From an optimization exercise on the open Yosys and OpenROAD flow, aimed at small area, a short achievable clock period and few clock cycles; shortcuts taken in it are not production practice. Only simulation tests tie the RTL to the original design; equivalence was not proved. Some runs may be left out. An edit can pass the tests and still lose a function that they never use.

==> run_1/met1.png <==
(1 px per µm) Cells faint in the background.
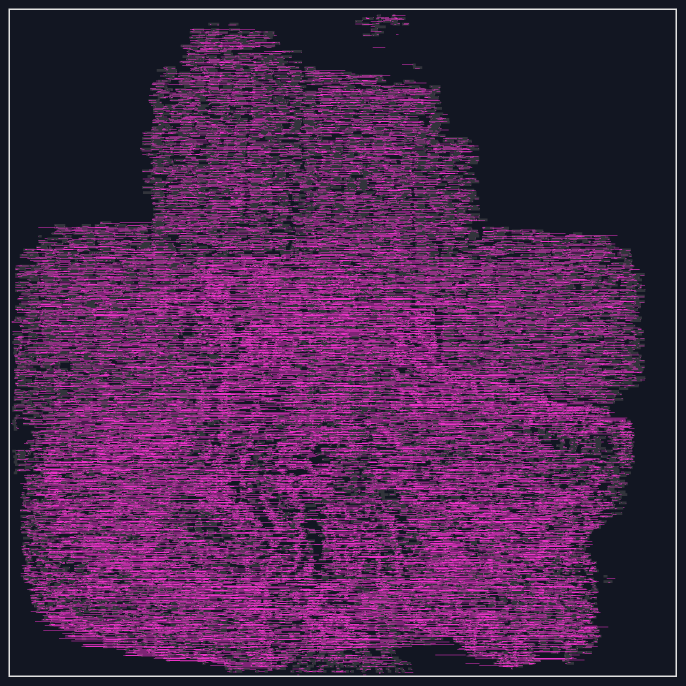
==> run_1/met4.png <==
(1 px per µm) Cells faint in the background.
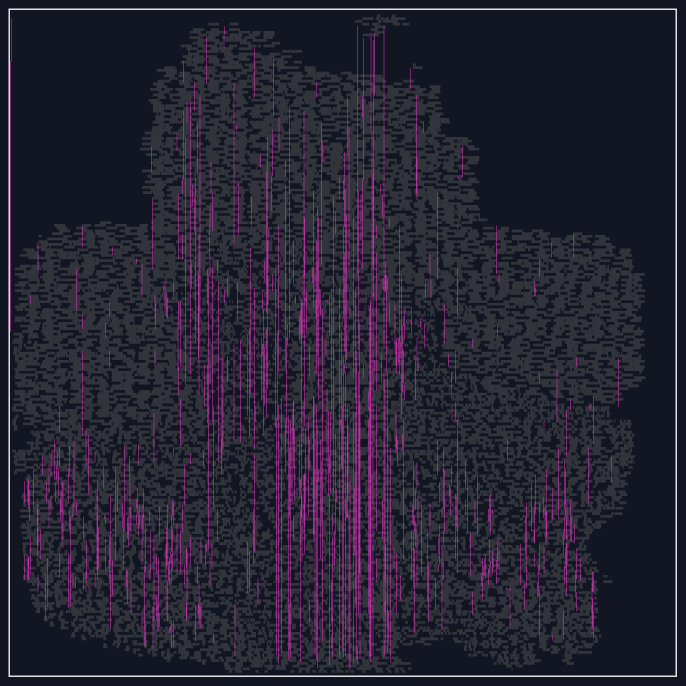
==> run_1/final_routing.png <==
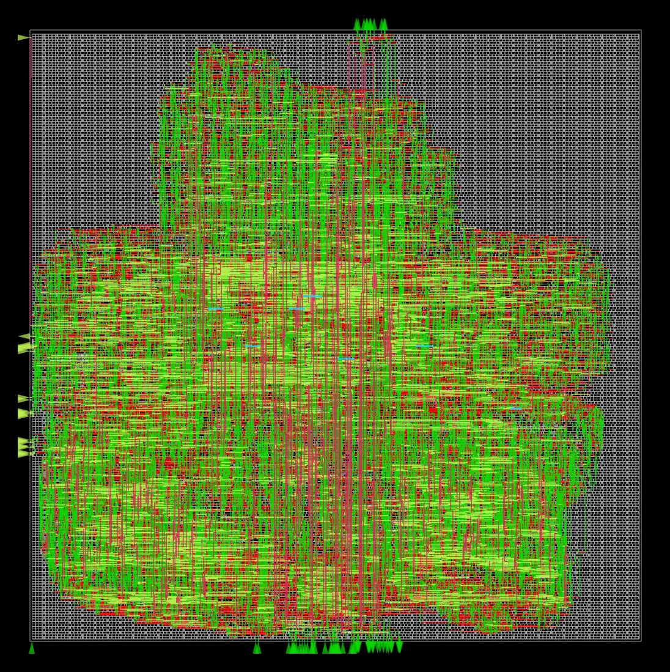
==> design/flow/design.v <==
module fft_twiddle_rom (
    input      [6:0]  sc,
    output     [23:0] d_wr0,   
    output     [23:0] d_wi0,   
    output     [23:0] d_wr1,   
    output     [23:0] d_wi1    
);
    function [47:0] rom;
        input [4:0] m;
        case (m)
            5'd0: rom = {24'h400005, 24'h000000};  
            5'd1: rom = {24'h40558e, 24'h14d548};  
            5'd2: rom = {24'h42ac6e, 24'h195015};  
            5'd3: rom = {24'h42e429, 24'haadab0};  
            5'd4: rom = {24'h55620e, 24'ha45008};  
            5'd5: rom = {24'h54118d, 24'ha08b71};  
            5'd6: rom = {24'h56e546, 24'ha3118d};  
            5'd7: rom = {24'h58d14e, 24'hb45a68};  
            5'd8: rom = {24'h2adc0e, 24'hb89406};  
            5'd9: rom = {24'h241348, 24'hca9046};  
            5'd10: rom = {24'h2150a9, 24'hc4ac4e};  
            5'd11: rom = {24'h228255, 24'hc450a9};  
            5'd12: rom = {24'h341028, 24'hc72a06};  
            5'd13: rom = {24'h389370, 24'hc0ac0d};  
            5'd14: rom = {24'h0b1031, 24'hc0e556};  
            5'd15: rom = {24'h069c68, 24'hc01c86};  
            5'd16: rom = {24'h000000, 24'hc00000};  
            5'd17: rom = {24'h14d548, 24'hc01c86};  
            5'd18: rom = {24'h195015, 24'hc0e556};  
            5'd19: rom = {24'haadab0, 24'hc0ac0d};  
            5'd20: rom = {24'ha45008, 24'hc72a06};  
            5'd21: rom = {24'ha08b71, 24'hc450a9};  
            5'd22: rom = {24'ha3118d, 24'hc4ac4e};  
            5'd23: rom = {24'hb45a68, 24'hca9046};  
            5'd24: rom = {24'hb89406, 24'hb89406};  
            5'd25: rom = {24'hca9046, 24'hb45a68};  
            5'd26: rom = {24'hc4ac4e, 24'ha3118d};  
            5'd27: rom = {24'hc450a9, 24'ha08b71};  
            5'd28: rom = {24'hc72a06, 24'ha45008};  
            5'd29: rom = {24'hc0ac0d, 24'haadab0};  
            5'd30: rom = {24'hc0e556, 24'h195015};  
            5'd31: rom = {24'hc01c86, 24'h14d548};  
            default: rom = 48'h0;
        endcase
    endfunction
    function [4:0] tw_index;
        input [6:0] sc;
        input       u;
        reg   [4:0] j;
        begin
            j = {u, sc[3:0]};
            case (sc[6:4])
                3'd0: tw_index = 5'd0;
                3'd1: tw_index = {j[0], 4'b0};
                3'd2: tw_index = {j[1:0], 3'b0};
                3'd3: tw_index = {j[2:0], 2'b0};
                3'd4: tw_index = {j[3:0], 1'b0};
                default: tw_index = j;
            endcase
        end
    endfunction
    assign {d_wr0, d_wi0} = rom(tw_index(sc, 1'b0));
    assign {d_wr1, d_wi1} = rom(tw_index(sc, 1'b1));
endmodule
module fft_butterfly (
    input             clk,
    input      [15:0] ar, ai, br, bi,
    input      [23:0] d_wr, d_wi,
    output     [15:0] oar, oai, obr, obi
);
    wire [23:0] d_nwi = d_wi ^ 24'o44444444;
    wire [31:0] pr_s, pr_c, pr_t, pi_s, pi_c, pi_t;
    wire t_0 = (d_wr[0] & br[0]) ^ d_wr[2];
    wire t_1 = ((d_wr[0] & br[1]) | (d_wr[1] & br[0])) ^ d_wr[2];
    wire t_2 = ((d_wr[0] & br[2]) | (d_wr[1] & br[1])) ^ d_wr[2];
    wire t_3 = ((d_wr[0] & br[3]) | (d_wr[1] & br[2])) ^ d_wr[2];
    wire t_4 = ((d_wr[0] & br[4]) | (d_wr[1] & br[3])) ^ d_wr[2];
    wire t_5 = ((d_wr[0] & br[5]) | (d_wr[1] & br[4])) ^ d_wr[2];
    wire t_6 = ((d_wr[0] & br[6]) | (d_wr[1] & br[5])) ^ d_wr[2];
    wire t_7 = ((d_wr[0] & br[7]) | (d_wr[1] & br[6])) ^ d_wr[2];
    wire t_8 = ((d_wr[0] & br[8]) | (d_wr[1] & br[7])) ^ d_wr[2];
    wire t_9 = ((d_wr[0] & br[9]) | (d_wr[1] & br[8])) ^ d_wr[2];
    wire t_10 = ((d_wr[0] & br[10]) | (d_wr[1] & br[9])) ^ d_wr[2];
    wire t_11 = ((d_wr[0] & br[11]) | (d_wr[1] & br[10])) ^ d_wr[2];
    wire t_12 = ((d_wr[0] & br[12]) | (d_wr[1] & br[11])) ^ d_wr[2];
    wire t_13 = ((d_wr[0] & br[13]) | (d_wr[1] & br[12])) ^ d_wr[2];
    wire t_14 = ((d_wr[0] & br[14]) | (d_wr[1] & br[13])) ^ d_wr[2];
    wire t_15 = ((d_wr[0] & br[15]) | (d_wr[1] & br[14])) ^ d_wr[2];
    wire t_16 = ~(((d_wr[0] & br[15]) | (d_wr[1] & br[15])) ^ d_wr[2]);
    wire t_17 = (d_wr[3] & br[0]) ^ d_wr[5];
    wire t_18 = ((d_wr[3] & br[1]) | (d_wr[4] & br[0])) ^ d_wr[5];
    wire t_19 = ((d_wr[3] & br[2]) | (d_wr[4] & br[1])) ^ d_wr[5];
    wire t_20 = ((d_wr[3] & br[3]) | (d_wr[4] & br[2])) ^ d_wr[5];
    wire t_21 = ((d_wr[3] & br[4]) | (d_wr[4] & br[3])) ^ d_wr[5];
    wire t_22 = ((d_wr[3] & br[5]) | (d_wr[4] & br[4])) ^ d_wr[5];
    wire t_23 = ((d_wr[3] & br[6]) | (d_wr[4] & br[5])) ^ d_wr[5];
    wire t_24 = ((d_wr[3] & br[7]) | (d_wr[4] & br[6])) ^ d_wr[5];
    wire t_25 = ((d_wr[3] & br[8]) | (d_wr[4] & br[7])) ^ d_wr[5];
    wire t_26 = ((d_wr[3] & br[9]) | (d_wr[4] & br[8])) ^ d_wr[5];
    wire t_27 = ((d_wr[3] & br[10]) | (d_wr[4] & br[9])) ^ d_wr[5];
    wire t_28 = ((d_wr[3] & br[11]) | (d_wr[4] & br[10])) ^ d_wr[5];
    wire t_29 = ((d_wr[3] & br[12]) | (d_wr[4] & br[11])) ^ d_wr[5];
    wire t_30 = ((d_wr[3] & br[13]) | (d_wr[4] & br[12])) ^ d_wr[5];
    wire t_31 = ((d_wr[3] & br[14]) | (d_wr[4] & br[13])) ^ d_wr[5];
    wire t_32 = ((d_wr[3] & br[15]) | (d_wr[4] & br[14])) ^ d_wr[5];
    wire t_33 = ~(((d_wr[3] & br[15]) | (d_wr[4] & br[15])) ^ d_wr[5]);
    wire t_34 = (d_wr[6] & br[0]) ^ d_wr[8];
    wire t_35 = ((d_wr[6] & br[1]) | (d_wr[7] & br[0])) ^ d_wr[8];
    wire t_36 = ((d_wr[6] & br[2]) | (d_wr[7] & br[1])) ^ d_wr[8];
    wire t_37 = ((d_wr[6] & br[3]) | (d_wr[7] & br[2])) ^ d_wr[8];
    wire t_38 = ((d_wr[6] & br[4]) | (d_wr[7] & br[3])) ^ d_wr[8];
    wire t_39 = ((d_wr[6] & br[5]) | (d_wr[7] & br[4])) ^ d_wr[8];
    wire t_40 = ((d_wr[6] & br[6]) | (d_wr[7] & br[5])) ^ d_wr[8];
    wire t_41 = ((d_wr[6] & br[7]) | (d_wr[7] & br[6])) ^ d_wr[8];
    wire t_42 = ((d_wr[6] & br[8]) | (d_wr[7] & br[7])) ^ d_wr[8];
    wire t_43 = ((d_wr[6] & br[9]) | (d_wr[7] & br[8])) ^ d_wr[8];
    wire t_44 = ((d_wr[6] & br[10]) | (d_wr[7] & br[9])) ^ d_wr[8];
    wire t_45 = ((d_wr[6] & br[11]) | (d_wr[7] & br[10])) ^ d_wr[8];
    wire t_46 = ((d_wr[6] & br[12]) | (d_wr[7] & br[11])) ^ d_wr[8];
    wire t_47 = ((d_wr[6] & br[13]) | (d_wr[7] & br[12])) ^ d_wr[8];
    wire t_48 = ((d_wr[6] & br[14]) | (d_wr[7] & br[13])) ^ d_wr[8];
    wire t_49 = ((d_wr[6] & br[15]) | (d_wr[7] & br[14])) ^ d_wr[8];
    wire t_50 = ~(((d_wr[6] & br[15]) | (d_wr[7] & br[15])) ^ d_wr[8]);
    wire t_51 = (d_wr[9] & br[0]) ^ d_wr[11];
    wire t_52 = ((d_wr[9] & br[1]) | (d_wr[10] & br[0])) ^ d_wr[11];
    wire t_53 = ((d_wr[9] & br[2]) | (d_wr[10] & br[1])) ^ d_wr[11];
    wire t_54 = ((d_wr[9] & br[3]) | (d_wr[10] & br[2])) ^ d_wr[11];
    wire t_55 = ((d_wr[9] & br[4]) | (d_wr[10] & br[3])) ^ d_wr[11];
    wire t_56 = ((d_wr[9] & br[5]) | (d_wr[10] & br[4])) ^ d_wr[11];
    wire t_57 = ((d_wr[9] & br[6]) | (d_wr[10] & br[5])) ^ d_wr[11];
    wire t_58 = ((d_wr[9] & br[7]) | (d_wr[10] & br[6])) ^ d_wr[11];
    wire t_59 = ((d_wr[9] & br[8]) | (d_wr[10] & br[7])) ^ d_wr[11];
    wire t_60 = ((d_wr[9] & br[9]) | (d_wr[10] & br[8])) ^ d_wr[11];
    wire t_61 = ((d_wr[9] & br[10]) | (d_wr[10] & br[9])) ^ d_wr[11];
    wire t_62 = ((d_wr[9] & br[11]) | (d_wr[10] & br[10])) ^ d_wr[11];
    wire t_63 = ((d_wr[9] & br[12]) | (d_wr[10] & br[11])) ^ d_wr[11];
    wire t_64 = ((d_wr[9] & br[13]) | (d_wr[10] & br[12])) ^ d_wr[11];
    wire t_65 = ((d_wr[9] & br[14]) | (d_wr[10] & br[13])) ^ d_wr[11];
    wire t_66 = ((d_wr[9] & br[15]) | (d_wr[10] & br[14])) ^ d_wr[11];
    wire t_67 = ~(((d_wr[9] & br[15]) | (d_wr[10] & br[15])) ^ d_wr[11]);
    wire t_68 = (d_wr[12] & br[0]) ^ d_wr[14];
    wire t_69 = ((d_wr[12] & br[1]) | (d_wr[13] & br[0])) ^ d_wr[14];
    wire t_70 = ((d_wr[12] & br[2]) | (d_wr[13] & br[1])) ^ d_wr[14];
    wire t_71 = ((d_wr[12] & br[3]) | (d_wr[13] & br[2])) ^ d_wr[14];
    wire t_72 = ((d_wr[12] & br[4]) | (d_wr[13] & br[3])) ^ d_wr[14];
    wire t_73 = ((d_wr[12] & br[5]) | (d_wr[13] & br[4])) ^ d_wr[14];
    wire t_74 = ((d_wr[12] & br[6]) | (d_wr[13] & br[5])) ^ d_wr[14];
    wire t_75 = ((d_wr[12] & br[7]) | (d_wr[13] & br[6])) ^ d_wr[14];
    wire t_76 = ((d_wr[12] & br[8]) | (d_wr[13] & br[7])) ^ d_wr[14];
    wire t_77 = ((d_wr[12] & br[9]) | (d_wr[13] & br[8])) ^ d_wr[14];
    wire t_78 = ((d_wr[12] & br[10]) | (d_wr[13] & br[9])) ^ d_wr[14];
    wire t_79 = ((d_wr[12] & br[11]) | (d_wr[13] & br[10])) ^ d_wr[14];
    wire t_80 = ((d_wr[12] & br[12]) | (d_wr[13] & br[11])) ^ d_wr[14];
    wire t_81 = ((d_wr[12] & br[13]) | (d_wr[13] & br[12])) ^ d_wr[14];
    wire t_82 = ((d_wr[12] & br[14]) | (d_wr[13] & br[13])) ^ d_wr[14];
    wire t_83 = ((d_wr[12] & br[15]) | (d_wr[13] & br[14])) ^ d_wr[14];
    wire t_84 = ~(((d_wr[12] & br[15]) | (d_wr[13] & br[15])) ^ d_wr[14]);
    wire t_85 = (d_wr[15] & br[0]) ^ d_wr[17];
    wire t_86 = ((d_wr[15] & br[1]) | (d_wr[16] & br[0])) ^ d_wr[17];
    wire t_87 = ((d_wr[15] & br[2]) | (d_wr[16] & br[1])) ^ d_wr[17];
    wire t_88 = ((d_wr[15] & br[3]) | (d_wr[16] & br[2])) ^ d_wr[17];
    wire t_89 = ((d_wr[15] & br[4]) | (d_wr[16] & br[3])) ^ d_wr[17];
    wire t_90 = ((d_wr[15] & br[5]) | (d_wr[16] & br[4])) ^ d_wr[17];
    wire t_91 = ((d_wr[15] & br[6]) | (d_wr[16] & br[5])) ^ d_wr[17];
    wire t_92 = ((d_wr[15] & br[7]) | (d_wr[16] & br[6])) ^ d_wr[17];
    wire t_93 = ((d_wr[15] & br[8]) | (d_wr[16] & br[7])) ^ d_wr[17];
    wire t_94 = ((d_wr[15] & br[9]) | (d_wr[16] & br[8])) ^ d_wr[17];
    wire t_95 = ((d_wr[15] & br[10]) | (d_wr[16] & br[9])) ^ d_wr[17];
    wire t_96 = ((d_wr[15] & br[11]) | (d_wr[16] & br[10])) ^ d_wr[17];
    wire t_97 = ((d_wr[15] & br[12]) | (d_wr[16] & br[11])) ^ d_wr[17];
    wire t_98 = ((d_wr[15] & br[13]) | (d_wr[16] & br[12])) ^ d_wr[17];
    wire t_99 = ((d_wr[15] & br[14]) | (d_wr[16] & br[13])) ^ d_wr[17];
    wire t_100 = ((d_wr[15] & br[15]) | (d_wr[16] & br[14])) ^ d_wr[17];
    wire t_101 = ~(((d_wr[15] & br[15]) | (d_wr[16] & br[15])) ^ d_wr[17]);
    wire t_102 = (d_wr[18] & br[0]) ^ d_wr[20];
    wire t_103 = ((d_wr[18] & br[1]) | (d_wr[19] & br[0])) ^ d_wr[20];
    wire t_104 = ((d_wr[18] & br[2]) | (d_wr[19] & br[1])) ^ d_wr[20];
    wire t_105 = ((d_wr[18] & br[3]) | (d_wr[19] & br[2])) ^ d_wr[20];
    wire t_106 = ((d_wr[18] & br[4]) | (d_wr[19] & br[3])) ^ d_wr[20];
    wire t_107 = ((d_wr[18] & br[5]) | (d_wr[19] & br[4])) ^ d_wr[20];
    wire t_108 = ((d_wr[18] & br[6]) | (d_wr[19] & br[5])) ^ d_wr[20];
    wire t_109 = ((d_wr[18] & br[7]) | (d_wr[19] & br[6])) ^ d_wr[20];
    wire t_110 = ((d_wr[18] & br[8]) | (d_wr[19] & br[7])) ^ d_wr[20];
    wire t_111 = ((d_wr[18] & br[9]) | (d_wr[19] & br[8])) ^ d_wr[20];
    wire t_112 = ((d_wr[18] & br[10]) | (d_wr[19] & br[9])) ^ d_wr[20];
    wire t_113 = ((d_wr[18] & br[11]) | (d_wr[19] & br[10])) ^ d_wr[20];
    wire t_114 = ((d_wr[18] & br[12]) | (d_wr[19] & br[11])) ^ d_wr[20];
    wire t_115 = ((d_wr[18] & br[13]) | (d_wr[19] & br[12])) ^ d_wr[20];
    wire t_116 = ((d_wr[18] & br[14]) | (d_wr[19] & br[13])) ^ d_wr[20];
    wire t_117 = ((d_wr[18] & br[15]) | (d_wr[19] & br[14])) ^ d_wr[20];
    wire t_118 = ~(((d_wr[18] & br[15]) | (d_wr[19] & br[15])) ^ d_wr[20]);
    wire t_119 = (d_wr[21] & br[0]) ^ d_wr[23];
    wire t_120 = ((d_wr[21] & br[1]) | (d_wr[22] & br[0])) ^ d_wr[23];
    wire t_121 = ((d_wr[21] & br[2]) | (d_wr[22] & br[1])) ^ d_wr[23];
    wire t_122 = ((d_wr[21] & br[3]) | (d_wr[22] & br[2])) ^ d_wr[23];
    wire t_123 = ((d_wr[21] & br[4]) | (d_wr[22] & br[3])) ^ d_wr[23];
    wire t_124 = ((d_wr[21] & br[5]) | (d_wr[22] & br[4])) ^ d_wr[23];
    wire t_125 = ((d_wr[21] & br[6]) | (d_wr[22] & br[5])) ^ d_wr[23];
    wire t_126 = ((d_wr[21] & br[7]) | (d_wr[22] & br[6])) ^ d_wr[23];
    wire t_127 = ((d_wr[21] & br[8]) | (d_wr[22] & br[7])) ^ d_wr[23];
    wire t_128 = ((d_wr[21] & br[9]) | (d_wr[22] & br[8])) ^ d_wr[23];
    wire t_129 = ((d_wr[21] & br[10]) | (d_wr[22] & br[9])) ^ d_wr[23];
    wire t_130 = ((d_wr[21] & br[11]) | (d_wr[22] & br[10])) ^ d_wr[23];
    wire t_131 = ((d_wr[21] & br[12]) | (d_wr[22] & br[11])) ^ d_wr[23];
    wire t_132 = ((d_wr[21] & br[13]) | (d_wr[22] & br[12])) ^ d_wr[23];
    wire t_133 = ((d_wr[21] & br[14]) | (d_wr[22] & br[13])) ^ d_wr[23];
    wire t_134 = ((d_wr[21] & br[15]) | (d_wr[22] & br[14])) ^ d_wr[23];
    wire t_135 = ~(((d_wr[21] & br[15]) | (d_wr[22] & br[15])) ^ d_wr[23]);
    wire t_136 = (d_nwi[0] & bi[0]) ^ d_nwi[2];
    wire t_137 = ((d_nwi[0] & bi[1]) | (d_nwi[1] & bi[0])) ^ d_nwi[2];
    wire t_138 = ((d_nwi[0] & bi[2]) | (d_nwi[1] & bi[1])) ^ d_nwi[2];
    wire t_139 = ((d_nwi[0] & bi[3]) | (d_nwi[1] & bi[2])) ^ d_nwi[2];
    wire t_140 = ((d_nwi[0] & bi[4]) | (d_nwi[1] & bi[3])) ^ d_nwi[2];
    wire t_141 = ((d_nwi[0] & bi[5]) | (d_nwi[1] & bi[4])) ^ d_nwi[2];
    wire t_142 = ((d_nwi[0] & bi[6]) | (d_nwi[1] & bi[5])) ^ d_nwi[2];
    wire t_143 = ((d_nwi[0] & bi[7]) | (d_nwi[1] & bi[6])) ^ d_nwi[2];
    wire t_144 = ((d_nwi[0] & bi[8]) | (d_nwi[1] & bi[7])) ^ d_nwi[2];
    wire t_145 = ((d_nwi[0] & bi[9]) | (d_nwi[1] & bi[8])) ^ d_nwi[2];
    wire t_146 = ((d_nwi[0] & bi[10]) | (d_nwi[1] & bi[9])) ^ d_nwi[2];
    wire t_147 = ((d_nwi[0] & bi[11]) | (d_nwi[1] & bi[10])) ^ d_nwi[2];
    wire t_148 = ((d_nwi[0] & bi[12]) | (d_nwi[1] & bi[11])) ^ d_nwi[2];
    wire t_149 = ((d_nwi[0] & bi[13]) | (d_nwi[1] & bi[12])) ^ d_nwi[2];
    wire t_150 = ((d_nwi[0] & bi[14]) | (d_nwi[1] & bi[13])) ^ d_nwi[2];
    wire t_151 = ((d_nwi[0] & bi[15]) | (d_nwi[1] & bi[14])) ^ d_nwi[2];
    wire t_152 = ~(((d_nwi[0] & bi[15]) | (d_nwi[1] & bi[15])) ^ d_nwi[2]);
    wire t_153 = (d_nwi[3] & bi[0]) ^ d_nwi[5];
    wire t_154 = ((d_nwi[3] & bi[1]) | (d_nwi[4] & bi[0])) ^ d_nwi[5];
    wire t_155 = ((d_nwi[3] & bi[2]) | (d_nwi[4] & bi[1])) ^ d_nwi[5];
    wire t_156 = ((d_nwi[3] & bi[3]) | (d_nwi[4] & bi[2])) ^ d_nwi[5];
    wire t_157 = ((d_nwi[3] & bi[4]) | (d_nwi[4] & bi[3])) ^ d_nwi[5];
    wire t_158 = ((d_nwi[3] & bi[5]) | (d_nwi[4] & bi[4])) ^ d_nwi[5];
    wire t_159 = ((d_nwi[3] & bi[6]) | (d_nwi[4] & bi[5])) ^ d_nwi[5];
    wire t_160 = ((d_nwi[3] & bi[7]) | (d_nwi[4] & bi[6])) ^ d_nwi[5];
    wire t_161 = ((d_nwi[3] & bi[8]) | (d_nwi[4] & bi[7])) ^ d_nwi[5];
    wire t_162 = ((d_nwi[3] & bi[9]) | (d_nwi[4] & bi[8])) ^ d_nwi[5];
    wire t_163 = ((d_nwi[3] & bi[10]) | (d_nwi[4] & bi[9])) ^ d_nwi[5];
    wire t_164 = ((d_nwi[3] & bi[11]) | (d_nwi[4] & bi[10])) ^ d_nwi[5];
    wire t_165 = ((d_nwi[3] & bi[12]) | (d_nwi[4] & bi[11])) ^ d_nwi[5];
    wire t_166 = ((d_nwi[3] & bi[13]) | (d_nwi[4] & bi[12])) ^ d_nwi[5];
    wire t_167 = ((d_nwi[3] & bi[14]) | (d_nwi[4] & bi[13])) ^ d_nwi[5];
    wire t_168 = ((d_nwi[3] & bi[15]) | (d_nwi[4] & bi[14])) ^ d_nwi[5];
    wire t_169 = ~(((d_nwi[3] & bi[15]) | (d_nwi[4] & bi[15])) ^ d_nwi[5]);
    wire t_170 = (d_nwi[6] & bi[0]) ^ d_nwi[8];
    wire t_171 = ((d_nwi[6] & bi[1]) | (d_nwi[7] & bi[0])) ^ d_nwi[8];
    wire t_172 = ((d_nwi[6] & bi[2]) | (d_nwi[7] & bi[1])) ^ d_nwi[8];
    wire t_173 = ((d_nwi[6] & bi[3]) | (d_nwi[7] & bi[2])) ^ d_nwi[8];
    wire t_174 = ((d_nwi[6] & bi[4]) | (d_nwi[7] & bi[3])) ^ d_nwi[8];
    wire t_175 = ((d_nwi[6] & bi[5]) | (d_nwi[7] & bi[4])) ^ d_nwi[8];
    wire t_176 = ((d_nwi[6] & bi[6]) | (d_nwi[7] & bi[5])) ^ d_nwi[8];
    wire t_177 = ((d_nwi[6] & bi[7]) | (d_nwi[7] & bi[6])) ^ d_nwi[8];
    wire t_178 = ((d_nwi[6] & bi[8]) | (d_nwi[7] & bi[7])) ^ d_nwi[8];
    wire t_179 = ((d_nwi[6] & bi[9]) | (d_nwi[7] & bi[8])) ^ d_nwi[8];
    wire t_180 = ((d_nwi[6] & bi[10]) | (d_nwi[7] & bi[9])) ^ d_nwi[8];
    wire t_181 = ((d_nwi[6] & bi[11]) | (d_nwi[7] & bi[10])) ^ d_nwi[8];
    wire t_182 = ((d_nwi[6] & bi[12]) | (d_nwi[7] & bi[11])) ^ d_nwi[8];
    wire t_183 = ((d_nwi[6] & bi[13]) | (d_nwi[7] & bi[12])) ^ d_nwi[8];
    wire t_184 = ((d_nwi[6] & bi[14]) | (d_nwi[7] & bi[13])) ^ d_nwi[8];
    wire t_185 = ((d_nwi[6] & bi[15]) | (d_nwi[7] & bi[14])) ^ d_nwi[8];
    wire t_186 = ~(((d_nwi[6] & bi[15]) | (d_nwi[7] & bi[15])) ^ d_nwi[8]);
    wire t_187 = (d_nwi[9] & bi[0]) ^ d_nwi[11];
    wire t_188 = ((d_nwi[9] & bi[1]) | (d_nwi[10] & bi[0])) ^ d_nwi[11];
    wire t_189 = ((d_nwi[9] & bi[2]) | (d_nwi[10] & bi[1])) ^ d_nwi[11];
    wire t_190 = ((d_nwi[9] & bi[3]) | (d_nwi[10] & bi[2])) ^ d_nwi[11];
    wire t_191 = ((d_nwi[9] & bi[4]) | (d_nwi[10] & bi[3])) ^ d_nwi[11];
    wire t_192 = ((d_nwi[9] & bi[5]) | (d_nwi[10] & bi[4])) ^ d_nwi[11];
    wire t_193 = ((d_nwi[9] & bi[6]) | (d_nwi[10] & bi[5])) ^ d_nwi[11];
    wire t_194 = ((d_nwi[9] & bi[7]) | (d_nwi[10] & bi[6])) ^ d_nwi[11];
    wire t_195 = ((d_nwi[9] & bi[8]) | (d_nwi[10] & bi[7])) ^ d_nwi[11];
    wire t_196 = ((d_nwi[9] & bi[9]) | (d_nwi[10] & bi[8])) ^ d_nwi[11];
    wire t_197 = ((d_nwi[9] & bi[10]) | (d_nwi[10] & bi[9])) ^ d_nwi[11];
    wire t_198 = ((d_nwi[9] & bi[11]) | (d_nwi[10] & bi[10])) ^ d_nwi[11];
    wire t_199 = ((d_nwi[9] & bi[12]) | (d_nwi[10] & bi[11])) ^ d_nwi[11];
    wire t_200 = ((d_nwi[9] & bi[13]) | (d_nwi[10] & bi[12])) ^ d_nwi[11];
    wire t_201 = ((d_nwi[9] & bi[14]) | (d_nwi[10] & bi[13])) ^ d_nwi[11];
    wire t_202 = ((d_nwi[9] & bi[15]) | (d_nwi[10] & bi[14])) ^ d_nwi[11];
    wire t_203 = ~(((d_nwi[9] & bi[15]) | (d_nwi[10] & bi[15])) ^ d_nwi[11]);
    wire t_204 = (d_nwi[12] & bi[0]) ^ d_nwi[14];
    wire t_205 = ((d_nwi[12] & bi[1]) | (d_nwi[13] & bi[0])) ^ d_nwi[14];
    wire t_206 = ((d_nwi[12] & bi[2]) | (d_nwi[13] & bi[1])) ^ d_nwi[14];
    wire t_207 = ((d_nwi[12] & bi[3]) | (d_nwi[13] & bi[2])) ^ d_nwi[14];
    wire t_208 = ((d_nwi[12] & bi[4]) | (d_nwi[13] & bi[3])) ^ d_nwi[14];
    wire t_209 = ((d_nwi[12] & bi[5]) | (d_nwi[13] & bi[4])) ^ d_nwi[14];
    wire t_210 = ((d_nwi[12] & bi[6]) | (d_nwi[13] & bi[5])) ^ d_nwi[14];
    wire t_211 = ((d_nwi[12] & bi[7]) | (d_nwi[13] & bi[6])) ^ d_nwi[14];
    wire t_212 = ((d_nwi[12] & bi[8]) | (d_nwi[13] & bi[7])) ^ d_nwi[14];
    wire t_213 = ((d_nwi[12] & bi[9]) | (d_nwi[13] & bi[8])) ^ d_nwi[14];
    wire t_214 = ((d_nwi[12] & bi[10]) | (d_nwi[13] & bi[9])) ^ d_nwi[14];
    wire t_215 = ((d_nwi[12] & bi[11]) | (d_nwi[13] & bi[10])) ^ d_nwi[14];
    wire t_216 = ((d_nwi[12] & bi[12]) | (d_nwi[13] & bi[11])) ^ d_nwi[14];
    wire t_217 = ((d_nwi[12] & bi[13]) | (d_nwi[13] & bi[12])) ^ d_nwi[14];
    wire t_218 = ((d_nwi[12] & bi[14]) | (d_nwi[13] & bi[13])) ^ d_nwi[14];
    wire t_219 = ((d_nwi[12] & bi[15]) | (d_nwi[13] & bi[14])) ^ d_nwi[14];
    wire t_220 = ~(((d_nwi[12] & bi[15]) | (d_nwi[13] & bi[15])) ^ d_nwi[14]);
    wire t_221 = (d_nwi[15] & bi[0]) ^ d_nwi[17];
    wire t_222 = ((d_nwi[15] & bi[1]) | (d_nwi[16] & bi[0])) ^ d_nwi[17];
    wire t_223 = ((d_nwi[15] & bi[2]) | (d_nwi[16] & bi[1])) ^ d_nwi[17];
    wire t_224 = ((d_nwi[15] & bi[3]) | (d_nwi[16] & bi[2])) ^ d_nwi[17];
    wire t_225 = ((d_nwi[15] & bi[4]) | (d_nwi[16] & bi[3])) ^ d_nwi[17];
    wire t_226 = ((d_nwi[15] & bi[5]) | (d_nwi[16] & bi[4])) ^ d_nwi[17];
    wire t_227 = ((d_nwi[15] & bi[6]) | (d_nwi[16] & bi[5])) ^ d_nwi[17];
    wire t_228 = ((d_nwi[15] & bi[7]) | (d_nwi[16] & bi[6])) ^ d_nwi[17];
    wire t_229 = ((d_nwi[15] & bi[8]) | (d_nwi[16] & bi[7])) ^ d_nwi[17];
    wire t_230 = ((d_nwi[15] & bi[9]) | (d_nwi[16] & bi[8])) ^ d_nwi[17];
    wire t_231 = ((d_nwi[15] & bi[10]) | (d_nwi[16] & bi[9])) ^ d_nwi[17];
    wire t_232 = ((d_nwi[15] & bi[11]) | (d_nwi[16] & bi[10])) ^ d_nwi[17];
    wire t_233 = ((d_nwi[15] & bi[12]) | (d_nwi[16] & bi[11])) ^ d_nwi[17];
    wire t_234 = ((d_nwi[15] & bi[13]) | (d_nwi[16] & bi[12])) ^ d_nwi[17];
    wire t_235 = ((d_nwi[15] & bi[14]) | (d_nwi[16] & bi[13])) ^ d_nwi[17];
    wire t_236 = ((d_nwi[15] & bi[15]) | (d_nwi[16] & bi[14])) ^ d_nwi[17];
    wire t_237 = ~(((d_nwi[15] & bi[15]) | (d_nwi[16] & bi[15])) ^ d_nwi[17]);
    wire t_238 = (d_nwi[18] & bi[0]) ^ d_nwi[20];
    wire t_239 = ((d_nwi[18] & bi[1]) | (d_nwi[19] & bi[0])) ^ d_nwi[20];
    wire t_240 = ((d_nwi[18] & bi[2]) | (d_nwi[19] & bi[1])) ^ d_nwi[20];
    wire t_241 = ((d_nwi[18] & bi[3]) | (d_nwi[19] & bi[2])) ^ d_nwi[20];
    wire t_242 = ((d_nwi[18] & bi[4]) | (d_nwi[19] & bi[3])) ^ d_nwi[20];
    wire t_243 = ((d_nwi[18] & bi[5]) | (d_nwi[19] & bi[4])) ^ d_nwi[20];
    wire t_244 = ((d_nwi[18] & bi[6]) | (d_nwi[19] & bi[5])) ^ d_nwi[20];
    wire t_245 = ((d_nwi[18] & bi[7]) | (d_nwi[19] & bi[6])) ^ d_nwi[20];
    wire t_246 = ((d_nwi[18] & bi[8]) | (d_nwi[19] & bi[7])) ^ d_nwi[20];
    wire t_247 = ((d_nwi[18] & bi[9]) | (d_nwi[19] & bi[8])) ^ d_nwi[20];
    wire t_248 = ((d_nwi[18] & bi[10]) | (d_nwi[19] & bi[9])) ^ d_nwi[20];
    wire t_249 = ((d_nwi[18] & bi[11]) | (d_nwi[19] & bi[10])) ^ d_nwi[20];
    wire t_250 = ((d_nwi[18] & bi[12]) | (d_nwi[19] & bi[11])) ^ d_nwi[20];
    wire t_251 = ((d_nwi[18] & bi[13]) | (d_nwi[19] & bi[12])) ^ d_nwi[20];
    wire t_252 = ((d_nwi[18] & bi[14]) | (d_nwi[19] & bi[13])) ^ d_nwi[20];
    wire t_253 = ((d_nwi[18] & bi[15]) | (d_nwi[19] & bi[14])) ^ d_nwi[20];
    wire t_254 = ~(((d_nwi[18] & bi[15]) | (d_nwi[19] & bi[15])) ^ d_nwi[20]);
    wire t_255 = (d_nwi[21] & bi[0]) ^ d_nwi[23];
    wire t_256 = ((d_nwi[21] & bi[1]) | (d_nwi[22] & bi[0])) ^ d_nwi[23];
    wire t_257 = ((d_nwi[21] & bi[2]) | (d_nwi[22] & bi[1])) ^ d_nwi[23];
    wire t_258 = ((d_nwi[21] & bi[3]) | (d_nwi[22] & bi[2])) ^ d_nwi[23];
    wire t_259 = ((d_nwi[21] & bi[4]) | (d_nwi[22] & bi[3])) ^ d_nwi[23];
    wire t_260 = ((d_nwi[21] & bi[5]) | (d_nwi[22] & bi[4])) ^ d_nwi[23];
    wire t_261 = ((d_nwi[21] & bi[6]) | (d_nwi[22] & bi[5])) ^ d_nwi[23];
    wire t_262 = ((d_nwi[21] & bi[7]) | (d_nwi[22] & bi[6])) ^ d_nwi[23];
    wire t_263 = ((d_nwi[21] & bi[8]) | (d_nwi[22] & bi[7])) ^ d_nwi[23];
    wire t_264 = ((d_nwi[21] & bi[9]) | (d_nwi[22] & bi[8])) ^ d_nwi[23];
    wire t_265 = ((d_nwi[21] & bi[10]) | (d_nwi[22] & bi[9])) ^ d_nwi[23];
    wire t_266 = ((d_nwi[21] & bi[11]) | (d_nwi[22] & bi[10])) ^ d_nwi[23];
    wire t_267 = ((d_nwi[21] & bi[12]) | (d_nwi[22] & bi[11])) ^ d_nwi[23];
    wire t_268 = ((d_nwi[21] & bi[13]) | (d_nwi[22] & bi[12])) ^ d_nwi[23];
    wire t_269 = ((d_nwi[21] & bi[14]) | (d_nwi[22] & bi[13])) ^ d_nwi[23];
    wire t_270 = ((d_nwi[21] & bi[15]) | (d_nwi[22] & bi[14])) ^ d_nwi[23];
    wire t_271 = ~(((d_nwi[21] & bi[15]) | (d_nwi[22] & bi[15])) ^ d_nwi[23]);
    wire t_272;
    wire t_273;
    fft_ha ut_272 (.a(t_10), .b(t_25), .s(t_272), .co(t_273));
    wire t_274;
    wire t_275;
    fft_fa ut_274 (.a(t_12), .b(t_27), .c(t_42), .s(t_274), .co(t_275));
    wire t_276;
    wire t_277;
    fft_ha ut_276 (.a(t_57), .b(t_72), .s(t_276), .co(t_277));
    wire t_278;
    wire t_279;
    fft_fa ut_278 (.a(t_13), .b(t_28), .c(t_43), .s(t_278), .co(t_279));
    wire t_280;
    wire t_281;
    fft_ha ut_280 (.a(t_58), .b(t_73), .s(t_280), .co(t_281));
    wire t_282;
    wire t_283;
    fft_fa ut_282 (.a(t_14), .b(t_29), .c(t_44), .s(t_282), .co(t_283));
    wire t_284;
    wire t_285;
    fft_fa ut_284 (.a(t_59), .b(t_74), .c(t_89), .s(t_284), .co(t_285));
    wire t_286;
    wire t_287;
    fft_fa ut_286 (.a(t_104), .b(t_119), .c(d_wr[23]), .s(t_286), .co(t_287));
    wire t_288;
    wire t_289;
    fft_ha ut_288 (.a(t_150), .b(t_165), .s(t_288), .co(t_289));
    wire t_290;
    wire t_291;
    fft_fa ut_290 (.a(t_15), .b(t_30), .c(t_45), .s(t_290), .co(t_291));
    wire t_292;
    wire t_293;
    fft_fa ut_292 (.a(t_60), .b(t_75), .c(t_90), .s(t_292), .co(t_293));
    wire t_294;
    wire t_295;
    fft_fa ut_294 (.a(t_105), .b(t_120), .c(t_151), .s(t_294), .co(t_295));
    wire t_296;
    wire t_297;
    fft_ha ut_296 (.a(t_166), .b(t_181), .s(t_296), .co(t_297));
    wire t_298;
    wire t_299;
    fft_fa ut_298 (.a(t_16), .b(t_31), .c(t_46), .s(t_298), .co(t_299));
    wire t_300;
    wire t_301;
    fft_fa ut_300 (.a(t_61), .b(t_76), .c(t_91), .s(t_300), .co(t_301));
    wire t_302;
    wire t_303;
    fft_fa ut_302 (.a(t_106), .b(t_121), .c(t_152), .s(t_302), .co(t_303));
    wire t_304;
    wire t_305;
    fft_ha ut_304 (.a(t_167), .b(t_182), .s(t_304), .co(t_305));
    wire t_306;
    wire t_307;
    fft_fa ut_306 (.a(t_32), .b(t_47), .c(t_62), .s(t_306), .co(t_307));
    wire t_308;
    wire t_309;
    fft_fa ut_308 (.a(t_77), .b(t_92), .c(t_107), .s(t_308), .co(t_309));
    wire t_310;
    wire t_311;
    fft_fa ut_310 (.a(t_122), .b(t_168), .c(t_183), .s(t_310), .co(t_311));
    wire t_312;
    wire t_313;
    fft_fa ut_312 (.a(t_33), .b(t_48), .c(t_63), .s(t_312), .co(t_313));
    wire t_314;
    wire t_315;
    fft_fa ut_314 (.a(t_78), .b(t_93), .c(t_108), .s(t_314), .co(t_315));
    wire t_316;
    wire t_317;
    fft_ha ut_316 (.a(t_123), .b(t_169), .s(t_316), .co(t_317));
    wire t_318;
    wire t_319;
    fft_fa ut_318 (.a(t_49), .b(t_64), .c(t_79), .s(t_318), .co(t_319));
    wire t_320;
    wire t_321;
    fft_ha ut_320 (.a(t_50), .b(t_65), .s(t_320), .co(t_321));
    wire t_322;
    wire t_323;
    fft_ha ut_322 (.a(t_6), .b(t_21), .s(t_322), .co(t_323));
    wire t_324;
    wire t_325;
    fft_fa ut_324 (.a(t_8), .b(t_23), .c(t_38), .s(t_324), .co(t_325));
    wire t_326;
    wire t_327;
    fft_ha ut_326 (.a(t_53), .b(t_68), .s(t_326), .co(t_327));
    wire t_328;
    wire t_329;
    fft_fa ut_328 (.a(t_9), .b(t_24), .c(t_39), .s(t_328), .co(t_329));
    wire t_330;
    wire t_331;
    fft_ha ut_330 (.a(t_54), .b(t_69), .s(t_330), .co(t_331));
    wire t_332;
    wire t_333;
    fft_fa ut_332 (.a(t_40), .b(t_55), .c(t_70), .s(t_332), .co(t_333));
    wire t_334;
    wire t_335;
    fft_fa ut_334 (.a(t_85), .b(d_wr[17]), .c(t_146), .s(t_334), .co(t_335));
    wire t_336;
    wire t_337;
    fft_fa ut_336 (.a(t_161), .b(t_176), .c(t_191), .s(t_336), .co(t_337));
    wire t_338;
    wire t_339;
    fft_fa ut_338 (.a(t_11), .b(t_26), .c(t_41), .s(t_338), .co(t_339));
    wire t_340;
    wire t_341;
    fft_fa ut_340 (.a(t_56), .b(t_71), .c(t_86), .s(t_340), .co(t_341));
    wire t_342;
    wire t_343;
    fft_fa ut_342 (.a(t_147), .b(t_162), .c(t_177), .s(t_342), .co(t_343));
    wire t_344;
    wire t_345;
    fft_ha ut_344 (.a(t_192), .b(t_207), .s(t_344), .co(t_345));
    wire t_346;
    wire t_347;
    fft_fa ut_346 (.a(t_87), .b(t_102), .c(d_wr[20]), .s(t_346), .co(t_347));
    wire t_348;
    wire t_349;
    fft_fa ut_348 (.a(t_148), .b(t_163), .c(t_178), .s(t_348), .co(t_349));
    wire t_350;
    wire t_351;
    fft_fa ut_350 (.a(t_193), .b(t_208), .c(t_223), .s(t_350), .co(t_351));
    wire t_352;
    wire t_353;
    fft_fa ut_352 (.a(t_238), .b(d_nwi[20]), .c(t_274), .s(t_352), .co(t_353));
    wire t_354;
    wire t_355;
    fft_fa ut_354 (.a(t_88), .b(t_103), .c(t_149), .s(t_354), .co(t_355));
    wire t_356;
    wire t_357;
    fft_fa ut_356 (.a(t_164), .b(t_179), .c(t_194), .s(t_356), .co(t_357));
    wire t_358;
    wire t_359;
    fft_fa ut_358 (.a(t_209), .b(t_224), .c(t_239), .s(t_358), .co(t_359));
    wire t_360;
    wire t_361;
    fft_fa ut_360 (.a(t_278), .b(t_280), .c(t_275), .s(t_360), .co(t_361));
    wire t_362;
    wire t_363;
    fft_fa ut_362 (.a(t_180), .b(t_195), .c(t_210), .s(t_362), .co(t_363));
    wire t_364;
    wire t_365;
    fft_fa ut_364 (.a(t_225), .b(t_240), .c(t_255), .s(t_364), .co(t_365));
    wire t_366;
    wire t_367;
    fft_fa ut_366 (.a(d_nwi[23]), .b(t_282), .c(t_284), .s(t_366), .co(t_367));
    wire t_368;
    wire t_369;
    fft_fa ut_368 (.a(t_286), .b(t_288), .c(t_279), .s(t_368), .co(t_369));
    wire t_370;
    wire t_371;
    fft_fa ut_370 (.a(t_196), .b(t_211), .c(t_226), .s(t_370), .co(t_371));
    wire t_372;
    wire t_373;
    fft_fa ut_372 (.a(t_241), .b(t_256), .c(t_290), .s(t_372), .co(t_373));
    wire t_374;
    wire t_375;
    fft_fa ut_374 (.a(t_292), .b(t_294), .c(t_296), .s(t_374), .co(t_375));
    wire t_376;
    wire t_377;
    fft_fa ut_376 (.a(t_283), .b(t_285), .c(t_287), .s(t_376), .co(t_377));
    wire t_378;
    wire t_379;
    fft_fa ut_378 (.a(t_197), .b(t_212), .c(t_227), .s(t_378), .co(t_379));
    wire t_380;
    wire t_381;
    fft_fa ut_380 (.a(t_242), .b(t_257), .c(t_298), .s(t_380), .co(t_381));
    wire t_382;
    wire t_383;
    fft_fa ut_382 (.a(t_300), .b(t_302), .c(t_304), .s(t_382), .co(t_383));
    wire t_384;
    wire t_385;
    fft_fa ut_384 (.a(t_291), .b(t_293), .c(t_295), .s(t_384), .co(t_385));
    wire t_386;
    wire t_387;
    fft_fa ut_386 (.a(t_198), .b(t_213), .c(t_228), .s(t_386), .co(t_387));
    wire t_388 = ~(t_243 ^ t_258);
    wire t_389 = t_243 | t_258;
    wire t_390;
    wire t_391;
    fft_fa ut_390 (.a(t_306), .b(t_308), .c(t_310), .s(t_390), .co(t_391));
    wire t_392;
    wire t_393;
    fft_fa ut_392 (.a(t_299), .b(t_301), .c(t_303), .s(t_392), .co(t_393));
    wire t_394;
    wire t_395;
    fft_fa ut_394 (.a(t_184), .b(t_199), .c(t_214), .s(t_394), .co(t_395));
    wire t_396;
    wire t_397;
    fft_fa ut_396 (.a(t_229), .b(t_244), .c(t_259), .s(t_396), .co(t_397));
    wire t_398 = ~(t_312 ^ t_314);
    wire t_399 = t_312 | t_314;
    wire t_400;
    wire t_401;
    fft_fa ut_400 (.a(t_316), .b(t_307), .c(t_309), .s(t_400), .co(t_401));
    wire t_402;
    wire t_403;
    fft_fa ut_402 (.a(t_94), .b(t_109), .c(t_124), .s(t_402), .co(t_403));
    wire t_404;
    wire t_405;
    fft_fa ut_404 (.a(t_185), .b(t_200), .c(t_215), .s(t_404), .co(t_405));
    wire t_406;
    wire t_407;
    fft_fa ut_406 (.a(t_230), .b(t_245), .c(t_260), .s(t_406), .co(t_407));
    wire t_408;
    wire t_409;
    fft_fa ut_408 (.a(t_318), .b(t_313), .c(t_315), .s(t_408), .co(t_409));
    wire t_410;
    wire t_411;
    fft_fa ut_410 (.a(t_80), .b(t_95), .c(t_110), .s(t_410), .co(t_411));
    wire t_412;
    wire t_413;
    fft_fa ut_412 (.a(t_125), .b(t_186), .c(t_201), .s(t_412), .co(t_413));
    wire t_414;
    wire t_415;
    fft_fa ut_414 (.a(t_216), .b(t_231), .c(t_246), .s(t_414), .co(t_415));
    wire t_416 = ~(t_261 ^ t_320);
    wire t_417 = t_261 | t_320;
    wire t_418;
    wire t_419;
    fft_fa ut_418 (.a(t_66), .b(t_81), .c(t_96), .s(t_418), .co(t_419));
    wire t_420;
    wire t_421;
    fft_fa ut_420 (.a(t_111), .b(t_126), .c(t_202), .s(t_420), .co(t_421));
    wire t_422;
    wire t_423;
    fft_fa ut_422 (.a(t_217), .b(t_232), .c(t_247), .s(t_422), .co(t_423));
    wire t_424;
    wire t_425;
    fft_fa ut_424 (.a(t_67), .b(t_82), .c(t_97), .s(t_424), .co(t_425));
    wire t_426;
    wire t_427;
    fft_fa ut_426 (.a(t_112), .b(t_127), .c(t_203), .s(t_426), .co(t_427));
    wire t_428;
    wire t_429;
    fft_ha ut_428 (.a(t_218), .b(t_233), .s(t_428), .co(t_429));
    wire t_430;
    wire t_431;
    fft_fa ut_430 (.a(t_83), .b(t_98), .c(t_113), .s(t_430), .co(t_431));
    wire t_432;
    wire t_433;
    fft_ha ut_432 (.a(t_84), .b(t_99), .s(t_432), .co(t_433));
    wire t_434;
    wire t_435;
    fft_fa ut_434 (.a(t_4), .b(t_19), .c(t_34), .s(t_434), .co(t_435));
    wire t_436;
    wire t_437;
    fft_ha ut_436 (.a(t_5), .b(t_20), .s(t_436), .co(t_437));
    wire t_438;
    wire t_439;
    fft_fa ut_438 (.a(t_36), .b(t_51), .c(d_wr[11]), .s(t_438), .co(t_439));
    wire t_440;
    wire t_441;
    fft_fa ut_440 (.a(t_142), .b(t_157), .c(t_172), .s(t_440), .co(t_441));
    wire t_442;
    wire t_443;
    fft_fa ut_442 (.a(t_7), .b(t_22), .c(t_37), .s(t_442), .co(t_443));
    wire t_444;
    wire t_445;
    fft_fa ut_444 (.a(t_52), .b(t_143), .c(t_158), .s(t_444), .co(t_445));
    wire t_446;
    wire t_447;
    fft_ha ut_446 (.a(t_173), .b(t_188), .s(t_446), .co(t_447));
    wire t_448;
    wire t_449;
    fft_fa ut_448 (.a(d_wr[14]), .b(t_144), .c(t_159), .s(t_448), .co(t_449));
    wire t_450;
    wire t_451;
    fft_fa ut_450 (.a(t_174), .b(t_189), .c(t_204), .s(t_450), .co(t_451));
    wire t_452;
    wire t_453;
    fft_fa ut_452 (.a(d_nwi[14]), .b(t_324), .c(t_326), .s(t_452), .co(t_453));
    wire t_454;
    wire t_455;
    fft_fa ut_454 (.a(t_145), .b(t_160), .c(t_175), .s(t_454), .co(t_455));
    wire t_456;
    wire t_457;
    fft_fa ut_456 (.a(t_190), .b(t_205), .c(t_328), .s(t_456), .co(t_457));
    wire t_458;
    wire t_459;
    fft_fa ut_458 (.a(t_330), .b(t_325), .c(t_327), .s(t_458), .co(t_459));
    wire t_460;
    wire t_461;
    fft_fa ut_460 (.a(t_206), .b(t_221), .c(d_nwi[17]), .s(t_460), .co(t_461));
    wire t_462;
    wire t_463;
    fft_fa ut_462 (.a(t_272), .b(t_332), .c(t_334), .s(t_462), .co(t_463));
    wire t_464;
    wire t_465;
    fft_fa ut_464 (.a(t_336), .b(t_329), .c(t_331), .s(t_464), .co(t_465));
    wire t_466;
    wire t_467;
    fft_fa ut_466 (.a(t_222), .b(t_273), .c(t_338), .s(t_466), .co(t_467));
    wire t_468;
    wire t_469;
    fft_fa ut_468 (.a(t_340), .b(t_342), .c(t_344), .s(t_468), .co(t_469));
    wire t_470;
    wire t_471;
    fft_fa ut_470 (.a(t_333), .b(t_335), .c(t_337), .s(t_470), .co(t_471));
    wire t_472;
    wire t_473;
    fft_fa ut_472 (.a(t_276), .b(t_346), .c(t_348), .s(t_472), .co(t_473));
    wire t_474;
    wire t_475;
    fft_fa ut_474 (.a(t_350), .b(t_352), .c(t_339), .s(t_474), .co(t_475));
    wire t_476;
    wire t_477;
    fft_fa ut_476 (.a(t_341), .b(t_343), .c(t_345), .s(t_476), .co(t_477));
    wire t_478;
    wire t_479;
    fft_fa ut_478 (.a(t_277), .b(t_354), .c(t_356), .s(t_478), .co(t_479));
    wire t_480;
    wire t_481;
    fft_fa ut_480 (.a(t_358), .b(t_360), .c(t_347), .s(t_480), .co(t_481));
    wire t_482;
    wire t_483;
    fft_fa ut_482 (.a(t_349), .b(t_351), .c(t_353), .s(t_482), .co(t_483));
    wire t_484;
    wire t_485;
    fft_fa ut_484 (.a(t_281), .b(t_362), .c(t_364), .s(t_484), .co(t_485));
    wire t_486;
    wire t_487;
    fft_fa ut_486 (.a(t_366), .b(t_368), .c(t_355), .s(t_486), .co(t_487));
    wire t_488;
    wire t_489;
    fft_fa ut_488 (.a(t_357), .b(t_359), .c(t_361), .s(t_488), .co(t_489));
    wire t_490;
    wire t_491;
    fft_fa ut_490 (.a(t_289), .b(t_370), .c(t_372), .s(t_490), .co(t_491));
    wire t_492;
    wire t_493;
    fft_fa ut_492 (.a(t_374), .b(t_376), .c(t_363), .s(t_492), .co(t_493));
    wire t_494;
    wire t_495;
    fft_fa ut_494 (.a(t_365), .b(t_367), .c(t_369), .s(t_494), .co(t_495));
    wire t_496;
    wire t_497;
    fft_fa ut_496 (.a(t_297), .b(t_378), .c(t_380), .s(t_496), .co(t_497));
    wire t_498;
    wire t_499;
    fft_fa ut_498 (.a(t_382), .b(t_384), .c(t_371), .s(t_498), .co(t_499));
    wire t_500;
    wire t_501;
    fft_fa ut_500 (.a(t_373), .b(t_375), .c(t_377), .s(t_500), .co(t_501));
    wire t_502;
    wire t_503;
    fft_fa ut_502 (.a(t_305), .b(t_386), .c(t_388), .s(t_502), .co(t_503));
    wire t_504;
    wire t_505;
    fft_fa ut_504 (.a(t_390), .b(t_392), .c(t_379), .s(t_504), .co(t_505));
    wire t_506;
    wire t_507;
    fft_fa ut_506 (.a(t_381), .b(t_383), .c(t_385), .s(t_506), .co(t_507));
    wire t_508;
    wire t_509;
    fft_fa ut_508 (.a(t_311), .b(t_394), .c(t_396), .s(t_508), .co(t_509));
    wire t_510;
    wire t_511;
    fft_fa ut_510 (.a(t_398), .b(t_400), .c(t_387), .s(t_510), .co(t_511));
    wire t_512;
    wire t_513;
    fft_fa ut_512 (.a(t_389), .b(t_391), .c(t_393), .s(t_512), .co(t_513));
    wire t_514;
    wire t_515;
    fft_fa ut_514 (.a(t_317), .b(t_402), .c(t_404), .s(t_514), .co(t_515));
    wire t_516;
    wire t_517;
    fft_fa ut_516 (.a(t_406), .b(t_408), .c(t_395), .s(t_516), .co(t_517));
    wire t_518;
    wire t_519;
    fft_fa ut_518 (.a(t_397), .b(t_399), .c(t_401), .s(t_518), .co(t_519));
    wire t_520;
    wire t_521;
    fft_fa ut_520 (.a(t_319), .b(t_410), .c(t_412), .s(t_520), .co(t_521));
    wire t_522;
    wire t_523;
    fft_fa ut_522 (.a(t_414), .b(t_416), .c(t_403), .s(t_522), .co(t_523));
    wire t_524;
    wire t_525;
    fft_fa ut_524 (.a(t_405), .b(t_407), .c(t_409), .s(t_524), .co(t_525));
    wire t_526;
    wire t_527;
    fft_fa ut_526 (.a(t_262), .b(t_321), .c(t_418), .s(t_526), .co(t_527));
    wire t_528;
    wire t_529;
    fft_fa ut_528 (.a(t_420), .b(t_422), .c(t_411), .s(t_528), .co(t_529));
    wire t_530;
    wire t_531;
    fft_fa ut_530 (.a(t_413), .b(t_415), .c(t_417), .s(t_530), .co(t_531));
    wire t_532 = ~(t_248 ^ t_263);
    wire t_533 = t_248 | t_263;
    wire t_534;
    wire t_535;
    fft_fa ut_534 (.a(t_424), .b(t_426), .c(t_428), .s(t_534), .co(t_535));
    wire t_536;
    wire t_537;
    fft_fa ut_536 (.a(t_419), .b(t_421), .c(t_423), .s(t_536), .co(t_537));
    wire t_538;
    wire t_539;
    fft_fa ut_538 (.a(t_128), .b(t_219), .c(t_234), .s(t_538), .co(t_539));
    wire t_540;
    wire t_541;
    fft_fa ut_540 (.a(t_249), .b(t_264), .c(t_430), .s(t_540), .co(t_541));
    wire t_542;
    wire t_543;
    fft_fa ut_542 (.a(t_425), .b(t_427), .c(t_429), .s(t_542), .co(t_543));
    wire t_544;
    wire t_545;
    fft_fa ut_544 (.a(t_114), .b(t_129), .c(t_220), .s(t_544), .co(t_545));
    wire t_546;
    wire t_547;
    fft_fa ut_546 (.a(t_235), .b(t_250), .c(t_265), .s(t_546), .co(t_547));
    wire t_548 = ~(t_432 ^ t_431);
    wire t_549 = t_432 | t_431;
    wire t_550;
    wire t_551;
    fft_fa ut_550 (.a(t_100), .b(t_115), .c(t_130), .s(t_550), .co(t_551));
    wire t_552;
    wire t_553;
    fft_fa ut_552 (.a(t_236), .b(t_251), .c(t_266), .s(t_552), .co(t_553));
    wire t_554;
    wire t_555;
    fft_fa ut_554 (.a(t_101), .b(t_116), .c(t_131), .s(t_554), .co(t_555));
    wire t_556;
    wire t_557;
    fft_ha ut_556 (.a(t_237), .b(t_252), .s(t_556), .co(t_557));
    wire t_558;
    wire t_559;
    fft_fa ut_558 (.a(t_2), .b(t_17), .c(d_wr[5]), .s(t_558), .co(t_559));
    wire t_560;
    wire t_561;
    fft_ha ut_560 (.a(t_3), .b(t_18), .s(t_560), .co(t_561));
    wire t_562;
    wire t_563;
    fft_fa ut_562 (.a(d_wr[8]), .b(t_140), .c(t_155), .s(t_562), .co(t_563));
    wire t_564;
    wire t_565;
    fft_ha ut_564 (.a(t_170), .b(d_nwi[8]), .s(t_564), .co(t_565));
    wire t_566;
    wire t_567;
    fft_fa ut_566 (.a(t_35), .b(t_141), .c(t_156), .s(t_566), .co(t_567));
    wire t_568;
    wire t_569;
    fft_fa ut_568 (.a(t_171), .b(t_436), .c(t_435), .s(t_568), .co(t_569));
    wire t_570;
    wire t_571;
    fft_fa ut_570 (.a(t_187), .b(d_nwi[11]), .c(t_322), .s(t_570), .co(t_571));
    wire t_572;
    wire t_573;
    fft_fa ut_572 (.a(t_438), .b(t_440), .c(t_437), .s(t_572), .co(t_573));
    wire t_574;
    wire t_575;
    fft_fa ut_574 (.a(t_323), .b(t_442), .c(t_444), .s(t_574), .co(t_575));
    wire t_576;
    wire t_577;
    fft_fa ut_576 (.a(t_446), .b(t_439), .c(t_441), .s(t_576), .co(t_577));
    wire t_578;
    wire t_579;
    fft_fa ut_578 (.a(t_448), .b(t_450), .c(t_452), .s(t_578), .co(t_579));
    wire t_580;
    wire t_581;
    fft_fa ut_580 (.a(t_443), .b(t_445), .c(t_447), .s(t_580), .co(t_581));
    wire t_582;
    wire t_583;
    fft_fa ut_582 (.a(t_454), .b(t_456), .c(t_458), .s(t_582), .co(t_583));
    wire t_584;
    wire t_585;
    fft_fa ut_584 (.a(t_449), .b(t_451), .c(t_453), .s(t_584), .co(t_585));
    wire t_586;
    wire t_587;
    fft_fa ut_586 (.a(t_460), .b(t_462), .c(t_464), .s(t_586), .co(t_587));
    wire t_588;
    wire t_589;
    fft_fa ut_588 (.a(t_455), .b(t_457), .c(t_459), .s(t_588), .co(t_589));
    wire t_590;
    wire t_591;
    fft_fa ut_590 (.a(t_466), .b(t_468), .c(t_470), .s(t_590), .co(t_591));
    wire t_592;
    wire t_593;
    fft_fa ut_592 (.a(t_461), .b(t_463), .c(t_465), .s(t_592), .co(t_593));
    wire t_594;
    wire t_595;
    fft_fa ut_594 (.a(t_472), .b(t_474), .c(t_476), .s(t_594), .co(t_595));
    wire t_596;
    wire t_597;
    fft_fa ut_596 (.a(t_467), .b(t_469), .c(t_471), .s(t_596), .co(t_597));
    wire t_598;
    wire t_599;
    fft_fa ut_598 (.a(t_478), .b(t_480), .c(t_482), .s(t_598), .co(t_599));
    wire t_600;
    wire t_601;
    fft_fa ut_600 (.a(t_473), .b(t_475), .c(t_477), .s(t_600), .co(t_601));
    wire t_602;
    wire t_603;
    fft_fa ut_602 (.a(t_484), .b(t_486), .c(t_488), .s(t_602), .co(t_603));
    wire t_604;
    wire t_605;
    fft_fa ut_604 (.a(t_479), .b(t_481), .c(t_483), .s(t_604), .co(t_605));
    wire t_606;
    wire t_607;
    fft_fa ut_606 (.a(t_490), .b(t_492), .c(t_494), .s(t_606), .co(t_607));
    wire t_608;
    wire t_609;
    fft_fa ut_608 (.a(t_485), .b(t_487), .c(t_489), .s(t_608), .co(t_609));
    wire t_610;
    wire t_611;
    fft_fa ut_610 (.a(t_496), .b(t_498), .c(t_500), .s(t_610), .co(t_611));
    wire t_612;
    wire t_613;
    fft_fa ut_612 (.a(t_491), .b(t_493), .c(t_495), .s(t_612), .co(t_613));
    wire t_614;
    wire t_615;
    fft_fa ut_614 (.a(t_502), .b(t_504), .c(t_506), .s(t_614), .co(t_615));
    wire t_616;
    wire t_617;
    fft_fa ut_616 (.a(t_497), .b(t_499), .c(t_501), .s(t_616), .co(t_617));
    wire t_618;
    wire t_619;
    fft_fa ut_618 (.a(t_508), .b(t_510), .c(t_512), .s(t_618), .co(t_619));
    wire t_620;
    wire t_621;
    fft_fa ut_620 (.a(t_503), .b(t_505), .c(t_507), .s(t_620), .co(t_621));
    wire t_622;
    wire t_623;
    fft_fa ut_622 (.a(t_514), .b(t_516), .c(t_518), .s(t_622), .co(t_623));
    wire t_624;
    wire t_625;
    fft_fa ut_624 (.a(t_509), .b(t_511), .c(t_513), .s(t_624), .co(t_625));
    wire t_626;
    wire t_627;
    fft_fa ut_626 (.a(t_520), .b(t_522), .c(t_524), .s(t_626), .co(t_627));
    wire t_628;
    wire t_629;
    fft_fa ut_628 (.a(t_515), .b(t_517), .c(t_519), .s(t_628), .co(t_629));
    wire t_630;
    wire t_631;
    fft_fa ut_630 (.a(t_526), .b(t_528), .c(t_530), .s(t_630), .co(t_631));
    wire t_632;
    wire t_633;
    fft_fa ut_632 (.a(t_521), .b(t_523), .c(t_525), .s(t_632), .co(t_633));
    wire t_634;
    wire t_635;
    fft_fa ut_634 (.a(t_532), .b(t_534), .c(t_536), .s(t_634), .co(t_635));
    wire t_636;
    wire t_637;
    fft_fa ut_636 (.a(t_527), .b(t_529), .c(t_531), .s(t_636), .co(t_637));
    wire t_638;
    wire t_639;
    fft_fa ut_638 (.a(t_538), .b(t_540), .c(t_542), .s(t_638), .co(t_639));
    wire t_640;
    wire t_641;
    fft_fa ut_640 (.a(t_533), .b(t_535), .c(t_537), .s(t_640), .co(t_641));
    wire t_642;
    wire t_643;
    fft_fa ut_642 (.a(t_544), .b(t_546), .c(t_548), .s(t_642), .co(t_643));
    wire t_644;
    wire t_645;
    fft_fa ut_644 (.a(t_539), .b(t_541), .c(t_543), .s(t_644), .co(t_645));
    wire t_646;
    wire t_647;
    fft_fa ut_646 (.a(t_433), .b(t_550), .c(t_552), .s(t_646), .co(t_647));
    wire t_648;
    wire t_649;
    fft_fa ut_648 (.a(t_545), .b(t_547), .c(t_549), .s(t_648), .co(t_649));
    wire t_650 = ~(t_267 ^ t_554);
    wire t_651 = t_267 | t_554;
    wire t_652;
    wire t_653;
    fft_fa ut_652 (.a(t_556), .b(t_551), .c(t_553), .s(t_652), .co(t_653));
    wire t_654;
    wire t_655;
    fft_fa ut_654 (.a(t_117), .b(t_132), .c(t_253), .s(t_654), .co(t_655));
    wire t_656;
    wire t_657;
    fft_fa ut_656 (.a(t_268), .b(t_555), .c(t_557), .s(t_656), .co(t_657));
    wire t_658;
    wire t_659;
    fft_fa ut_658 (.a(t_118), .b(t_133), .c(t_254), .s(t_658), .co(t_659));
    wire t_660 = ~t_269;
    wire t_661;
    wire t_662;
    fft_ha ut_661 (.a(t_0), .b(d_wr[2]), .s(t_661), .co(t_662));
    wire t_663;
    wire t_664;
    fft_ha ut_663 (.a(t_138), .b(t_153), .s(t_663), .co(t_664));
    wire t_665;
    wire t_666;
    fft_fa ut_665 (.a(t_139), .b(t_154), .c(t_560), .s(t_665), .co(t_666));
    wire t_667;
    wire t_668;
    fft_fa ut_667 (.a(t_434), .b(t_562), .c(t_564), .s(t_667), .co(t_668));
    wire t_669;
    wire t_670;
    fft_fa ut_669 (.a(t_566), .b(t_568), .c(t_563), .s(t_669), .co(t_670));
    wire t_671;
    wire t_672;
    fft_fa ut_671 (.a(t_570), .b(t_572), .c(t_567), .s(t_671), .co(t_672));
    wire t_673;
    wire t_674;
    fft_fa ut_673 (.a(t_574), .b(t_576), .c(t_571), .s(t_673), .co(t_674));
    wire t_675;
    wire t_676;
    fft_fa ut_675 (.a(t_578), .b(t_580), .c(t_575), .s(t_675), .co(t_676));
    wire t_677;
    wire t_678;
    fft_fa ut_677 (.a(t_582), .b(t_584), .c(t_579), .s(t_677), .co(t_678));
    wire t_679;
    wire t_680;
    fft_fa ut_679 (.a(t_586), .b(t_588), .c(t_583), .s(t_679), .co(t_680));
    wire t_681;
    wire t_682;
    fft_fa ut_681 (.a(t_590), .b(t_592), .c(t_587), .s(t_681), .co(t_682));
    wire t_683;
    wire t_684;
    fft_fa ut_683 (.a(t_594), .b(t_596), .c(t_591), .s(t_683), .co(t_684));
    wire t_685;
    wire t_686;
    fft_fa ut_685 (.a(t_598), .b(t_600), .c(t_595), .s(t_685), .co(t_686));
    wire t_687;
    wire t_688;
    fft_fa ut_687 (.a(t_602), .b(t_604), .c(t_599), .s(t_687), .co(t_688));
    wire t_689;
    wire t_690;
    fft_fa ut_689 (.a(t_606), .b(t_608), .c(t_603), .s(t_689), .co(t_690));
    wire t_691;
    wire t_692;
    fft_fa ut_691 (.a(t_610), .b(t_612), .c(t_607), .s(t_691), .co(t_692));
    wire t_693;
    wire t_694;
    fft_fa ut_693 (.a(t_614), .b(t_616), .c(t_611), .s(t_693), .co(t_694));
    wire t_695;
    wire t_696;
    fft_fa ut_695 (.a(t_618), .b(t_620), .c(t_615), .s(t_695), .co(t_696));
    wire t_697;
    wire t_698;
    fft_fa ut_697 (.a(t_622), .b(t_624), .c(t_619), .s(t_697), .co(t_698));
    wire t_699;
    wire t_700;
    fft_fa ut_699 (.a(t_626), .b(t_628), .c(t_623), .s(t_699), .co(t_700));
    wire t_701;
    wire t_702;
    fft_fa ut_701 (.a(t_630), .b(t_632), .c(t_627), .s(t_701), .co(t_702));
    wire t_703;
    wire t_704;
    fft_fa ut_703 (.a(t_634), .b(t_636), .c(t_631), .s(t_703), .co(t_704));
    wire t_705;
    wire t_706;
    fft_fa ut_705 (.a(t_638), .b(t_640), .c(t_635), .s(t_705), .co(t_706));
    wire t_707;
    wire t_708;
    fft_fa ut_707 (.a(t_642), .b(t_644), .c(t_639), .s(t_707), .co(t_708));
    wire t_709;
    wire t_710;
    fft_fa ut_709 (.a(t_646), .b(t_648), .c(t_643), .s(t_709), .co(t_710));
    wire t_711;
    wire t_712;
    fft_fa ut_711 (.a(t_650), .b(t_652), .c(t_647), .s(t_711), .co(t_712));
    wire t_713;
    wire t_714;
    fft_fa ut_713 (.a(t_654), .b(t_656), .c(t_651), .s(t_713), .co(t_714));
    wire t_715;
    wire t_716;
    fft_fa ut_715 (.a(t_658), .b(t_660), .c(t_655), .s(t_715), .co(t_716));
    wire t_717;
    wire t_718;
    fft_fa ut_717 (.a(t_134), .b(t_270), .c(t_659), .s(t_717), .co(t_718));
    wire t_719;
    wire t_720;
    fft_ha ut_719 (.a(t_135), .b(t_271), .s(t_719), .co(t_720));
    assign pr_s = {t_720, 1'b1, t_269, t_657, t_653, t_649, t_645, t_641, t_637, t_633, t_629, t_625, t_621, t_617, t_613, t_609, t_605, t_601, t_597, t_593, t_589, t_585, t_581, t_577, t_573, t_569, t_565, t_561, t_559, d_nwi[5], t_1, t_136};
    assign pr_c = {1'b0, t_719, t_717, t_715, t_713, t_711, t_709, t_707, t_705, t_703, t_701, t_699, t_697, t_695, t_693, t_691, t_689, t_687, t_685, t_683, t_681, t_679, t_677, t_675, t_673, t_671, t_669, t_667, t_665, t_558, t_137, d_nwi[2]};
    assign pr_t = {1'b0, t_718, t_716, t_714, t_712, t_710, t_708, t_706, t_704, t_702, t_700, t_698, t_696, t_694, t_692, t_690, t_688, t_686, t_684, t_682, t_680, t_678, t_676, t_674, t_672, t_670, t_668, t_666, t_664, t_663, t_662, t_661};
    wire t_721 = (d_wi[0] & br[0]) ^ d_wi[2];
    wire t_722 = ((d_wi[0] & br[1]) | (d_wi[1] & br[0])) ^ d_wi[2];
    wire t_723 = ((d_wi[0] & br[2]) | (d_wi[1] & br[1])) ^ d_wi[2];
    wire t_724 = ((d_wi[0] & br[3]) | (d_wi[1] & br[2])) ^ d_wi[2];
    wire t_725 = ((d_wi[0] & br[4]) | (d_wi[1] & br[3])) ^ d_wi[2];
    wire t_726 = ((d_wi[0] & br[5]) | (d_wi[1] & br[4])) ^ d_wi[2];
    wire t_727 = ((d_wi[0] & br[6]) | (d_wi[1] & br[5])) ^ d_wi[2];
    wire t_728 = ((d_wi[0] & br[7]) | (d_wi[1] & br[6])) ^ d_wi[2];
    wire t_729 = ((d_wi[0] & br[8]) | (d_wi[1] & br[7])) ^ d_wi[2];
    wire t_730 = ((d_wi[0] & br[9]) | (d_wi[1] & br[8])) ^ d_wi[2];
    wire t_731 = ((d_wi[0] & br[10]) | (d_wi[1] & br[9])) ^ d_wi[2];
    wire t_732 = ((d_wi[0] & br[11]) | (d_wi[1] & br[10])) ^ d_wi[2];
    wire t_733 = ((d_wi[0] & br[12]) | (d_wi[1] & br[11])) ^ d_wi[2];
    wire t_734 = ((d_wi[0] & br[13]) | (d_wi[1] & br[12])) ^ d_wi[2];
    wire t_735 = ((d_wi[0] & br[14]) | (d_wi[1] & br[13])) ^ d_wi[2];
    wire t_736 = ((d_wi[0] & br[15]) | (d_wi[1] & br[14])) ^ d_wi[2];
    wire t_737 = ~(((d_wi[0] & br[15]) | (d_wi[1] & br[15])) ^ d_wi[2]);
    wire t_738 = (d_wi[3] & br[0]) ^ d_wi[5];
    wire t_739 = ((d_wi[3] & br[1]) | (d_wi[4] & br[0])) ^ d_wi[5];
    wire t_740 = ((d_wi[3] & br[2]) | (d_wi[4] & br[1])) ^ d_wi[5];
    wire t_741 = ((d_wi[3] & br[3]) | (d_wi[4] & br[2])) ^ d_wi[5];
    wire t_742 = ((d_wi[3] & br[4]) | (d_wi[4] & br[3])) ^ d_wi[5];
    wire t_743 = ((d_wi[3] & br[5]) | (d_wi[4] & br[4])) ^ d_wi[5];
    wire t_744 = ((d_wi[3] & br[6]) | (d_wi[4] & br[5])) ^ d_wi[5];
    wire t_745 = ((d_wi[3] & br[7]) | (d_wi[4] & br[6])) ^ d_wi[5];
    wire t_746 = ((d_wi[3] & br[8]) | (d_wi[4] & br[7])) ^ d_wi[5];
    wire t_747 = ((d_wi[3] & br[9]) | (d_wi[4] & br[8])) ^ d_wi[5];
    wire t_748 = ((d_wi[3] & br[10]) | (d_wi[4] & br[9])) ^ d_wi[5];
    wire t_749 = ((d_wi[3] & br[11]) | (d_wi[4] & br[10])) ^ d_wi[5];
    wire t_750 = ((d_wi[3] & br[12]) | (d_wi[4] & br[11])) ^ d_wi[5];
    wire t_751 = ((d_wi[3] & br[13]) | (d_wi[4] & br[12])) ^ d_wi[5];
    wire t_752 = ((d_wi[3] & br[14]) | (d_wi[4] & br[13])) ^ d_wi[5];
    wire t_753 = ((d_wi[3] & br[15]) | (d_wi[4] & br[14])) ^ d_wi[5];
    wire t_754 = ~(((d_wi[3] & br[15]) | (d_wi[4] & br[15])) ^ d_wi[5]);
    wire t_755 = (d_wi[6] & br[0]) ^ d_wi[8];
    wire t_756 = ((d_wi[6] & br[1]) | (d_wi[7] & br[0])) ^ d_wi[8];
    wire t_757 = ((d_wi[6] & br[2]) | (d_wi[7] & br[1])) ^ d_wi[8];
    wire t_758 = ((d_wi[6] & br[3]) | (d_wi[7] & br[2])) ^ d_wi[8];
    wire t_759 = ((d_wi[6] & br[4]) | (d_wi[7] & br[3])) ^ d_wi[8];
    wire t_760 = ((d_wi[6] & br[5]) | (d_wi[7] & br[4])) ^ d_wi[8];
    wire t_761 = ((d_wi[6] & br[6]) | (d_wi[7] & br[5])) ^ d_wi[8];
    wire t_762 = ((d_wi[6] & br[7]) | (d_wi[7] & br[6])) ^ d_wi[8];
    wire t_763 = ((d_wi[6] & br[8]) | (d_wi[7] & br[7])) ^ d_wi[8];
    wire t_764 = ((d_wi[6] & br[9]) | (d_wi[7] & br[8])) ^ d_wi[8];
    wire t_765 = ((d_wi[6] & br[10]) | (d_wi[7] & br[9])) ^ d_wi[8];
    wire t_766 = ((d_wi[6] & br[11]) | (d_wi[7] & br[10])) ^ d_wi[8];
    wire t_767 = ((d_wi[6] & br[12]) | (d_wi[7] & br[11])) ^ d_wi[8];
    wire t_768 = ((d_wi[6] & br[13]) | (d_wi[7] & br[12])) ^ d_wi[8];
    wire t_769 = ((d_wi[6] & br[14]) | (d_wi[7] & br[13])) ^ d_wi[8];
    wire t_770 = ((d_wi[6] & br[15]) | (d_wi[7] & br[14])) ^ d_wi[8];
    wire t_771 = ~(((d_wi[6] & br[15]) | (d_wi[7] & br[15])) ^ d_wi[8]);
    wire t_772 = (d_wi[9] & br[0]) ^ d_wi[11];
    wire t_773 = ((d_wi[9] & br[1]) | (d_wi[10] & br[0])) ^ d_wi[11];
    wire t_774 = ((d_wi[9] & br[2]) | (d_wi[10] & br[1])) ^ d_wi[11];
    wire t_775 = ((d_wi[9] & br[3]) | (d_wi[10] & br[2])) ^ d_wi[11];
    wire t_776 = ((d_wi[9] & br[4]) | (d_wi[10] & br[3])) ^ d_wi[11];
    wire t_777 = ((d_wi[9] & br[5]) | (d_wi[10] & br[4])) ^ d_wi[11];
    wire t_778 = ((d_wi[9] & br[6]) | (d_wi[10] & br[5])) ^ d_wi[11];
    wire t_779 = ((d_wi[9] & br[7]) | (d_wi[10] & br[6])) ^ d_wi[11];
    wire t_780 = ((d_wi[9] & br[8]) | (d_wi[10] & br[7])) ^ d_wi[11];
    wire t_781 = ((d_wi[9] & br[9]) | (d_wi[10] & br[8])) ^ d_wi[11];
    wire t_782 = ((d_wi[9] & br[10]) | (d_wi[10] & br[9])) ^ d_wi[11];
    wire t_783 = ((d_wi[9] & br[11]) | (d_wi[10] & br[10])) ^ d_wi[11];
    wire t_784 = ((d_wi[9] & br[12]) | (d_wi[10] & br[11])) ^ d_wi[11];
    wire t_785 = ((d_wi[9] & br[13]) | (d_wi[10] & br[12])) ^ d_wi[11];
    wire t_786 = ((d_wi[9] & br[14]) | (d_wi[10] & br[13])) ^ d_wi[11];
    wire t_787 = ((d_wi[9] & br[15]) | (d_wi[10] & br[14])) ^ d_wi[11];
    wire t_788 = ~(((d_wi[9] & br[15]) | (d_wi[10] & br[15])) ^ d_wi[11]);
    wire t_789 = (d_wi[12] & br[0]) ^ d_wi[14];
    wire t_790 = ((d_wi[12] & br[1]) | (d_wi[13] & br[0])) ^ d_wi[14];
    wire t_791 = ((d_wi[12] & br[2]) | (d_wi[13] & br[1])) ^ d_wi[14];
    wire t_792 = ((d_wi[12] & br[3]) | (d_wi[13] & br[2])) ^ d_wi[14];
    wire t_793 = ((d_wi[12] & br[4]) | (d_wi[13] & br[3])) ^ d_wi[14];
    wire t_794 = ((d_wi[12] & br[5]) | (d_wi[13] & br[4])) ^ d_wi[14];
    wire t_795 = ((d_wi[12] & br[6]) | (d_wi[13] & br[5])) ^ d_wi[14];
    wire t_796 = ((d_wi[12] & br[7]) | (d_wi[13] & br[6])) ^ d_wi[14];
    wire t_797 = ((d_wi[12] & br[8]) | (d_wi[13] & br[7])) ^ d_wi[14];
    wire t_798 = ((d_wi[12] & br[9]) | (d_wi[13] & br[8])) ^ d_wi[14];
    wire t_799 = ((d_wi[12] & br[10]) | (d_wi[13] & br[9])) ^ d_wi[14];
    wire t_800 = ((d_wi[12] & br[11]) | (d_wi[13] & br[10])) ^ d_wi[14];
    wire t_801 = ((d_wi[12] & br[12]) | (d_wi[13] & br[11])) ^ d_wi[14];
    wire t_802 = ((d_wi[12] & br[13]) | (d_wi[13] & br[12])) ^ d_wi[14];
    wire t_803 = ((d_wi[12] & br[14]) | (d_wi[13] & br[13])) ^ d_wi[14];
    wire t_804 = ((d_wi[12] & br[15]) | (d_wi[13] & br[14])) ^ d_wi[14];
    wire t_805 = ~(((d_wi[12] & br[15]) | (d_wi[13] & br[15])) ^ d_wi[14]);
    wire t_806 = (d_wi[15] & br[0]) ^ d_wi[17];
    wire t_807 = ((d_wi[15] & br[1]) | (d_wi[16] & br[0])) ^ d_wi[17];
    wire t_808 = ((d_wi[15] & br[2]) | (d_wi[16] & br[1])) ^ d_wi[17];
    wire t_809 = ((d_wi[15] & br[3]) | (d_wi[16] & br[2])) ^ d_wi[17];
    wire t_810 = ((d_wi[15] & br[4]) | (d_wi[16] & br[3])) ^ d_wi[17];
    wire t_811 = ((d_wi[15] & br[5]) | (d_wi[16] & br[4])) ^ d_wi[17];
    wire t_812 = ((d_wi[15] & br[6]) | (d_wi[16] & br[5])) ^ d_wi[17];
    wire t_813 = ((d_wi[15] & br[7]) | (d_wi[16] & br[6])) ^ d_wi[17];
    wire t_814 = ((d_wi[15] & br[8]) | (d_wi[16] & br[7])) ^ d_wi[17];
    wire t_815 = ((d_wi[15] & br[9]) | (d_wi[16] & br[8])) ^ d_wi[17];
    wire t_816 = ((d_wi[15] & br[10]) | (d_wi[16] & br[9])) ^ d_wi[17];
    wire t_817 = ((d_wi[15] & br[11]) | (d_wi[16] & br[10])) ^ d_wi[17];
    wire t_818 = ((d_wi[15] & br[12]) | (d_wi[16] & br[11])) ^ d_wi[17];
    wire t_819 = ((d_wi[15] & br[13]) | (d_wi[16] & br[12])) ^ d_wi[17];
    wire t_820 = ((d_wi[15] & br[14]) | (d_wi[16] & br[13])) ^ d_wi[17];
    wire t_821 = ((d_wi[15] & br[15]) | (d_wi[16] & br[14])) ^ d_wi[17];
    wire t_822 = ~(((d_wi[15] & br[15]) | (d_wi[16] & br[15])) ^ d_wi[17]);
    wire t_823 = (d_wi[18] & br[0]) ^ d_wi[20];
    wire t_824 = ((d_wi[18] & br[1]) | (d_wi[19] & br[0])) ^ d_wi[20];
    wire t_825 = ((d_wi[18] & br[2]) | (d_wi[19] & br[1])) ^ d_wi[20];
    wire t_826 = ((d_wi[18] & br[3]) | (d_wi[19] & br[2])) ^ d_wi[20];
    wire t_827 = ((d_wi[18] & br[4]) | (d_wi[19] & br[3])) ^ d_wi[20];
    wire t_828 = ((d_wi[18] & br[5]) | (d_wi[19] & br[4])) ^ d_wi[20];
    wire t_829 = ((d_wi[18] & br[6]) | (d_wi[19] & br[5])) ^ d_wi[20];
    wire t_830 = ((d_wi[18] & br[7]) | (d_wi[19] & br[6])) ^ d_wi[20];
    wire t_831 = ((d_wi[18] & br[8]) | (d_wi[19] & br[7])) ^ d_wi[20];
    wire t_832 = ((d_wi[18] & br[9]) | (d_wi[19] & br[8])) ^ d_wi[20];
    wire t_833 = ((d_wi[18] & br[10]) | (d_wi[19] & br[9])) ^ d_wi[20];
    wire t_834 = ((d_wi[18] & br[11]) | (d_wi[19] & br[10])) ^ d_wi[20];
    wire t_835 = ((d_wi[18] & br[12]) | (d_wi[19] & br[11])) ^ d_wi[20];
    wire t_836 = ((d_wi[18] & br[13]) | (d_wi[19] & br[12])) ^ d_wi[20];
    wire t_837 = ((d_wi[18] & br[14]) | (d_wi[19] & br[13])) ^ d_wi[20];
    wire t_838 = ((d_wi[18] & br[15]) | (d_wi[19] & br[14])) ^ d_wi[20];
    wire t_839 = ~(((d_wi[18] & br[15]) | (d_wi[19] & br[15])) ^ d_wi[20]);
    wire t_840 = (d_wi[21] & br[0]) ^ d_wi[23];
    wire t_841 = ((d_wi[21] & br[1]) | (d_wi[22] & br[0])) ^ d_wi[23];
    wire t_842 = ((d_wi[21] & br[2]) | (d_wi[22] & br[1])) ^ d_wi[23];
    wire t_843 = ((d_wi[21] & br[3]) | (d_wi[22] & br[2])) ^ d_wi[23];
    wire t_844 = ((d_wi[21] & br[4]) | (d_wi[22] & br[3])) ^ d_wi[23];
    wire t_845 = ((d_wi[21] & br[5]) | (d_wi[22] & br[4])) ^ d_wi[23];
    wire t_846 = ((d_wi[21] & br[6]) | (d_wi[22] & br[5])) ^ d_wi[23];
    wire t_847 = ((d_wi[21] & br[7]) | (d_wi[22] & br[6])) ^ d_wi[23];
    wire t_848 = ((d_wi[21] & br[8]) | (d_wi[22] & br[7])) ^ d_wi[23];
    wire t_849 = ((d_wi[21] & br[9]) | (d_wi[22] & br[8])) ^ d_wi[23];
    wire t_850 = ((d_wi[21] & br[10]) | (d_wi[22] & br[9])) ^ d_wi[23];
    wire t_851 = ((d_wi[21] & br[11]) | (d_wi[22] & br[10])) ^ d_wi[23];
    wire t_852 = ((d_wi[21] & br[12]) | (d_wi[22] & br[11])) ^ d_wi[23];
    wire t_853 = ((d_wi[21] & br[13]) | (d_wi[22] & br[12])) ^ d_wi[23];
    wire t_854 = ((d_wi[21] & br[14]) | (d_wi[22] & br[13])) ^ d_wi[23];
    wire t_855 = ((d_wi[21] & br[15]) | (d_wi[22] & br[14])) ^ d_wi[23];
    wire t_856 = ~(((d_wi[21] & br[15]) | (d_wi[22] & br[15])) ^ d_wi[23]);
    wire t_857 = (d_wr[0] & bi[0]) ^ d_wr[2];
    wire t_858 = ((d_wr[0] & bi[1]) | (d_wr[1] & bi[0])) ^ d_wr[2];
    wire t_859 = ((d_wr[0] & bi[2]) | (d_wr[1] & bi[1])) ^ d_wr[2];
    wire t_860 = ((d_wr[0] & bi[3]) | (d_wr[1] & bi[2])) ^ d_wr[2];
    wire t_861 = ((d_wr[0] & bi[4]) | (d_wr[1] & bi[3])) ^ d_wr[2];
    wire t_862 = ((d_wr[0] & bi[5]) | (d_wr[1] & bi[4])) ^ d_wr[2];
    wire t_863 = ((d_wr[0] & bi[6]) | (d_wr[1] & bi[5])) ^ d_wr[2];
    wire t_864 = ((d_wr[0] & bi[7]) | (d_wr[1] & bi[6])) ^ d_wr[2];
    wire t_865 = ((d_wr[0] & bi[8]) | (d_wr[1] & bi[7])) ^ d_wr[2];
    wire t_866 = ((d_wr[0] & bi[9]) | (d_wr[1] & bi[8])) ^ d_wr[2];
    wire t_867 = ((d_wr[0] & bi[10]) | (d_wr[1] & bi[9])) ^ d_wr[2];
    wire t_868 = ((d_wr[0] & bi[11]) | (d_wr[1] & bi[10])) ^ d_wr[2];
    wire t_869 = ((d_wr[0] & bi[12]) | (d_wr[1] & bi[11])) ^ d_wr[2];
    wire t_870 = ((d_wr[0] & bi[13]) | (d_wr[1] & bi[12])) ^ d_wr[2];
    wire t_871 = ((d_wr[0] & bi[14]) | (d_wr[1] & bi[13])) ^ d_wr[2];
    wire t_872 = ((d_wr[0] & bi[15]) | (d_wr[1] & bi[14])) ^ d_wr[2];
    wire t_873 = ~(((d_wr[0] & bi[15]) | (d_wr[1] & bi[15])) ^ d_wr[2]);
    wire t_874 = (d_wr[3] & bi[0]) ^ d_wr[5];
    wire t_875 = ((d_wr[3] & bi[1]) | (d_wr[4] & bi[0])) ^ d_wr[5];
    wire t_876 = ((d_wr[3] & bi[2]) | (d_wr[4] & bi[1])) ^ d_wr[5];
    wire t_877 = ((d_wr[3] & bi[3]) | (d_wr[4] & bi[2])) ^ d_wr[5];
    wire t_878 = ((d_wr[3] & bi[4]) | (d_wr[4] & bi[3])) ^ d_wr[5];
    wire t_879 = ((d_wr[3] & bi[5]) | (d_wr[4] & bi[4])) ^ d_wr[5];
    wire t_880 = ((d_wr[3] & bi[6]) | (d_wr[4] & bi[5])) ^ d_wr[5];
    wire t_881 = ((d_wr[3] & bi[7]) | (d_wr[4] & bi[6])) ^ d_wr[5];
    wire t_882 = ((d_wr[3] & bi[8]) | (d_wr[4] & bi[7])) ^ d_wr[5];
    wire t_883 = ((d_wr[3] & bi[9]) | (d_wr[4] & bi[8])) ^ d_wr[5];
    wire t_884 = ((d_wr[3] & bi[10]) | (d_wr[4] & bi[9])) ^ d_wr[5];
    wire t_885 = ((d_wr[3] & bi[11]) | (d_wr[4] & bi[10])) ^ d_wr[5];
    wire t_886 = ((d_wr[3] & bi[12]) | (d_wr[4] & bi[11])) ^ d_wr[5];
    wire t_887 = ((d_wr[3] & bi[13]) | (d_wr[4] & bi[12])) ^ d_wr[5];
    wire t_888 = ((d_wr[3] & bi[14]) | (d_wr[4] & bi[13])) ^ d_wr[5];
    wire t_889 = ((d_wr[3] & bi[15]) | (d_wr[4] & bi[14])) ^ d_wr[5];
    wire t_890 = ~(((d_wr[3] & bi[15]) | (d_wr[4] & bi[15])) ^ d_wr[5]);
    wire t_891 = (d_wr[6] & bi[0]) ^ d_wr[8];
    wire t_892 = ((d_wr[6] & bi[1]) | (d_wr[7] & bi[0])) ^ d_wr[8];
    wire t_893 = ((d_wr[6] & bi[2]) | (d_wr[7] & bi[1])) ^ d_wr[8];
    wire t_894 = ((d_wr[6] & bi[3]) | (d_wr[7] & bi[2])) ^ d_wr[8];
    wire t_895 = ((d_wr[6] & bi[4]) | (d_wr[7] & bi[3])) ^ d_wr[8];
    wire t_896 = ((d_wr[6] & bi[5]) | (d_wr[7] & bi[4])) ^ d_wr[8];
    wire t_897 = ((d_wr[6] & bi[6]) | (d_wr[7] & bi[5])) ^ d_wr[8];
    wire t_898 = ((d_wr[6] & bi[7]) | (d_wr[7] & bi[6])) ^ d_wr[8];
    wire t_899 = ((d_wr[6] & bi[8]) | (d_wr[7] & bi[7])) ^ d_wr[8];
    wire t_900 = ((d_wr[6] & bi[9]) | (d_wr[7] & bi[8])) ^ d_wr[8];
    wire t_901 = ((d_wr[6] & bi[10]) | (d_wr[7] & bi[9])) ^ d_wr[8];
    wire t_902 = ((d_wr[6] & bi[11]) | (d_wr[7] & bi[10])) ^ d_wr[8];
    wire t_903 = ((d_wr[6] & bi[12]) | (d_wr[7] & bi[11])) ^ d_wr[8];
    wire t_904 = ((d_wr[6] & bi[13]) | (d_wr[7] & bi[12])) ^ d_wr[8];
    wire t_905 = ((d_wr[6] & bi[14]) | (d_wr[7] & bi[13])) ^ d_wr[8];
    wire t_906 = ((d_wr[6] & bi[15]) | (d_wr[7] & bi[14])) ^ d_wr[8];
    wire t_907 = ~(((d_wr[6] & bi[15]) | (d_wr[7] & bi[15])) ^ d_wr[8]);
    wire t_908 = (d_wr[9] & bi[0]) ^ d_wr[11];
    wire t_909 = ((d_wr[9] & bi[1]) | (d_wr[10] & bi[0])) ^ d_wr[11];
    wire t_910 = ((d_wr[9] & bi[2]) | (d_wr[10] & bi[1])) ^ d_wr[11];
    wire t_911 = ((d_wr[9] & bi[3]) | (d_wr[10] & bi[2])) ^ d_wr[11];
    wire t_912 = ((d_wr[9] & bi[4]) | (d_wr[10] & bi[3])) ^ d_wr[11];
    wire t_913 = ((d_wr[9] & bi[5]) | (d_wr[10] & bi[4])) ^ d_wr[11];
    wire t_914 = ((d_wr[9] & bi[6]) | (d_wr[10] & bi[5])) ^ d_wr[11];
    wire t_915 = ((d_wr[9] & bi[7]) | (d_wr[10] & bi[6])) ^ d_wr[11];
    wire t_916 = ((d_wr[9] & bi[8]) | (d_wr[10] & bi[7])) ^ d_wr[11];
    wire t_917 = ((d_wr[9] & bi[9]) | (d_wr[10] & bi[8])) ^ d_wr[11];
    wire t_918 = ((d_wr[9] & bi[10]) | (d_wr[10] & bi[9])) ^ d_wr[11];
    wire t_919 = ((d_wr[9] & bi[11]) | (d_wr[10] & bi[10])) ^ d_wr[11];
    wire t_920 = ((d_wr[9] & bi[12]) | (d_wr[10] & bi[11])) ^ d_wr[11];
    wire t_921 = ((d_wr[9] & bi[13]) | (d_wr[10] & bi[12])) ^ d_wr[11];
    wire t_922 = ((d_wr[9] & bi[14]) | (d_wr[10] & bi[13])) ^ d_wr[11];
    wire t_923 = ((d_wr[9] & bi[15]) | (d_wr[10] & bi[14])) ^ d_wr[11];
    wire t_924 = ~(((d_wr[9] & bi[15]) | (d_wr[10] & bi[15])) ^ d_wr[11]);
    wire t_925 = (d_wr[12] & bi[0]) ^ d_wr[14];
    wire t_926 = ((d_wr[12] & bi[1]) | (d_wr[13] & bi[0])) ^ d_wr[14];
    wire t_927 = ((d_wr[12] & bi[2]) | (d_wr[13] & bi[1])) ^ d_wr[14];
    wire t_928 = ((d_wr[12] & bi[3]) | (d_wr[13] & bi[2])) ^ d_wr[14];
    wire t_929 = ((d_wr[12] & bi[4]) | (d_wr[13] & bi[3])) ^ d_wr[14];
    wire t_930 = ((d_wr[12] & bi[5]) | (d_wr[13] & bi[4])) ^ d_wr[14];
    wire t_931 = ((d_wr[12] & bi[6]) | (d_wr[13] & bi[5])) ^ d_wr[14];
    wire t_932 = ((d_wr[12] & bi[7]) | (d_wr[13] & bi[6])) ^ d_wr[14];
    wire t_933 = ((d_wr[12] & bi[8]) | (d_wr[13] & bi[7])) ^ d_wr[14];
    wire t_934 = ((d_wr[12] & bi[9]) | (d_wr[13] & bi[8])) ^ d_wr[14];
    wire t_935 = ((d_wr[12] & bi[10]) | (d_wr[13] & bi[9])) ^ d_wr[14];
    wire t_936 = ((d_wr[12] & bi[11]) | (d_wr[13] & bi[10])) ^ d_wr[14];
    wire t_937 = ((d_wr[12] & bi[12]) | (d_wr[13] & bi[11])) ^ d_wr[14];
    wire t_938 = ((d_wr[12] & bi[13]) | (d_wr[13] & bi[12])) ^ d_wr[14];
    wire t_939 = ((d_wr[12] & bi[14]) | (d_wr[13] & bi[13])) ^ d_wr[14];
    wire t_940 = ((d_wr[12] & bi[15]) | (d_wr[13] & bi[14])) ^ d_wr[14];
    wire t_941 = ~(((d_wr[12] & bi[15]) | (d_wr[13] & bi[15])) ^ d_wr[14]);
    wire t_942 = (d_wr[15] & bi[0]) ^ d_wr[17];
    wire t_943 = ((d_wr[15] & bi[1]) | (d_wr[16] & bi[0])) ^ d_wr[17];
    wire t_944 = ((d_wr[15] & bi[2]) | (d_wr[16] & bi[1])) ^ d_wr[17];
    wire t_945 = ((d_wr[15] & bi[3]) | (d_wr[16] & bi[2])) ^ d_wr[17];
    wire t_946 = ((d_wr[15] & bi[4]) | (d_wr[16] & bi[3])) ^ d_wr[17];
    wire t_947 = ((d_wr[15] & bi[5]) | (d_wr[16] & bi[4])) ^ d_wr[17];
    wire t_948 = ((d_wr[15] & bi[6]) | (d_wr[16] & bi[5])) ^ d_wr[17];
    wire t_949 = ((d_wr[15] & bi[7]) | (d_wr[16] & bi[6])) ^ d_wr[17];
    wire t_950 = ((d_wr[15] & bi[8]) | (d_wr[16] & bi[7])) ^ d_wr[17];
    wire t_951 = ((d_wr[15] & bi[9]) | (d_wr[16] & bi[8])) ^ d_wr[17];
    wire t_952 = ((d_wr[15] & bi[10]) | (d_wr[16] & bi[9])) ^ d_wr[17];
    wire t_953 = ((d_wr[15] & bi[11]) | (d_wr[16] & bi[10])) ^ d_wr[17];
    wire t_954 = ((d_wr[15] & bi[12]) | (d_wr[16] & bi[11])) ^ d_wr[17];
    wire t_955 = ((d_wr[15] & bi[13]) | (d_wr[16] & bi[12])) ^ d_wr[17];
    wire t_956 = ((d_wr[15] & bi[14]) | (d_wr[16] & bi[13])) ^ d_wr[17];
    wire t_957 = ((d_wr[15] & bi[15]) | (d_wr[16] & bi[14])) ^ d_wr[17];
    wire t_958 = ~(((d_wr[15] & bi[15]) | (d_wr[16] & bi[15])) ^ d_wr[17]);
    wire t_959 = (d_wr[18] & bi[0]) ^ d_wr[20];
    wire t_960 = ((d_wr[18] & bi[1]) | (d_wr[19] & bi[0])) ^ d_wr[20];
    wire t_961 = ((d_wr[18] & bi[2]) | (d_wr[19] & bi[1])) ^ d_wr[20];
    wire t_962 = ((d_wr[18] & bi[3]) | (d_wr[19] & bi[2])) ^ d_wr[20];
    wire t_963 = ((d_wr[18] & bi[4]) | (d_wr[19] & bi[3])) ^ d_wr[20];
    wire t_964 = ((d_wr[18] & bi[5]) | (d_wr[19] & bi[4])) ^ d_wr[20];
    wire t_965 = ((d_wr[18] & bi[6]) | (d_wr[19] & bi[5])) ^ d_wr[20];
    wire t_966 = ((d_wr[18] & bi[7]) | (d_wr[19] & bi[6])) ^ d_wr[20];
    wire t_967 = ((d_wr[18] & bi[8]) | (d_wr[19] & bi[7])) ^ d_wr[20];
    wire t_968 = ((d_wr[18] & bi[9]) | (d_wr[19] & bi[8])) ^ d_wr[20];
    wire t_969 = ((d_wr[18] & bi[10]) | (d_wr[19] & bi[9])) ^ d_wr[20];
    wire t_970 = ((d_wr[18] & bi[11]) | (d_wr[19] & bi[10])) ^ d_wr[20];
    wire t_971 = ((d_wr[18] & bi[12]) | (d_wr[19] & bi[11])) ^ d_wr[20];
    wire t_972 = ((d_wr[18] & bi[13]) | (d_wr[19] & bi[12])) ^ d_wr[20];
    wire t_973 = ((d_wr[18] & bi[14]) | (d_wr[19] & bi[13])) ^ d_wr[20];
    wire t_974 = ((d_wr[18] & bi[15]) | (d_wr[19] & bi[14])) ^ d_wr[20];
    wire t_975 = ~(((d_wr[18] & bi[15]) | (d_wr[19] & bi[15])) ^ d_wr[20]);
    wire t_976 = (d_wr[21] & bi[0]) ^ d_wr[23];
    wire t_977 = ((d_wr[21] & bi[1]) | (d_wr[22] & bi[0])) ^ d_wr[23];
    wire t_978 = ((d_wr[21] & bi[2]) | (d_wr[22] & bi[1])) ^ d_wr[23];
    wire t_979 = ((d_wr[21] & bi[3]) | (d_wr[22] & bi[2])) ^ d_wr[23];
    wire t_980 = ((d_wr[21] & bi[4]) | (d_wr[22] & bi[3])) ^ d_wr[23];
    wire t_981 = ((d_wr[21] & bi[5]) | (d_wr[22] & bi[4])) ^ d_wr[23];
    wire t_982 = ((d_wr[21] & bi[6]) | (d_wr[22] & bi[5])) ^ d_wr[23];
    wire t_983 = ((d_wr[21] & bi[7]) | (d_wr[22] & bi[6])) ^ d_wr[23];
    wire t_984 = ((d_wr[21] & bi[8]) | (d_wr[22] & bi[7])) ^ d_wr[23];
    wire t_985 = ((d_wr[21] & bi[9]) | (d_wr[22] & bi[8])) ^ d_wr[23];
    wire t_986 = ((d_wr[21] & bi[10]) | (d_wr[22] & bi[9])) ^ d_wr[23];
    wire t_987 = ((d_wr[21] & bi[11]) | (d_wr[22] & bi[10])) ^ d_wr[23];
    wire t_988 = ((d_wr[21] & bi[12]) | (d_wr[22] & bi[11])) ^ d_wr[23];
    wire t_989 = ((d_wr[21] & bi[13]) | (d_wr[22] & bi[12])) ^ d_wr[23];
    wire t_990 = ((d_wr[21] & bi[14]) | (d_wr[22] & bi[13])) ^ d_wr[23];
    wire t_991 = ((d_wr[21] & bi[15]) | (d_wr[22] & bi[14])) ^ d_wr[23];
    wire t_992 = ~(((d_wr[21] & bi[15]) | (d_wr[22] & bi[15])) ^ d_wr[23]);
    wire t_993;
    wire t_994;
    fft_ha ut_993 (.a(t_731), .b(t_746), .s(t_993), .co(t_994));
    wire t_995;
    wire t_996;
    fft_fa ut_995 (.a(t_733), .b(t_748), .c(t_763), .s(t_995), .co(t_996));
    wire t_997;
    wire t_998;
    fft_ha ut_997 (.a(t_778), .b(t_793), .s(t_997), .co(t_998));
    wire t_999;
    wire t_1000;
    fft_fa ut_999 (.a(t_734), .b(t_749), .c(t_764), .s(t_999), .co(t_1000));
    wire t_1001;
    wire t_1002;
    fft_ha ut_1001 (.a(t_779), .b(t_794), .s(t_1001), .co(t_1002));
    wire t_1003;
    wire t_1004;
    fft_fa ut_1003 (.a(t_735), .b(t_750), .c(t_765), .s(t_1003), .co(t_1004));
    wire t_1005;
    wire t_1006;
    fft_fa ut_1005 (.a(t_780), .b(t_795), .c(t_810), .s(t_1005), .co(t_1006));
    wire t_1007;
    wire t_1008;
    fft_fa ut_1007 (.a(t_825), .b(t_840), .c(d_wi[23]), .s(t_1007), .co(t_1008));
    wire t_1009;
    wire t_1010;
    fft_ha ut_1009 (.a(t_871), .b(t_886), .s(t_1009), .co(t_1010));
    wire t_1011;
    wire t_1012;
    fft_fa ut_1011 (.a(t_736), .b(t_751), .c(t_766), .s(t_1011), .co(t_1012));
    wire t_1013;
    wire t_1014;
    fft_fa ut_1013 (.a(t_781), .b(t_796), .c(t_811), .s(t_1013), .co(t_1014));
    wire t_1015;
    wire t_1016;
    fft_fa ut_1015 (.a(t_826), .b(t_841), .c(t_872), .s(t_1015), .co(t_1016));
    wire t_1017;
    wire t_1018;
    fft_ha ut_1017 (.a(t_887), .b(t_902), .s(t_1017), .co(t_1018));
    wire t_1019;
    wire t_1020;
    fft_fa ut_1019 (.a(t_737), .b(t_752), .c(t_767), .s(t_1019), .co(t_1020));
    wire t_1021;
    wire t_1022;
    fft_fa ut_1021 (.a(t_782), .b(t_797), .c(t_812), .s(t_1021), .co(t_1022));
    wire t_1023;
    wire t_1024;
    fft_fa ut_1023 (.a(t_827), .b(t_842), .c(t_873), .s(t_1023), .co(t_1024));
    wire t_1025;
    wire t_1026;
    fft_ha ut_1025 (.a(t_888), .b(t_903), .s(t_1025), .co(t_1026));
    wire t_1027;
    wire t_1028;
    fft_fa ut_1027 (.a(t_753), .b(t_768), .c(t_783), .s(t_1027), .co(t_1028));
    wire t_1029;
    wire t_1030;
    fft_fa ut_1029 (.a(t_798), .b(t_813), .c(t_828), .s(t_1029), .co(t_1030));
    wire t_1031;
    wire t_1032;
    fft_fa ut_1031 (.a(t_843), .b(t_889), .c(t_904), .s(t_1031), .co(t_1032));
    wire t_1033;
    wire t_1034;
    fft_fa ut_1033 (.a(t_754), .b(t_769), .c(t_784), .s(t_1033), .co(t_1034));
    wire t_1035;
    wire t_1036;
    fft_fa ut_1035 (.a(t_799), .b(t_814), .c(t_829), .s(t_1035), .co(t_1036));
    wire t_1037;
    wire t_1038;
    fft_ha ut_1037 (.a(t_844), .b(t_890), .s(t_1037), .co(t_1038));
    wire t_1039;
    wire t_1040;
    fft_fa ut_1039 (.a(t_770), .b(t_785), .c(t_800), .s(t_1039), .co(t_1040));
    wire t_1041;
    wire t_1042;
    fft_ha ut_1041 (.a(t_771), .b(t_786), .s(t_1041), .co(t_1042));
    wire t_1043;
    wire t_1044;
    fft_ha ut_1043 (.a(t_727), .b(t_742), .s(t_1043), .co(t_1044));
    wire t_1045;
    wire t_1046;
    fft_fa ut_1045 (.a(t_729), .b(t_744), .c(t_759), .s(t_1045), .co(t_1046));
    wire t_1047;
    wire t_1048;
    fft_ha ut_1047 (.a(t_774), .b(t_789), .s(t_1047), .co(t_1048));
    wire t_1049;
    wire t_1050;
    fft_fa ut_1049 (.a(t_730), .b(t_745), .c(t_760), .s(t_1049), .co(t_1050));
    wire t_1051;
    wire t_1052;
    fft_ha ut_1051 (.a(t_775), .b(t_790), .s(t_1051), .co(t_1052));
    wire t_1053;
    wire t_1054;
    fft_fa ut_1053 (.a(t_761), .b(t_776), .c(t_791), .s(t_1053), .co(t_1054));
    wire t_1055;
    wire t_1056;
    fft_fa ut_1055 (.a(t_806), .b(d_wi[17]), .c(t_867), .s(t_1055), .co(t_1056));
    wire t_1057;
    wire t_1058;
    fft_fa ut_1057 (.a(t_882), .b(t_897), .c(t_912), .s(t_1057), .co(t_1058));
    wire t_1059;
    wire t_1060;
    fft_fa ut_1059 (.a(t_732), .b(t_747), .c(t_762), .s(t_1059), .co(t_1060));
    wire t_1061;
    wire t_1062;
    fft_fa ut_1061 (.a(t_777), .b(t_792), .c(t_807), .s(t_1061), .co(t_1062));
    wire t_1063;
    wire t_1064;
    fft_fa ut_1063 (.a(t_868), .b(t_883), .c(t_898), .s(t_1063), .co(t_1064));
    wire t_1065;
    wire t_1066;
    fft_ha ut_1065 (.a(t_913), .b(t_928), .s(t_1065), .co(t_1066));
    wire t_1067;
    wire t_1068;
    fft_fa ut_1067 (.a(t_808), .b(t_823), .c(d_wi[20]), .s(t_1067), .co(t_1068));
    wire t_1069;
    wire t_1070;
    fft_fa ut_1069 (.a(t_869), .b(t_884), .c(t_899), .s(t_1069), .co(t_1070));
    wire t_1071;
    wire t_1072;
    fft_fa ut_1071 (.a(t_914), .b(t_929), .c(t_944), .s(t_1071), .co(t_1072));
    wire t_1073;
    wire t_1074;
    fft_fa ut_1073 (.a(t_959), .b(d_wr[20]), .c(t_995), .s(t_1073), .co(t_1074));
    wire t_1075;
    wire t_1076;
    fft_fa ut_1075 (.a(t_809), .b(t_824), .c(t_870), .s(t_1075), .co(t_1076));
    wire t_1077;
    wire t_1078;
    fft_fa ut_1077 (.a(t_885), .b(t_900), .c(t_915), .s(t_1077), .co(t_1078));
    wire t_1079;
    wire t_1080;
    fft_fa ut_1079 (.a(t_930), .b(t_945), .c(t_960), .s(t_1079), .co(t_1080));
    wire t_1081;
    wire t_1082;
    fft_fa ut_1081 (.a(t_999), .b(t_1001), .c(t_996), .s(t_1081), .co(t_1082));
    wire t_1083;
    wire t_1084;
    fft_fa ut_1083 (.a(t_901), .b(t_916), .c(t_931), .s(t_1083), .co(t_1084));
    wire t_1085;
    wire t_1086;
    fft_fa ut_1085 (.a(t_946), .b(t_961), .c(t_976), .s(t_1085), .co(t_1086));
    wire t_1087;
    wire t_1088;
    fft_fa ut_1087 (.a(d_wr[23]), .b(t_1003), .c(t_1005), .s(t_1087), .co(t_1088));
    wire t_1089;
    wire t_1090;
    fft_fa ut_1089 (.a(t_1007), .b(t_1009), .c(t_1000), .s(t_1089), .co(t_1090));
    wire t_1091;
    wire t_1092;
    fft_fa ut_1091 (.a(t_917), .b(t_932), .c(t_947), .s(t_1091), .co(t_1092));
    wire t_1093;
    wire t_1094;
    fft_fa ut_1093 (.a(t_962), .b(t_977), .c(t_1011), .s(t_1093), .co(t_1094));
    wire t_1095;
    wire t_1096;
    fft_fa ut_1095 (.a(t_1013), .b(t_1015), .c(t_1017), .s(t_1095), .co(t_1096));
    wire t_1097;
    wire t_1098;
    fft_fa ut_1097 (.a(t_1004), .b(t_1006), .c(t_1008), .s(t_1097), .co(t_1098));
    wire t_1099;
    wire t_1100;
    fft_fa ut_1099 (.a(t_918), .b(t_933), .c(t_948), .s(t_1099), .co(t_1100));
    wire t_1101;
    wire t_1102;
    fft_fa ut_1101 (.a(t_963), .b(t_978), .c(t_1019), .s(t_1101), .co(t_1102));
    wire t_1103;
    wire t_1104;
    fft_fa ut_1103 (.a(t_1021), .b(t_1023), .c(t_1025), .s(t_1103), .co(t_1104));
    wire t_1105;
    wire t_1106;
    fft_fa ut_1105 (.a(t_1012), .b(t_1014), .c(t_1016), .s(t_1105), .co(t_1106));
    wire t_1107;
    wire t_1108;
    fft_fa ut_1107 (.a(t_919), .b(t_934), .c(t_949), .s(t_1107), .co(t_1108));
    wire t_1109 = ~(t_964 ^ t_979);
    wire t_1110 = t_964 | t_979;
    wire t_1111;
    wire t_1112;
    fft_fa ut_1111 (.a(t_1027), .b(t_1029), .c(t_1031), .s(t_1111), .co(t_1112));
    wire t_1113;
    wire t_1114;
    fft_fa ut_1113 (.a(t_1020), .b(t_1022), .c(t_1024), .s(t_1113), .co(t_1114));
    wire t_1115;
    wire t_1116;
    fft_fa ut_1115 (.a(t_905), .b(t_920), .c(t_935), .s(t_1115), .co(t_1116));
    wire t_1117;
    wire t_1118;
    fft_fa ut_1117 (.a(t_950), .b(t_965), .c(t_980), .s(t_1117), .co(t_1118));
    wire t_1119 = ~(t_1033 ^ t_1035);
    wire t_1120 = t_1033 | t_1035;
    wire t_1121;
    wire t_1122;
    fft_fa ut_1121 (.a(t_1037), .b(t_1028), .c(t_1030), .s(t_1121), .co(t_1122));
    wire t_1123;
    wire t_1124;
    fft_fa ut_1123 (.a(t_815), .b(t_830), .c(t_845), .s(t_1123), .co(t_1124));
    wire t_1125;
    wire t_1126;
    fft_fa ut_1125 (.a(t_906), .b(t_921), .c(t_936), .s(t_1125), .co(t_1126));
    wire t_1127;
    wire t_1128;
    fft_fa ut_1127 (.a(t_951), .b(t_966), .c(t_981), .s(t_1127), .co(t_1128));
    wire t_1129;
    wire t_1130;
    fft_fa ut_1129 (.a(t_1039), .b(t_1034), .c(t_1036), .s(t_1129), .co(t_1130));
    wire t_1131;
    wire t_1132;
    fft_fa ut_1131 (.a(t_801), .b(t_816), .c(t_831), .s(t_1131), .co(t_1132));
    wire t_1133;
    wire t_1134;
    fft_fa ut_1133 (.a(t_846), .b(t_907), .c(t_922), .s(t_1133), .co(t_1134));
    wire t_1135;
    wire t_1136;
    fft_fa ut_1135 (.a(t_937), .b(t_952), .c(t_967), .s(t_1135), .co(t_1136));
    wire t_1137 = ~(t_982 ^ t_1041);
    wire t_1138 = t_982 | t_1041;
    wire t_1139;
    wire t_1140;
    fft_fa ut_1139 (.a(t_787), .b(t_802), .c(t_817), .s(t_1139), .co(t_1140));
    wire t_1141;
    wire t_1142;
    fft_fa ut_1141 (.a(t_832), .b(t_847), .c(t_923), .s(t_1141), .co(t_1142));
    wire t_1143;
    wire t_1144;
    fft_fa ut_1143 (.a(t_938), .b(t_953), .c(t_968), .s(t_1143), .co(t_1144));
    wire t_1145;
    wire t_1146;
    fft_fa ut_1145 (.a(t_788), .b(t_803), .c(t_818), .s(t_1145), .co(t_1146));
    wire t_1147;
    wire t_1148;
    fft_fa ut_1147 (.a(t_833), .b(t_848), .c(t_924), .s(t_1147), .co(t_1148));
    wire t_1149;
    wire t_1150;
    fft_ha ut_1149 (.a(t_939), .b(t_954), .s(t_1149), .co(t_1150));
    wire t_1151;
    wire t_1152;
    fft_fa ut_1151 (.a(t_804), .b(t_819), .c(t_834), .s(t_1151), .co(t_1152));
    wire t_1153;
    wire t_1154;
    fft_ha ut_1153 (.a(t_805), .b(t_820), .s(t_1153), .co(t_1154));
    wire t_1155;
    wire t_1156;
    fft_fa ut_1155 (.a(t_725), .b(t_740), .c(t_755), .s(t_1155), .co(t_1156));
    wire t_1157;
    wire t_1158;
    fft_ha ut_1157 (.a(t_726), .b(t_741), .s(t_1157), .co(t_1158));
    wire t_1159;
    wire t_1160;
    fft_fa ut_1159 (.a(t_757), .b(t_772), .c(d_wi[11]), .s(t_1159), .co(t_1160));
    wire t_1161;
    wire t_1162;
    fft_fa ut_1161 (.a(t_863), .b(t_878), .c(t_893), .s(t_1161), .co(t_1162));
    wire t_1163;
    wire t_1164;
    fft_fa ut_1163 (.a(t_728), .b(t_743), .c(t_758), .s(t_1163), .co(t_1164));
    wire t_1165;
    wire t_1166;
    fft_fa ut_1165 (.a(t_773), .b(t_864), .c(t_879), .s(t_1165), .co(t_1166));
    wire t_1167;
    wire t_1168;
    fft_ha ut_1167 (.a(t_894), .b(t_909), .s(t_1167), .co(t_1168));
    wire t_1169;
    wire t_1170;
    fft_fa ut_1169 (.a(d_wi[14]), .b(t_865), .c(t_880), .s(t_1169), .co(t_1170));
    wire t_1171;
    wire t_1172;
    fft_fa ut_1171 (.a(t_895), .b(t_910), .c(t_925), .s(t_1171), .co(t_1172));
    wire t_1173;
    wire t_1174;
    fft_fa ut_1173 (.a(d_wr[14]), .b(t_1045), .c(t_1047), .s(t_1173), .co(t_1174));
    wire t_1175;
    wire t_1176;
    fft_fa ut_1175 (.a(t_866), .b(t_881), .c(t_896), .s(t_1175), .co(t_1176));
    wire t_1177;
    wire t_1178;
    fft_fa ut_1177 (.a(t_911), .b(t_926), .c(t_1049), .s(t_1177), .co(t_1178));
    wire t_1179;
    wire t_1180;
    fft_fa ut_1179 (.a(t_1051), .b(t_1046), .c(t_1048), .s(t_1179), .co(t_1180));
    wire t_1181;
    wire t_1182;
    fft_fa ut_1181 (.a(t_927), .b(t_942), .c(d_wr[17]), .s(t_1181), .co(t_1182));
    wire t_1183;
    wire t_1184;
    fft_fa ut_1183 (.a(t_993), .b(t_1053), .c(t_1055), .s(t_1183), .co(t_1184));
    wire t_1185;
    wire t_1186;
    fft_fa ut_1185 (.a(t_1057), .b(t_1050), .c(t_1052), .s(t_1185), .co(t_1186));
    wire t_1187;
    wire t_1188;
    fft_fa ut_1187 (.a(t_943), .b(t_994), .c(t_1059), .s(t_1187), .co(t_1188));
    wire t_1189;
    wire t_1190;
    fft_fa ut_1189 (.a(t_1061), .b(t_1063), .c(t_1065), .s(t_1189), .co(t_1190));
    wire t_1191;
    wire t_1192;
    fft_fa ut_1191 (.a(t_1054), .b(t_1056), .c(t_1058), .s(t_1191), .co(t_1192));
    wire t_1193;
    wire t_1194;
    fft_fa ut_1193 (.a(t_997), .b(t_1067), .c(t_1069), .s(t_1193), .co(t_1194));
    wire t_1195;
    wire t_1196;
    fft_fa ut_1195 (.a(t_1071), .b(t_1073), .c(t_1060), .s(t_1195), .co(t_1196));
    wire t_1197;
    wire t_1198;
    fft_fa ut_1197 (.a(t_1062), .b(t_1064), .c(t_1066), .s(t_1197), .co(t_1198));
    wire t_1199;
    wire t_1200;
    fft_fa ut_1199 (.a(t_998), .b(t_1075), .c(t_1077), .s(t_1199), .co(t_1200));
    wire t_1201;
    wire t_1202;
    fft_fa ut_1201 (.a(t_1079), .b(t_1081), .c(t_1068), .s(t_1201), .co(t_1202));
    wire t_1203;
    wire t_1204;
    fft_fa ut_1203 (.a(t_1070), .b(t_1072), .c(t_1074), .s(t_1203), .co(t_1204));
    wire t_1205;
    wire t_1206;
    fft_fa ut_1205 (.a(t_1002), .b(t_1083), .c(t_1085), .s(t_1205), .co(t_1206));
    wire t_1207;
    wire t_1208;
    fft_fa ut_1207 (.a(t_1087), .b(t_1089), .c(t_1076), .s(t_1207), .co(t_1208));
    wire t_1209;
    wire t_1210;
    fft_fa ut_1209 (.a(t_1078), .b(t_1080), .c(t_1082), .s(t_1209), .co(t_1210));
    wire t_1211;
    wire t_1212;
    fft_fa ut_1211 (.a(t_1010), .b(t_1091), .c(t_1093), .s(t_1211), .co(t_1212));
    wire t_1213;
    wire t_1214;
    fft_fa ut_1213 (.a(t_1095), .b(t_1097), .c(t_1084), .s(t_1213), .co(t_1214));
    wire t_1215;
    wire t_1216;
    fft_fa ut_1215 (.a(t_1086), .b(t_1088), .c(t_1090), .s(t_1215), .co(t_1216));
    wire t_1217;
    wire t_1218;
    fft_fa ut_1217 (.a(t_1018), .b(t_1099), .c(t_1101), .s(t_1217), .co(t_1218));
    wire t_1219;
    wire t_1220;
    fft_fa ut_1219 (.a(t_1103), .b(t_1105), .c(t_1092), .s(t_1219), .co(t_1220));
    wire t_1221;
    wire t_1222;
    fft_fa ut_1221 (.a(t_1094), .b(t_1096), .c(t_1098), .s(t_1221), .co(t_1222));
    wire t_1223;
    wire t_1224;
    fft_fa ut_1223 (.a(t_1026), .b(t_1107), .c(t_1109), .s(t_1223), .co(t_1224));
    wire t_1225;
    wire t_1226;
    fft_fa ut_1225 (.a(t_1111), .b(t_1113), .c(t_1100), .s(t_1225), .co(t_1226));
    wire t_1227;
    wire t_1228;
    fft_fa ut_1227 (.a(t_1102), .b(t_1104), .c(t_1106), .s(t_1227), .co(t_1228));
    wire t_1229;
    wire t_1230;
    fft_fa ut_1229 (.a(t_1032), .b(t_1115), .c(t_1117), .s(t_1229), .co(t_1230));
    wire t_1231;
    wire t_1232;
    fft_fa ut_1231 (.a(t_1119), .b(t_1121), .c(t_1108), .s(t_1231), .co(t_1232));
    wire t_1233;
    wire t_1234;
    fft_fa ut_1233 (.a(t_1110), .b(t_1112), .c(t_1114), .s(t_1233), .co(t_1234));
    wire t_1235;
    wire t_1236;
    fft_fa ut_1235 (.a(t_1038), .b(t_1123), .c(t_1125), .s(t_1235), .co(t_1236));
    wire t_1237;
    wire t_1238;
    fft_fa ut_1237 (.a(t_1127), .b(t_1129), .c(t_1116), .s(t_1237), .co(t_1238));
    wire t_1239;
    wire t_1240;
    fft_fa ut_1239 (.a(t_1118), .b(t_1120), .c(t_1122), .s(t_1239), .co(t_1240));
    wire t_1241;
    wire t_1242;
    fft_fa ut_1241 (.a(t_1040), .b(t_1131), .c(t_1133), .s(t_1241), .co(t_1242));
    wire t_1243;
    wire t_1244;
    fft_fa ut_1243 (.a(t_1135), .b(t_1137), .c(t_1124), .s(t_1243), .co(t_1244));
    wire t_1245;
    wire t_1246;
    fft_fa ut_1245 (.a(t_1126), .b(t_1128), .c(t_1130), .s(t_1245), .co(t_1246));
    wire t_1247;
    wire t_1248;
    fft_fa ut_1247 (.a(t_983), .b(t_1042), .c(t_1139), .s(t_1247), .co(t_1248));
    wire t_1249;
    wire t_1250;
    fft_fa ut_1249 (.a(t_1141), .b(t_1143), .c(t_1132), .s(t_1249), .co(t_1250));
    wire t_1251;
    wire t_1252;
    fft_fa ut_1251 (.a(t_1134), .b(t_1136), .c(t_1138), .s(t_1251), .co(t_1252));
    wire t_1253 = ~(t_969 ^ t_984);
    wire t_1254 = t_969 | t_984;
    wire t_1255;
    wire t_1256;
    fft_fa ut_1255 (.a(t_1145), .b(t_1147), .c(t_1149), .s(t_1255), .co(t_1256));
    wire t_1257;
    wire t_1258;
    fft_fa ut_1257 (.a(t_1140), .b(t_1142), .c(t_1144), .s(t_1257), .co(t_1258));
    wire t_1259;
    wire t_1260;
    fft_fa ut_1259 (.a(t_849), .b(t_940), .c(t_955), .s(t_1259), .co(t_1260));
    wire t_1261;
    wire t_1262;
    fft_fa ut_1261 (.a(t_970), .b(t_985), .c(t_1151), .s(t_1261), .co(t_1262));
    wire t_1263;
    wire t_1264;
    fft_fa ut_1263 (.a(t_1146), .b(t_1148), .c(t_1150), .s(t_1263), .co(t_1264));
    wire t_1265;
    wire t_1266;
    fft_fa ut_1265 (.a(t_835), .b(t_850), .c(t_941), .s(t_1265), .co(t_1266));
    wire t_1267;
    wire t_1268;
    fft_fa ut_1267 (.a(t_956), .b(t_971), .c(t_986), .s(t_1267), .co(t_1268));
    wire t_1269 = ~(t_1153 ^ t_1152);
    wire t_1270 = t_1153 | t_1152;
    wire t_1271;
    wire t_1272;
    fft_fa ut_1271 (.a(t_821), .b(t_836), .c(t_851), .s(t_1271), .co(t_1272));
    wire t_1273;
    wire t_1274;
    fft_fa ut_1273 (.a(t_957), .b(t_972), .c(t_987), .s(t_1273), .co(t_1274));
    wire t_1275;
    wire t_1276;
    fft_fa ut_1275 (.a(t_822), .b(t_837), .c(t_852), .s(t_1275), .co(t_1276));
    wire t_1277;
    wire t_1278;
    fft_ha ut_1277 (.a(t_958), .b(t_973), .s(t_1277), .co(t_1278));
    wire t_1279;
    wire t_1280;
    fft_fa ut_1279 (.a(t_723), .b(t_738), .c(d_wi[5]), .s(t_1279), .co(t_1280));
    wire t_1281;
    wire t_1282;
    fft_ha ut_1281 (.a(t_724), .b(t_739), .s(t_1281), .co(t_1282));
    wire t_1283;
    wire t_1284;
    fft_fa ut_1283 (.a(d_wi[8]), .b(t_861), .c(t_876), .s(t_1283), .co(t_1284));
    wire t_1285;
    wire t_1286;
    fft_ha ut_1285 (.a(t_891), .b(d_wr[8]), .s(t_1285), .co(t_1286));
    wire t_1287;
    wire t_1288;
    fft_fa ut_1287 (.a(t_756), .b(t_862), .c(t_877), .s(t_1287), .co(t_1288));
    wire t_1289;
    wire t_1290;
    fft_fa ut_1289 (.a(t_892), .b(t_1157), .c(t_1156), .s(t_1289), .co(t_1290));
    wire t_1291;
    wire t_1292;
    fft_fa ut_1291 (.a(t_908), .b(d_wr[11]), .c(t_1043), .s(t_1291), .co(t_1292));
    wire t_1293;
    wire t_1294;
    fft_fa ut_1293 (.a(t_1159), .b(t_1161), .c(t_1158), .s(t_1293), .co(t_1294));
    wire t_1295;
    wire t_1296;
    fft_fa ut_1295 (.a(t_1044), .b(t_1163), .c(t_1165), .s(t_1295), .co(t_1296));
    wire t_1297;
    wire t_1298;
    fft_fa ut_1297 (.a(t_1167), .b(t_1160), .c(t_1162), .s(t_1297), .co(t_1298));
    wire t_1299;
    wire t_1300;
    fft_fa ut_1299 (.a(t_1169), .b(t_1171), .c(t_1173), .s(t_1299), .co(t_1300));
    wire t_1301;
    wire t_1302;
    fft_fa ut_1301 (.a(t_1164), .b(t_1166), .c(t_1168), .s(t_1301), .co(t_1302));
    wire t_1303;
    wire t_1304;
    fft_fa ut_1303 (.a(t_1175), .b(t_1177), .c(t_1179), .s(t_1303), .co(t_1304));
    wire t_1305;
    wire t_1306;
    fft_fa ut_1305 (.a(t_1170), .b(t_1172), .c(t_1174), .s(t_1305), .co(t_1306));
    wire t_1307;
    wire t_1308;
    fft_fa ut_1307 (.a(t_1181), .b(t_1183), .c(t_1185), .s(t_1307), .co(t_1308));
    wire t_1309;
    wire t_1310;
    fft_fa ut_1309 (.a(t_1176), .b(t_1178), .c(t_1180), .s(t_1309), .co(t_1310));
    wire t_1311;
    wire t_1312;
    fft_fa ut_1311 (.a(t_1187), .b(t_1189), .c(t_1191), .s(t_1311), .co(t_1312));
    wire t_1313;
    wire t_1314;
    fft_fa ut_1313 (.a(t_1182), .b(t_1184), .c(t_1186), .s(t_1313), .co(t_1314));
    wire t_1315;
    wire t_1316;
    fft_fa ut_1315 (.a(t_1193), .b(t_1195), .c(t_1197), .s(t_1315), .co(t_1316));
    wire t_1317;
    wire t_1318;
    fft_fa ut_1317 (.a(t_1188), .b(t_1190), .c(t_1192), .s(t_1317), .co(t_1318));
    wire t_1319;
    wire t_1320;
    fft_fa ut_1319 (.a(t_1199), .b(t_1201), .c(t_1203), .s(t_1319), .co(t_1320));
    wire t_1321;
    wire t_1322;
    fft_fa ut_1321 (.a(t_1194), .b(t_1196), .c(t_1198), .s(t_1321), .co(t_1322));
    wire t_1323;
    wire t_1324;
    fft_fa ut_1323 (.a(t_1205), .b(t_1207), .c(t_1209), .s(t_1323), .co(t_1324));
    wire t_1325;
    wire t_1326;
    fft_fa ut_1325 (.a(t_1200), .b(t_1202), .c(t_1204), .s(t_1325), .co(t_1326));
    wire t_1327;
    wire t_1328;
    fft_fa ut_1327 (.a(t_1211), .b(t_1213), .c(t_1215), .s(t_1327), .co(t_1328));
    wire t_1329;
    wire t_1330;
    fft_fa ut_1329 (.a(t_1206), .b(t_1208), .c(t_1210), .s(t_1329), .co(t_1330));
    wire t_1331;
    wire t_1332;
    fft_fa ut_1331 (.a(t_1217), .b(t_1219), .c(t_1221), .s(t_1331), .co(t_1332));
    wire t_1333;
    wire t_1334;
    fft_fa ut_1333 (.a(t_1212), .b(t_1214), .c(t_1216), .s(t_1333), .co(t_1334));
    wire t_1335;
    wire t_1336;
    fft_fa ut_1335 (.a(t_1223), .b(t_1225), .c(t_1227), .s(t_1335), .co(t_1336));
    wire t_1337;
    wire t_1338;
    fft_fa ut_1337 (.a(t_1218), .b(t_1220), .c(t_1222), .s(t_1337), .co(t_1338));
    wire t_1339;
    wire t_1340;
    fft_fa ut_1339 (.a(t_1229), .b(t_1231), .c(t_1233), .s(t_1339), .co(t_1340));
    wire t_1341;
    wire t_1342;
    fft_fa ut_1341 (.a(t_1224), .b(t_1226), .c(t_1228), .s(t_1341), .co(t_1342));
    wire t_1343;
    wire t_1344;
    fft_fa ut_1343 (.a(t_1235), .b(t_1237), .c(t_1239), .s(t_1343), .co(t_1344));
    wire t_1345;
    wire t_1346;
    fft_fa ut_1345 (.a(t_1230), .b(t_1232), .c(t_1234), .s(t_1345), .co(t_1346));
    wire t_1347;
    wire t_1348;
    fft_fa ut_1347 (.a(t_1241), .b(t_1243), .c(t_1245), .s(t_1347), .co(t_1348));
    wire t_1349;
    wire t_1350;
    fft_fa ut_1349 (.a(t_1236), .b(t_1238), .c(t_1240), .s(t_1349), .co(t_1350));
    wire t_1351;
    wire t_1352;
    fft_fa ut_1351 (.a(t_1247), .b(t_1249), .c(t_1251), .s(t_1351), .co(t_1352));
    wire t_1353;
    wire t_1354;
    fft_fa ut_1353 (.a(t_1242), .b(t_1244), .c(t_1246), .s(t_1353), .co(t_1354));
    wire t_1355;
    wire t_1356;
    fft_fa ut_1355 (.a(t_1253), .b(t_1255), .c(t_1257), .s(t_1355), .co(t_1356));
    wire t_1357;
    wire t_1358;
    fft_fa ut_1357 (.a(t_1248), .b(t_1250), .c(t_1252), .s(t_1357), .co(t_1358));
    wire t_1359;
    wire t_1360;
    fft_fa ut_1359 (.a(t_1259), .b(t_1261), .c(t_1263), .s(t_1359), .co(t_1360));
    wire t_1361;
    wire t_1362;
    fft_fa ut_1361 (.a(t_1254), .b(t_1256), .c(t_1258), .s(t_1361), .co(t_1362));
    wire t_1363;
    wire t_1364;
    fft_fa ut_1363 (.a(t_1265), .b(t_1267), .c(t_1269), .s(t_1363), .co(t_1364));
    wire t_1365;
    wire t_1366;
    fft_fa ut_1365 (.a(t_1260), .b(t_1262), .c(t_1264), .s(t_1365), .co(t_1366));
    wire t_1367;
    wire t_1368;
    fft_fa ut_1367 (.a(t_1154), .b(t_1271), .c(t_1273), .s(t_1367), .co(t_1368));
    wire t_1369;
    wire t_1370;
    fft_fa ut_1369 (.a(t_1266), .b(t_1268), .c(t_1270), .s(t_1369), .co(t_1370));
    wire t_1371 = ~(t_988 ^ t_1275);
    wire t_1372 = t_988 | t_1275;
    wire t_1373;
    wire t_1374;
    fft_fa ut_1373 (.a(t_1277), .b(t_1272), .c(t_1274), .s(t_1373), .co(t_1374));
    wire t_1375;
    wire t_1376;
    fft_fa ut_1375 (.a(t_838), .b(t_853), .c(t_974), .s(t_1375), .co(t_1376));
    wire t_1377;
    wire t_1378;
    fft_fa ut_1377 (.a(t_989), .b(t_1276), .c(t_1278), .s(t_1377), .co(t_1378));
    wire t_1379;
    wire t_1380;
    fft_fa ut_1379 (.a(t_839), .b(t_854), .c(t_975), .s(t_1379), .co(t_1380));
    wire t_1381 = ~t_990;
    wire t_1382;
    wire t_1383;
    fft_ha ut_1382 (.a(t_721), .b(d_wi[2]), .s(t_1382), .co(t_1383));
    wire t_1384;
    wire t_1385;
    fft_ha ut_1384 (.a(t_859), .b(t_874), .s(t_1384), .co(t_1385));
    wire t_1386;
    wire t_1387;
    fft_fa ut_1386 (.a(t_860), .b(t_875), .c(t_1281), .s(t_1386), .co(t_1387));
    wire t_1388;
    wire t_1389;
    fft_fa ut_1388 (.a(t_1155), .b(t_1283), .c(t_1285), .s(t_1388), .co(t_1389));
    wire t_1390;
    wire t_1391;
    fft_fa ut_1390 (.a(t_1287), .b(t_1289), .c(t_1284), .s(t_1390), .co(t_1391));
    wire t_1392;
    wire t_1393;
    fft_fa ut_1392 (.a(t_1291), .b(t_1293), .c(t_1288), .s(t_1392), .co(t_1393));
    wire t_1394;
    wire t_1395;
    fft_fa ut_1394 (.a(t_1295), .b(t_1297), .c(t_1292), .s(t_1394), .co(t_1395));
    wire t_1396;
    wire t_1397;
    fft_fa ut_1396 (.a(t_1299), .b(t_1301), .c(t_1296), .s(t_1396), .co(t_1397));
    wire t_1398;
    wire t_1399;
    fft_fa ut_1398 (.a(t_1303), .b(t_1305), .c(t_1300), .s(t_1398), .co(t_1399));
    wire t_1400;
    wire t_1401;
    fft_fa ut_1400 (.a(t_1307), .b(t_1309), .c(t_1304), .s(t_1400), .co(t_1401));
    wire t_1402;
    wire t_1403;
    fft_fa ut_1402 (.a(t_1311), .b(t_1313), .c(t_1308), .s(t_1402), .co(t_1403));
    wire t_1404;
    wire t_1405;
    fft_fa ut_1404 (.a(t_1315), .b(t_1317), .c(t_1312), .s(t_1404), .co(t_1405));
    wire t_1406;
    wire t_1407;
    fft_fa ut_1406 (.a(t_1319), .b(t_1321), .c(t_1316), .s(t_1406), .co(t_1407));
    wire t_1408;
    wire t_1409;
    fft_fa ut_1408 (.a(t_1323), .b(t_1325), .c(t_1320), .s(t_1408), .co(t_1409));
    wire t_1410;
    wire t_1411;
    fft_fa ut_1410 (.a(t_1327), .b(t_1329), .c(t_1324), .s(t_1410), .co(t_1411));
    wire t_1412;
    wire t_1413;
    fft_fa ut_1412 (.a(t_1331), .b(t_1333), .c(t_1328), .s(t_1412), .co(t_1413));
    wire t_1414;
    wire t_1415;
    fft_fa ut_1414 (.a(t_1335), .b(t_1337), .c(t_1332), .s(t_1414), .co(t_1415));
    wire t_1416;
    wire t_1417;
    fft_fa ut_1416 (.a(t_1339), .b(t_1341), .c(t_1336), .s(t_1416), .co(t_1417));
    wire t_1418;
    wire t_1419;
    fft_fa ut_1418 (.a(t_1343), .b(t_1345), .c(t_1340), .s(t_1418), .co(t_1419));
    wire t_1420;
    wire t_1421;
    fft_fa ut_1420 (.a(t_1347), .b(t_1349), .c(t_1344), .s(t_1420), .co(t_1421));
    wire t_1422;
    wire t_1423;
    fft_fa ut_1422 (.a(t_1351), .b(t_1353), .c(t_1348), .s(t_1422), .co(t_1423));
    wire t_1424;
    wire t_1425;
    fft_fa ut_1424 (.a(t_1355), .b(t_1357), .c(t_1352), .s(t_1424), .co(t_1425));
    wire t_1426;
    wire t_1427;
    fft_fa ut_1426 (.a(t_1359), .b(t_1361), .c(t_1356), .s(t_1426), .co(t_1427));
    wire t_1428;
    wire t_1429;
    fft_fa ut_1428 (.a(t_1363), .b(t_1365), .c(t_1360), .s(t_1428), .co(t_1429));
    wire t_1430;
    wire t_1431;
    fft_fa ut_1430 (.a(t_1367), .b(t_1369), .c(t_1364), .s(t_1430), .co(t_1431));
    wire t_1432;
    wire t_1433;
    fft_fa ut_1432 (.a(t_1371), .b(t_1373), .c(t_1368), .s(t_1432), .co(t_1433));
    wire t_1434;
    wire t_1435;
    fft_fa ut_1434 (.a(t_1375), .b(t_1377), .c(t_1372), .s(t_1434), .co(t_1435));
    wire t_1436;
    wire t_1437;
    fft_fa ut_1436 (.a(t_1379), .b(t_1381), .c(t_1376), .s(t_1436), .co(t_1437));
    wire t_1438;
    wire t_1439;
    fft_fa ut_1438 (.a(t_855), .b(t_991), .c(t_1380), .s(t_1438), .co(t_1439));
    wire t_1440;
    wire t_1441;
    fft_ha ut_1440 (.a(t_856), .b(t_992), .s(t_1440), .co(t_1441));
    assign pi_s = {t_1441, 1'b1, t_990, t_1378, t_1374, t_1370, t_1366, t_1362, t_1358, t_1354, t_1350, t_1346, t_1342, t_1338, t_1334, t_1330, t_1326, t_1322, t_1318, t_1314, t_1310, t_1306, t_1302, t_1298, t_1294, t_1290, t_1286, t_1282, t_1280, d_wr[5], t_722, t_857};
    assign pi_c = {1'b0, t_1440, t_1438, t_1436, t_1434, t_1432, t_1430, t_1428, t_1426, t_1424, t_1422, t_1420, t_1418, t_1416, t_1414, t_1412, t_1410, t_1408, t_1406, t_1404, t_1402, t_1400, t_1398, t_1396, t_1394, t_1392, t_1390, t_1388, t_1386, t_1279, t_858, d_wr[2]};
    assign pi_t = {1'b0, t_1439, t_1437, t_1435, t_1433, t_1431, t_1429, t_1427, t_1425, t_1423, t_1421, t_1419, t_1417, t_1415, t_1413, t_1411, t_1409, t_1407, t_1405, t_1403, t_1401, t_1399, t_1397, t_1395, t_1393, t_1391, t_1389, t_1387, t_1385, t_1384, t_1383, t_1382};
    reg [31:0] pr_s_q, pr_c_q, pr_t_q, pi_s_q, pi_c_q, pi_t_q;
    reg [15:0] ar_q, ai_q;
    always @(posedge clk) begin
        pr_s_q <= pr_s; pr_c_q <= pr_c; pr_t_q <= pr_t;
        pi_s_q <= pi_s; pi_c_q <= pi_c; pi_t_q <= pi_t;
        ar_q <= ar; ai_q <= ai;
    end
    wire [31:0] pr_s2, pr_co;
    fft_fa upr_0 (.a(pr_s_q[0]), .b(pr_c_q[0]), .c(pr_t_q[0]), .s(pr_s2[0]), .co(pr_co[0]));
    fft_fa upr_1 (.a(pr_s_q[1]), .b(pr_c_q[1]), .c(pr_t_q[1]), .s(pr_s2[1]), .co(pr_co[1]));
    fft_fa upr_2 (.a(pr_s_q[2]), .b(pr_c_q[2]), .c(pr_t_q[2]), .s(pr_s2[2]), .co(pr_co[2]));
    fft_fa upr_3 (.a(pr_s_q[3]), .b(pr_c_q[3]), .c(pr_t_q[3]), .s(pr_s2[3]), .co(pr_co[3]));
    fft_fa upr_4 (.a(pr_s_q[4]), .b(pr_c_q[4]), .c(pr_t_q[4]), .s(pr_s2[4]), .co(pr_co[4]));
    fft_fa upr_5 (.a(pr_s_q[5]), .b(pr_c_q[5]), .c(pr_t_q[5]), .s(pr_s2[5]), .co(pr_co[5]));
    fft_fa upr_6 (.a(pr_s_q[6]), .b(pr_c_q[6]), .c(pr_t_q[6]), .s(pr_s2[6]), .co(pr_co[6]));
    fft_fa upr_7 (.a(pr_s_q[7]), .b(pr_c_q[7]), .c(pr_t_q[7]), .s(pr_s2[7]), .co(pr_co[7]));
    fft_fa upr_8 (.a(pr_s_q[8]), .b(pr_c_q[8]), .c(pr_t_q[8]), .s(pr_s2[8]), .co(pr_co[8]));
    fft_fa upr_9 (.a(pr_s_q[9]), .b(pr_c_q[9]), .c(pr_t_q[9]), .s(pr_s2[9]), .co(pr_co[9]));
    fft_fa upr_10 (.a(pr_s_q[10]), .b(pr_c_q[10]), .c(pr_t_q[10]), .s(pr_s2[10]), .co(pr_co[10]));
    fft_fa upr_11 (.a(pr_s_q[11]), .b(pr_c_q[11]), .c(pr_t_q[11]), .s(pr_s2[11]), .co(pr_co[11]));
    fft_fa upr_12 (.a(pr_s_q[12]), .b(pr_c_q[12]), .c(pr_t_q[12]), .s(pr_s2[12]), .co(pr_co[12]));
    fft_fa upr_13 (.a(pr_s_q[13]), .b(pr_c_q[13]), .c(pr_t_q[13]), .s(pr_s2[13]), .co(pr_co[13]));
    fft_fa upr_14 (.a(pr_s_q[14]), .b(pr_c_q[14]), .c(pr_t_q[14]), .s(pr_s2[14]), .co(pr_co[14]));
    fft_fa upr_15 (.a(pr_s_q[15]), .b(pr_c_q[15]), .c(pr_t_q[15]), .s(pr_s2[15]), .co(pr_co[15]));
    fft_fa upr_16 (.a(pr_s_q[16]), .b(pr_c_q[16]), .c(pr_t_q[16]), .s(pr_s2[16]), .co(pr_co[16]));
    fft_fa upr_17 (.a(pr_s_q[17]), .b(pr_c_q[17]), .c(pr_t_q[17]), .s(pr_s2[17]), .co(pr_co[17]));
    fft_fa upr_18 (.a(pr_s_q[18]), .b(pr_c_q[18]), .c(pr_t_q[18]), .s(pr_s2[18]), .co(pr_co[18]));
    fft_fa upr_19 (.a(pr_s_q[19]), .b(pr_c_q[19]), .c(pr_t_q[19]), .s(pr_s2[19]), .co(pr_co[19]));
    fft_fa upr_20 (.a(pr_s_q[20]), .b(pr_c_q[20]), .c(pr_t_q[20]), .s(pr_s2[20]), .co(pr_co[20]));
    fft_fa upr_21 (.a(pr_s_q[21]), .b(pr_c_q[21]), .c(pr_t_q[21]), .s(pr_s2[21]), .co(pr_co[21]));
    fft_fa upr_22 (.a(pr_s_q[22]), .b(pr_c_q[22]), .c(pr_t_q[22]), .s(pr_s2[22]), .co(pr_co[22]));
    fft_fa upr_23 (.a(pr_s_q[23]), .b(pr_c_q[23]), .c(pr_t_q[23]), .s(pr_s2[23]), .co(pr_co[23]));
    fft_fa upr_24 (.a(pr_s_q[24]), .b(pr_c_q[24]), .c(pr_t_q[24]), .s(pr_s2[24]), .co(pr_co[24]));
    fft_fa upr_25 (.a(pr_s_q[25]), .b(pr_c_q[25]), .c(pr_t_q[25]), .s(pr_s2[25]), .co(pr_co[25]));
    fft_fa upr_26 (.a(pr_s_q[26]), .b(pr_c_q[26]), .c(pr_t_q[26]), .s(pr_s2[26]), .co(pr_co[26]));
    fft_fa upr_27 (.a(pr_s_q[27]), .b(pr_c_q[27]), .c(pr_t_q[27]), .s(pr_s2[27]), .co(pr_co[27]));
    fft_fa upr_28 (.a(pr_s_q[28]), .b(pr_c_q[28]), .c(pr_t_q[28]), .s(pr_s2[28]), .co(pr_co[28]));
    fft_fa upr_29 (.a(pr_s_q[29]), .b(pr_c_q[29]), .c(pr_t_q[29]), .s(pr_s2[29]), .co(pr_co[29]));
    fft_fa upr_30 (.a(pr_s_q[30]), .b(pr_c_q[30]), .c(pr_t_q[30]), .s(pr_s2[30]), .co(pr_co[30]));
    assign pr_s2[31] = pr_s_q[31];
    assign pr_co[31] = 1'b0;
    wire [31:0] pr_c2 = {pr_co[30:0], 1'b0};
    wire [31:0] pi_s2, pi_co;
    fft_fa upi_0 (.a(pi_s_q[0]), .b(pi_c_q[0]), .c(pi_t_q[0]), .s(pi_s2[0]), .co(pi_co[0]));
    fft_fa upi_1 (.a(pi_s_q[1]), .b(pi_c_q[1]), .c(pi_t_q[1]), .s(pi_s2[1]), .co(pi_co[1]));
    fft_fa upi_2 (.a(pi_s_q[2]), .b(pi_c_q[2]), .c(pi_t_q[2]), .s(pi_s2[2]), .co(pi_co[2]));
    fft_fa upi_3 (.a(pi_s_q[3]), .b(pi_c_q[3]), .c(pi_t_q[3]), .s(pi_s2[3]), .co(pi_co[3]));
    fft_fa upi_4 (.a(pi_s_q[4]), .b(pi_c_q[4]), .c(pi_t_q[4]), .s(pi_s2[4]), .co(pi_co[4]));
    fft_fa upi_5 (.a(pi_s_q[5]), .b(pi_c_q[5]), .c(pi_t_q[5]), .s(pi_s2[5]), .co(pi_co[5]));
    fft_fa upi_6 (.a(pi_s_q[6]), .b(pi_c_q[6]), .c(pi_t_q[6]), .s(pi_s2[6]), .co(pi_co[6]));
    fft_fa upi_7 (.a(pi_s_q[7]), .b(pi_c_q[7]), .c(pi_t_q[7]), .s(pi_s2[7]), .co(pi_co[7]));
    fft_fa upi_8 (.a(pi_s_q[8]), .b(pi_c_q[8]), .c(pi_t_q[8]), .s(pi_s2[8]), .co(pi_co[8]));
    fft_fa upi_9 (.a(pi_s_q[9]), .b(pi_c_q[9]), .c(pi_t_q[9]), .s(pi_s2[9]), .co(pi_co[9]));
    fft_fa upi_10 (.a(pi_s_q[10]), .b(pi_c_q[10]), .c(pi_t_q[10]), .s(pi_s2[10]), .co(pi_co[10]));
    fft_fa upi_11 (.a(pi_s_q[11]), .b(pi_c_q[11]), .c(pi_t_q[11]), .s(pi_s2[11]), .co(pi_co[11]));
    fft_fa upi_12 (.a(pi_s_q[12]), .b(pi_c_q[12]), .c(pi_t_q[12]), .s(pi_s2[12]), .co(pi_co[12]));
    fft_fa upi_13 (.a(pi_s_q[13]), .b(pi_c_q[13]), .c(pi_t_q[13]), .s(pi_s2[13]), .co(pi_co[13]));
    fft_fa upi_14 (.a(pi_s_q[14]), .b(pi_c_q[14]), .c(pi_t_q[14]), .s(pi_s2[14]), .co(pi_co[14]));
    fft_fa upi_15 (.a(pi_s_q[15]), .b(pi_c_q[15]), .c(pi_t_q[15]), .s(pi_s2[15]), .co(pi_co[15]));
    fft_fa upi_16 (.a(pi_s_q[16]), .b(pi_c_q[16]), .c(pi_t_q[16]), .s(pi_s2[16]), .co(pi_co[16]));
    fft_fa upi_17 (.a(pi_s_q[17]), .b(pi_c_q[17]), .c(pi_t_q[17]), .s(pi_s2[17]), .co(pi_co[17]));
    fft_fa upi_18 (.a(pi_s_q[18]), .b(pi_c_q[18]), .c(pi_t_q[18]), .s(pi_s2[18]), .co(pi_co[18]));
    fft_fa upi_19 (.a(pi_s_q[19]), .b(pi_c_q[19]), .c(pi_t_q[19]), .s(pi_s2[19]), .co(pi_co[19]));
    fft_fa upi_20 (.a(pi_s_q[20]), .b(pi_c_q[20]), .c(pi_t_q[20]), .s(pi_s2[20]), .co(pi_co[20]));
    fft_fa upi_21 (.a(pi_s_q[21]), .b(pi_c_q[21]), .c(pi_t_q[21]), .s(pi_s2[21]), .co(pi_co[21]));
    fft_fa upi_22 (.a(pi_s_q[22]), .b(pi_c_q[22]), .c(pi_t_q[22]), .s(pi_s2[22]), .co(pi_co[22]));
    fft_fa upi_23 (.a(pi_s_q[23]), .b(pi_c_q[23]), .c(pi_t_q[23]), .s(pi_s2[23]), .co(pi_co[23]));
    fft_fa upi_24 (.a(pi_s_q[24]), .b(pi_c_q[24]), .c(pi_t_q[24]), .s(pi_s2[24]), .co(pi_co[24]));
    fft_fa upi_25 (.a(pi_s_q[25]), .b(pi_c_q[25]), .c(pi_t_q[25]), .s(pi_s2[25]), .co(pi_co[25]));
    fft_fa upi_26 (.a(pi_s_q[26]), .b(pi_c_q[26]), .c(pi_t_q[26]), .s(pi_s2[26]), .co(pi_co[26]));
    fft_fa upi_27 (.a(pi_s_q[27]), .b(pi_c_q[27]), .c(pi_t_q[27]), .s(pi_s2[27]), .co(pi_co[27]));
    fft_fa upi_28 (.a(pi_s_q[28]), .b(pi_c_q[28]), .c(pi_t_q[28]), .s(pi_s2[28]), .co(pi_co[28]));
    fft_fa upi_29 (.a(pi_s_q[29]), .b(pi_c_q[29]), .c(pi_t_q[29]), .s(pi_s2[29]), .co(pi_co[29]));
    fft_fa upi_30 (.a(pi_s_q[30]), .b(pi_c_q[30]), .c(pi_t_q[30]), .s(pi_s2[30]), .co(pi_co[30]));
    assign pi_s2[31] = pi_s_q[31];
    assign pi_co[31] = 1'b0;
    wire [31:0] pi_c2 = {pi_co[30:0], 1'b0};
    fft_bf_half hr (.a(ar_q), .s(pr_s2), .c(pr_c2), .oa(oar), .ob(obr));
    fft_bf_half hi (.a(ai_q), .s(pi_s2), .c(pi_c2), .oa(oai), .ob(obi));
endmodule
module fft_bf_half (
    input  [15:0] a,
    input  [31:0] s, c,
    output [15:0] oa, ob
);
    wire [31:0] p   = s + c;
    wire        ovf = p[31] ^ p[30];
    wire [31:0] xa  = {1'b0, a, 15'b0};
    wire [31:0] sa, cah;
    assign sa[14:0]  = s[14:0] ^ c[14:0];
    assign cah[14:0] = s[14:0] & c[14:0];
    fft_fa csa_a [16:0] (.a(s[31:15]), .b(c[31:15]), .c(xa[31:15]), .s(sa[31:15]), .co(cah[31:15]));
    wire [31:0] ca  = {cah[30:0], 1'b0};
    wire [31:0] qa  = sa + ca;
    wire [31:0] xb  = {1'b0, a, 15'h7fff};
    wire [31:0] ns  = ~s;
    wire [31:0] nc  = ~c;
    wire [31:0] sb, cbh;
    assign sb[14:0]  = ~(ns[14:0] ^ nc[14:0]);
    assign cbh[14:0] = ns[14:0] | nc[14:0];
    fft_fa csa_b [16:0] (.a(ns[31:15]), .b(nc[31:15]), .c(xb[31:15]), .s(sb[31:15]), .co(cbh[31:15]));
    wire [31:0] cb  = {cbh[30:0], 1'b1};
    wire [31:0] qb  = sb + cb + 32'd1;
    wire [15:0] a_m1 = a - 16'd1;
    wire [15:0] a_p1 = a + 16'd1;
    wire [15:0] sat_a = p[31] ? a : a_m1;
    wire [15:0] sat_b = p[31] ? a : a_p1;
    assign oa = ovf ? {~sat_a[15], sat_a[14:0]} : qa[30:15];
    assign ob = ovf ? {~sat_b[15], sat_b[14:0]} : qb[30:15];
endmodule
module fft_fa (
    input  a, b, c,
    output s, co
);
    assign s  = a ^ b ^ c;
    assign co = (a & b) | (a & c) | (b & c);
endmodule
module fft_ha (
    input  a, b,
    output s, co
);
    assign s  = a ^ b;
    assign co = a & b;
endmodule
module fft_memory (
    input          clk,
    input  [3:0]   we,      
    input  [15:0]  wa,      
    input  [127:0] wd,      
    input  [15:0]  ra,      
    output [127:0] rd       
);
    genvar b;
    generate
        for (b = 0; b < 4; b = b + 1) begin : bank
            reg [31:0] mem [0:15];
            always @(posedge clk) begin
                if (we[b])
                    mem[wa[4*b +: 4]] <= wd[32*b +: 32];
            end
            assign rd[32*b +: 32] = mem[ra[4*b +: 4]];
        end
    endgenerate
endmodule
module fft_controller (
    input              clk,
    input              rst_n,
    input              start,
    input              data_valid,
    input      [15:0]  data_in_real,
    input      [15:0]  data_in_imag,
    input      [5:0]   addr_in,
    input              rd_en,
    input      [5:0]   addr_out,
    input      [127:0] mem_rd,
    output reg         busy,
    output reg         done,
    output reg [3:0]   mem_we,
    output reg [15:0]  mem_wa,
    output reg [127:0] mem_wd,
    output reg [15:0]  mem_ra,
    output reg [15:0]  data_out_real,
    output reg [15:0]  data_out_imag
);
    localparam IDLE = 2'd0, LOAD = 2'd1, COMP = 2'd2, DONE = 2'd3;
    reg  [1:0]  state;
    reg  [6:0]  cnt;              
    reg  [6:0]  cnt1, cnt2;       
    reg         v1, v2, v3;       
    reg         in_v;
    reg  [5:0]  in_a;             
    reg  [31:0] in_d;
    reg  [31:0] rd_q [0:3];       
    function [5:0] bitrev6;
        input [5:0] x;
        bitrev6 = {x[0], x[1], x[2], x[3], x[4], x[5]};
    endfunction
    function [1:0] bank_of;
        input [5:0] x;
        bank_of = {x[5], ^x};
    endfunction
    function [5:0] slot_addr;
        input [6:0] sc;
        input [1:0] k;
        reg   [4:0] j;
        reg   [2:0] s;
        integer i;
        begin
            j = {k[1], sc[3:0]};
            s = sc[6:4];
            for (i = 0; i < 6; i = i + 1) begin
                if (i < s)
                    slot_addr[i] = j[i];
                else if (i == s)
                    slot_addr[i] = k[0];
                else
                    slot_addr[i] = j[i-1];
            end
        end
    endfunction
    always @(posedge clk or negedge rst_n) begin
        if (!rst_n) begin
            state <= IDLE;
            busy  <= 1'b0;
            done  <= 1'b0;
            cnt   <= 7'd0;
            cnt1  <= 7'd0;
            cnt2  <= 7'd0;
            v1    <= 1'b0;
            v2    <= 1'b0;
            v3    <= 1'b0;
            in_v  <= 1'b0;
        end else begin
            in_v <= (state == LOAD) && data_valid;
            v1   <= (state == COMP) && !(cnt[6] && cnt[5]);
            v2   <= v1;
            v3   <= v2;
            cnt1 <= cnt;
            cnt2 <= cnt1;
            case (state)
                IDLE, DONE: begin
                    if (start) begin
                        state <= LOAD;
                        busy  <= 1'b1;
                        done  <= 1'b0;
                    end
                end
                LOAD: begin
                    cnt <= 7'd0;
                    if (!data_valid)
                        state <= COMP;
                end
                default: begin  
                    cnt <= cnt + 7'd1;
                    if (cnt == 7'd97) begin
                        state <= DONE;
                        busy  <= 1'b0;
                        done  <= 1'b1;
                    end
                end
            endcase
        end
    end
    always @(posedge clk) begin
        in_a <= bitrev6(addr_in);
        in_d <= {data_in_real, data_in_imag};
    end
    reg [15:0] ra_q;              
    reg [1:0]  rsel_q [0:3];      
    reg [6:0]  nc;
    reg [5:0]  na [0:3];
    reg [1:0]  nb [0:3];
    reg [15:0] nra;
    integer k, b;
    always @(*) begin
        nc = (state == COMP) ? cnt + 7'd1 : 7'd0;
        for (k = 0; k < 4; k = k + 1) begin
            na[k] = slot_addr(nc, k[1:0]);
            nb[k] = bank_of(na[k]);
        end
        nra = 16'd0;
        for (k = 0; k < 4; k = k + 1)
            for (b = 0; b < 4; b = b + 1)
                if (nb[k] == b)
                    nra[4*b +: 4] = na[k][3:0];
        if (state == DONE) begin
            nb[0] = bank_of(addr_out);
            nra   = {4{addr_out[3:0]}};
        end
    end
    always @(posedge clk) begin
        ra_q <= nra;
        for (k = 0; k < 4; k = k + 1)
            rsel_q[k] <= nb[k];
    end
    always @(*) mem_ra = ra_q;
    always @(posedge clk) begin
        for (k = 0; k < 4; k = k + 1)
            rd_q[k] <= mem_rd[32*rsel_q[k] +: 32];
        data_out_real <= rd_q[0][31:16];
        data_out_imag <= rd_q[0][15:0];
    end
    wire [23:0] d_wr0, d_wi0, d_wr1, d_wi1;
    wire [15:0] o_ar [0:1];
    wire [15:0] o_ai [0:1];
    wire [15:0] o_br [0:1];
    wire [15:0] o_bi [0:1];
    fft_twiddle_rom rom (.sc(cnt), .d_wr0(d_wr0), .d_wi0(d_wi0), .d_wr1(d_wr1), .d_wi1(d_wi1));
    reg [23:0] q_wr0, q_wi0, q_wr1, q_wi1;
    always @(posedge clk) begin
        q_wr0 <= d_wr0; q_wi0 <= d_wi0;
        q_wr1 <= d_wr1; q_wi1 <= d_wi1;
    end
    fft_butterfly bf0 (
        .clk(clk),
        .ar(rd_q[0][31:16]), .ai(rd_q[0][15:0]), .br(rd_q[1][31:16]), .bi(rd_q[1][15:0]),
        .d_wr(q_wr0), .d_wi(q_wi0),
        .oar(o_ar[0]), .oai(o_ai[0]), .obr(o_br[0]), .obi(o_bi[0])
    );
    fft_butterfly bf1 (
        .clk(clk),
        .ar(rd_q[2][31:16]), .ai(rd_q[2][15:0]), .br(rd_q[3][31:16]), .bi(rd_q[3][15:0]),
        .d_wr(q_wr1), .d_wi(q_wi1),
        .oar(o_ar[1]), .oai(o_ai[1]), .obr(o_br[1]), .obi(o_bi[1])
    );
    reg [31:0] res   [0:3];
    reg [15:0] wa_q;              
    reg [1:0]  wsel_q [0:3];      
    reg [5:0]  wa_slot [0:3];
    reg [1:0]  nws [0:3];
    reg [15:0] nwa;
    always @(*) begin
        for (k = 0; k < 4; k = k + 1)
            wa_slot[k] = slot_addr(cnt2, k[1:0]);
        nwa = 16'd0;
        for (b = 0; b < 4; b = b + 1)
            nws[b] = 2'd0;
        for (k = 0; k < 4; k = k + 1)
            for (b = 0; b < 4; b = b + 1)
                if (bank_of(wa_slot[k]) == b) begin
                    nwa[4*b +: 4] = wa_slot[k][3:0];
                    nws[b] = k[1:0];
                end
    end
    always @(posedge clk) begin
        res[0] <= {o_ar[0], o_ai[0]};
        res[1] <= {o_br[0], o_bi[0]};
        res[2] <= {o_ar[1], o_ai[1]};
        res[3] <= {o_br[1], o_bi[1]};
        wa_q   <= nwa;
        for (b = 0; b < 4; b = b + 1)
            wsel_q[b] <= nws[b];
    end
    always @(*) begin
        for (b = 0; b < 4; b = b + 1) begin
            if (in_v) begin
                mem_we[b] = (bank_of(in_a) == b);
                mem_wa[4*b +: 4] = in_a[3:0];
                mem_wd[32*b +: 32] = in_d;
            end else begin
                mem_we[b] = v3;
                mem_wa[4*b +: 4] = wa_q[4*b +: 4];
                mem_wd[32*b +: 32] = res[wsel_q[b]];
            end
        end
    end
endmodule
module fft_top (
    input         clk,
    input         rst_n,
    input         start,
    input         data_valid,
    input  [15:0] data_in_real,
    input  [15:0] data_in_imag,
    input  [5:0]  addr_in,
    input         rd_en,
    input  [5:0]  addr_out,
    output        busy,
    output        done,
    output [15:0] data_out_real,
    output [15:0] data_out_imag
);
    wire [3:0]   mem_we;
    wire [15:0]  mem_wa;
    wire [127:0] mem_wd;
    wire [15:0]  mem_ra;
    wire [127:0] mem_rd;
    fft_controller controller_inst (
        .clk(clk),
        .rst_n(rst_n),
        .start(start),
        .data_valid(data_valid),
        .data_in_real(data_in_real),
        .data_in_imag(data_in_imag),
        .addr_in(addr_in),
        .rd_en(rd_en),
        .addr_out(addr_out),
        .mem_rd(mem_rd),
        .busy(busy),
        .done(done),
        .mem_we(mem_we),
        .mem_wa(mem_wa),
        .mem_wd(mem_wd),
        .mem_ra(mem_ra),
        .data_out_real(data_out_real),
        .data_out_imag(data_out_imag)
    );
    fft_memory memory_inst (
        .clk(clk),
        .we(mem_we),
        .wa(mem_wa),
        .wd(mem_wd),
        .ra(mem_ra),
        .rd(mem_rd)
    );
endmodule
==> design/flow/run.sh <==
#!/bin/bash
# synth_recipe.tcl (not shown) runs the flow's synth.tcl, then flattens the netlist and writes it again
# the make line also repeats each setting of config.mk as NAME=value (left out here)
make -C /OpenROAD-flow-scripts/flow DESIGN_CONFIG=/design/flow/config.mk WORK_HOME=/design/flow/orfs CLKGATE_MAP_FILE= SYNTH_SCRIPT=/design/flow/synth_recipe.tcl finish
==> design/flow/config.mk <==
export PLATFORM = sky130hd
export DESIGN_NAME = fft_top
export DESIGN_NICKNAME = fft_top
export VERILOG_FILES = /design/flow/design.v
export SDC_FILE = /design/flow/constraint.sdc
export NUM_CORES = 4
export LEC_CHECK = 0
export ABC_CLOCK_PERIOD_IN_PS = 4000
export CAP_MARGIN = 20
export CORE_MARGIN = 2
export CORE_UTILIZATION = 40
export PLACE_DENSITY = 0.6
export SETUP_SLACK_MARGIN = 5
export SLEW_MARGIN = 20
export SYNTH_HIERARCHICAL = 1
export SYNTH_MINIMUM_KEEP_SIZE = 0
==> design/flow/constraint.sdc <==
create_clock -name core_clock -period 11.0 [get_ports {clk}]
set_input_delay 2.2000 -clock core_clock [delete_from_list [all_inputs] [get_ports {clk}]]
set_output_delay 2.2000 -clock core_clock [all_outputs]
set_load 0.01 [all_outputs]
==> impl_metrics.tcl, run 1 <==
set metrics [dict create \
    drt-initial-drc-count 13900 \
    avgSynthCellArea_um2 14.2 \
    synth_edf_count 2048 \
    nFillCells 38700 \
    synth_top_area_cell "edfxtp_1" \
    grt_pass1_wl_um 829000 \
    yosysWarnings 58 \
    status "complete, no violations" \
    drv_slew 0 \
    syn2layout_area_growth_pct 9.38 \
    placed_area_mm2 0.181 \
    multi_input_gates 7877 \
    crit_type "register to register" \
    max_slew.worst_pin.slew_ns 1.34 \
    crit_family "compound AO/OA/AOI/OAI gates" \
    yosys.area.top_type_share_pct 35.1 \
    period_needed_ns 5.31 \
    finalSetupViolations 0 \
    largest_register_ffs 2048 \
    cp-startpoint "controller_inst.bf0.pr_s_q[13]" \
    yosysMostFrequentCell "edfxtp_1" \
    place.gp.congestion 0.967 \
    nonClkBufAreaFrac_pct 1.98 \
    dr.pass1.iters 5 \
    use_met1_pct 35.2 \
    synth_xor_area_share_pct 6.71 \
    max_freq_mhz 188 \
    antenna_found_initial 43 \
    grt_busiest_layer "met2" \
    ios 83 \
    cp-start-kind "register" \
    ys_ff_latch 2982 \
    crit_buf_inv 0 \
    final-clk-cell-share_pct 5.59 \
    r2r-start "controller_inst.bf0.pr_s_q[13]" \
    route.detailed.drc 0 \
    crit_end "controller_inst.res[1][18]" \
    holdPathStages 0 \
    cts.sinks 2982 \
    place_ws_ns 5.77 \
    multi_input_area_share_pct 45.4 \
    min_to "controller_inst.bf1.ai_q[3]" \
    dp.cells 17600 \
    clock_path_buffers 4 \
    critPathMaxFanout 33 \
    synth_top_family_by_area "adder cells" \
    grt_util_met3_pct 6.26 \
    clock_latency_ns 0.98 \
    antennaDiodeCount 53 \
    final_cell_mix "edfxtp_1, xnor2_1, fa_1" \
    synthFlopType "edfxtp_1" \
    cts_tree "built" \
    hold_viol 0 \
    netlist_area_mm2 0.175 \
    worstPathCellList "fa_1 -> ha_1 -> nand4_1 -> nor3_1 -> a31oi_1 -> o21ai_0 -> a21oi_1 -> o211ai_2 -> nand2_2 -> nand2_4 -> nor2_1 -> a221o_1" \
    muxShareOfSynthArea_pct 10.1 \
    synth-compound-area-share_pct 12.4 \
    cts-root-buf "clkbuf_16" \
    drv_cap 0 \
    final_cell_area_mm2 0.191 \
    ctsHoldBuffers 0 \
    netlist_instances 12300 \
    cpMaxStageDelayCell "o21ai_0" \
    inv_count 565 \
    setup_tns_ns 0 \
    post_drt_via_cell_ratio 6.10 \
    cts_setup_buffers 0 \
    signal_buffers 471 \
    end_kind "register" \
    regArea_mm2 0.0805 \
    core_mm2 0.435 \
    synthAdderAreaFrac_pct 16.1 \
    r2r_slack_ns 5.69 \
    ys_types 127 \
    min_from "controller_inst.rd_q[2][3]" \
    required_ns 11.84 \
    cp.depth 12 \
    final_common_cell "edfxtp_1" \
    synth-simple-area-share_pct 3.88 \
    clkTransAtPathRegs_ns 0.06 \
    fin_nets 13900 \
    synth.area.top_cells "edfxtp_1, fa_1, dfxtp_1" \
    worst_path_largest_cell_delay_ns 0.87 \
    clkbuf_count 395 \
    cts_made_buffers 323 \
    grt_pass1_vias 112000 \
    fp.dieH_um 666 \
    rsz0062_at_grt "no" \
    multiInputGateArea_mm2 0.0870 \
    relSlewSlack_pct 9.53 \
    dominant_cells "multi-input combinational cells" \
    h-tree-depth 5 \
    r2r_cells 12 \
    die_area_mm2 0.443 \
    nWellTaps 5734 \
    postRouteAntennaNets 0 \
    dpl.hpwl_um 386000 \
    sh_seq_area_pct 42.1 \
    drive_gt1_share_pct 21.3 \
    use_met2_pct 39.0 \
    reg2reg_to "controller_inst.res[1][18]" \
    ys_seq_area_share_pct 45.9 \
    cts_resized 0 \
    seq_cells 2982 \
    row_count 242 \
    hold_slack_ns 0.328 \
    grt_overflow_total 0 \
    hp-class "register to register" \
    layout_setup_ws_ns 5.69 \
    grt_max_degree 157 \
    async_flop_share_pct 0.973 \
    highest_layer "met5" \
    io_buffers 81 \
    die_w_um 666 \
]
Testbench counts for the RTL of run 1, summed over its fixed seeds: cycles 7,336.
-- met1.png (at the start) --
share of all routed wire: 40%
main direction: horizontal
nets with wire on the layer: 12668

-- met4.png (at the start) --
longest straight run: 371 µm
share of all routed wire: 5.8%
nets with wire on the layer: 363
wire length on this layer: 33.8 mm
main direction: vertical
vias: 112k
drt total wl: 585000 µm

-- final_routing.png (at the start) --
GRT Util Overall: 26.0%
WL/cell: 32.0 µm
DRT met1 WL: 234000 µm
metal2 WL: 256000 µm
met3 wire length: 60700 µm

==> run_1/metal_stack.png <==
(1 px per µm) Only two layers are drawn.
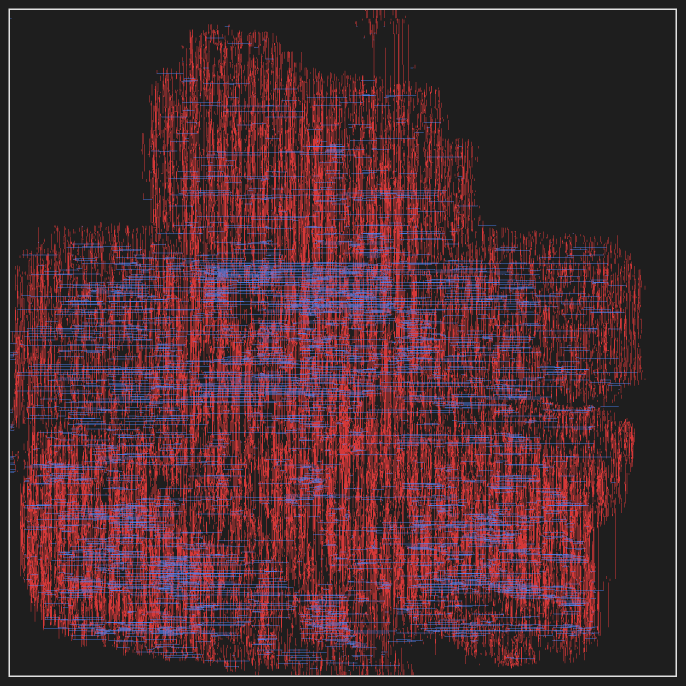

==> run 2, diff against run 1 <==
==> design/flow/flow/run.sh (new file) <==
#!/bin/bash
# Layout flow: the standard flow (standard.sh: the same synthesis and
# steps) run with a larger setup margin for the resizer's timing repair, so
# that repair keeps improving paths that already meet the clock period.
# The clock period and constraints are the standard flow's, unchanged.
# Each tool's output goes to a log file in this folder.
set -o pipefail
sed 's/SETUP_SLACK_MARGIN=[0-9.]*/SETUP_SLACK_MARGIN=6.8/' standard.sh > standard_margin.sh
cp standard_margin.sh standard_margin_sh.log
bash standard_margin.sh > standard.log 2>&1
==> design/flow/standard.sh (new file) <==
#!/bin/bash
# synth_recipe.tcl (not shown) runs the flow's synth.tcl, then flattens the netlist and writes it again
# the make line also repeats each setting of config.mk as NAME=value (left out here)
make -C /OpenROAD-flow-scripts/flow DESIGN_CONFIG=/design/flow/config.mk WORK_HOME=/design/flow/orfs CLKGATE_MAP_FILE= SYNTH_SCRIPT=/design/flow/synth_recipe.tcl "${@:-finish}"
removed: design/flow/run.sh
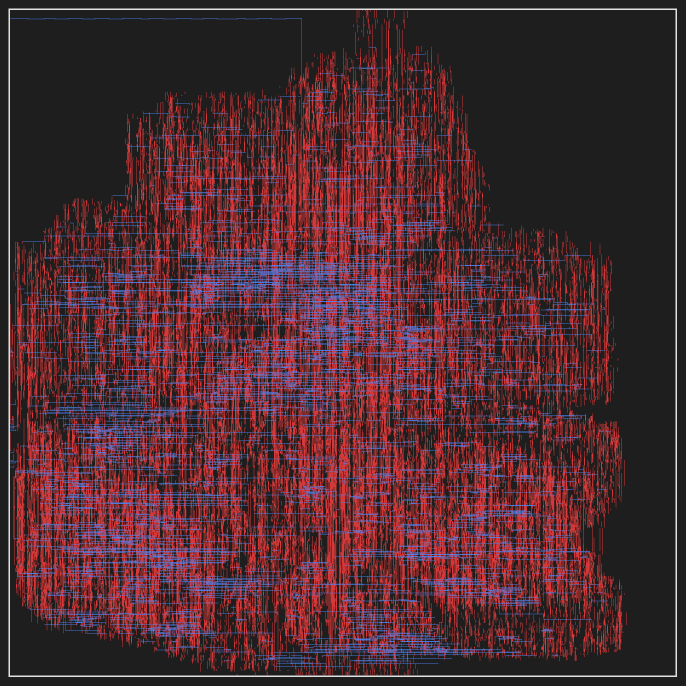
(run_2/metal_stack.png)
(1 px per µm) Only two layers are drawn.
legend:
  blue:
    layer: met3
    wire_length: 57.7 mm
  red:
    layer: met2
    wire_length: 257 mm

==> impl_metrics.tcl, run 2 <==
set metrics [dict create \
    initial_core_util_pct 40.2 \
    cts_tree "built" \
    max_slew.worst_pin.slew_ns 1.23 \
    period_share_pct 37.9 \
    clkTransAtPathRegs_ns 0.07 \
    drv_cap 0 \
    synthAdderAreaFrac_pct 16.1 \
    final_cell_mix "edfxtp_1, xnor2_1, fa_1" \
    synthFlopType "edfxtp_1" \
    cp-startpoint "controller_inst.bf1.pr_s_q[13]" \
    synth_xor_area_share_pct 6.71 \
    cpMaxStageDelayCell "fa_1" \
    cts-root-buf "clkbuf_16" \
    row_count 242 \
    grt_pass1_wl_um 827000 \
    crit_type "register to register" \
    multi_input_area_share_pct 45.5 \
    syn2layout_area_growth_pct 10.5 \
    clkbuf_count 405 \
    synth_commonest_cells "edfxtp_1, xnor2_1, fa_1" \
    die_area_mm2 0.443 \
    min_to "controller_inst.bf1.ar_q[13]" \
    placed_area_mm2 0.181 \
    grt_pass1_vias 112000 \
    max_freq_mhz 240 \
    worstPathCellList "fa_1 -> ha_2 -> inv_1 -> fa_1 -> inv_1 -> nand4_1 -> a2111oi_2 -> a32oi_2 -> buf_4 -> a21oi_4 -> a21o_1 -> a21oi_1 -> xor2_1 -> a21oi_1 -> o22a_1" \
    sh_seq_area_pct 41.7 \
    core_mm2 0.435 \
    rsz0062_at_grt "yes" \
    clock_path_buffers 4 \
    largest_register_ffs 2048 \
    yosysMostFrequentCell "edfxtp_1" \
    crit_end "controller_inst.res[2][24]" \
    status "complete, no violations" \
    postLayoutCoreUtil_pct 44.4 \
    met1Wirelength_um 232000 \
    required_ns 11.79 \
    crit_family "adder cells" \
    async_flop_share_pct 0.973 \
    route.met3.wl_um 57700 \
    grt_overflow_total 0 \
    fp.dieH_um 666 \
    ys_ff_latch 2982 \
    dp.cells 17600 \
    nWellTaps 5734 \
    muxShareOfSynthArea_pct 10.1 \
    reg2reg_to "controller_inst.res[2][24]" \
    critPathMaxFanout 5 \
    antennaDiodeCount 22 \
    ios 83 \
    final_common_cell "edfxtp_1" \
    layout_setup_ws_ns 6.83 \
    highest_layer "met5" \
    route.detailed.drc 0 \
    synth_edf_count 2048 \
    netlist_area_mm2 0.175 \
    grt_busiest_layer "met2" \
    synth.area.top_cells "edfxtp_1, fa_1, dfxtp_1" \
    use_met2_pct 39.2 \
    yosysWarnings 58 \
    synth_top_family_by_area "adder cells" \
    final_cell_area_mm2 0.193 \
    clock-skew-final_ns 0.0881 \
    ys_types 127 \
    clock_latency_ns 0.99 \
    io_buffers 81 \
    nonClkBufAreaFrac_pct 2.27 \
    cp_data_arrival_time_ns 4.96 \
    postRouteAntennaNets 0 \
    holdPathStages 0 \
    synth_top_area_cell "edfxtp_1" \
    cts_setup_buffers 18 \
    netlist_instances 12300 \
    inv_count 565 \
    fin_nets 13900 \
    use_met1_pct 34.6 \
    cts.sinks 2982 \
    period_needed_ns 4.17 \
    worst_path_largest_cell_delay_ns 0.68 \
    place.gp.congestion 0.954 \
    cts_resized 115 \
    nFillCells 38700 \
    finalSetupViolations 0 \
    die_w_um 666 \
    hp-class "register to register" \
    multi_input_gates 7881 \
    relSlewSlack_pct 17.1 \
    regArea_mm2 0.0806 \
    stdcell_count 18300 \
    drive_gt1_share_pct 22.9 \
    r2r-start "controller_inst.bf1.pr_s_q[13]" \
    hold_viol 0 \
    avgSynthCellArea_um2 14.2 \
    grt_max_degree 90 \
    grt_util_met3_pct 6.14 \
    drv_slew 0 \
    r2r_slack_ns 6.83 \
    cts_made_buffers 319 \
    dr.pass1.iters 9 \
    crit_buf_inv 3 \
    dpl.hpwl_um 384000 \
    final-clk-cell-share_pct 5.67 \
    end_kind "register" \
    ys_seq_area_share_pct 45.9 \
    synth-compound-area-share_pct 12.4 \
    antenna_found_initial 44 \
    setup_tns_ns 0 \
    vias 111000 \
    drt-initial-drc-count 13200 \
    signal_buffers 520 \
    place_ws_ns 5.88 \
    r2r_cells 15 \
    dominant_cells "multi-input combinational cells" \
    cp-start-kind "register" \
    post_drt_via_cell_ratio 6.07 \
    hold_slack_ns 0.330 \
    seq_cells 2982 \
    wl_met2_um 257000 \
    h-tree-depth 5 \
    synth-simple-area-share_pct 3.88 \
    multiInputGateArea_mm2 0.0881 \
    cp.depth 15 \
    min_from "controller_inst.rd_q[2][29]" \
    yosys.area.top_type_share_pct 35.1 \
    ctsHoldBuffers 0 \
]
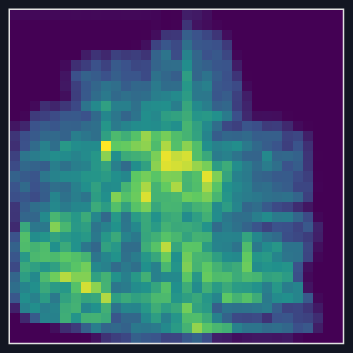
(run_2/wire_density.png)
(0.5 px per µm) 33 x 33 tiles, from dark purple (low) to yellow (high), scaled to the fullest tile. Values are wire area over tile area, all layers added.
emptiest ninth of the die: top right
densest ninth of the die: middle
mean over tiles: 0.23
nearly empty tiles: 24%
fullest tile: 0.70
tiles over half the peak: 26%
drt total wl: 583000 µm
WL/cell: 31.9 µm
GRT Util Overall: 25.9%

==> run_2/met1.png <==
(1 px per µm) Cells faint in the background.
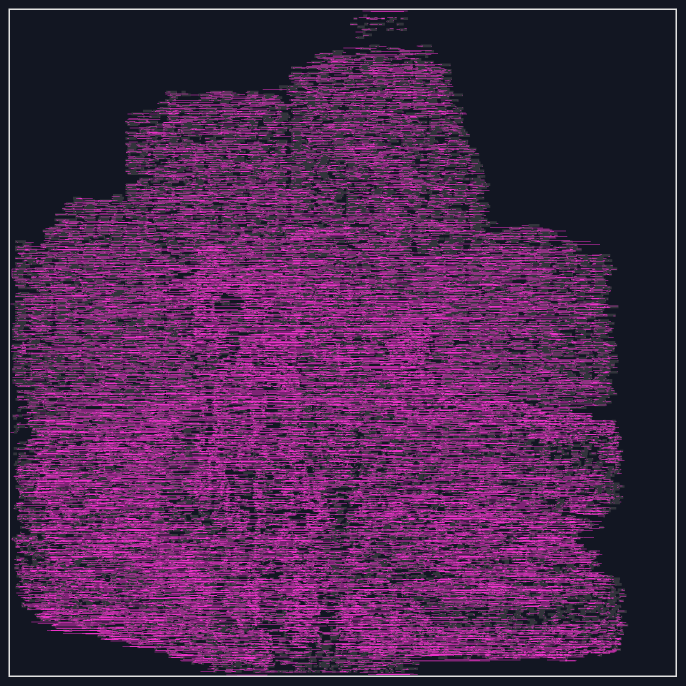

==> run 3, diff against run 2 <==
--- a/design/flow/design.v
+++ b/design/flow/design.v
@@ -2083,7 +2083,7 @@
     input  [3:0]   we,      
     input  [15:0]  wa,      
     input  [127:0] wd,      
-    input  [15:0]  ra,      
+    input  [63:0]  ra,      
     output [127:0] rd       
 );
     genvar b;
@@ -2094,7 +2094,14 @@
                 if (we[b])
                     mem[wa[4*b +: 4]] <= wd[32*b +: 32];
             end
-            assign rd[32*b +: 32] = mem[ra[4*b +: 4]];
+            reg [31:0] r;
+            integer i;
+            always @(*) begin
+                r = 32'd0;
+                for (i = 0; i < 16; i = i + 1)
+                    r = r | (mem[i] & {32{ra[16*b + i]}});
+            end
+            assign rd[32*b +: 32] = r;
         end
     endgenerate
 endmodule
@@ -2114,7 +2121,7 @@
     output reg [3:0]   mem_we,
     output reg [15:0]  mem_wa,
     output reg [127:0] mem_wd,
-    output reg [15:0]  mem_ra,
+    output reg [63:0]  mem_ra,        
     output reg [15:0]  data_out_real,
     output reg [15:0]  data_out_imag
 );
@@ -2201,8 +2208,8 @@
         in_a <= bitrev6(addr_in);
         in_d <= {data_in_real, data_in_imag};
     end
-    reg [15:0] ra_q;              
-    reg [1:0]  rsel_q [0:3];      
+    reg [63:0] ra_q;              
+    reg [3:0]  rsel_q [0:3];      
     reg [6:0]  nc;
     reg [5:0]  na [0:3];
     reg [1:0]  nb [0:3];
@@ -2225,14 +2232,16 @@
         end
     end
     always @(posedge clk) begin
-        ra_q <= nra;
+        for (b = 0; b < 4; b = b + 1)
+            ra_q[16*b +: 16] <= 16'd1 << nra[4*b +: 4];
         for (k = 0; k < 4; k = k + 1)
-            rsel_q[k] <= nb[k];
+            rsel_q[k] <= 4'd1 << nb[k];
     end
     always @(*) mem_ra = ra_q;
     always @(posedge clk) begin
         for (k = 0; k < 4; k = k + 1)
-            rd_q[k] <= mem_rd[32*rsel_q[k] +: 32];
+            rd_q[k] <= ({32{rsel_q[k][0]}} & mem_rd[31:0])  | ({32{rsel_q[k][1]}} & mem_rd[63:32]) |
+                       ({32{rsel_q[k][2]}} & mem_rd[95:64]) | ({32{rsel_q[k][3]}} & mem_rd[127:96]);
         data_out_real <= rd_q[0][31:16];
         data_out_imag <= rd_q[0][15:0];
     end
@@ -2261,7 +2270,7 @@
     );
     reg [31:0] res   [0:3];
     reg [15:0] wa_q;              
-    reg [1:0]  wsel_q [0:3];      
+    reg [3:0]  wsel_q [0:3];      
     reg [5:0]  wa_slot [0:3];
     reg [1:0]  nws [0:3];
     reg [15:0] nwa;
@@ -2285,7 +2294,7 @@
         res[3] <= {o_br[1], o_bi[1]};
         wa_q   <= nwa;
         for (b = 0; b < 4; b = b + 1)
-            wsel_q[b] <= nws[b];
+            wsel_q[b] <= v2 ? (4'd1 << nws[b]) : 4'd0;
     end
     always @(*) begin
         for (b = 0; b < 4; b = b + 1) begin
@@ -2296,7 +2305,8 @@
             end else begin
                 mem_we[b] = v3;
                 mem_wa[4*b +: 4] = wa_q[4*b +: 4];
-                mem_wd[32*b +: 32] = res[wsel_q[b]];
+                mem_wd[32*b +: 32] = ({32{wsel_q[b][0]}} & res[0]) | ({32{wsel_q[b][1]}} & res[1]) |
+                                     ({32{wsel_q[b][2]}} & res[2]) | ({32{wsel_q[b][3]}} & res[3]);
             end
         end
     end
@@ -2319,7 +2329,7 @@
     wire [3:0]   mem_we;
     wire [15:0]  mem_wa;
     wire [127:0] mem_wd;
-    wire [15:0]  mem_ra;
+    wire [63:0]  mem_ra;
     wire [127:0] mem_rd;
     fft_controller controller_inst (
         .clk(clk),
--- a/design/flow/flow/run.sh
+++ b/design/flow/flow/run.sh
@@ -5,6 +5,6 @@
 # The clock period and constraints are the standard flow's, unchanged.
 # Each tool's output goes to a log file in this folder.
 set -o pipefail
-sed 's/SETUP_SLACK_MARGIN=[0-9.]*/SETUP_SLACK_MARGIN=6.8/' standard.sh > standard_margin.sh
+sed 's/SETUP_SLACK_MARGIN=[0-9.]*/SETUP_SLACK_MARGIN=7.1/' standard.sh > standard_margin.sh
 cp standard_margin.sh standard_margin_sh.log
 bash standard_margin.sh > standard.log 2>&1
--- a/design/flow/config.mk
+++ b/design/flow/config.mk
@@ -8,8 +8,8 @@
 export ABC_CLOCK_PERIOD_IN_PS = 4000
 export CAP_MARGIN = 20
 export CORE_MARGIN = 2
-export CORE_UTILIZATION = 40
-export PLACE_DENSITY = 0.6
+export CORE_UTILIZATION = 55
+export PLACE_DENSITY = 0.7
 export SETUP_SLACK_MARGIN = 5
 export SLEW_MARGIN = 20
 export SYNTH_HIERARCHICAL = 1
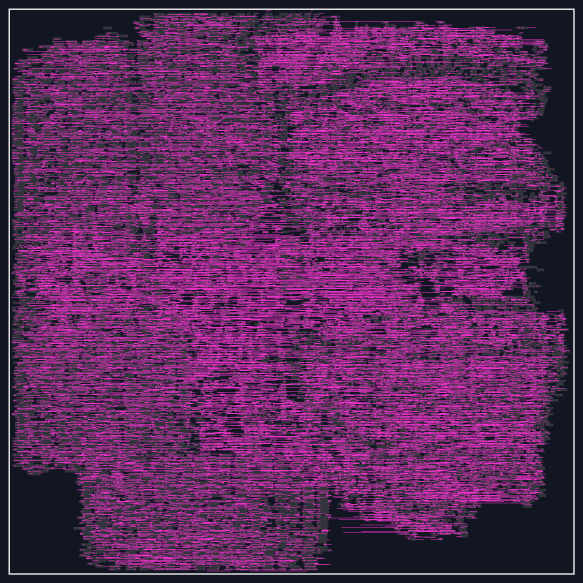
(run_3/met1.png)
(1 px per µm) Cells faint in the background.
longest straight run: 134 µm
nets with wire on the layer: 13460
wire length on this layer: 215 mm
share of all routed wire: 36%
main direction: horizontal
drt total wl: 594000 µm
vias: 121k

==> impl_metrics.tcl, run 3 <==
set metrics [dict create \
    min_to "controller_inst.bf1.ai_q[0]" \
    grt_util_met3_pct 9.90 \
    ios 83 \
    fin_nets 14700 \
    use_met1_pct 47.5 \
    avgSynthCellArea_um2 13.3 \
    relSlewSlack_pct 21.3 \
    dp.cells 16700 \
    synth_top_area_cell "edfxtp_1" \
    postRouteAntennaNets 0 \
    post_drt_via_cell_ratio 6.95 \
    synth_edf_count 2048 \
    cpMaxStageDelayCell "fa_2" \
    synth-compound-area-share_pct 18.9 \
    muxShareOfSynthArea_pct 0.498 \
    clock_path_buffers 4 \
    status "complete, no violations" \
    routedWlPerCell_um 34.1 \
    dpl.hpwl_um 378000 \
    r2r_cells 13 \
    worstPathCellList "fa_2 -> ha_4 -> fa_2 -> o2bb2ai_2 -> or3_4 -> o21a_1 -> a32oi_2 -> buf_6 -> a21oi_2 -> o31a_1 -> o41ai_2 -> o22ai_1 -> and3_1" \
    ys_seq_area_share_pct 47.5 \
    nFillCells 23400 \
    max_freq_mhz 251 \
    netlist_instances 13000 \
    nWellTaps 4140 \
    h-tree-depth 5 \
    holdPathStages 0 \
    critPathMaxFanout 3 \
    ys_types 124 \
    cts_made_buffers 318 \
    yosys.area.top_type_share_pct 35.8 \
    synth-simple-area-share_pct 4.80 \
    clkTransAtPathRegs_ns 0.07 \
    antenna_found_initial 48 \
    min_from "controller_inst.rd_q[2][0]" \
    grt_busiest_layer "met2" \
    route.detailed.drc 0 \
    met1Wirelength_um 215000 \
    grt_max_degree 81 \
    cp-startpoint "controller_inst.bf1.pi_s_q[12]" \
    hp-class "register to register" \
    fp.dieH_um 563 \
    synthAdderAreaFrac_pct 16.5 \
    synth_xor_area_share_pct 6.74 \
    syn2layout_area_growth_pct 10.8 \
    finalSetupViolations 0 \
    drive_gt1_share_pct 18.4 \
    multi_input_gates 8553 \
    end_kind "register" \
    cp_data_arrival_time_ns 4.77 \
    multiInputGateArea_mm2 0.0850 \
    grt_pass1_wl_um 846000 \
    final_cell_area_mm2 0.191 \
    setup_tns_ns 0 \
    synth.area.top_cells "edfxtp_1, fa_1, dfxtp_1" \
    inv_count 436 \
    row_count 205 \
    rsz0062_at_grt "yes" \
    crit_end "controller_inst.res[3][15]" \
    postLayoutCoreUtil_pct 61.2 \
    final_common_cell "edfxtp_1" \
    antennaDiodeCount 9 \
    cp.depth 13 \
    synthFlopType "edfxtp_1" \
    crit_type "register to register" \
    clock-skew-final_ns 0.0894 \
    worst_path_largest_cell_delay_ns 0.72 \
    grt_overflow_total 0 \
    cts_resized 362 \
    crit_family "compound AO/OA/AOI/OAI gates" \
    cts_setup_buffers 74 \
    largest_register_ffs 2048 \
    ctsHoldBuffers 0 \
    die_area_mm2 0.317 \
    clkbuf_count 404 \
    layout_setup_ws_ns 7.01 \
    netlist_area_mm2 0.172 \
]
Testbench counts for the RTL of run 3, summed over its fixed seeds: cycles 7,336.
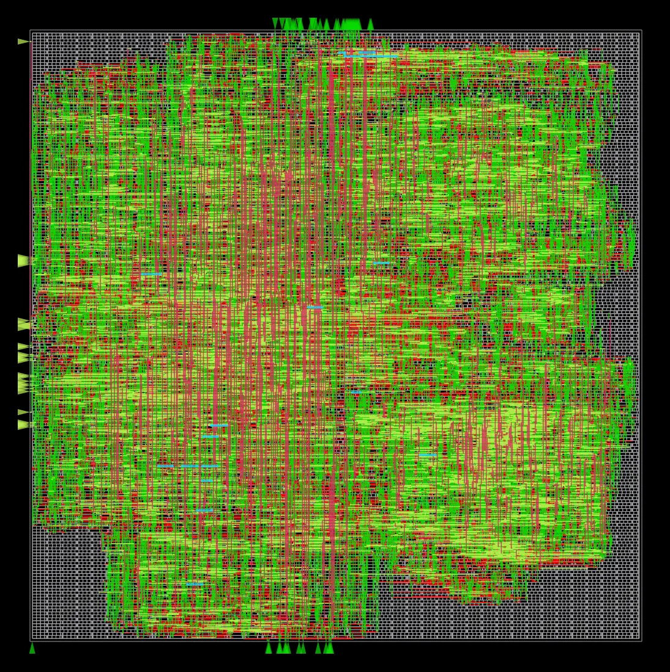
(run_3/final_routing.png)
met3 wire length: 74700 µm
Top Layer Used: met5
GRT Util Overall: 36.8%
metal2 WL: 258000 µm

==> run_3/wire_density.png <==
(0.5 px per µm) 28 x 28 tiles, from dark purple (low) to yellow (high), scaled to the fullest tile. Values are wire area over tile area, all layers added.
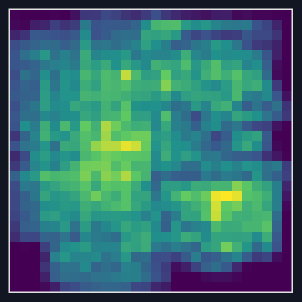

==> run 4, diff against run 3 <==
--- a/design/flow/design.v
+++ b/design/flow/design.v
@@ -2122,8 +2122,8 @@
     output reg [15:0]  mem_wa,
     output reg [127:0] mem_wd,
     output reg [63:0]  mem_ra,        
-    output reg [15:0]  data_out_real,
-    output reg [15:0]  data_out_imag
+    output     [15:0]  data_out_real,
+    output     [15:0]  data_out_imag
 );
     localparam IDLE = 2'd0, LOAD = 2'd1, COMP = 2'd2, DONE = 2'd3;
     reg  [1:0]  state;
@@ -2133,6 +2133,7 @@
     reg         in_v;
     reg  [5:0]  in_a;             
     reg  [31:0] in_d;
+    reg  [5:0]  ha;               
     reg  [31:0] rd_q [0:3];       
     function [5:0] bitrev6;
         input [5:0] x;
@@ -2195,7 +2196,7 @@
                 end
                 default: begin  
                     cnt <= cnt + 7'd1;
-                    if (cnt == 7'd97) begin
+                    if (cnt == 7'd96) begin
                         state <= DONE;
                         busy  <= 1'b0;
                         done  <= 1'b1;
@@ -2205,6 +2206,7 @@
         end
     end
     always @(posedge clk) begin
+        ha   <= addr_out;
         in_a <= bitrev6(addr_in);
         in_d <= {data_in_real, data_in_imag};
     end
@@ -2227,8 +2229,8 @@
                 if (nb[k] == b)
                     nra[4*b +: 4] = na[k][3:0];
         if (state == DONE) begin
-            nb[0] = bank_of(addr_out);
-            nra   = {4{addr_out[3:0]}};
+            nb[0] = bank_of(ha);
+            nra   = {4{ha[3:0]}};
         end
     end
     always @(posedge clk) begin
@@ -2238,12 +2240,12 @@
             rsel_q[k] <= 4'd1 << nb[k];
     end
     always @(*) mem_ra = ra_q;
+    assign data_out_real = rd_q[0][31:16];
+    assign data_out_imag = rd_q[0][15:0];
     always @(posedge clk) begin
         for (k = 0; k < 4; k = k + 1)
             rd_q[k] <= ({32{rsel_q[k][0]}} & mem_rd[31:0])  | ({32{rsel_q[k][1]}} & mem_rd[63:32]) |
                        ({32{rsel_q[k][2]}} & mem_rd[95:64]) | ({32{rsel_q[k][3]}} & mem_rd[127:96]);
-        data_out_real <= rd_q[0][31:16];
-        data_out_imag <= rd_q[0][15:0];
     end
     wire [23:0] d_wr0, d_wi0, d_wr1, d_wi1;
     wire [15:0] o_ar [0:1];
--- a/design/flow/config.mk
+++ b/design/flow/config.mk
@@ -8,8 +8,10 @@
 export ABC_CLOCK_PERIOD_IN_PS = 4000
 export CAP_MARGIN = 20
 export CORE_MARGIN = 2
-export CORE_UTILIZATION = 55
-export PLACE_DENSITY = 0.7
+export CORE_UTILIZATION = 60
+export CTS_CLUSTER_DIAMETER = 120
+export CTS_CLUSTER_SIZE = 20
+export PLACE_DENSITY = 0.72
 export SETUP_SLACK_MARGIN = 5
 export SLEW_MARGIN = 20
 export SYNTH_HIERARCHICAL = 1
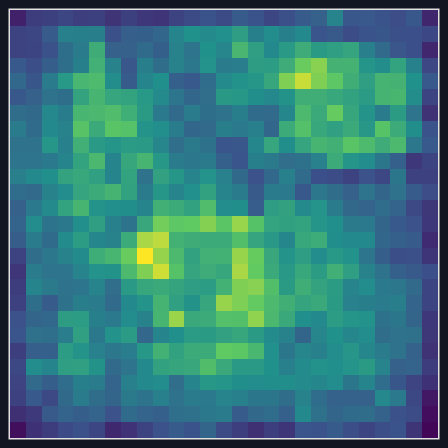
(run_4/wire_density.png)
27 x 27 tiles, from dark purple (low) to yellow (high), scaled to the fullest tile. Values are wire area over tile area, all layers added.
mean over tiles: 0.38
fullest tile: 0.86
tiles over half the peak: 35%
WL/cell: 36.6 µm
drt total wl: 616000 µm
vias: 121k
GRT Util Overall: 41.4%

==> impl_metrics.tcl, run 4 <==
set metrics [dict create \
    r2r_cells 8 \
    drv_slew 0 \
    r2r_slack_ns 7.02 \
    dr.pass1.iters 20 \
    cpMaxStageDelayCell "ha_1" \
    postRouteAntennaNets 0 \
    clock_latency_ns 0.92 \
    seq_cells 3019 \
    period_share_pct 36.2 \
    fin_nets 14600 \
    grt_pass1_wl_um 864000 \
    ys_types 123 \
    drive_gt1_share_pct 17.4 \
    cp-startpoint "controller_inst.cnt[5]" \
    die_area_mm2 0.290 \
    synthAdderAreaFrac_pct 16.6 \
    cp-start-kind "register" \
    synth_top_family_by_area "compound AO/OA/AOI/OAI gates" \
    cts_made_buffers 177 \
    cp.depth 8 \
    min_to "controller_inst.bf1.ar_q[9]" \
    synth_top_area_cell "edfxtp_1" \
    status "complete, no violations" \
    grt_overflow_total 0 \
    synth-compound-area-share_pct 18.9 \
    finalSetupViolations 0 \
    row_count 196 \
    multiInputGateArea_mm2 0.0855 \
    antennaDiodeCount 11 \
    synth.area.top_cells "edfxtp_1, fa_1, dfxtp_1" \
    io_buffers 81 \
    clkbuf_count 266 \
    largest_register_ffs 2048 \
    layout_setup_ws_ns 7.02 \
    yosysMostFrequentCell "edfxtp_1" \
    dominant_cells "multi-input combinational cells" \
    worst_path_largest_cell_delay_ns 0.65 \
    final_common_cell "edfxtp_1" \
    required_ns 11.65 \
    nFillCells 20800 \
    h-tree-depth 4 \
    post_drt_via_cell_ratio 7.19 \
    postLayoutCoreUtil_pct 65.0 \
    grt_max_degree 88 \
    holdPathStages 0 \
    cts_tree "built" \
    regArea_mm2 0.0814 \
    multi_input_gates 8589 \
    placed_area_mm2 0.174 \
    clkTransAtPathRegs_ns 0.09 \
    dp.cells 16300 \
    hold_slack_ns 0.335 \
    hold_viol 0 \
    synth_xor_area_share_pct 6.81 \
    sh_seq_area_pct 44.0 \
    highest_layer "met5" \
    inv_count 432 \
    crit_family "compound AO/OA/AOI/OAI gates" \
    nonClkBufAreaFrac_pct 3.58 \
]
Testbench counts for the RTL of run 4, summed over its fixed seeds: cycles 7,304.
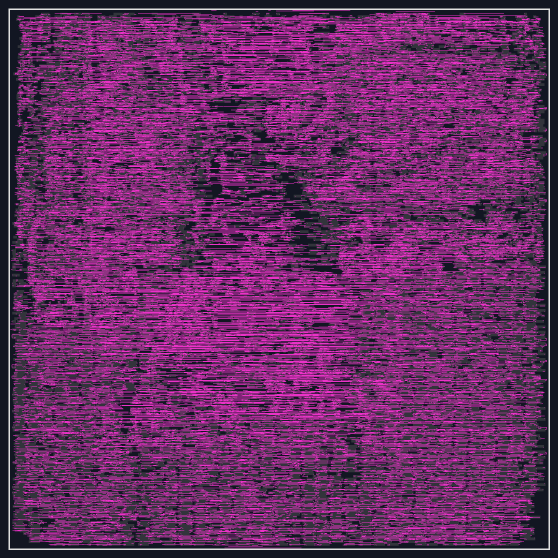
(run_4/met1.png)
(1 px per µm) Cells faint in the background.
nets with wire on the layer: 13485
share of all routed wire: 37%
longest straight run: 135 µm
main direction: horizontal
wire length on this layer: 226 mm

==> run_4/final_routing.png <==
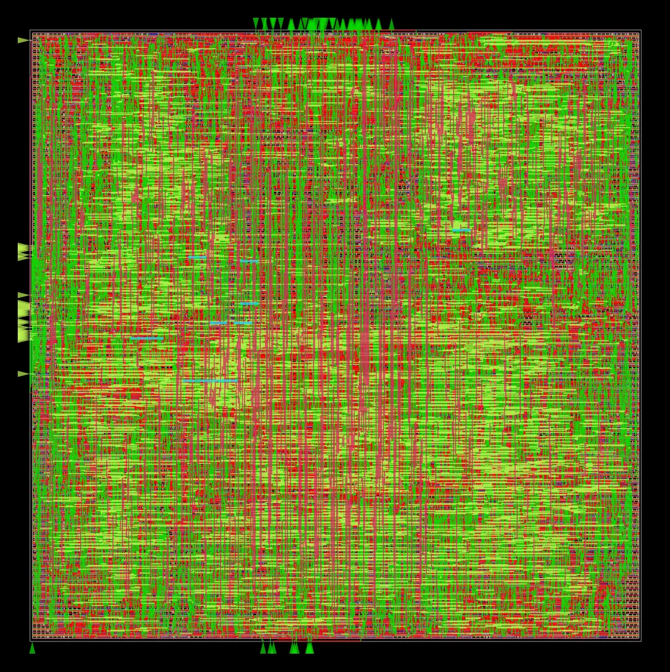

==> run 5, diff against run 4 <==
--- a/design/flow/config.mk
+++ b/design/flow/config.mk
@@ -8,10 +8,10 @@
 export ABC_CLOCK_PERIOD_IN_PS = 4000
 export CAP_MARGIN = 20
 export CORE_MARGIN = 2
-export CORE_UTILIZATION = 60
+export CORE_UTILIZATION = 55
 export CTS_CLUSTER_DIAMETER = 120
 export CTS_CLUSTER_SIZE = 20
-export PLACE_DENSITY = 0.72
+export PLACE_DENSITY = 0.7
 export SETUP_SLACK_MARGIN = 5
 export SLEW_MARGIN = 20
 export SYNTH_HIERARCHICAL = 1
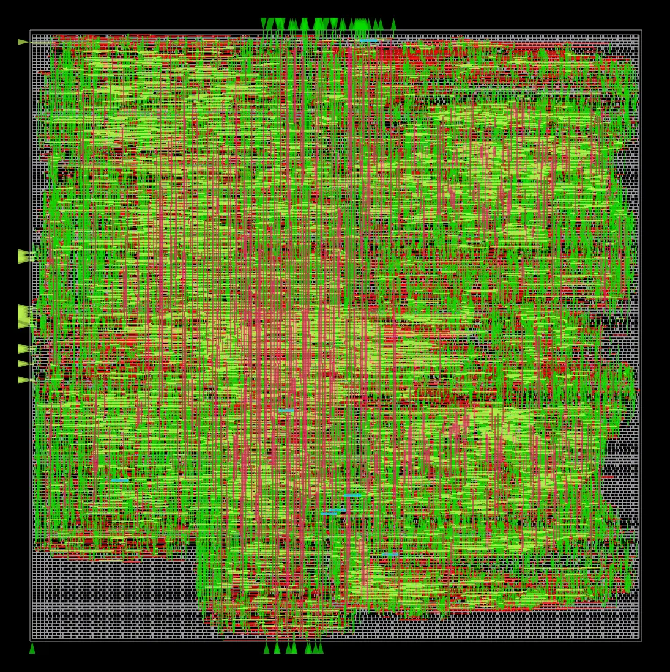
(run_5/final_routing.png)
WL/cell: 34.7 µm
vias: 120k
drt total wl: 596000 µm
GRT Util Overall: 36.7%

==> impl_metrics.tcl, run 5 <==
set metrics [dict create \
    synth_commonest_cells "edfxtp_1, xnor2_1, fa_1" \
    signal_buffers 701 \
    status "complete, no violations" \
    worstPathCellList "fa_1 -> ha_2 -> inv_2 -> fa_2 -> inv_2 -> a311o_1 -> a31o_2 -> a211oi_4 -> buf_4 -> o31a_1 -> buf_6 -> o21ai_4 -> a21oi_2 -> xor2_2 -> a221oi_2" \
    clkTransAtPathRegs_ns 0.09 \
    hold_viol 0 \
    place_ws_ns 5.73 \
    cp-startpoint "controller_inst.bf0.pi_s_q[13]" \
    relSlewSlack_pct 18.9 \
    met1Wirelength_um 217000 \
    use_met2_pct 55.6 \
    dr.pass1.iters 16 \
    syn2layout_area_growth_pct 8.20 \
    grt_max_degree 73 \
    stdcell_count 17200 \
    initial_core_util_pct 55.4 \
    io_buffers 81 \
    cts_setup_buffers 73 \
    netlist_instances 13000 \
    drv_cap 0 \
    crit_type "register to register" \
    postLayoutCoreUtil_pct 59.9 \
    ctsHoldBuffers 0 \
    clkbuf_count 271 \
    place.gp.congestion 0.992 \
    holdPathStages 0 \
    core_mm2 0.309 \
    reg2reg_to "controller_inst.res[0][14]" \
    dp.cells 16700 \
    end_kind "register" \
    synth-compound-area-share_pct 18.9 \
    route.detailed.drc 0 \
    ios 83 \
    dominant_cells "multi-input combinational cells" \
    regArea_mm2 0.0813 \
    grt_util_met3_pct 8.79 \
    required_ns 11.81 \
    largest_register_ffs 2048 \
    multi_input_area_share_pct 46.0 \
    cts.sinks 3019 \
    drive_gt1_share_pct 17.2 \
    period_share_pct 35.5 \
    wl_met2_um 263000 \
    die_area_mm2 0.316 \
    r2r_cells 15 \
    highest_layer "met5" \
    yosysMostFrequentCell "edfxtp_1" \
    final-clk-cell-share_pct 2.81 \
    netlist_area_mm2 0.171 \
    grt_busiest_layer "met2" \
    grt_pass1_wl_um 838000 \
    yosysWarnings 58 \
    nonClkBufAreaFrac_pct 3.60 \
    r2r_slack_ns 7.10 \
    r2r-start "controller_inst.bf0.pi_s_q[13]" \
    postRouteAntennaNets 0 \
    ys_ff_latch 3019 \
    critPathMaxFanout 5 \
    synth_edf_count 2048 \
    fp.dieH_um 562 \
    synth.area.top_cells "edfxtp_1, fa_1, dfxtp_1" \
    cts_resized 429 \
    cp-start-kind "register" \
    cts-root-buf "clkbuf_16" \
    nWellTaps 4120 \
    sh_seq_area_pct 43.9 \
    muxShareOfSynthArea_pct 0.448 \
]
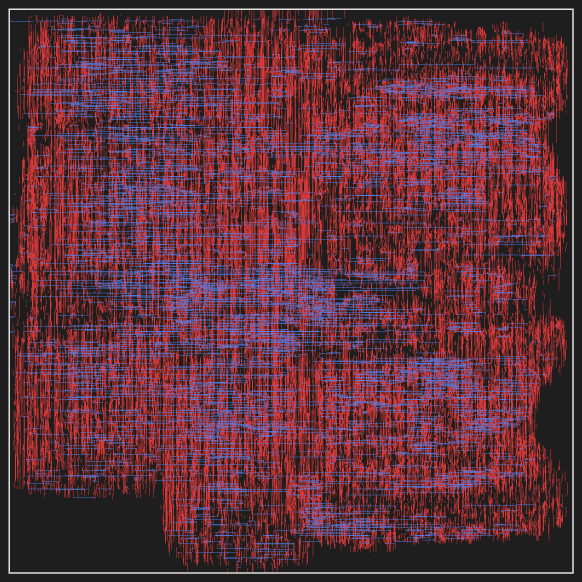
(run_5/metal_stack.png)
(1 px per µm) Only two layers are drawn.
legend:
  blue:
    layer: met3
    wire_length: 71.4 mm
  red:
    layer: met2
    wire_length: 263 mm

==> run_5/wire_density.png <==
(0.5 px per µm) 28 x 28 tiles, from dark purple (low) to yellow (high), scaled to the fullest tile. Values are wire area over tile area, all layers added.
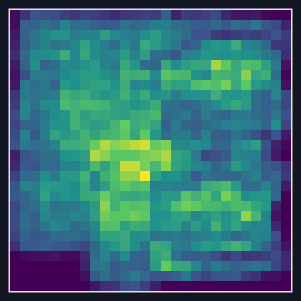

==> run 6, diff against run 5 <==
--- a/design/flow/config.mk
+++ b/design/flow/config.mk
@@ -8,10 +8,10 @@
 export ABC_CLOCK_PERIOD_IN_PS = 4000
 export CAP_MARGIN = 20
 export CORE_MARGIN = 2
-export CORE_UTILIZATION = 55
+export CORE_UTILIZATION = 50
 export CTS_CLUSTER_DIAMETER = 120
 export CTS_CLUSTER_SIZE = 20
-export PLACE_DENSITY = 0.7
+export PLACE_DENSITY = 0.65
 export SETUP_SLACK_MARGIN = 5
 export SLEW_MARGIN = 20
 export SYNTH_HIERARCHICAL = 1
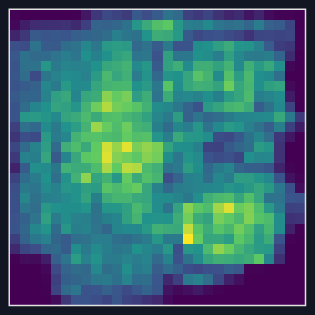
(run_6/wire_density.png)
(0.5 px per µm) 29 x 29 tiles, from dark purple (low) to yellow (high), scaled to the fullest tile. Values are wire area over tile area, all layers added.
densest ninth of the die: middle
fullest tile: 0.77
mean over tiles: 0.31

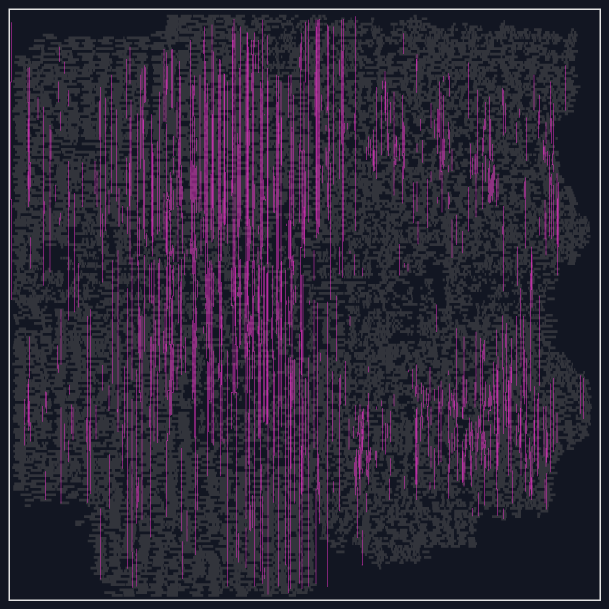
(run_6/met4.png)
(1 px per µm) Cells faint in the background.
nets with wire on the layer: 503
main direction: vertical
wire length on this layer: 44.8 mm
share of all routed wire: 7.3%
longest straight run: 295 µm

==> impl_metrics.tcl, run 6 <==
set metrics [dict create \
    status "complete, no violations" \
    dpl.hpwl_um 389000 \
    cp.depth 14 \
    clock_path_buffers 4 \
    drv_slew 0 \
    avgSynthCellArea_um2 13.2 \
    clock-skew-final_ns 0.0839 \
    netlist_area_mm2 0.171 \
    critPathMaxFanout 3 \
    multi_input_gates 8591 \
    ctsHoldBuffers 0 \
    grt_util_all_layers_pct 34.0 \
    fin_nets 14600 \
    period_share_pct 35.9 \
    vias 120000 \
    place.gp.congestion 0.990 \
    cp-start-kind "register" \
    final_cell_mix "edfxtp_1, xnor2_1, fa_1" \
    stdcell_count 17600 \
    nWellTaps 4536 \
    place_ws_ns 5.46 \
    row_count 214 \
    grt_overflow_total 0 \
    async_flop_share_pct 0.961 \
    cts_tree "built" \
    cts_setup_buffers 78 \
    use_met1_pct 44.3 \
    nonClkBufAreaFrac_pct 4.01 \
    relSlewSlack_pct 24.8 \
    synth.area.top_cells "edfxtp_1, fa_1, dfxtp_1" \
    worst_path_largest_cell_delay_ns 0.59 \
    sh_seq_area_pct 43.6 \
    clkTransAtPathRegs_ns 0.09 \
    netlist_instances 13000 \
    max_freq_mhz 253 \
    reg2reg_to "controller_inst.res[3][7]" \
    postLayoutCoreUtil_pct 54.8 \
    worstPathCellList "fa_2 -> ha_1 -> fa_1 -> a21o_1 -> a31oi_1 -> o211ai_1 -> nand3b_1 -> buf_4 -> buf_4 -> nand2_2 -> o21ai_0 -> nand2b_1 -> xnor2_1 -> a211oi_1" \
    synth_edf_count 2048 \
    largest_register_ffs 2048 \
    regArea_mm2 0.0814 \
    cp-startpoint "controller_inst.bf1.pi_s_q[2]" \
    ys_types 123 \
    grt_max_degree 94 \
    grt_pass1_vias 120000 \
    multi_input_area_share_pct 45.6 \
    met1Wirelength_um 228000 \
    drt-initial-drc-count 16200 \
    post_drt_via_cell_ratio 6.80 \
    hold_viol 0 \
    layout_setup_ws_ns 7.05 \
    crit_type "register to register" \
    cts_made_buffers 179 \
    core_mm2 0.341 \
    dp.cells 17100 \
    grt_busiest_layer "met2" \
    routedWlPerCell_um 34.7 \
    wl_met2_um 272000 \
    hp-class "register to register" \
    min_from "controller_inst.rd_q[2][6]" \
    min_to "controller_inst.bf1.ai_q[6]" \
    muxShareOfSynthArea_pct 0.448 \
    yosys.area.top_type_share_pct 35.9 \
    nFillCells 27900 \
    hold_slack_ns 0.302 \
    drv_cap 0 \
    r2r_slack_ns 7.05 \
    multiInputGateArea_mm2 0.0852 \
    synth_xor_area_share_pct 6.81 \
    final-clk-cell-share_pct 2.80 \
    synth_top_family_by_area "compound AO/OA/AOI/OAI gates" \
    antenna_found_initial 37 \
    antennaDiodeCount 7 \
    end_kind "register" \
    ios 83 \
    grt_pass1_wl_um 855000 \
    clock_latency_ns 0.95 \
    route.met3.wl_um 66600 \
    synth-simple-area-share_pct 4.82 \
    ys_seq_area_share_pct 47.3 \
    ys_ff_latch 3019 \
    synthFlopType "edfxtp_1" \
    rsz0062_at_grt "yes" \
    initial_core_util_pct 50.3 \
    final_cell_area_mm2 0.187 \
    seq_cells 3019 \
    cp_data_arrival_time_ns 4.71 \
    signal_buffers 742 \
    period_needed_ns 3.95 \
    die_w_um 589 \
    syn2layout_area_growth_pct 8.88 \
    crit_end "controller_inst.res[3][7]" \
    fp.dieH_um 589 \
    finalSetupViolations 0 \
    inv_count 432 \
    crit_family "compound AO/OA/AOI/OAI gates" \
    dr.pass1.iters 15 \
    yosysWarnings 58 \
    clkbuf_count 267 \
    cpMaxStageDelayCell "fa_2" \
    use_met2_pct 52.4 \
    cts_resized 482 \
    postRouteAntennaNets 0 \
    cts.sinks 3019 \
    synth_commonest_cells "edfxtp_1, xnor2_1, fa_1" \
    final_common_cell "edfxtp_1" \
    io_buffers 81 \
    required_ns 11.76 \
    synth_top_area_cell "edfxtp_1" \
    die_area_mm2 0.347 \
    cts-root-buf "clkbuf_16" \
    max_slew.worst_pin.slew_ns 1.13 \
    setup_tns_ns 0 \
    grt_util_met3_pct 7.37 \
    r2r-start "controller_inst.bf1.pi_s_q[2]" \
    yosysMostFrequentCell "edfxtp_1" \
    wirelength_um 612000 \
    crit_buf_inv 2 \
    highest_layer "met5" \
    dominant_cells "multi-input combinational cells" \
    synthAdderAreaFrac_pct 16.6 \
    route.detailed.drc 0 \
    r2r_cells 14 \
    drive_gt1_share_pct 17.5 \
]
==> run_6/metal_stack.png <==
(1 px per µm) Only two layers are drawn.
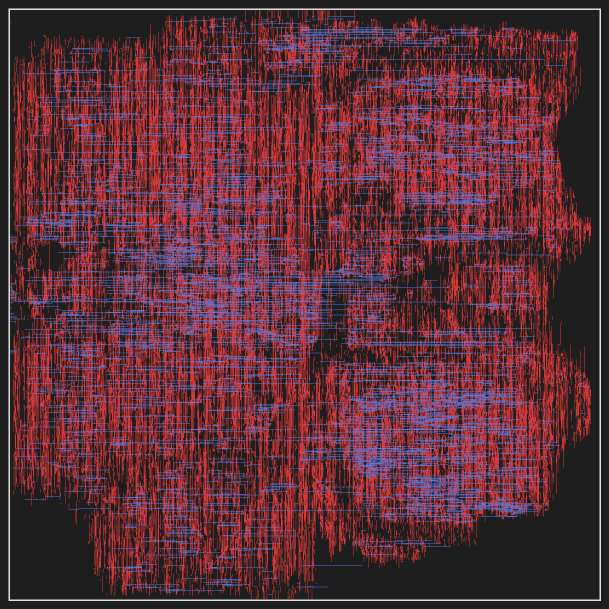

==> run 7, diff against run 6 <==
--- a/design/flow/config.mk
+++ b/design/flow/config.mk
@@ -8,10 +8,10 @@
 export ABC_CLOCK_PERIOD_IN_PS = 4000
 export CAP_MARGIN = 20
 export CORE_MARGIN = 2
-export CORE_UTILIZATION = 50
-export CTS_CLUSTER_DIAMETER = 120
-export CTS_CLUSTER_SIZE = 20
-export PLACE_DENSITY = 0.65
+export CORE_UTILIZATION = 55
+export CTS_CLUSTER_DIAMETER = 110
+export CTS_CLUSTER_SIZE = 24
+export PLACE_DENSITY = 0.7
 export SETUP_SLACK_MARGIN = 5
 export SLEW_MARGIN = 20
 export SYNTH_HIERARCHICAL = 1
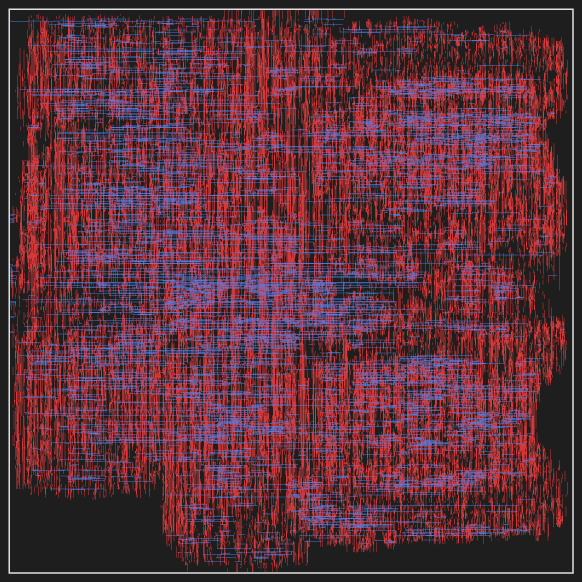
(run_7/metal_stack.png)
(1 px per µm) Only two layers are drawn.
legend:
  red:
    layer: met2
    wire_length: 262 mm
  blue:
    layer: met3
    wire_length: 72.7 mm
WL/cell: 34.7 µm
GRT Util Overall: 36.6%
vias: 120k
drt total wl: 595000 µm

==> impl_metrics.tcl, run 7 <==
set metrics [dict create \
    cts-root-buf "clkbuf_16" \
    cp-startpoint "controller_inst.q_wi0[12]" \
    route.met3.wl_um 72700 \
    status "complete, no violations" \
    min_from "controller_inst.rd_q[2][16]" \
    synth_edf_count 2048 \
    nWellTaps 4120 \
    hp-class "register to register" \
    stdcell_count 17100 \
    postRouteAntennaNets 0 \
    ys_seq_area_share_pct 47.3 \
    grt_max_degree 73 \
    cp-start-kind "register" \
    sh_seq_area_pct 44.0 \
    ys_ff_latch 3019 \
    final_cell_mix "edfxtp_1, xnor2_1, fa_1" \
    signal_buffers 696 \
    route.detailed.drc 0 \
    netlist_area_mm2 0.171 \
    clkTransAtPathRegs_ns 0.10 \
    setup_tns_ns 0 \
    post_drt_via_cell_ratio 6.98 \
    antennaDiodeCount 14 \
    final_cell_area_mm2 0.185 \
    fp.dieH_um 562 \
    required_ns 11.82 \
    finalSetupViolations 0 \
    place_ws_ns 5.73 \
    io_buffers 81 \
    row_count 204 \
    clkbuf_count 231 \
    rsz0062_at_grt "yes" \
    final-clk-cell-share_pct 2.64 \
    period_needed_ns 3.93 \
    placed_area_mm2 0.174 \
    worstPathCellList "buf_6 -> a22oi_1 -> xnor2_1 -> fa_1 -> fa_1 -> fa_1 -> fa_1 -> fa_1" \
    synth_top_family_by_area "compound AO/OA/AOI/OAI gates" \
    synth-compound-area-share_pct 18.9 \
    ios 83 \
    r2r_slack_ns 7.07 \
    met1Wirelength_um 215000 \
    postLayoutCoreUtil_pct 59.7 \
    netlist_instances 13000 \
    crit_end "controller_inst.bf0.pi_c_q[19]" \
    synth.area.top_cells "edfxtp_1, fa_1, dfxtp_1" \
    fin_nets 14500 \
    antenna_found_initial 35 \
    seq_cells 3019 \
    cts_setup_buffers 69 \
    dpl.hpwl_um 385000 \
    synth_commonest_cells "edfxtp_1, xnor2_1, fa_1" \
    multi_input_area_share_pct 46.0 \
    grt_overflow_total 0 \
    multi_input_gates 8589 \
    final_common_cell "edfxtp_1" \
    cts.sinks 3019 \
    drv_slew 0 \
    min_to "controller_inst.bf1.ar_q[0]" \
    crit_type "register to register" \
    cp_data_arrival_time_ns 4.75 \
    clock-skew-final_ns 0.0851 \
    r2r_cells 8 \
    grt_pass1_wl_um 836000 \
    die_area_mm2 0.316 \
    muxShareOfSynthArea_pct 0.448 \
    worst_path_largest_cell_delay_ns 0.63 \
    highest_layer "met5" \
    max_slew.worst_pin.slew_ns 1.25 \
    dominant_cells "multi-input combinational cells" \
    die_w_um 562 \
    period_share_pct 35.7 \
    synthAdderAreaFrac_pct 16.6 \
    use_met1_pct 47.6 \
    crit_family "adder cells" \
    ctsHoldBuffers 0 \
    dr.pass1.iters 15 \
    place.gp.congestion 0.992 \
    critPathMaxFanout 34 \
    drv_cap 0 \
    yosysWarnings 58 \
    clock_path_buffers 4 \
    synthFlopType "edfxtp_1" \
    max_freq_mhz 255 \
]
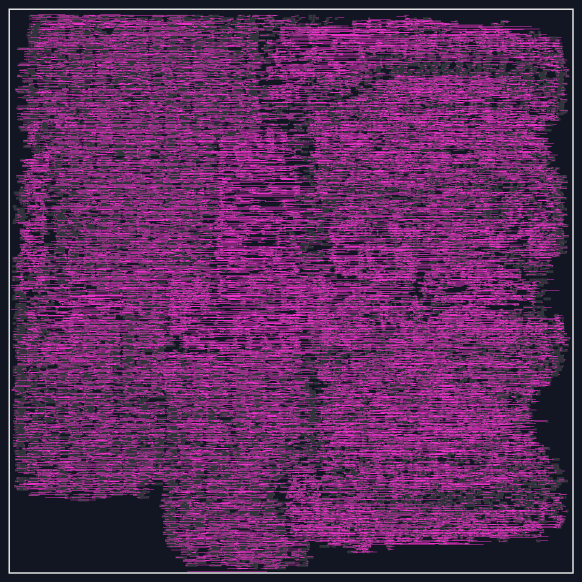
(run_7/met1.png)
(1 px per µm) Cells faint in the background.
longest straight run: 181 µm
nets with wire on the layer: 13360
share of all routed wire: 36%

==> run_7/final_routing.png <==
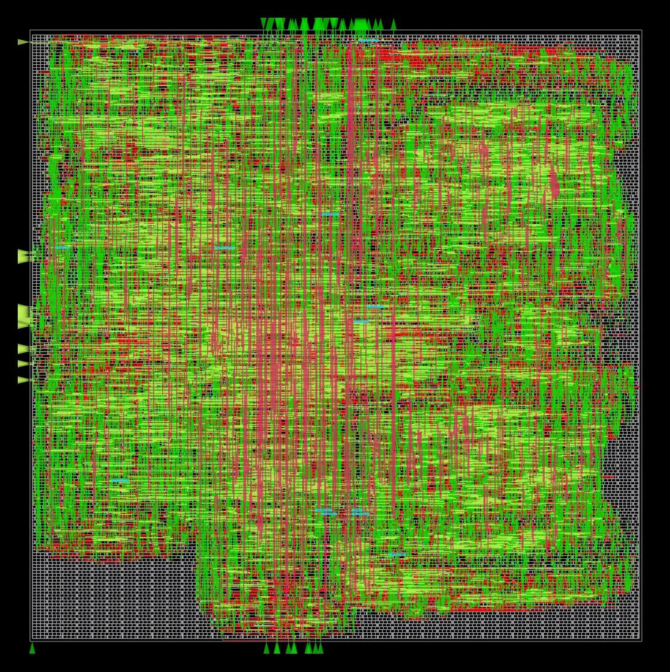

==> run 8, diff against run 7 <==
--- a/design/flow/design.v
+++ b/design/flow/design.v
@@ -2039,30 +2039,23 @@
     input  [31:0] s, c,
     output [15:0] oa, ob
 );
+    wire [15:0] lo  = {1'b0, s[14:0]} + {1'b0, c[14:0]};
+    wire        cl  = lo[15];
     wire [31:0] p   = s + c;
-    wire        ovf = p[31] ^ p[30];
-    wire [31:0] xa  = {1'b0, a, 15'b0};
-    wire [31:0] sa, cah;
-    assign sa[14:0]  = s[14:0] ^ c[14:0];
-    assign cah[14:0] = s[14:0] & c[14:0];
-    fft_fa csa_a [16:0] (.a(s[31:15]), .b(c[31:15]), .c(xa[31:15]), .s(sa[31:15]), .co(cah[31:15]));
-    wire [31:0] ca  = {cah[30:0], 1'b0};
-    wire [31:0] qa  = sa + ca;
-    wire [31:0] xb  = {1'b0, a, 15'h7fff};
-    wire [31:0] ns  = ~s;
-    wire [31:0] nc  = ~c;
-    wire [31:0] sb, cbh;
-    assign sb[14:0]  = ~(ns[14:0] ^ nc[14:0]);
-    assign cbh[14:0] = ns[14:0] | nc[14:0];
-    fft_fa csa_b [16:0] (.a(ns[31:15]), .b(nc[31:15]), .c(xb[31:15]), .s(sb[31:15]), .co(cbh[31:15]));
-    wire [31:0] cb  = {cbh[30:0], 1'b1};
-    wire [31:0] qb  = sb + cb + 32'd1;
+    wire [16:0] ph  = p[31:15];
+    wire        ovf = ph[16] ^ ph[15];
+    wire [15:0] sa, ca;
+    fft_fa csa_a [15:0] (.a(s[30:15]), .b(c[30:15]), .c(a), .s(sa), .co(ca));
+    wire [15:0] qa  = sa + {ca[14:0], 1'b0} + {15'd0, cl};
+    wire [15:0] sb, cb;
+    fft_fa csa_b [15:0] (.a(~s[30:15]), .b(~c[30:15]), .c(a), .s(sb), .co(cb));
+    wire [15:0] qb  = sb + {cb[14:0], 1'b1} + {15'd0, ~cl};
     wire [15:0] a_m1 = a - 16'd1;
     wire [15:0] a_p1 = a + 16'd1;
-    wire [15:0] sat_a = p[31] ? a : a_m1;
-    wire [15:0] sat_b = p[31] ? a : a_p1;
-    assign oa = ovf ? {~sat_a[15], sat_a[14:0]} : qa[30:15];
-    assign ob = ovf ? {~sat_b[15], sat_b[14:0]} : qb[30:15];
+    wire [15:0] sat_a = ph[16] ? a : a_m1;
+    wire [15:0] sat_b = ph[16] ? a : a_p1;
+    assign oa = ovf ? {~sat_a[15], sat_a[14:0]} : qa;
+    assign ob = ovf ? {~sat_b[15], sat_b[14:0]} : qb;
 endmodule
 module fft_fa (
     input  a, b, c,
--- a/design/flow/config.mk
+++ b/design/flow/config.mk
@@ -8,10 +8,10 @@
 export ABC_CLOCK_PERIOD_IN_PS = 4000
 export CAP_MARGIN = 20
 export CORE_MARGIN = 2
-export CORE_UTILIZATION = 55
-export CTS_CLUSTER_DIAMETER = 110
-export CTS_CLUSTER_SIZE = 24
-export PLACE_DENSITY = 0.7
+export CORE_UTILIZATION = 60
+export CTS_CLUSTER_DIAMETER = 120
+export CTS_CLUSTER_SIZE = 20
+export PLACE_DENSITY = 0.72
 export SETUP_SLACK_MARGIN = 5
 export SLEW_MARGIN = 20
 export SYNTH_HIERARCHICAL = 1
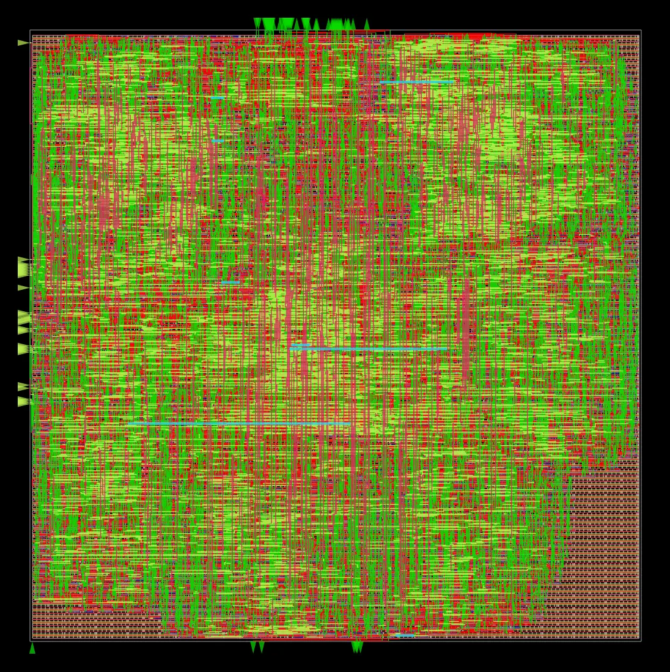
(run_8/final_routing.png)
met3 wire length: 75900 µm
DRT met1 WL: 210000 µm
vias: 114k

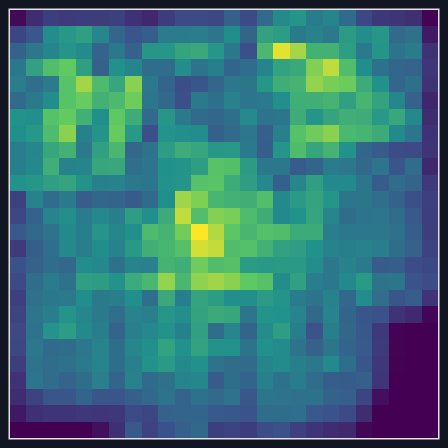
(run_8/wire_density.png)
26 x 26 tiles, from dark purple (low) to yellow (high), scaled to the fullest tile. Values are wire area over tile area, all layers added.
mean over tiles: 0.37
tiles over half the peak: 30%
nearly empty tiles: 4.6%
fullest tile: 0.89
emptiest ninth of the die: bottom right
densest ninth of the die: middle
WL/cell: 36.3 µm
GRT Util Overall: 40.1%

==> impl_metrics.tcl, run 8 <==
set metrics [dict create \
    status "complete, but fails checks" \
    so.violations "antenna rules" \
    min_to "controller_inst.bf1.ar_q[7]" \
    inv_count 337 \
    h-tree-depth 4 \
    clkTransAtPathRegs_ns 0.10 \
    crit_type "register to register" \
    max_slew.worst_pin.slew_ns 1.25 \
    core_mm2 0.274 \
    worstPathCellList "fa_1 -> ha_4 -> a21oi_2 -> and2b_2 -> o41ai_4 -> buf_6 -> a21oi_4 -> buf_12 -> ha_4 -> inv_2 -> fa_2 -> nor2b_1 -> o21a_1 -> o21ai_2 -> a21oi_2 -> a211oi_2 -> buf_4 -> o21ai_2 -> xnor2_2 -> mux2i_1" \
    max_freq_mhz 235 \
    holdPathStages 0 \
    postRouteAntennaNets 1 \
    synth_edf_count 2048 \
    wirelength_um 575000 \
    synth_top_area_cell "edfxtp_1" \
    clock_path_buffers 4 \
    synth.area.top_cells "edfxtp_1, fa_1, dfxtp_1" \
    layout_setup_ws_ns 6.74 \
    post_drt_via_cell_ratio 7.19 \
    drive_gt1_share_pct 17.8 \
    regArea_mm2 0.0814 \
    grt_max_degree 100 \
    yosysWarnings 58 \
    netlist_area_mm2 0.166 \
    placed_area_mm2 0.168 \
    required_ns 11.77 \
    drv_cap 0 \
    wl_met2_um 247000 \
    use_met1_pct 53.6 \
    multiInputGateArea_mm2 0.0790 \
    clkbuf_count 234 \
    final_common_cell "edfxtp_1" \
    synth-compound-area-share_pct 18.0 \
    syn2layout_area_growth_pct 7.41 \
    multi_input_gates 7824 \
    r2r_cells 20 \
    async_flop_share_pct 0.961 \
    final-clk-cell-share_pct 2.80 \
    grt_busiest_layer "met2" \
    io_buffers 81 \
    grt_pass1_wl_um 805000 \
    period_needed_ns 4.26 \
    critPathMaxFanout 3 \
    final_cell_mix "edfxtp_1, xnor2_1, fa_1" \
    cts_tree "built" \
    rsz0062_at_grt "yes" \
    muxShareOfSynthArea_pct 1.19 \
    ys_seq_area_share_pct 48.9 \
    ys_types 131 \
    row_count 192 \
    ys_ff_latch 3019 \
]
Testbench counts for the RTL of run 8, summed over its fixed seeds: cycles 7,304.

==> layout pictures side by side <==
Wiring by layer.
(1 px per µm) Only two layers are drawn.
Plate I
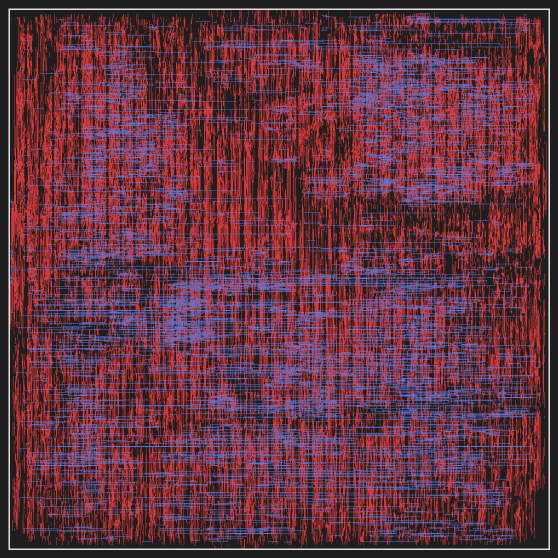
Plate II
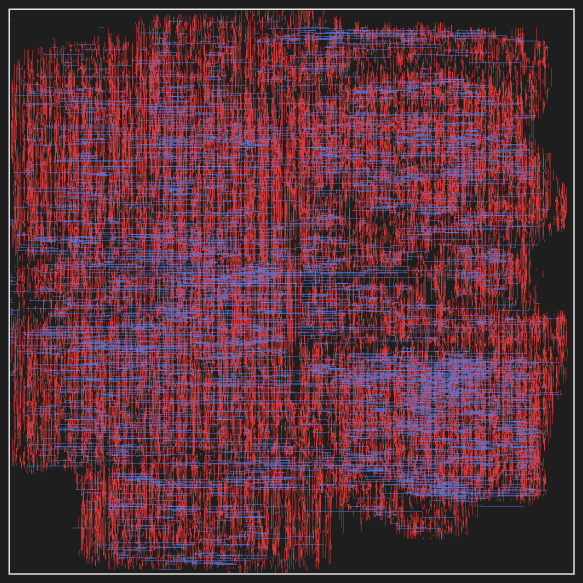
- Plate II = run 3
- Plate I = run 4


==> screenshots <==
Met4 routing.
(1 px per µm) Cells faint in the background.
picture 1
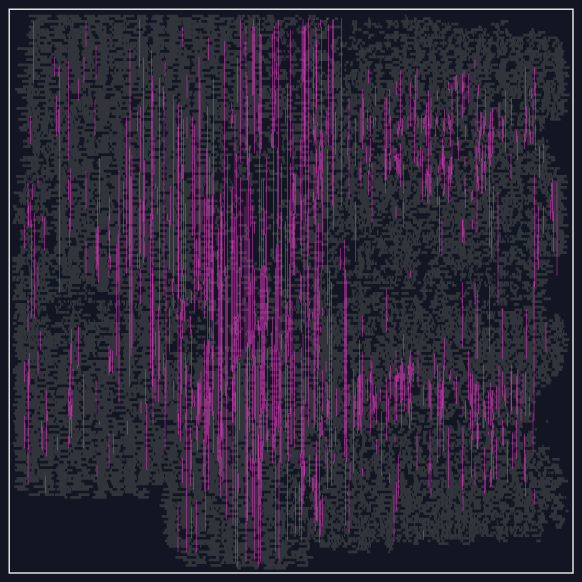
picture 2
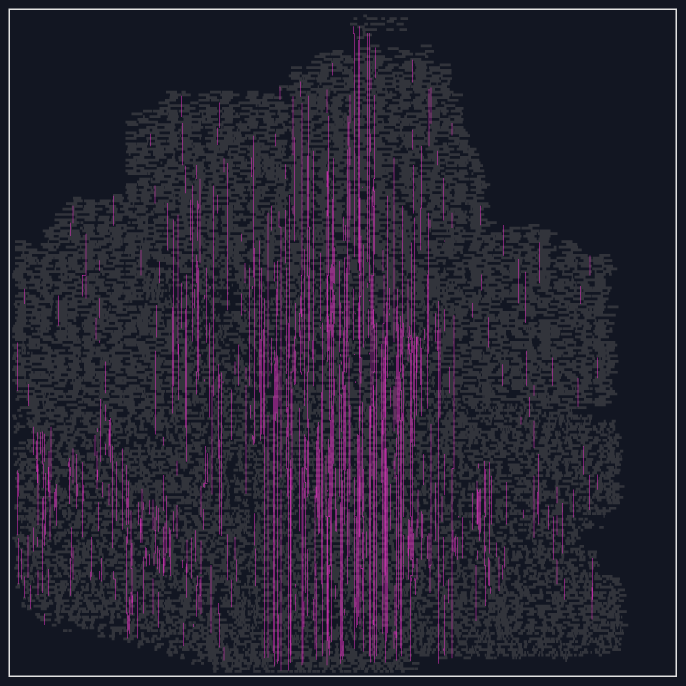
picture 3
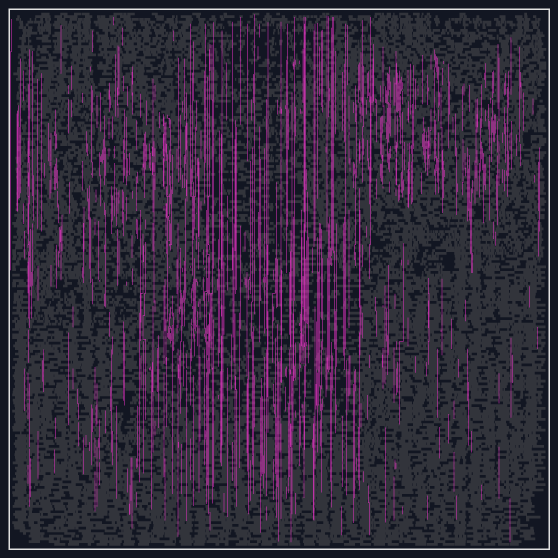
picture 4
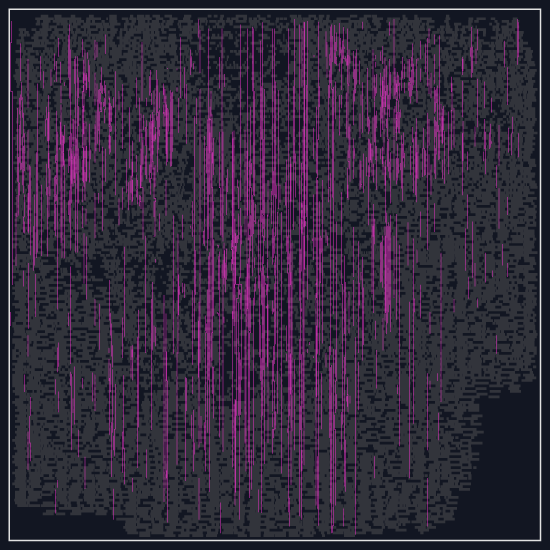
picture 5
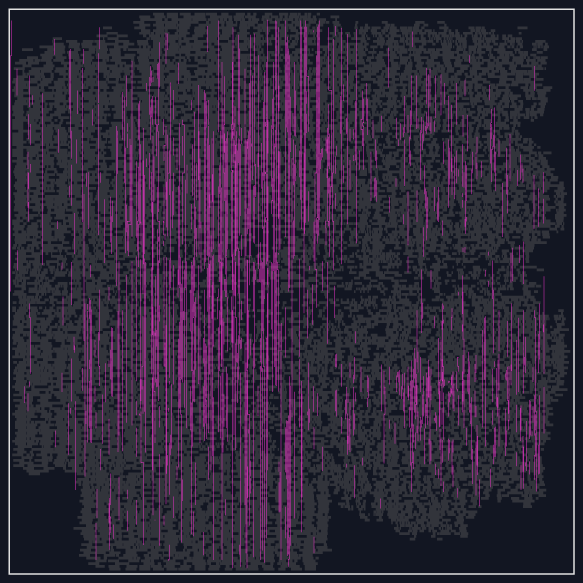
picture 3 -> run 4
picture 1 -> run 5
picture 2 -> run 2
picture 4 -> run 8
picture 5 -> run 3
Of these, largest die: picture 2

## what the ideal ports hide
In the flow no input, the clock included, has a driving cell. The finished layouts below were timed again as built, in two steps. Step 1 sets driving cells, clkbuf_16 on the clock port and buf_2 on the other inputs (assumed; they add their load-dependent delay and slew). Step 2 adds t to the input delays and takes it off the output delays; t is the mean of the earliest and latest rising clock arrival at the registers after step 1. Input paths then give back, and output paths get back, about the clock's delay inside the block. a / b / c = ideal ports / drivers / drivers and shift; a / b = the first two.
| run | t (ns) | setup WS [ns] | clock arrival spread, ns | worst slew at a driven data input, ns |
|---|---|---|---|---|
| run 1 | 1.060 | 5.687 / 5.687 / 5.687 | 0.119 / 0.119 | 0.04 |
| run 2 | 1.052 | 6.832 / 6.764 / 6.244 | 0.101 / 0.101 | 0.07 |
| run 3 | 1.006 | 7.009 / 7.009 / 6.778 | 0.095 / 0.095 | 0.06 |
| run 4 | 0.992 | 7.020 / 7.020 / 7.020 | 0.065 / 0.065 | 0.07 |
| run 5 | 1.009 | 7.097 / 7.049 / 7.097 | 0.090 / 0.090 | 0.07 |
| run 6 | 1.022 | 7.049 / 7.012 / 7.049 | 0.087 / 0.087 | 0.05 |
| run 7 | 0.992 | 7.072 / 7.051 / 7.072 | 0.088 / 0.088 | 0.07 |
| run 8 | 1.016 | 6.742 / 6.742 / 6.742 | 0.077 / 0.077 | 0.08 |
The setup slack of run 2, which loses most, moves by -0.068 ns with the drivers and by -0.588 ns with both steps.
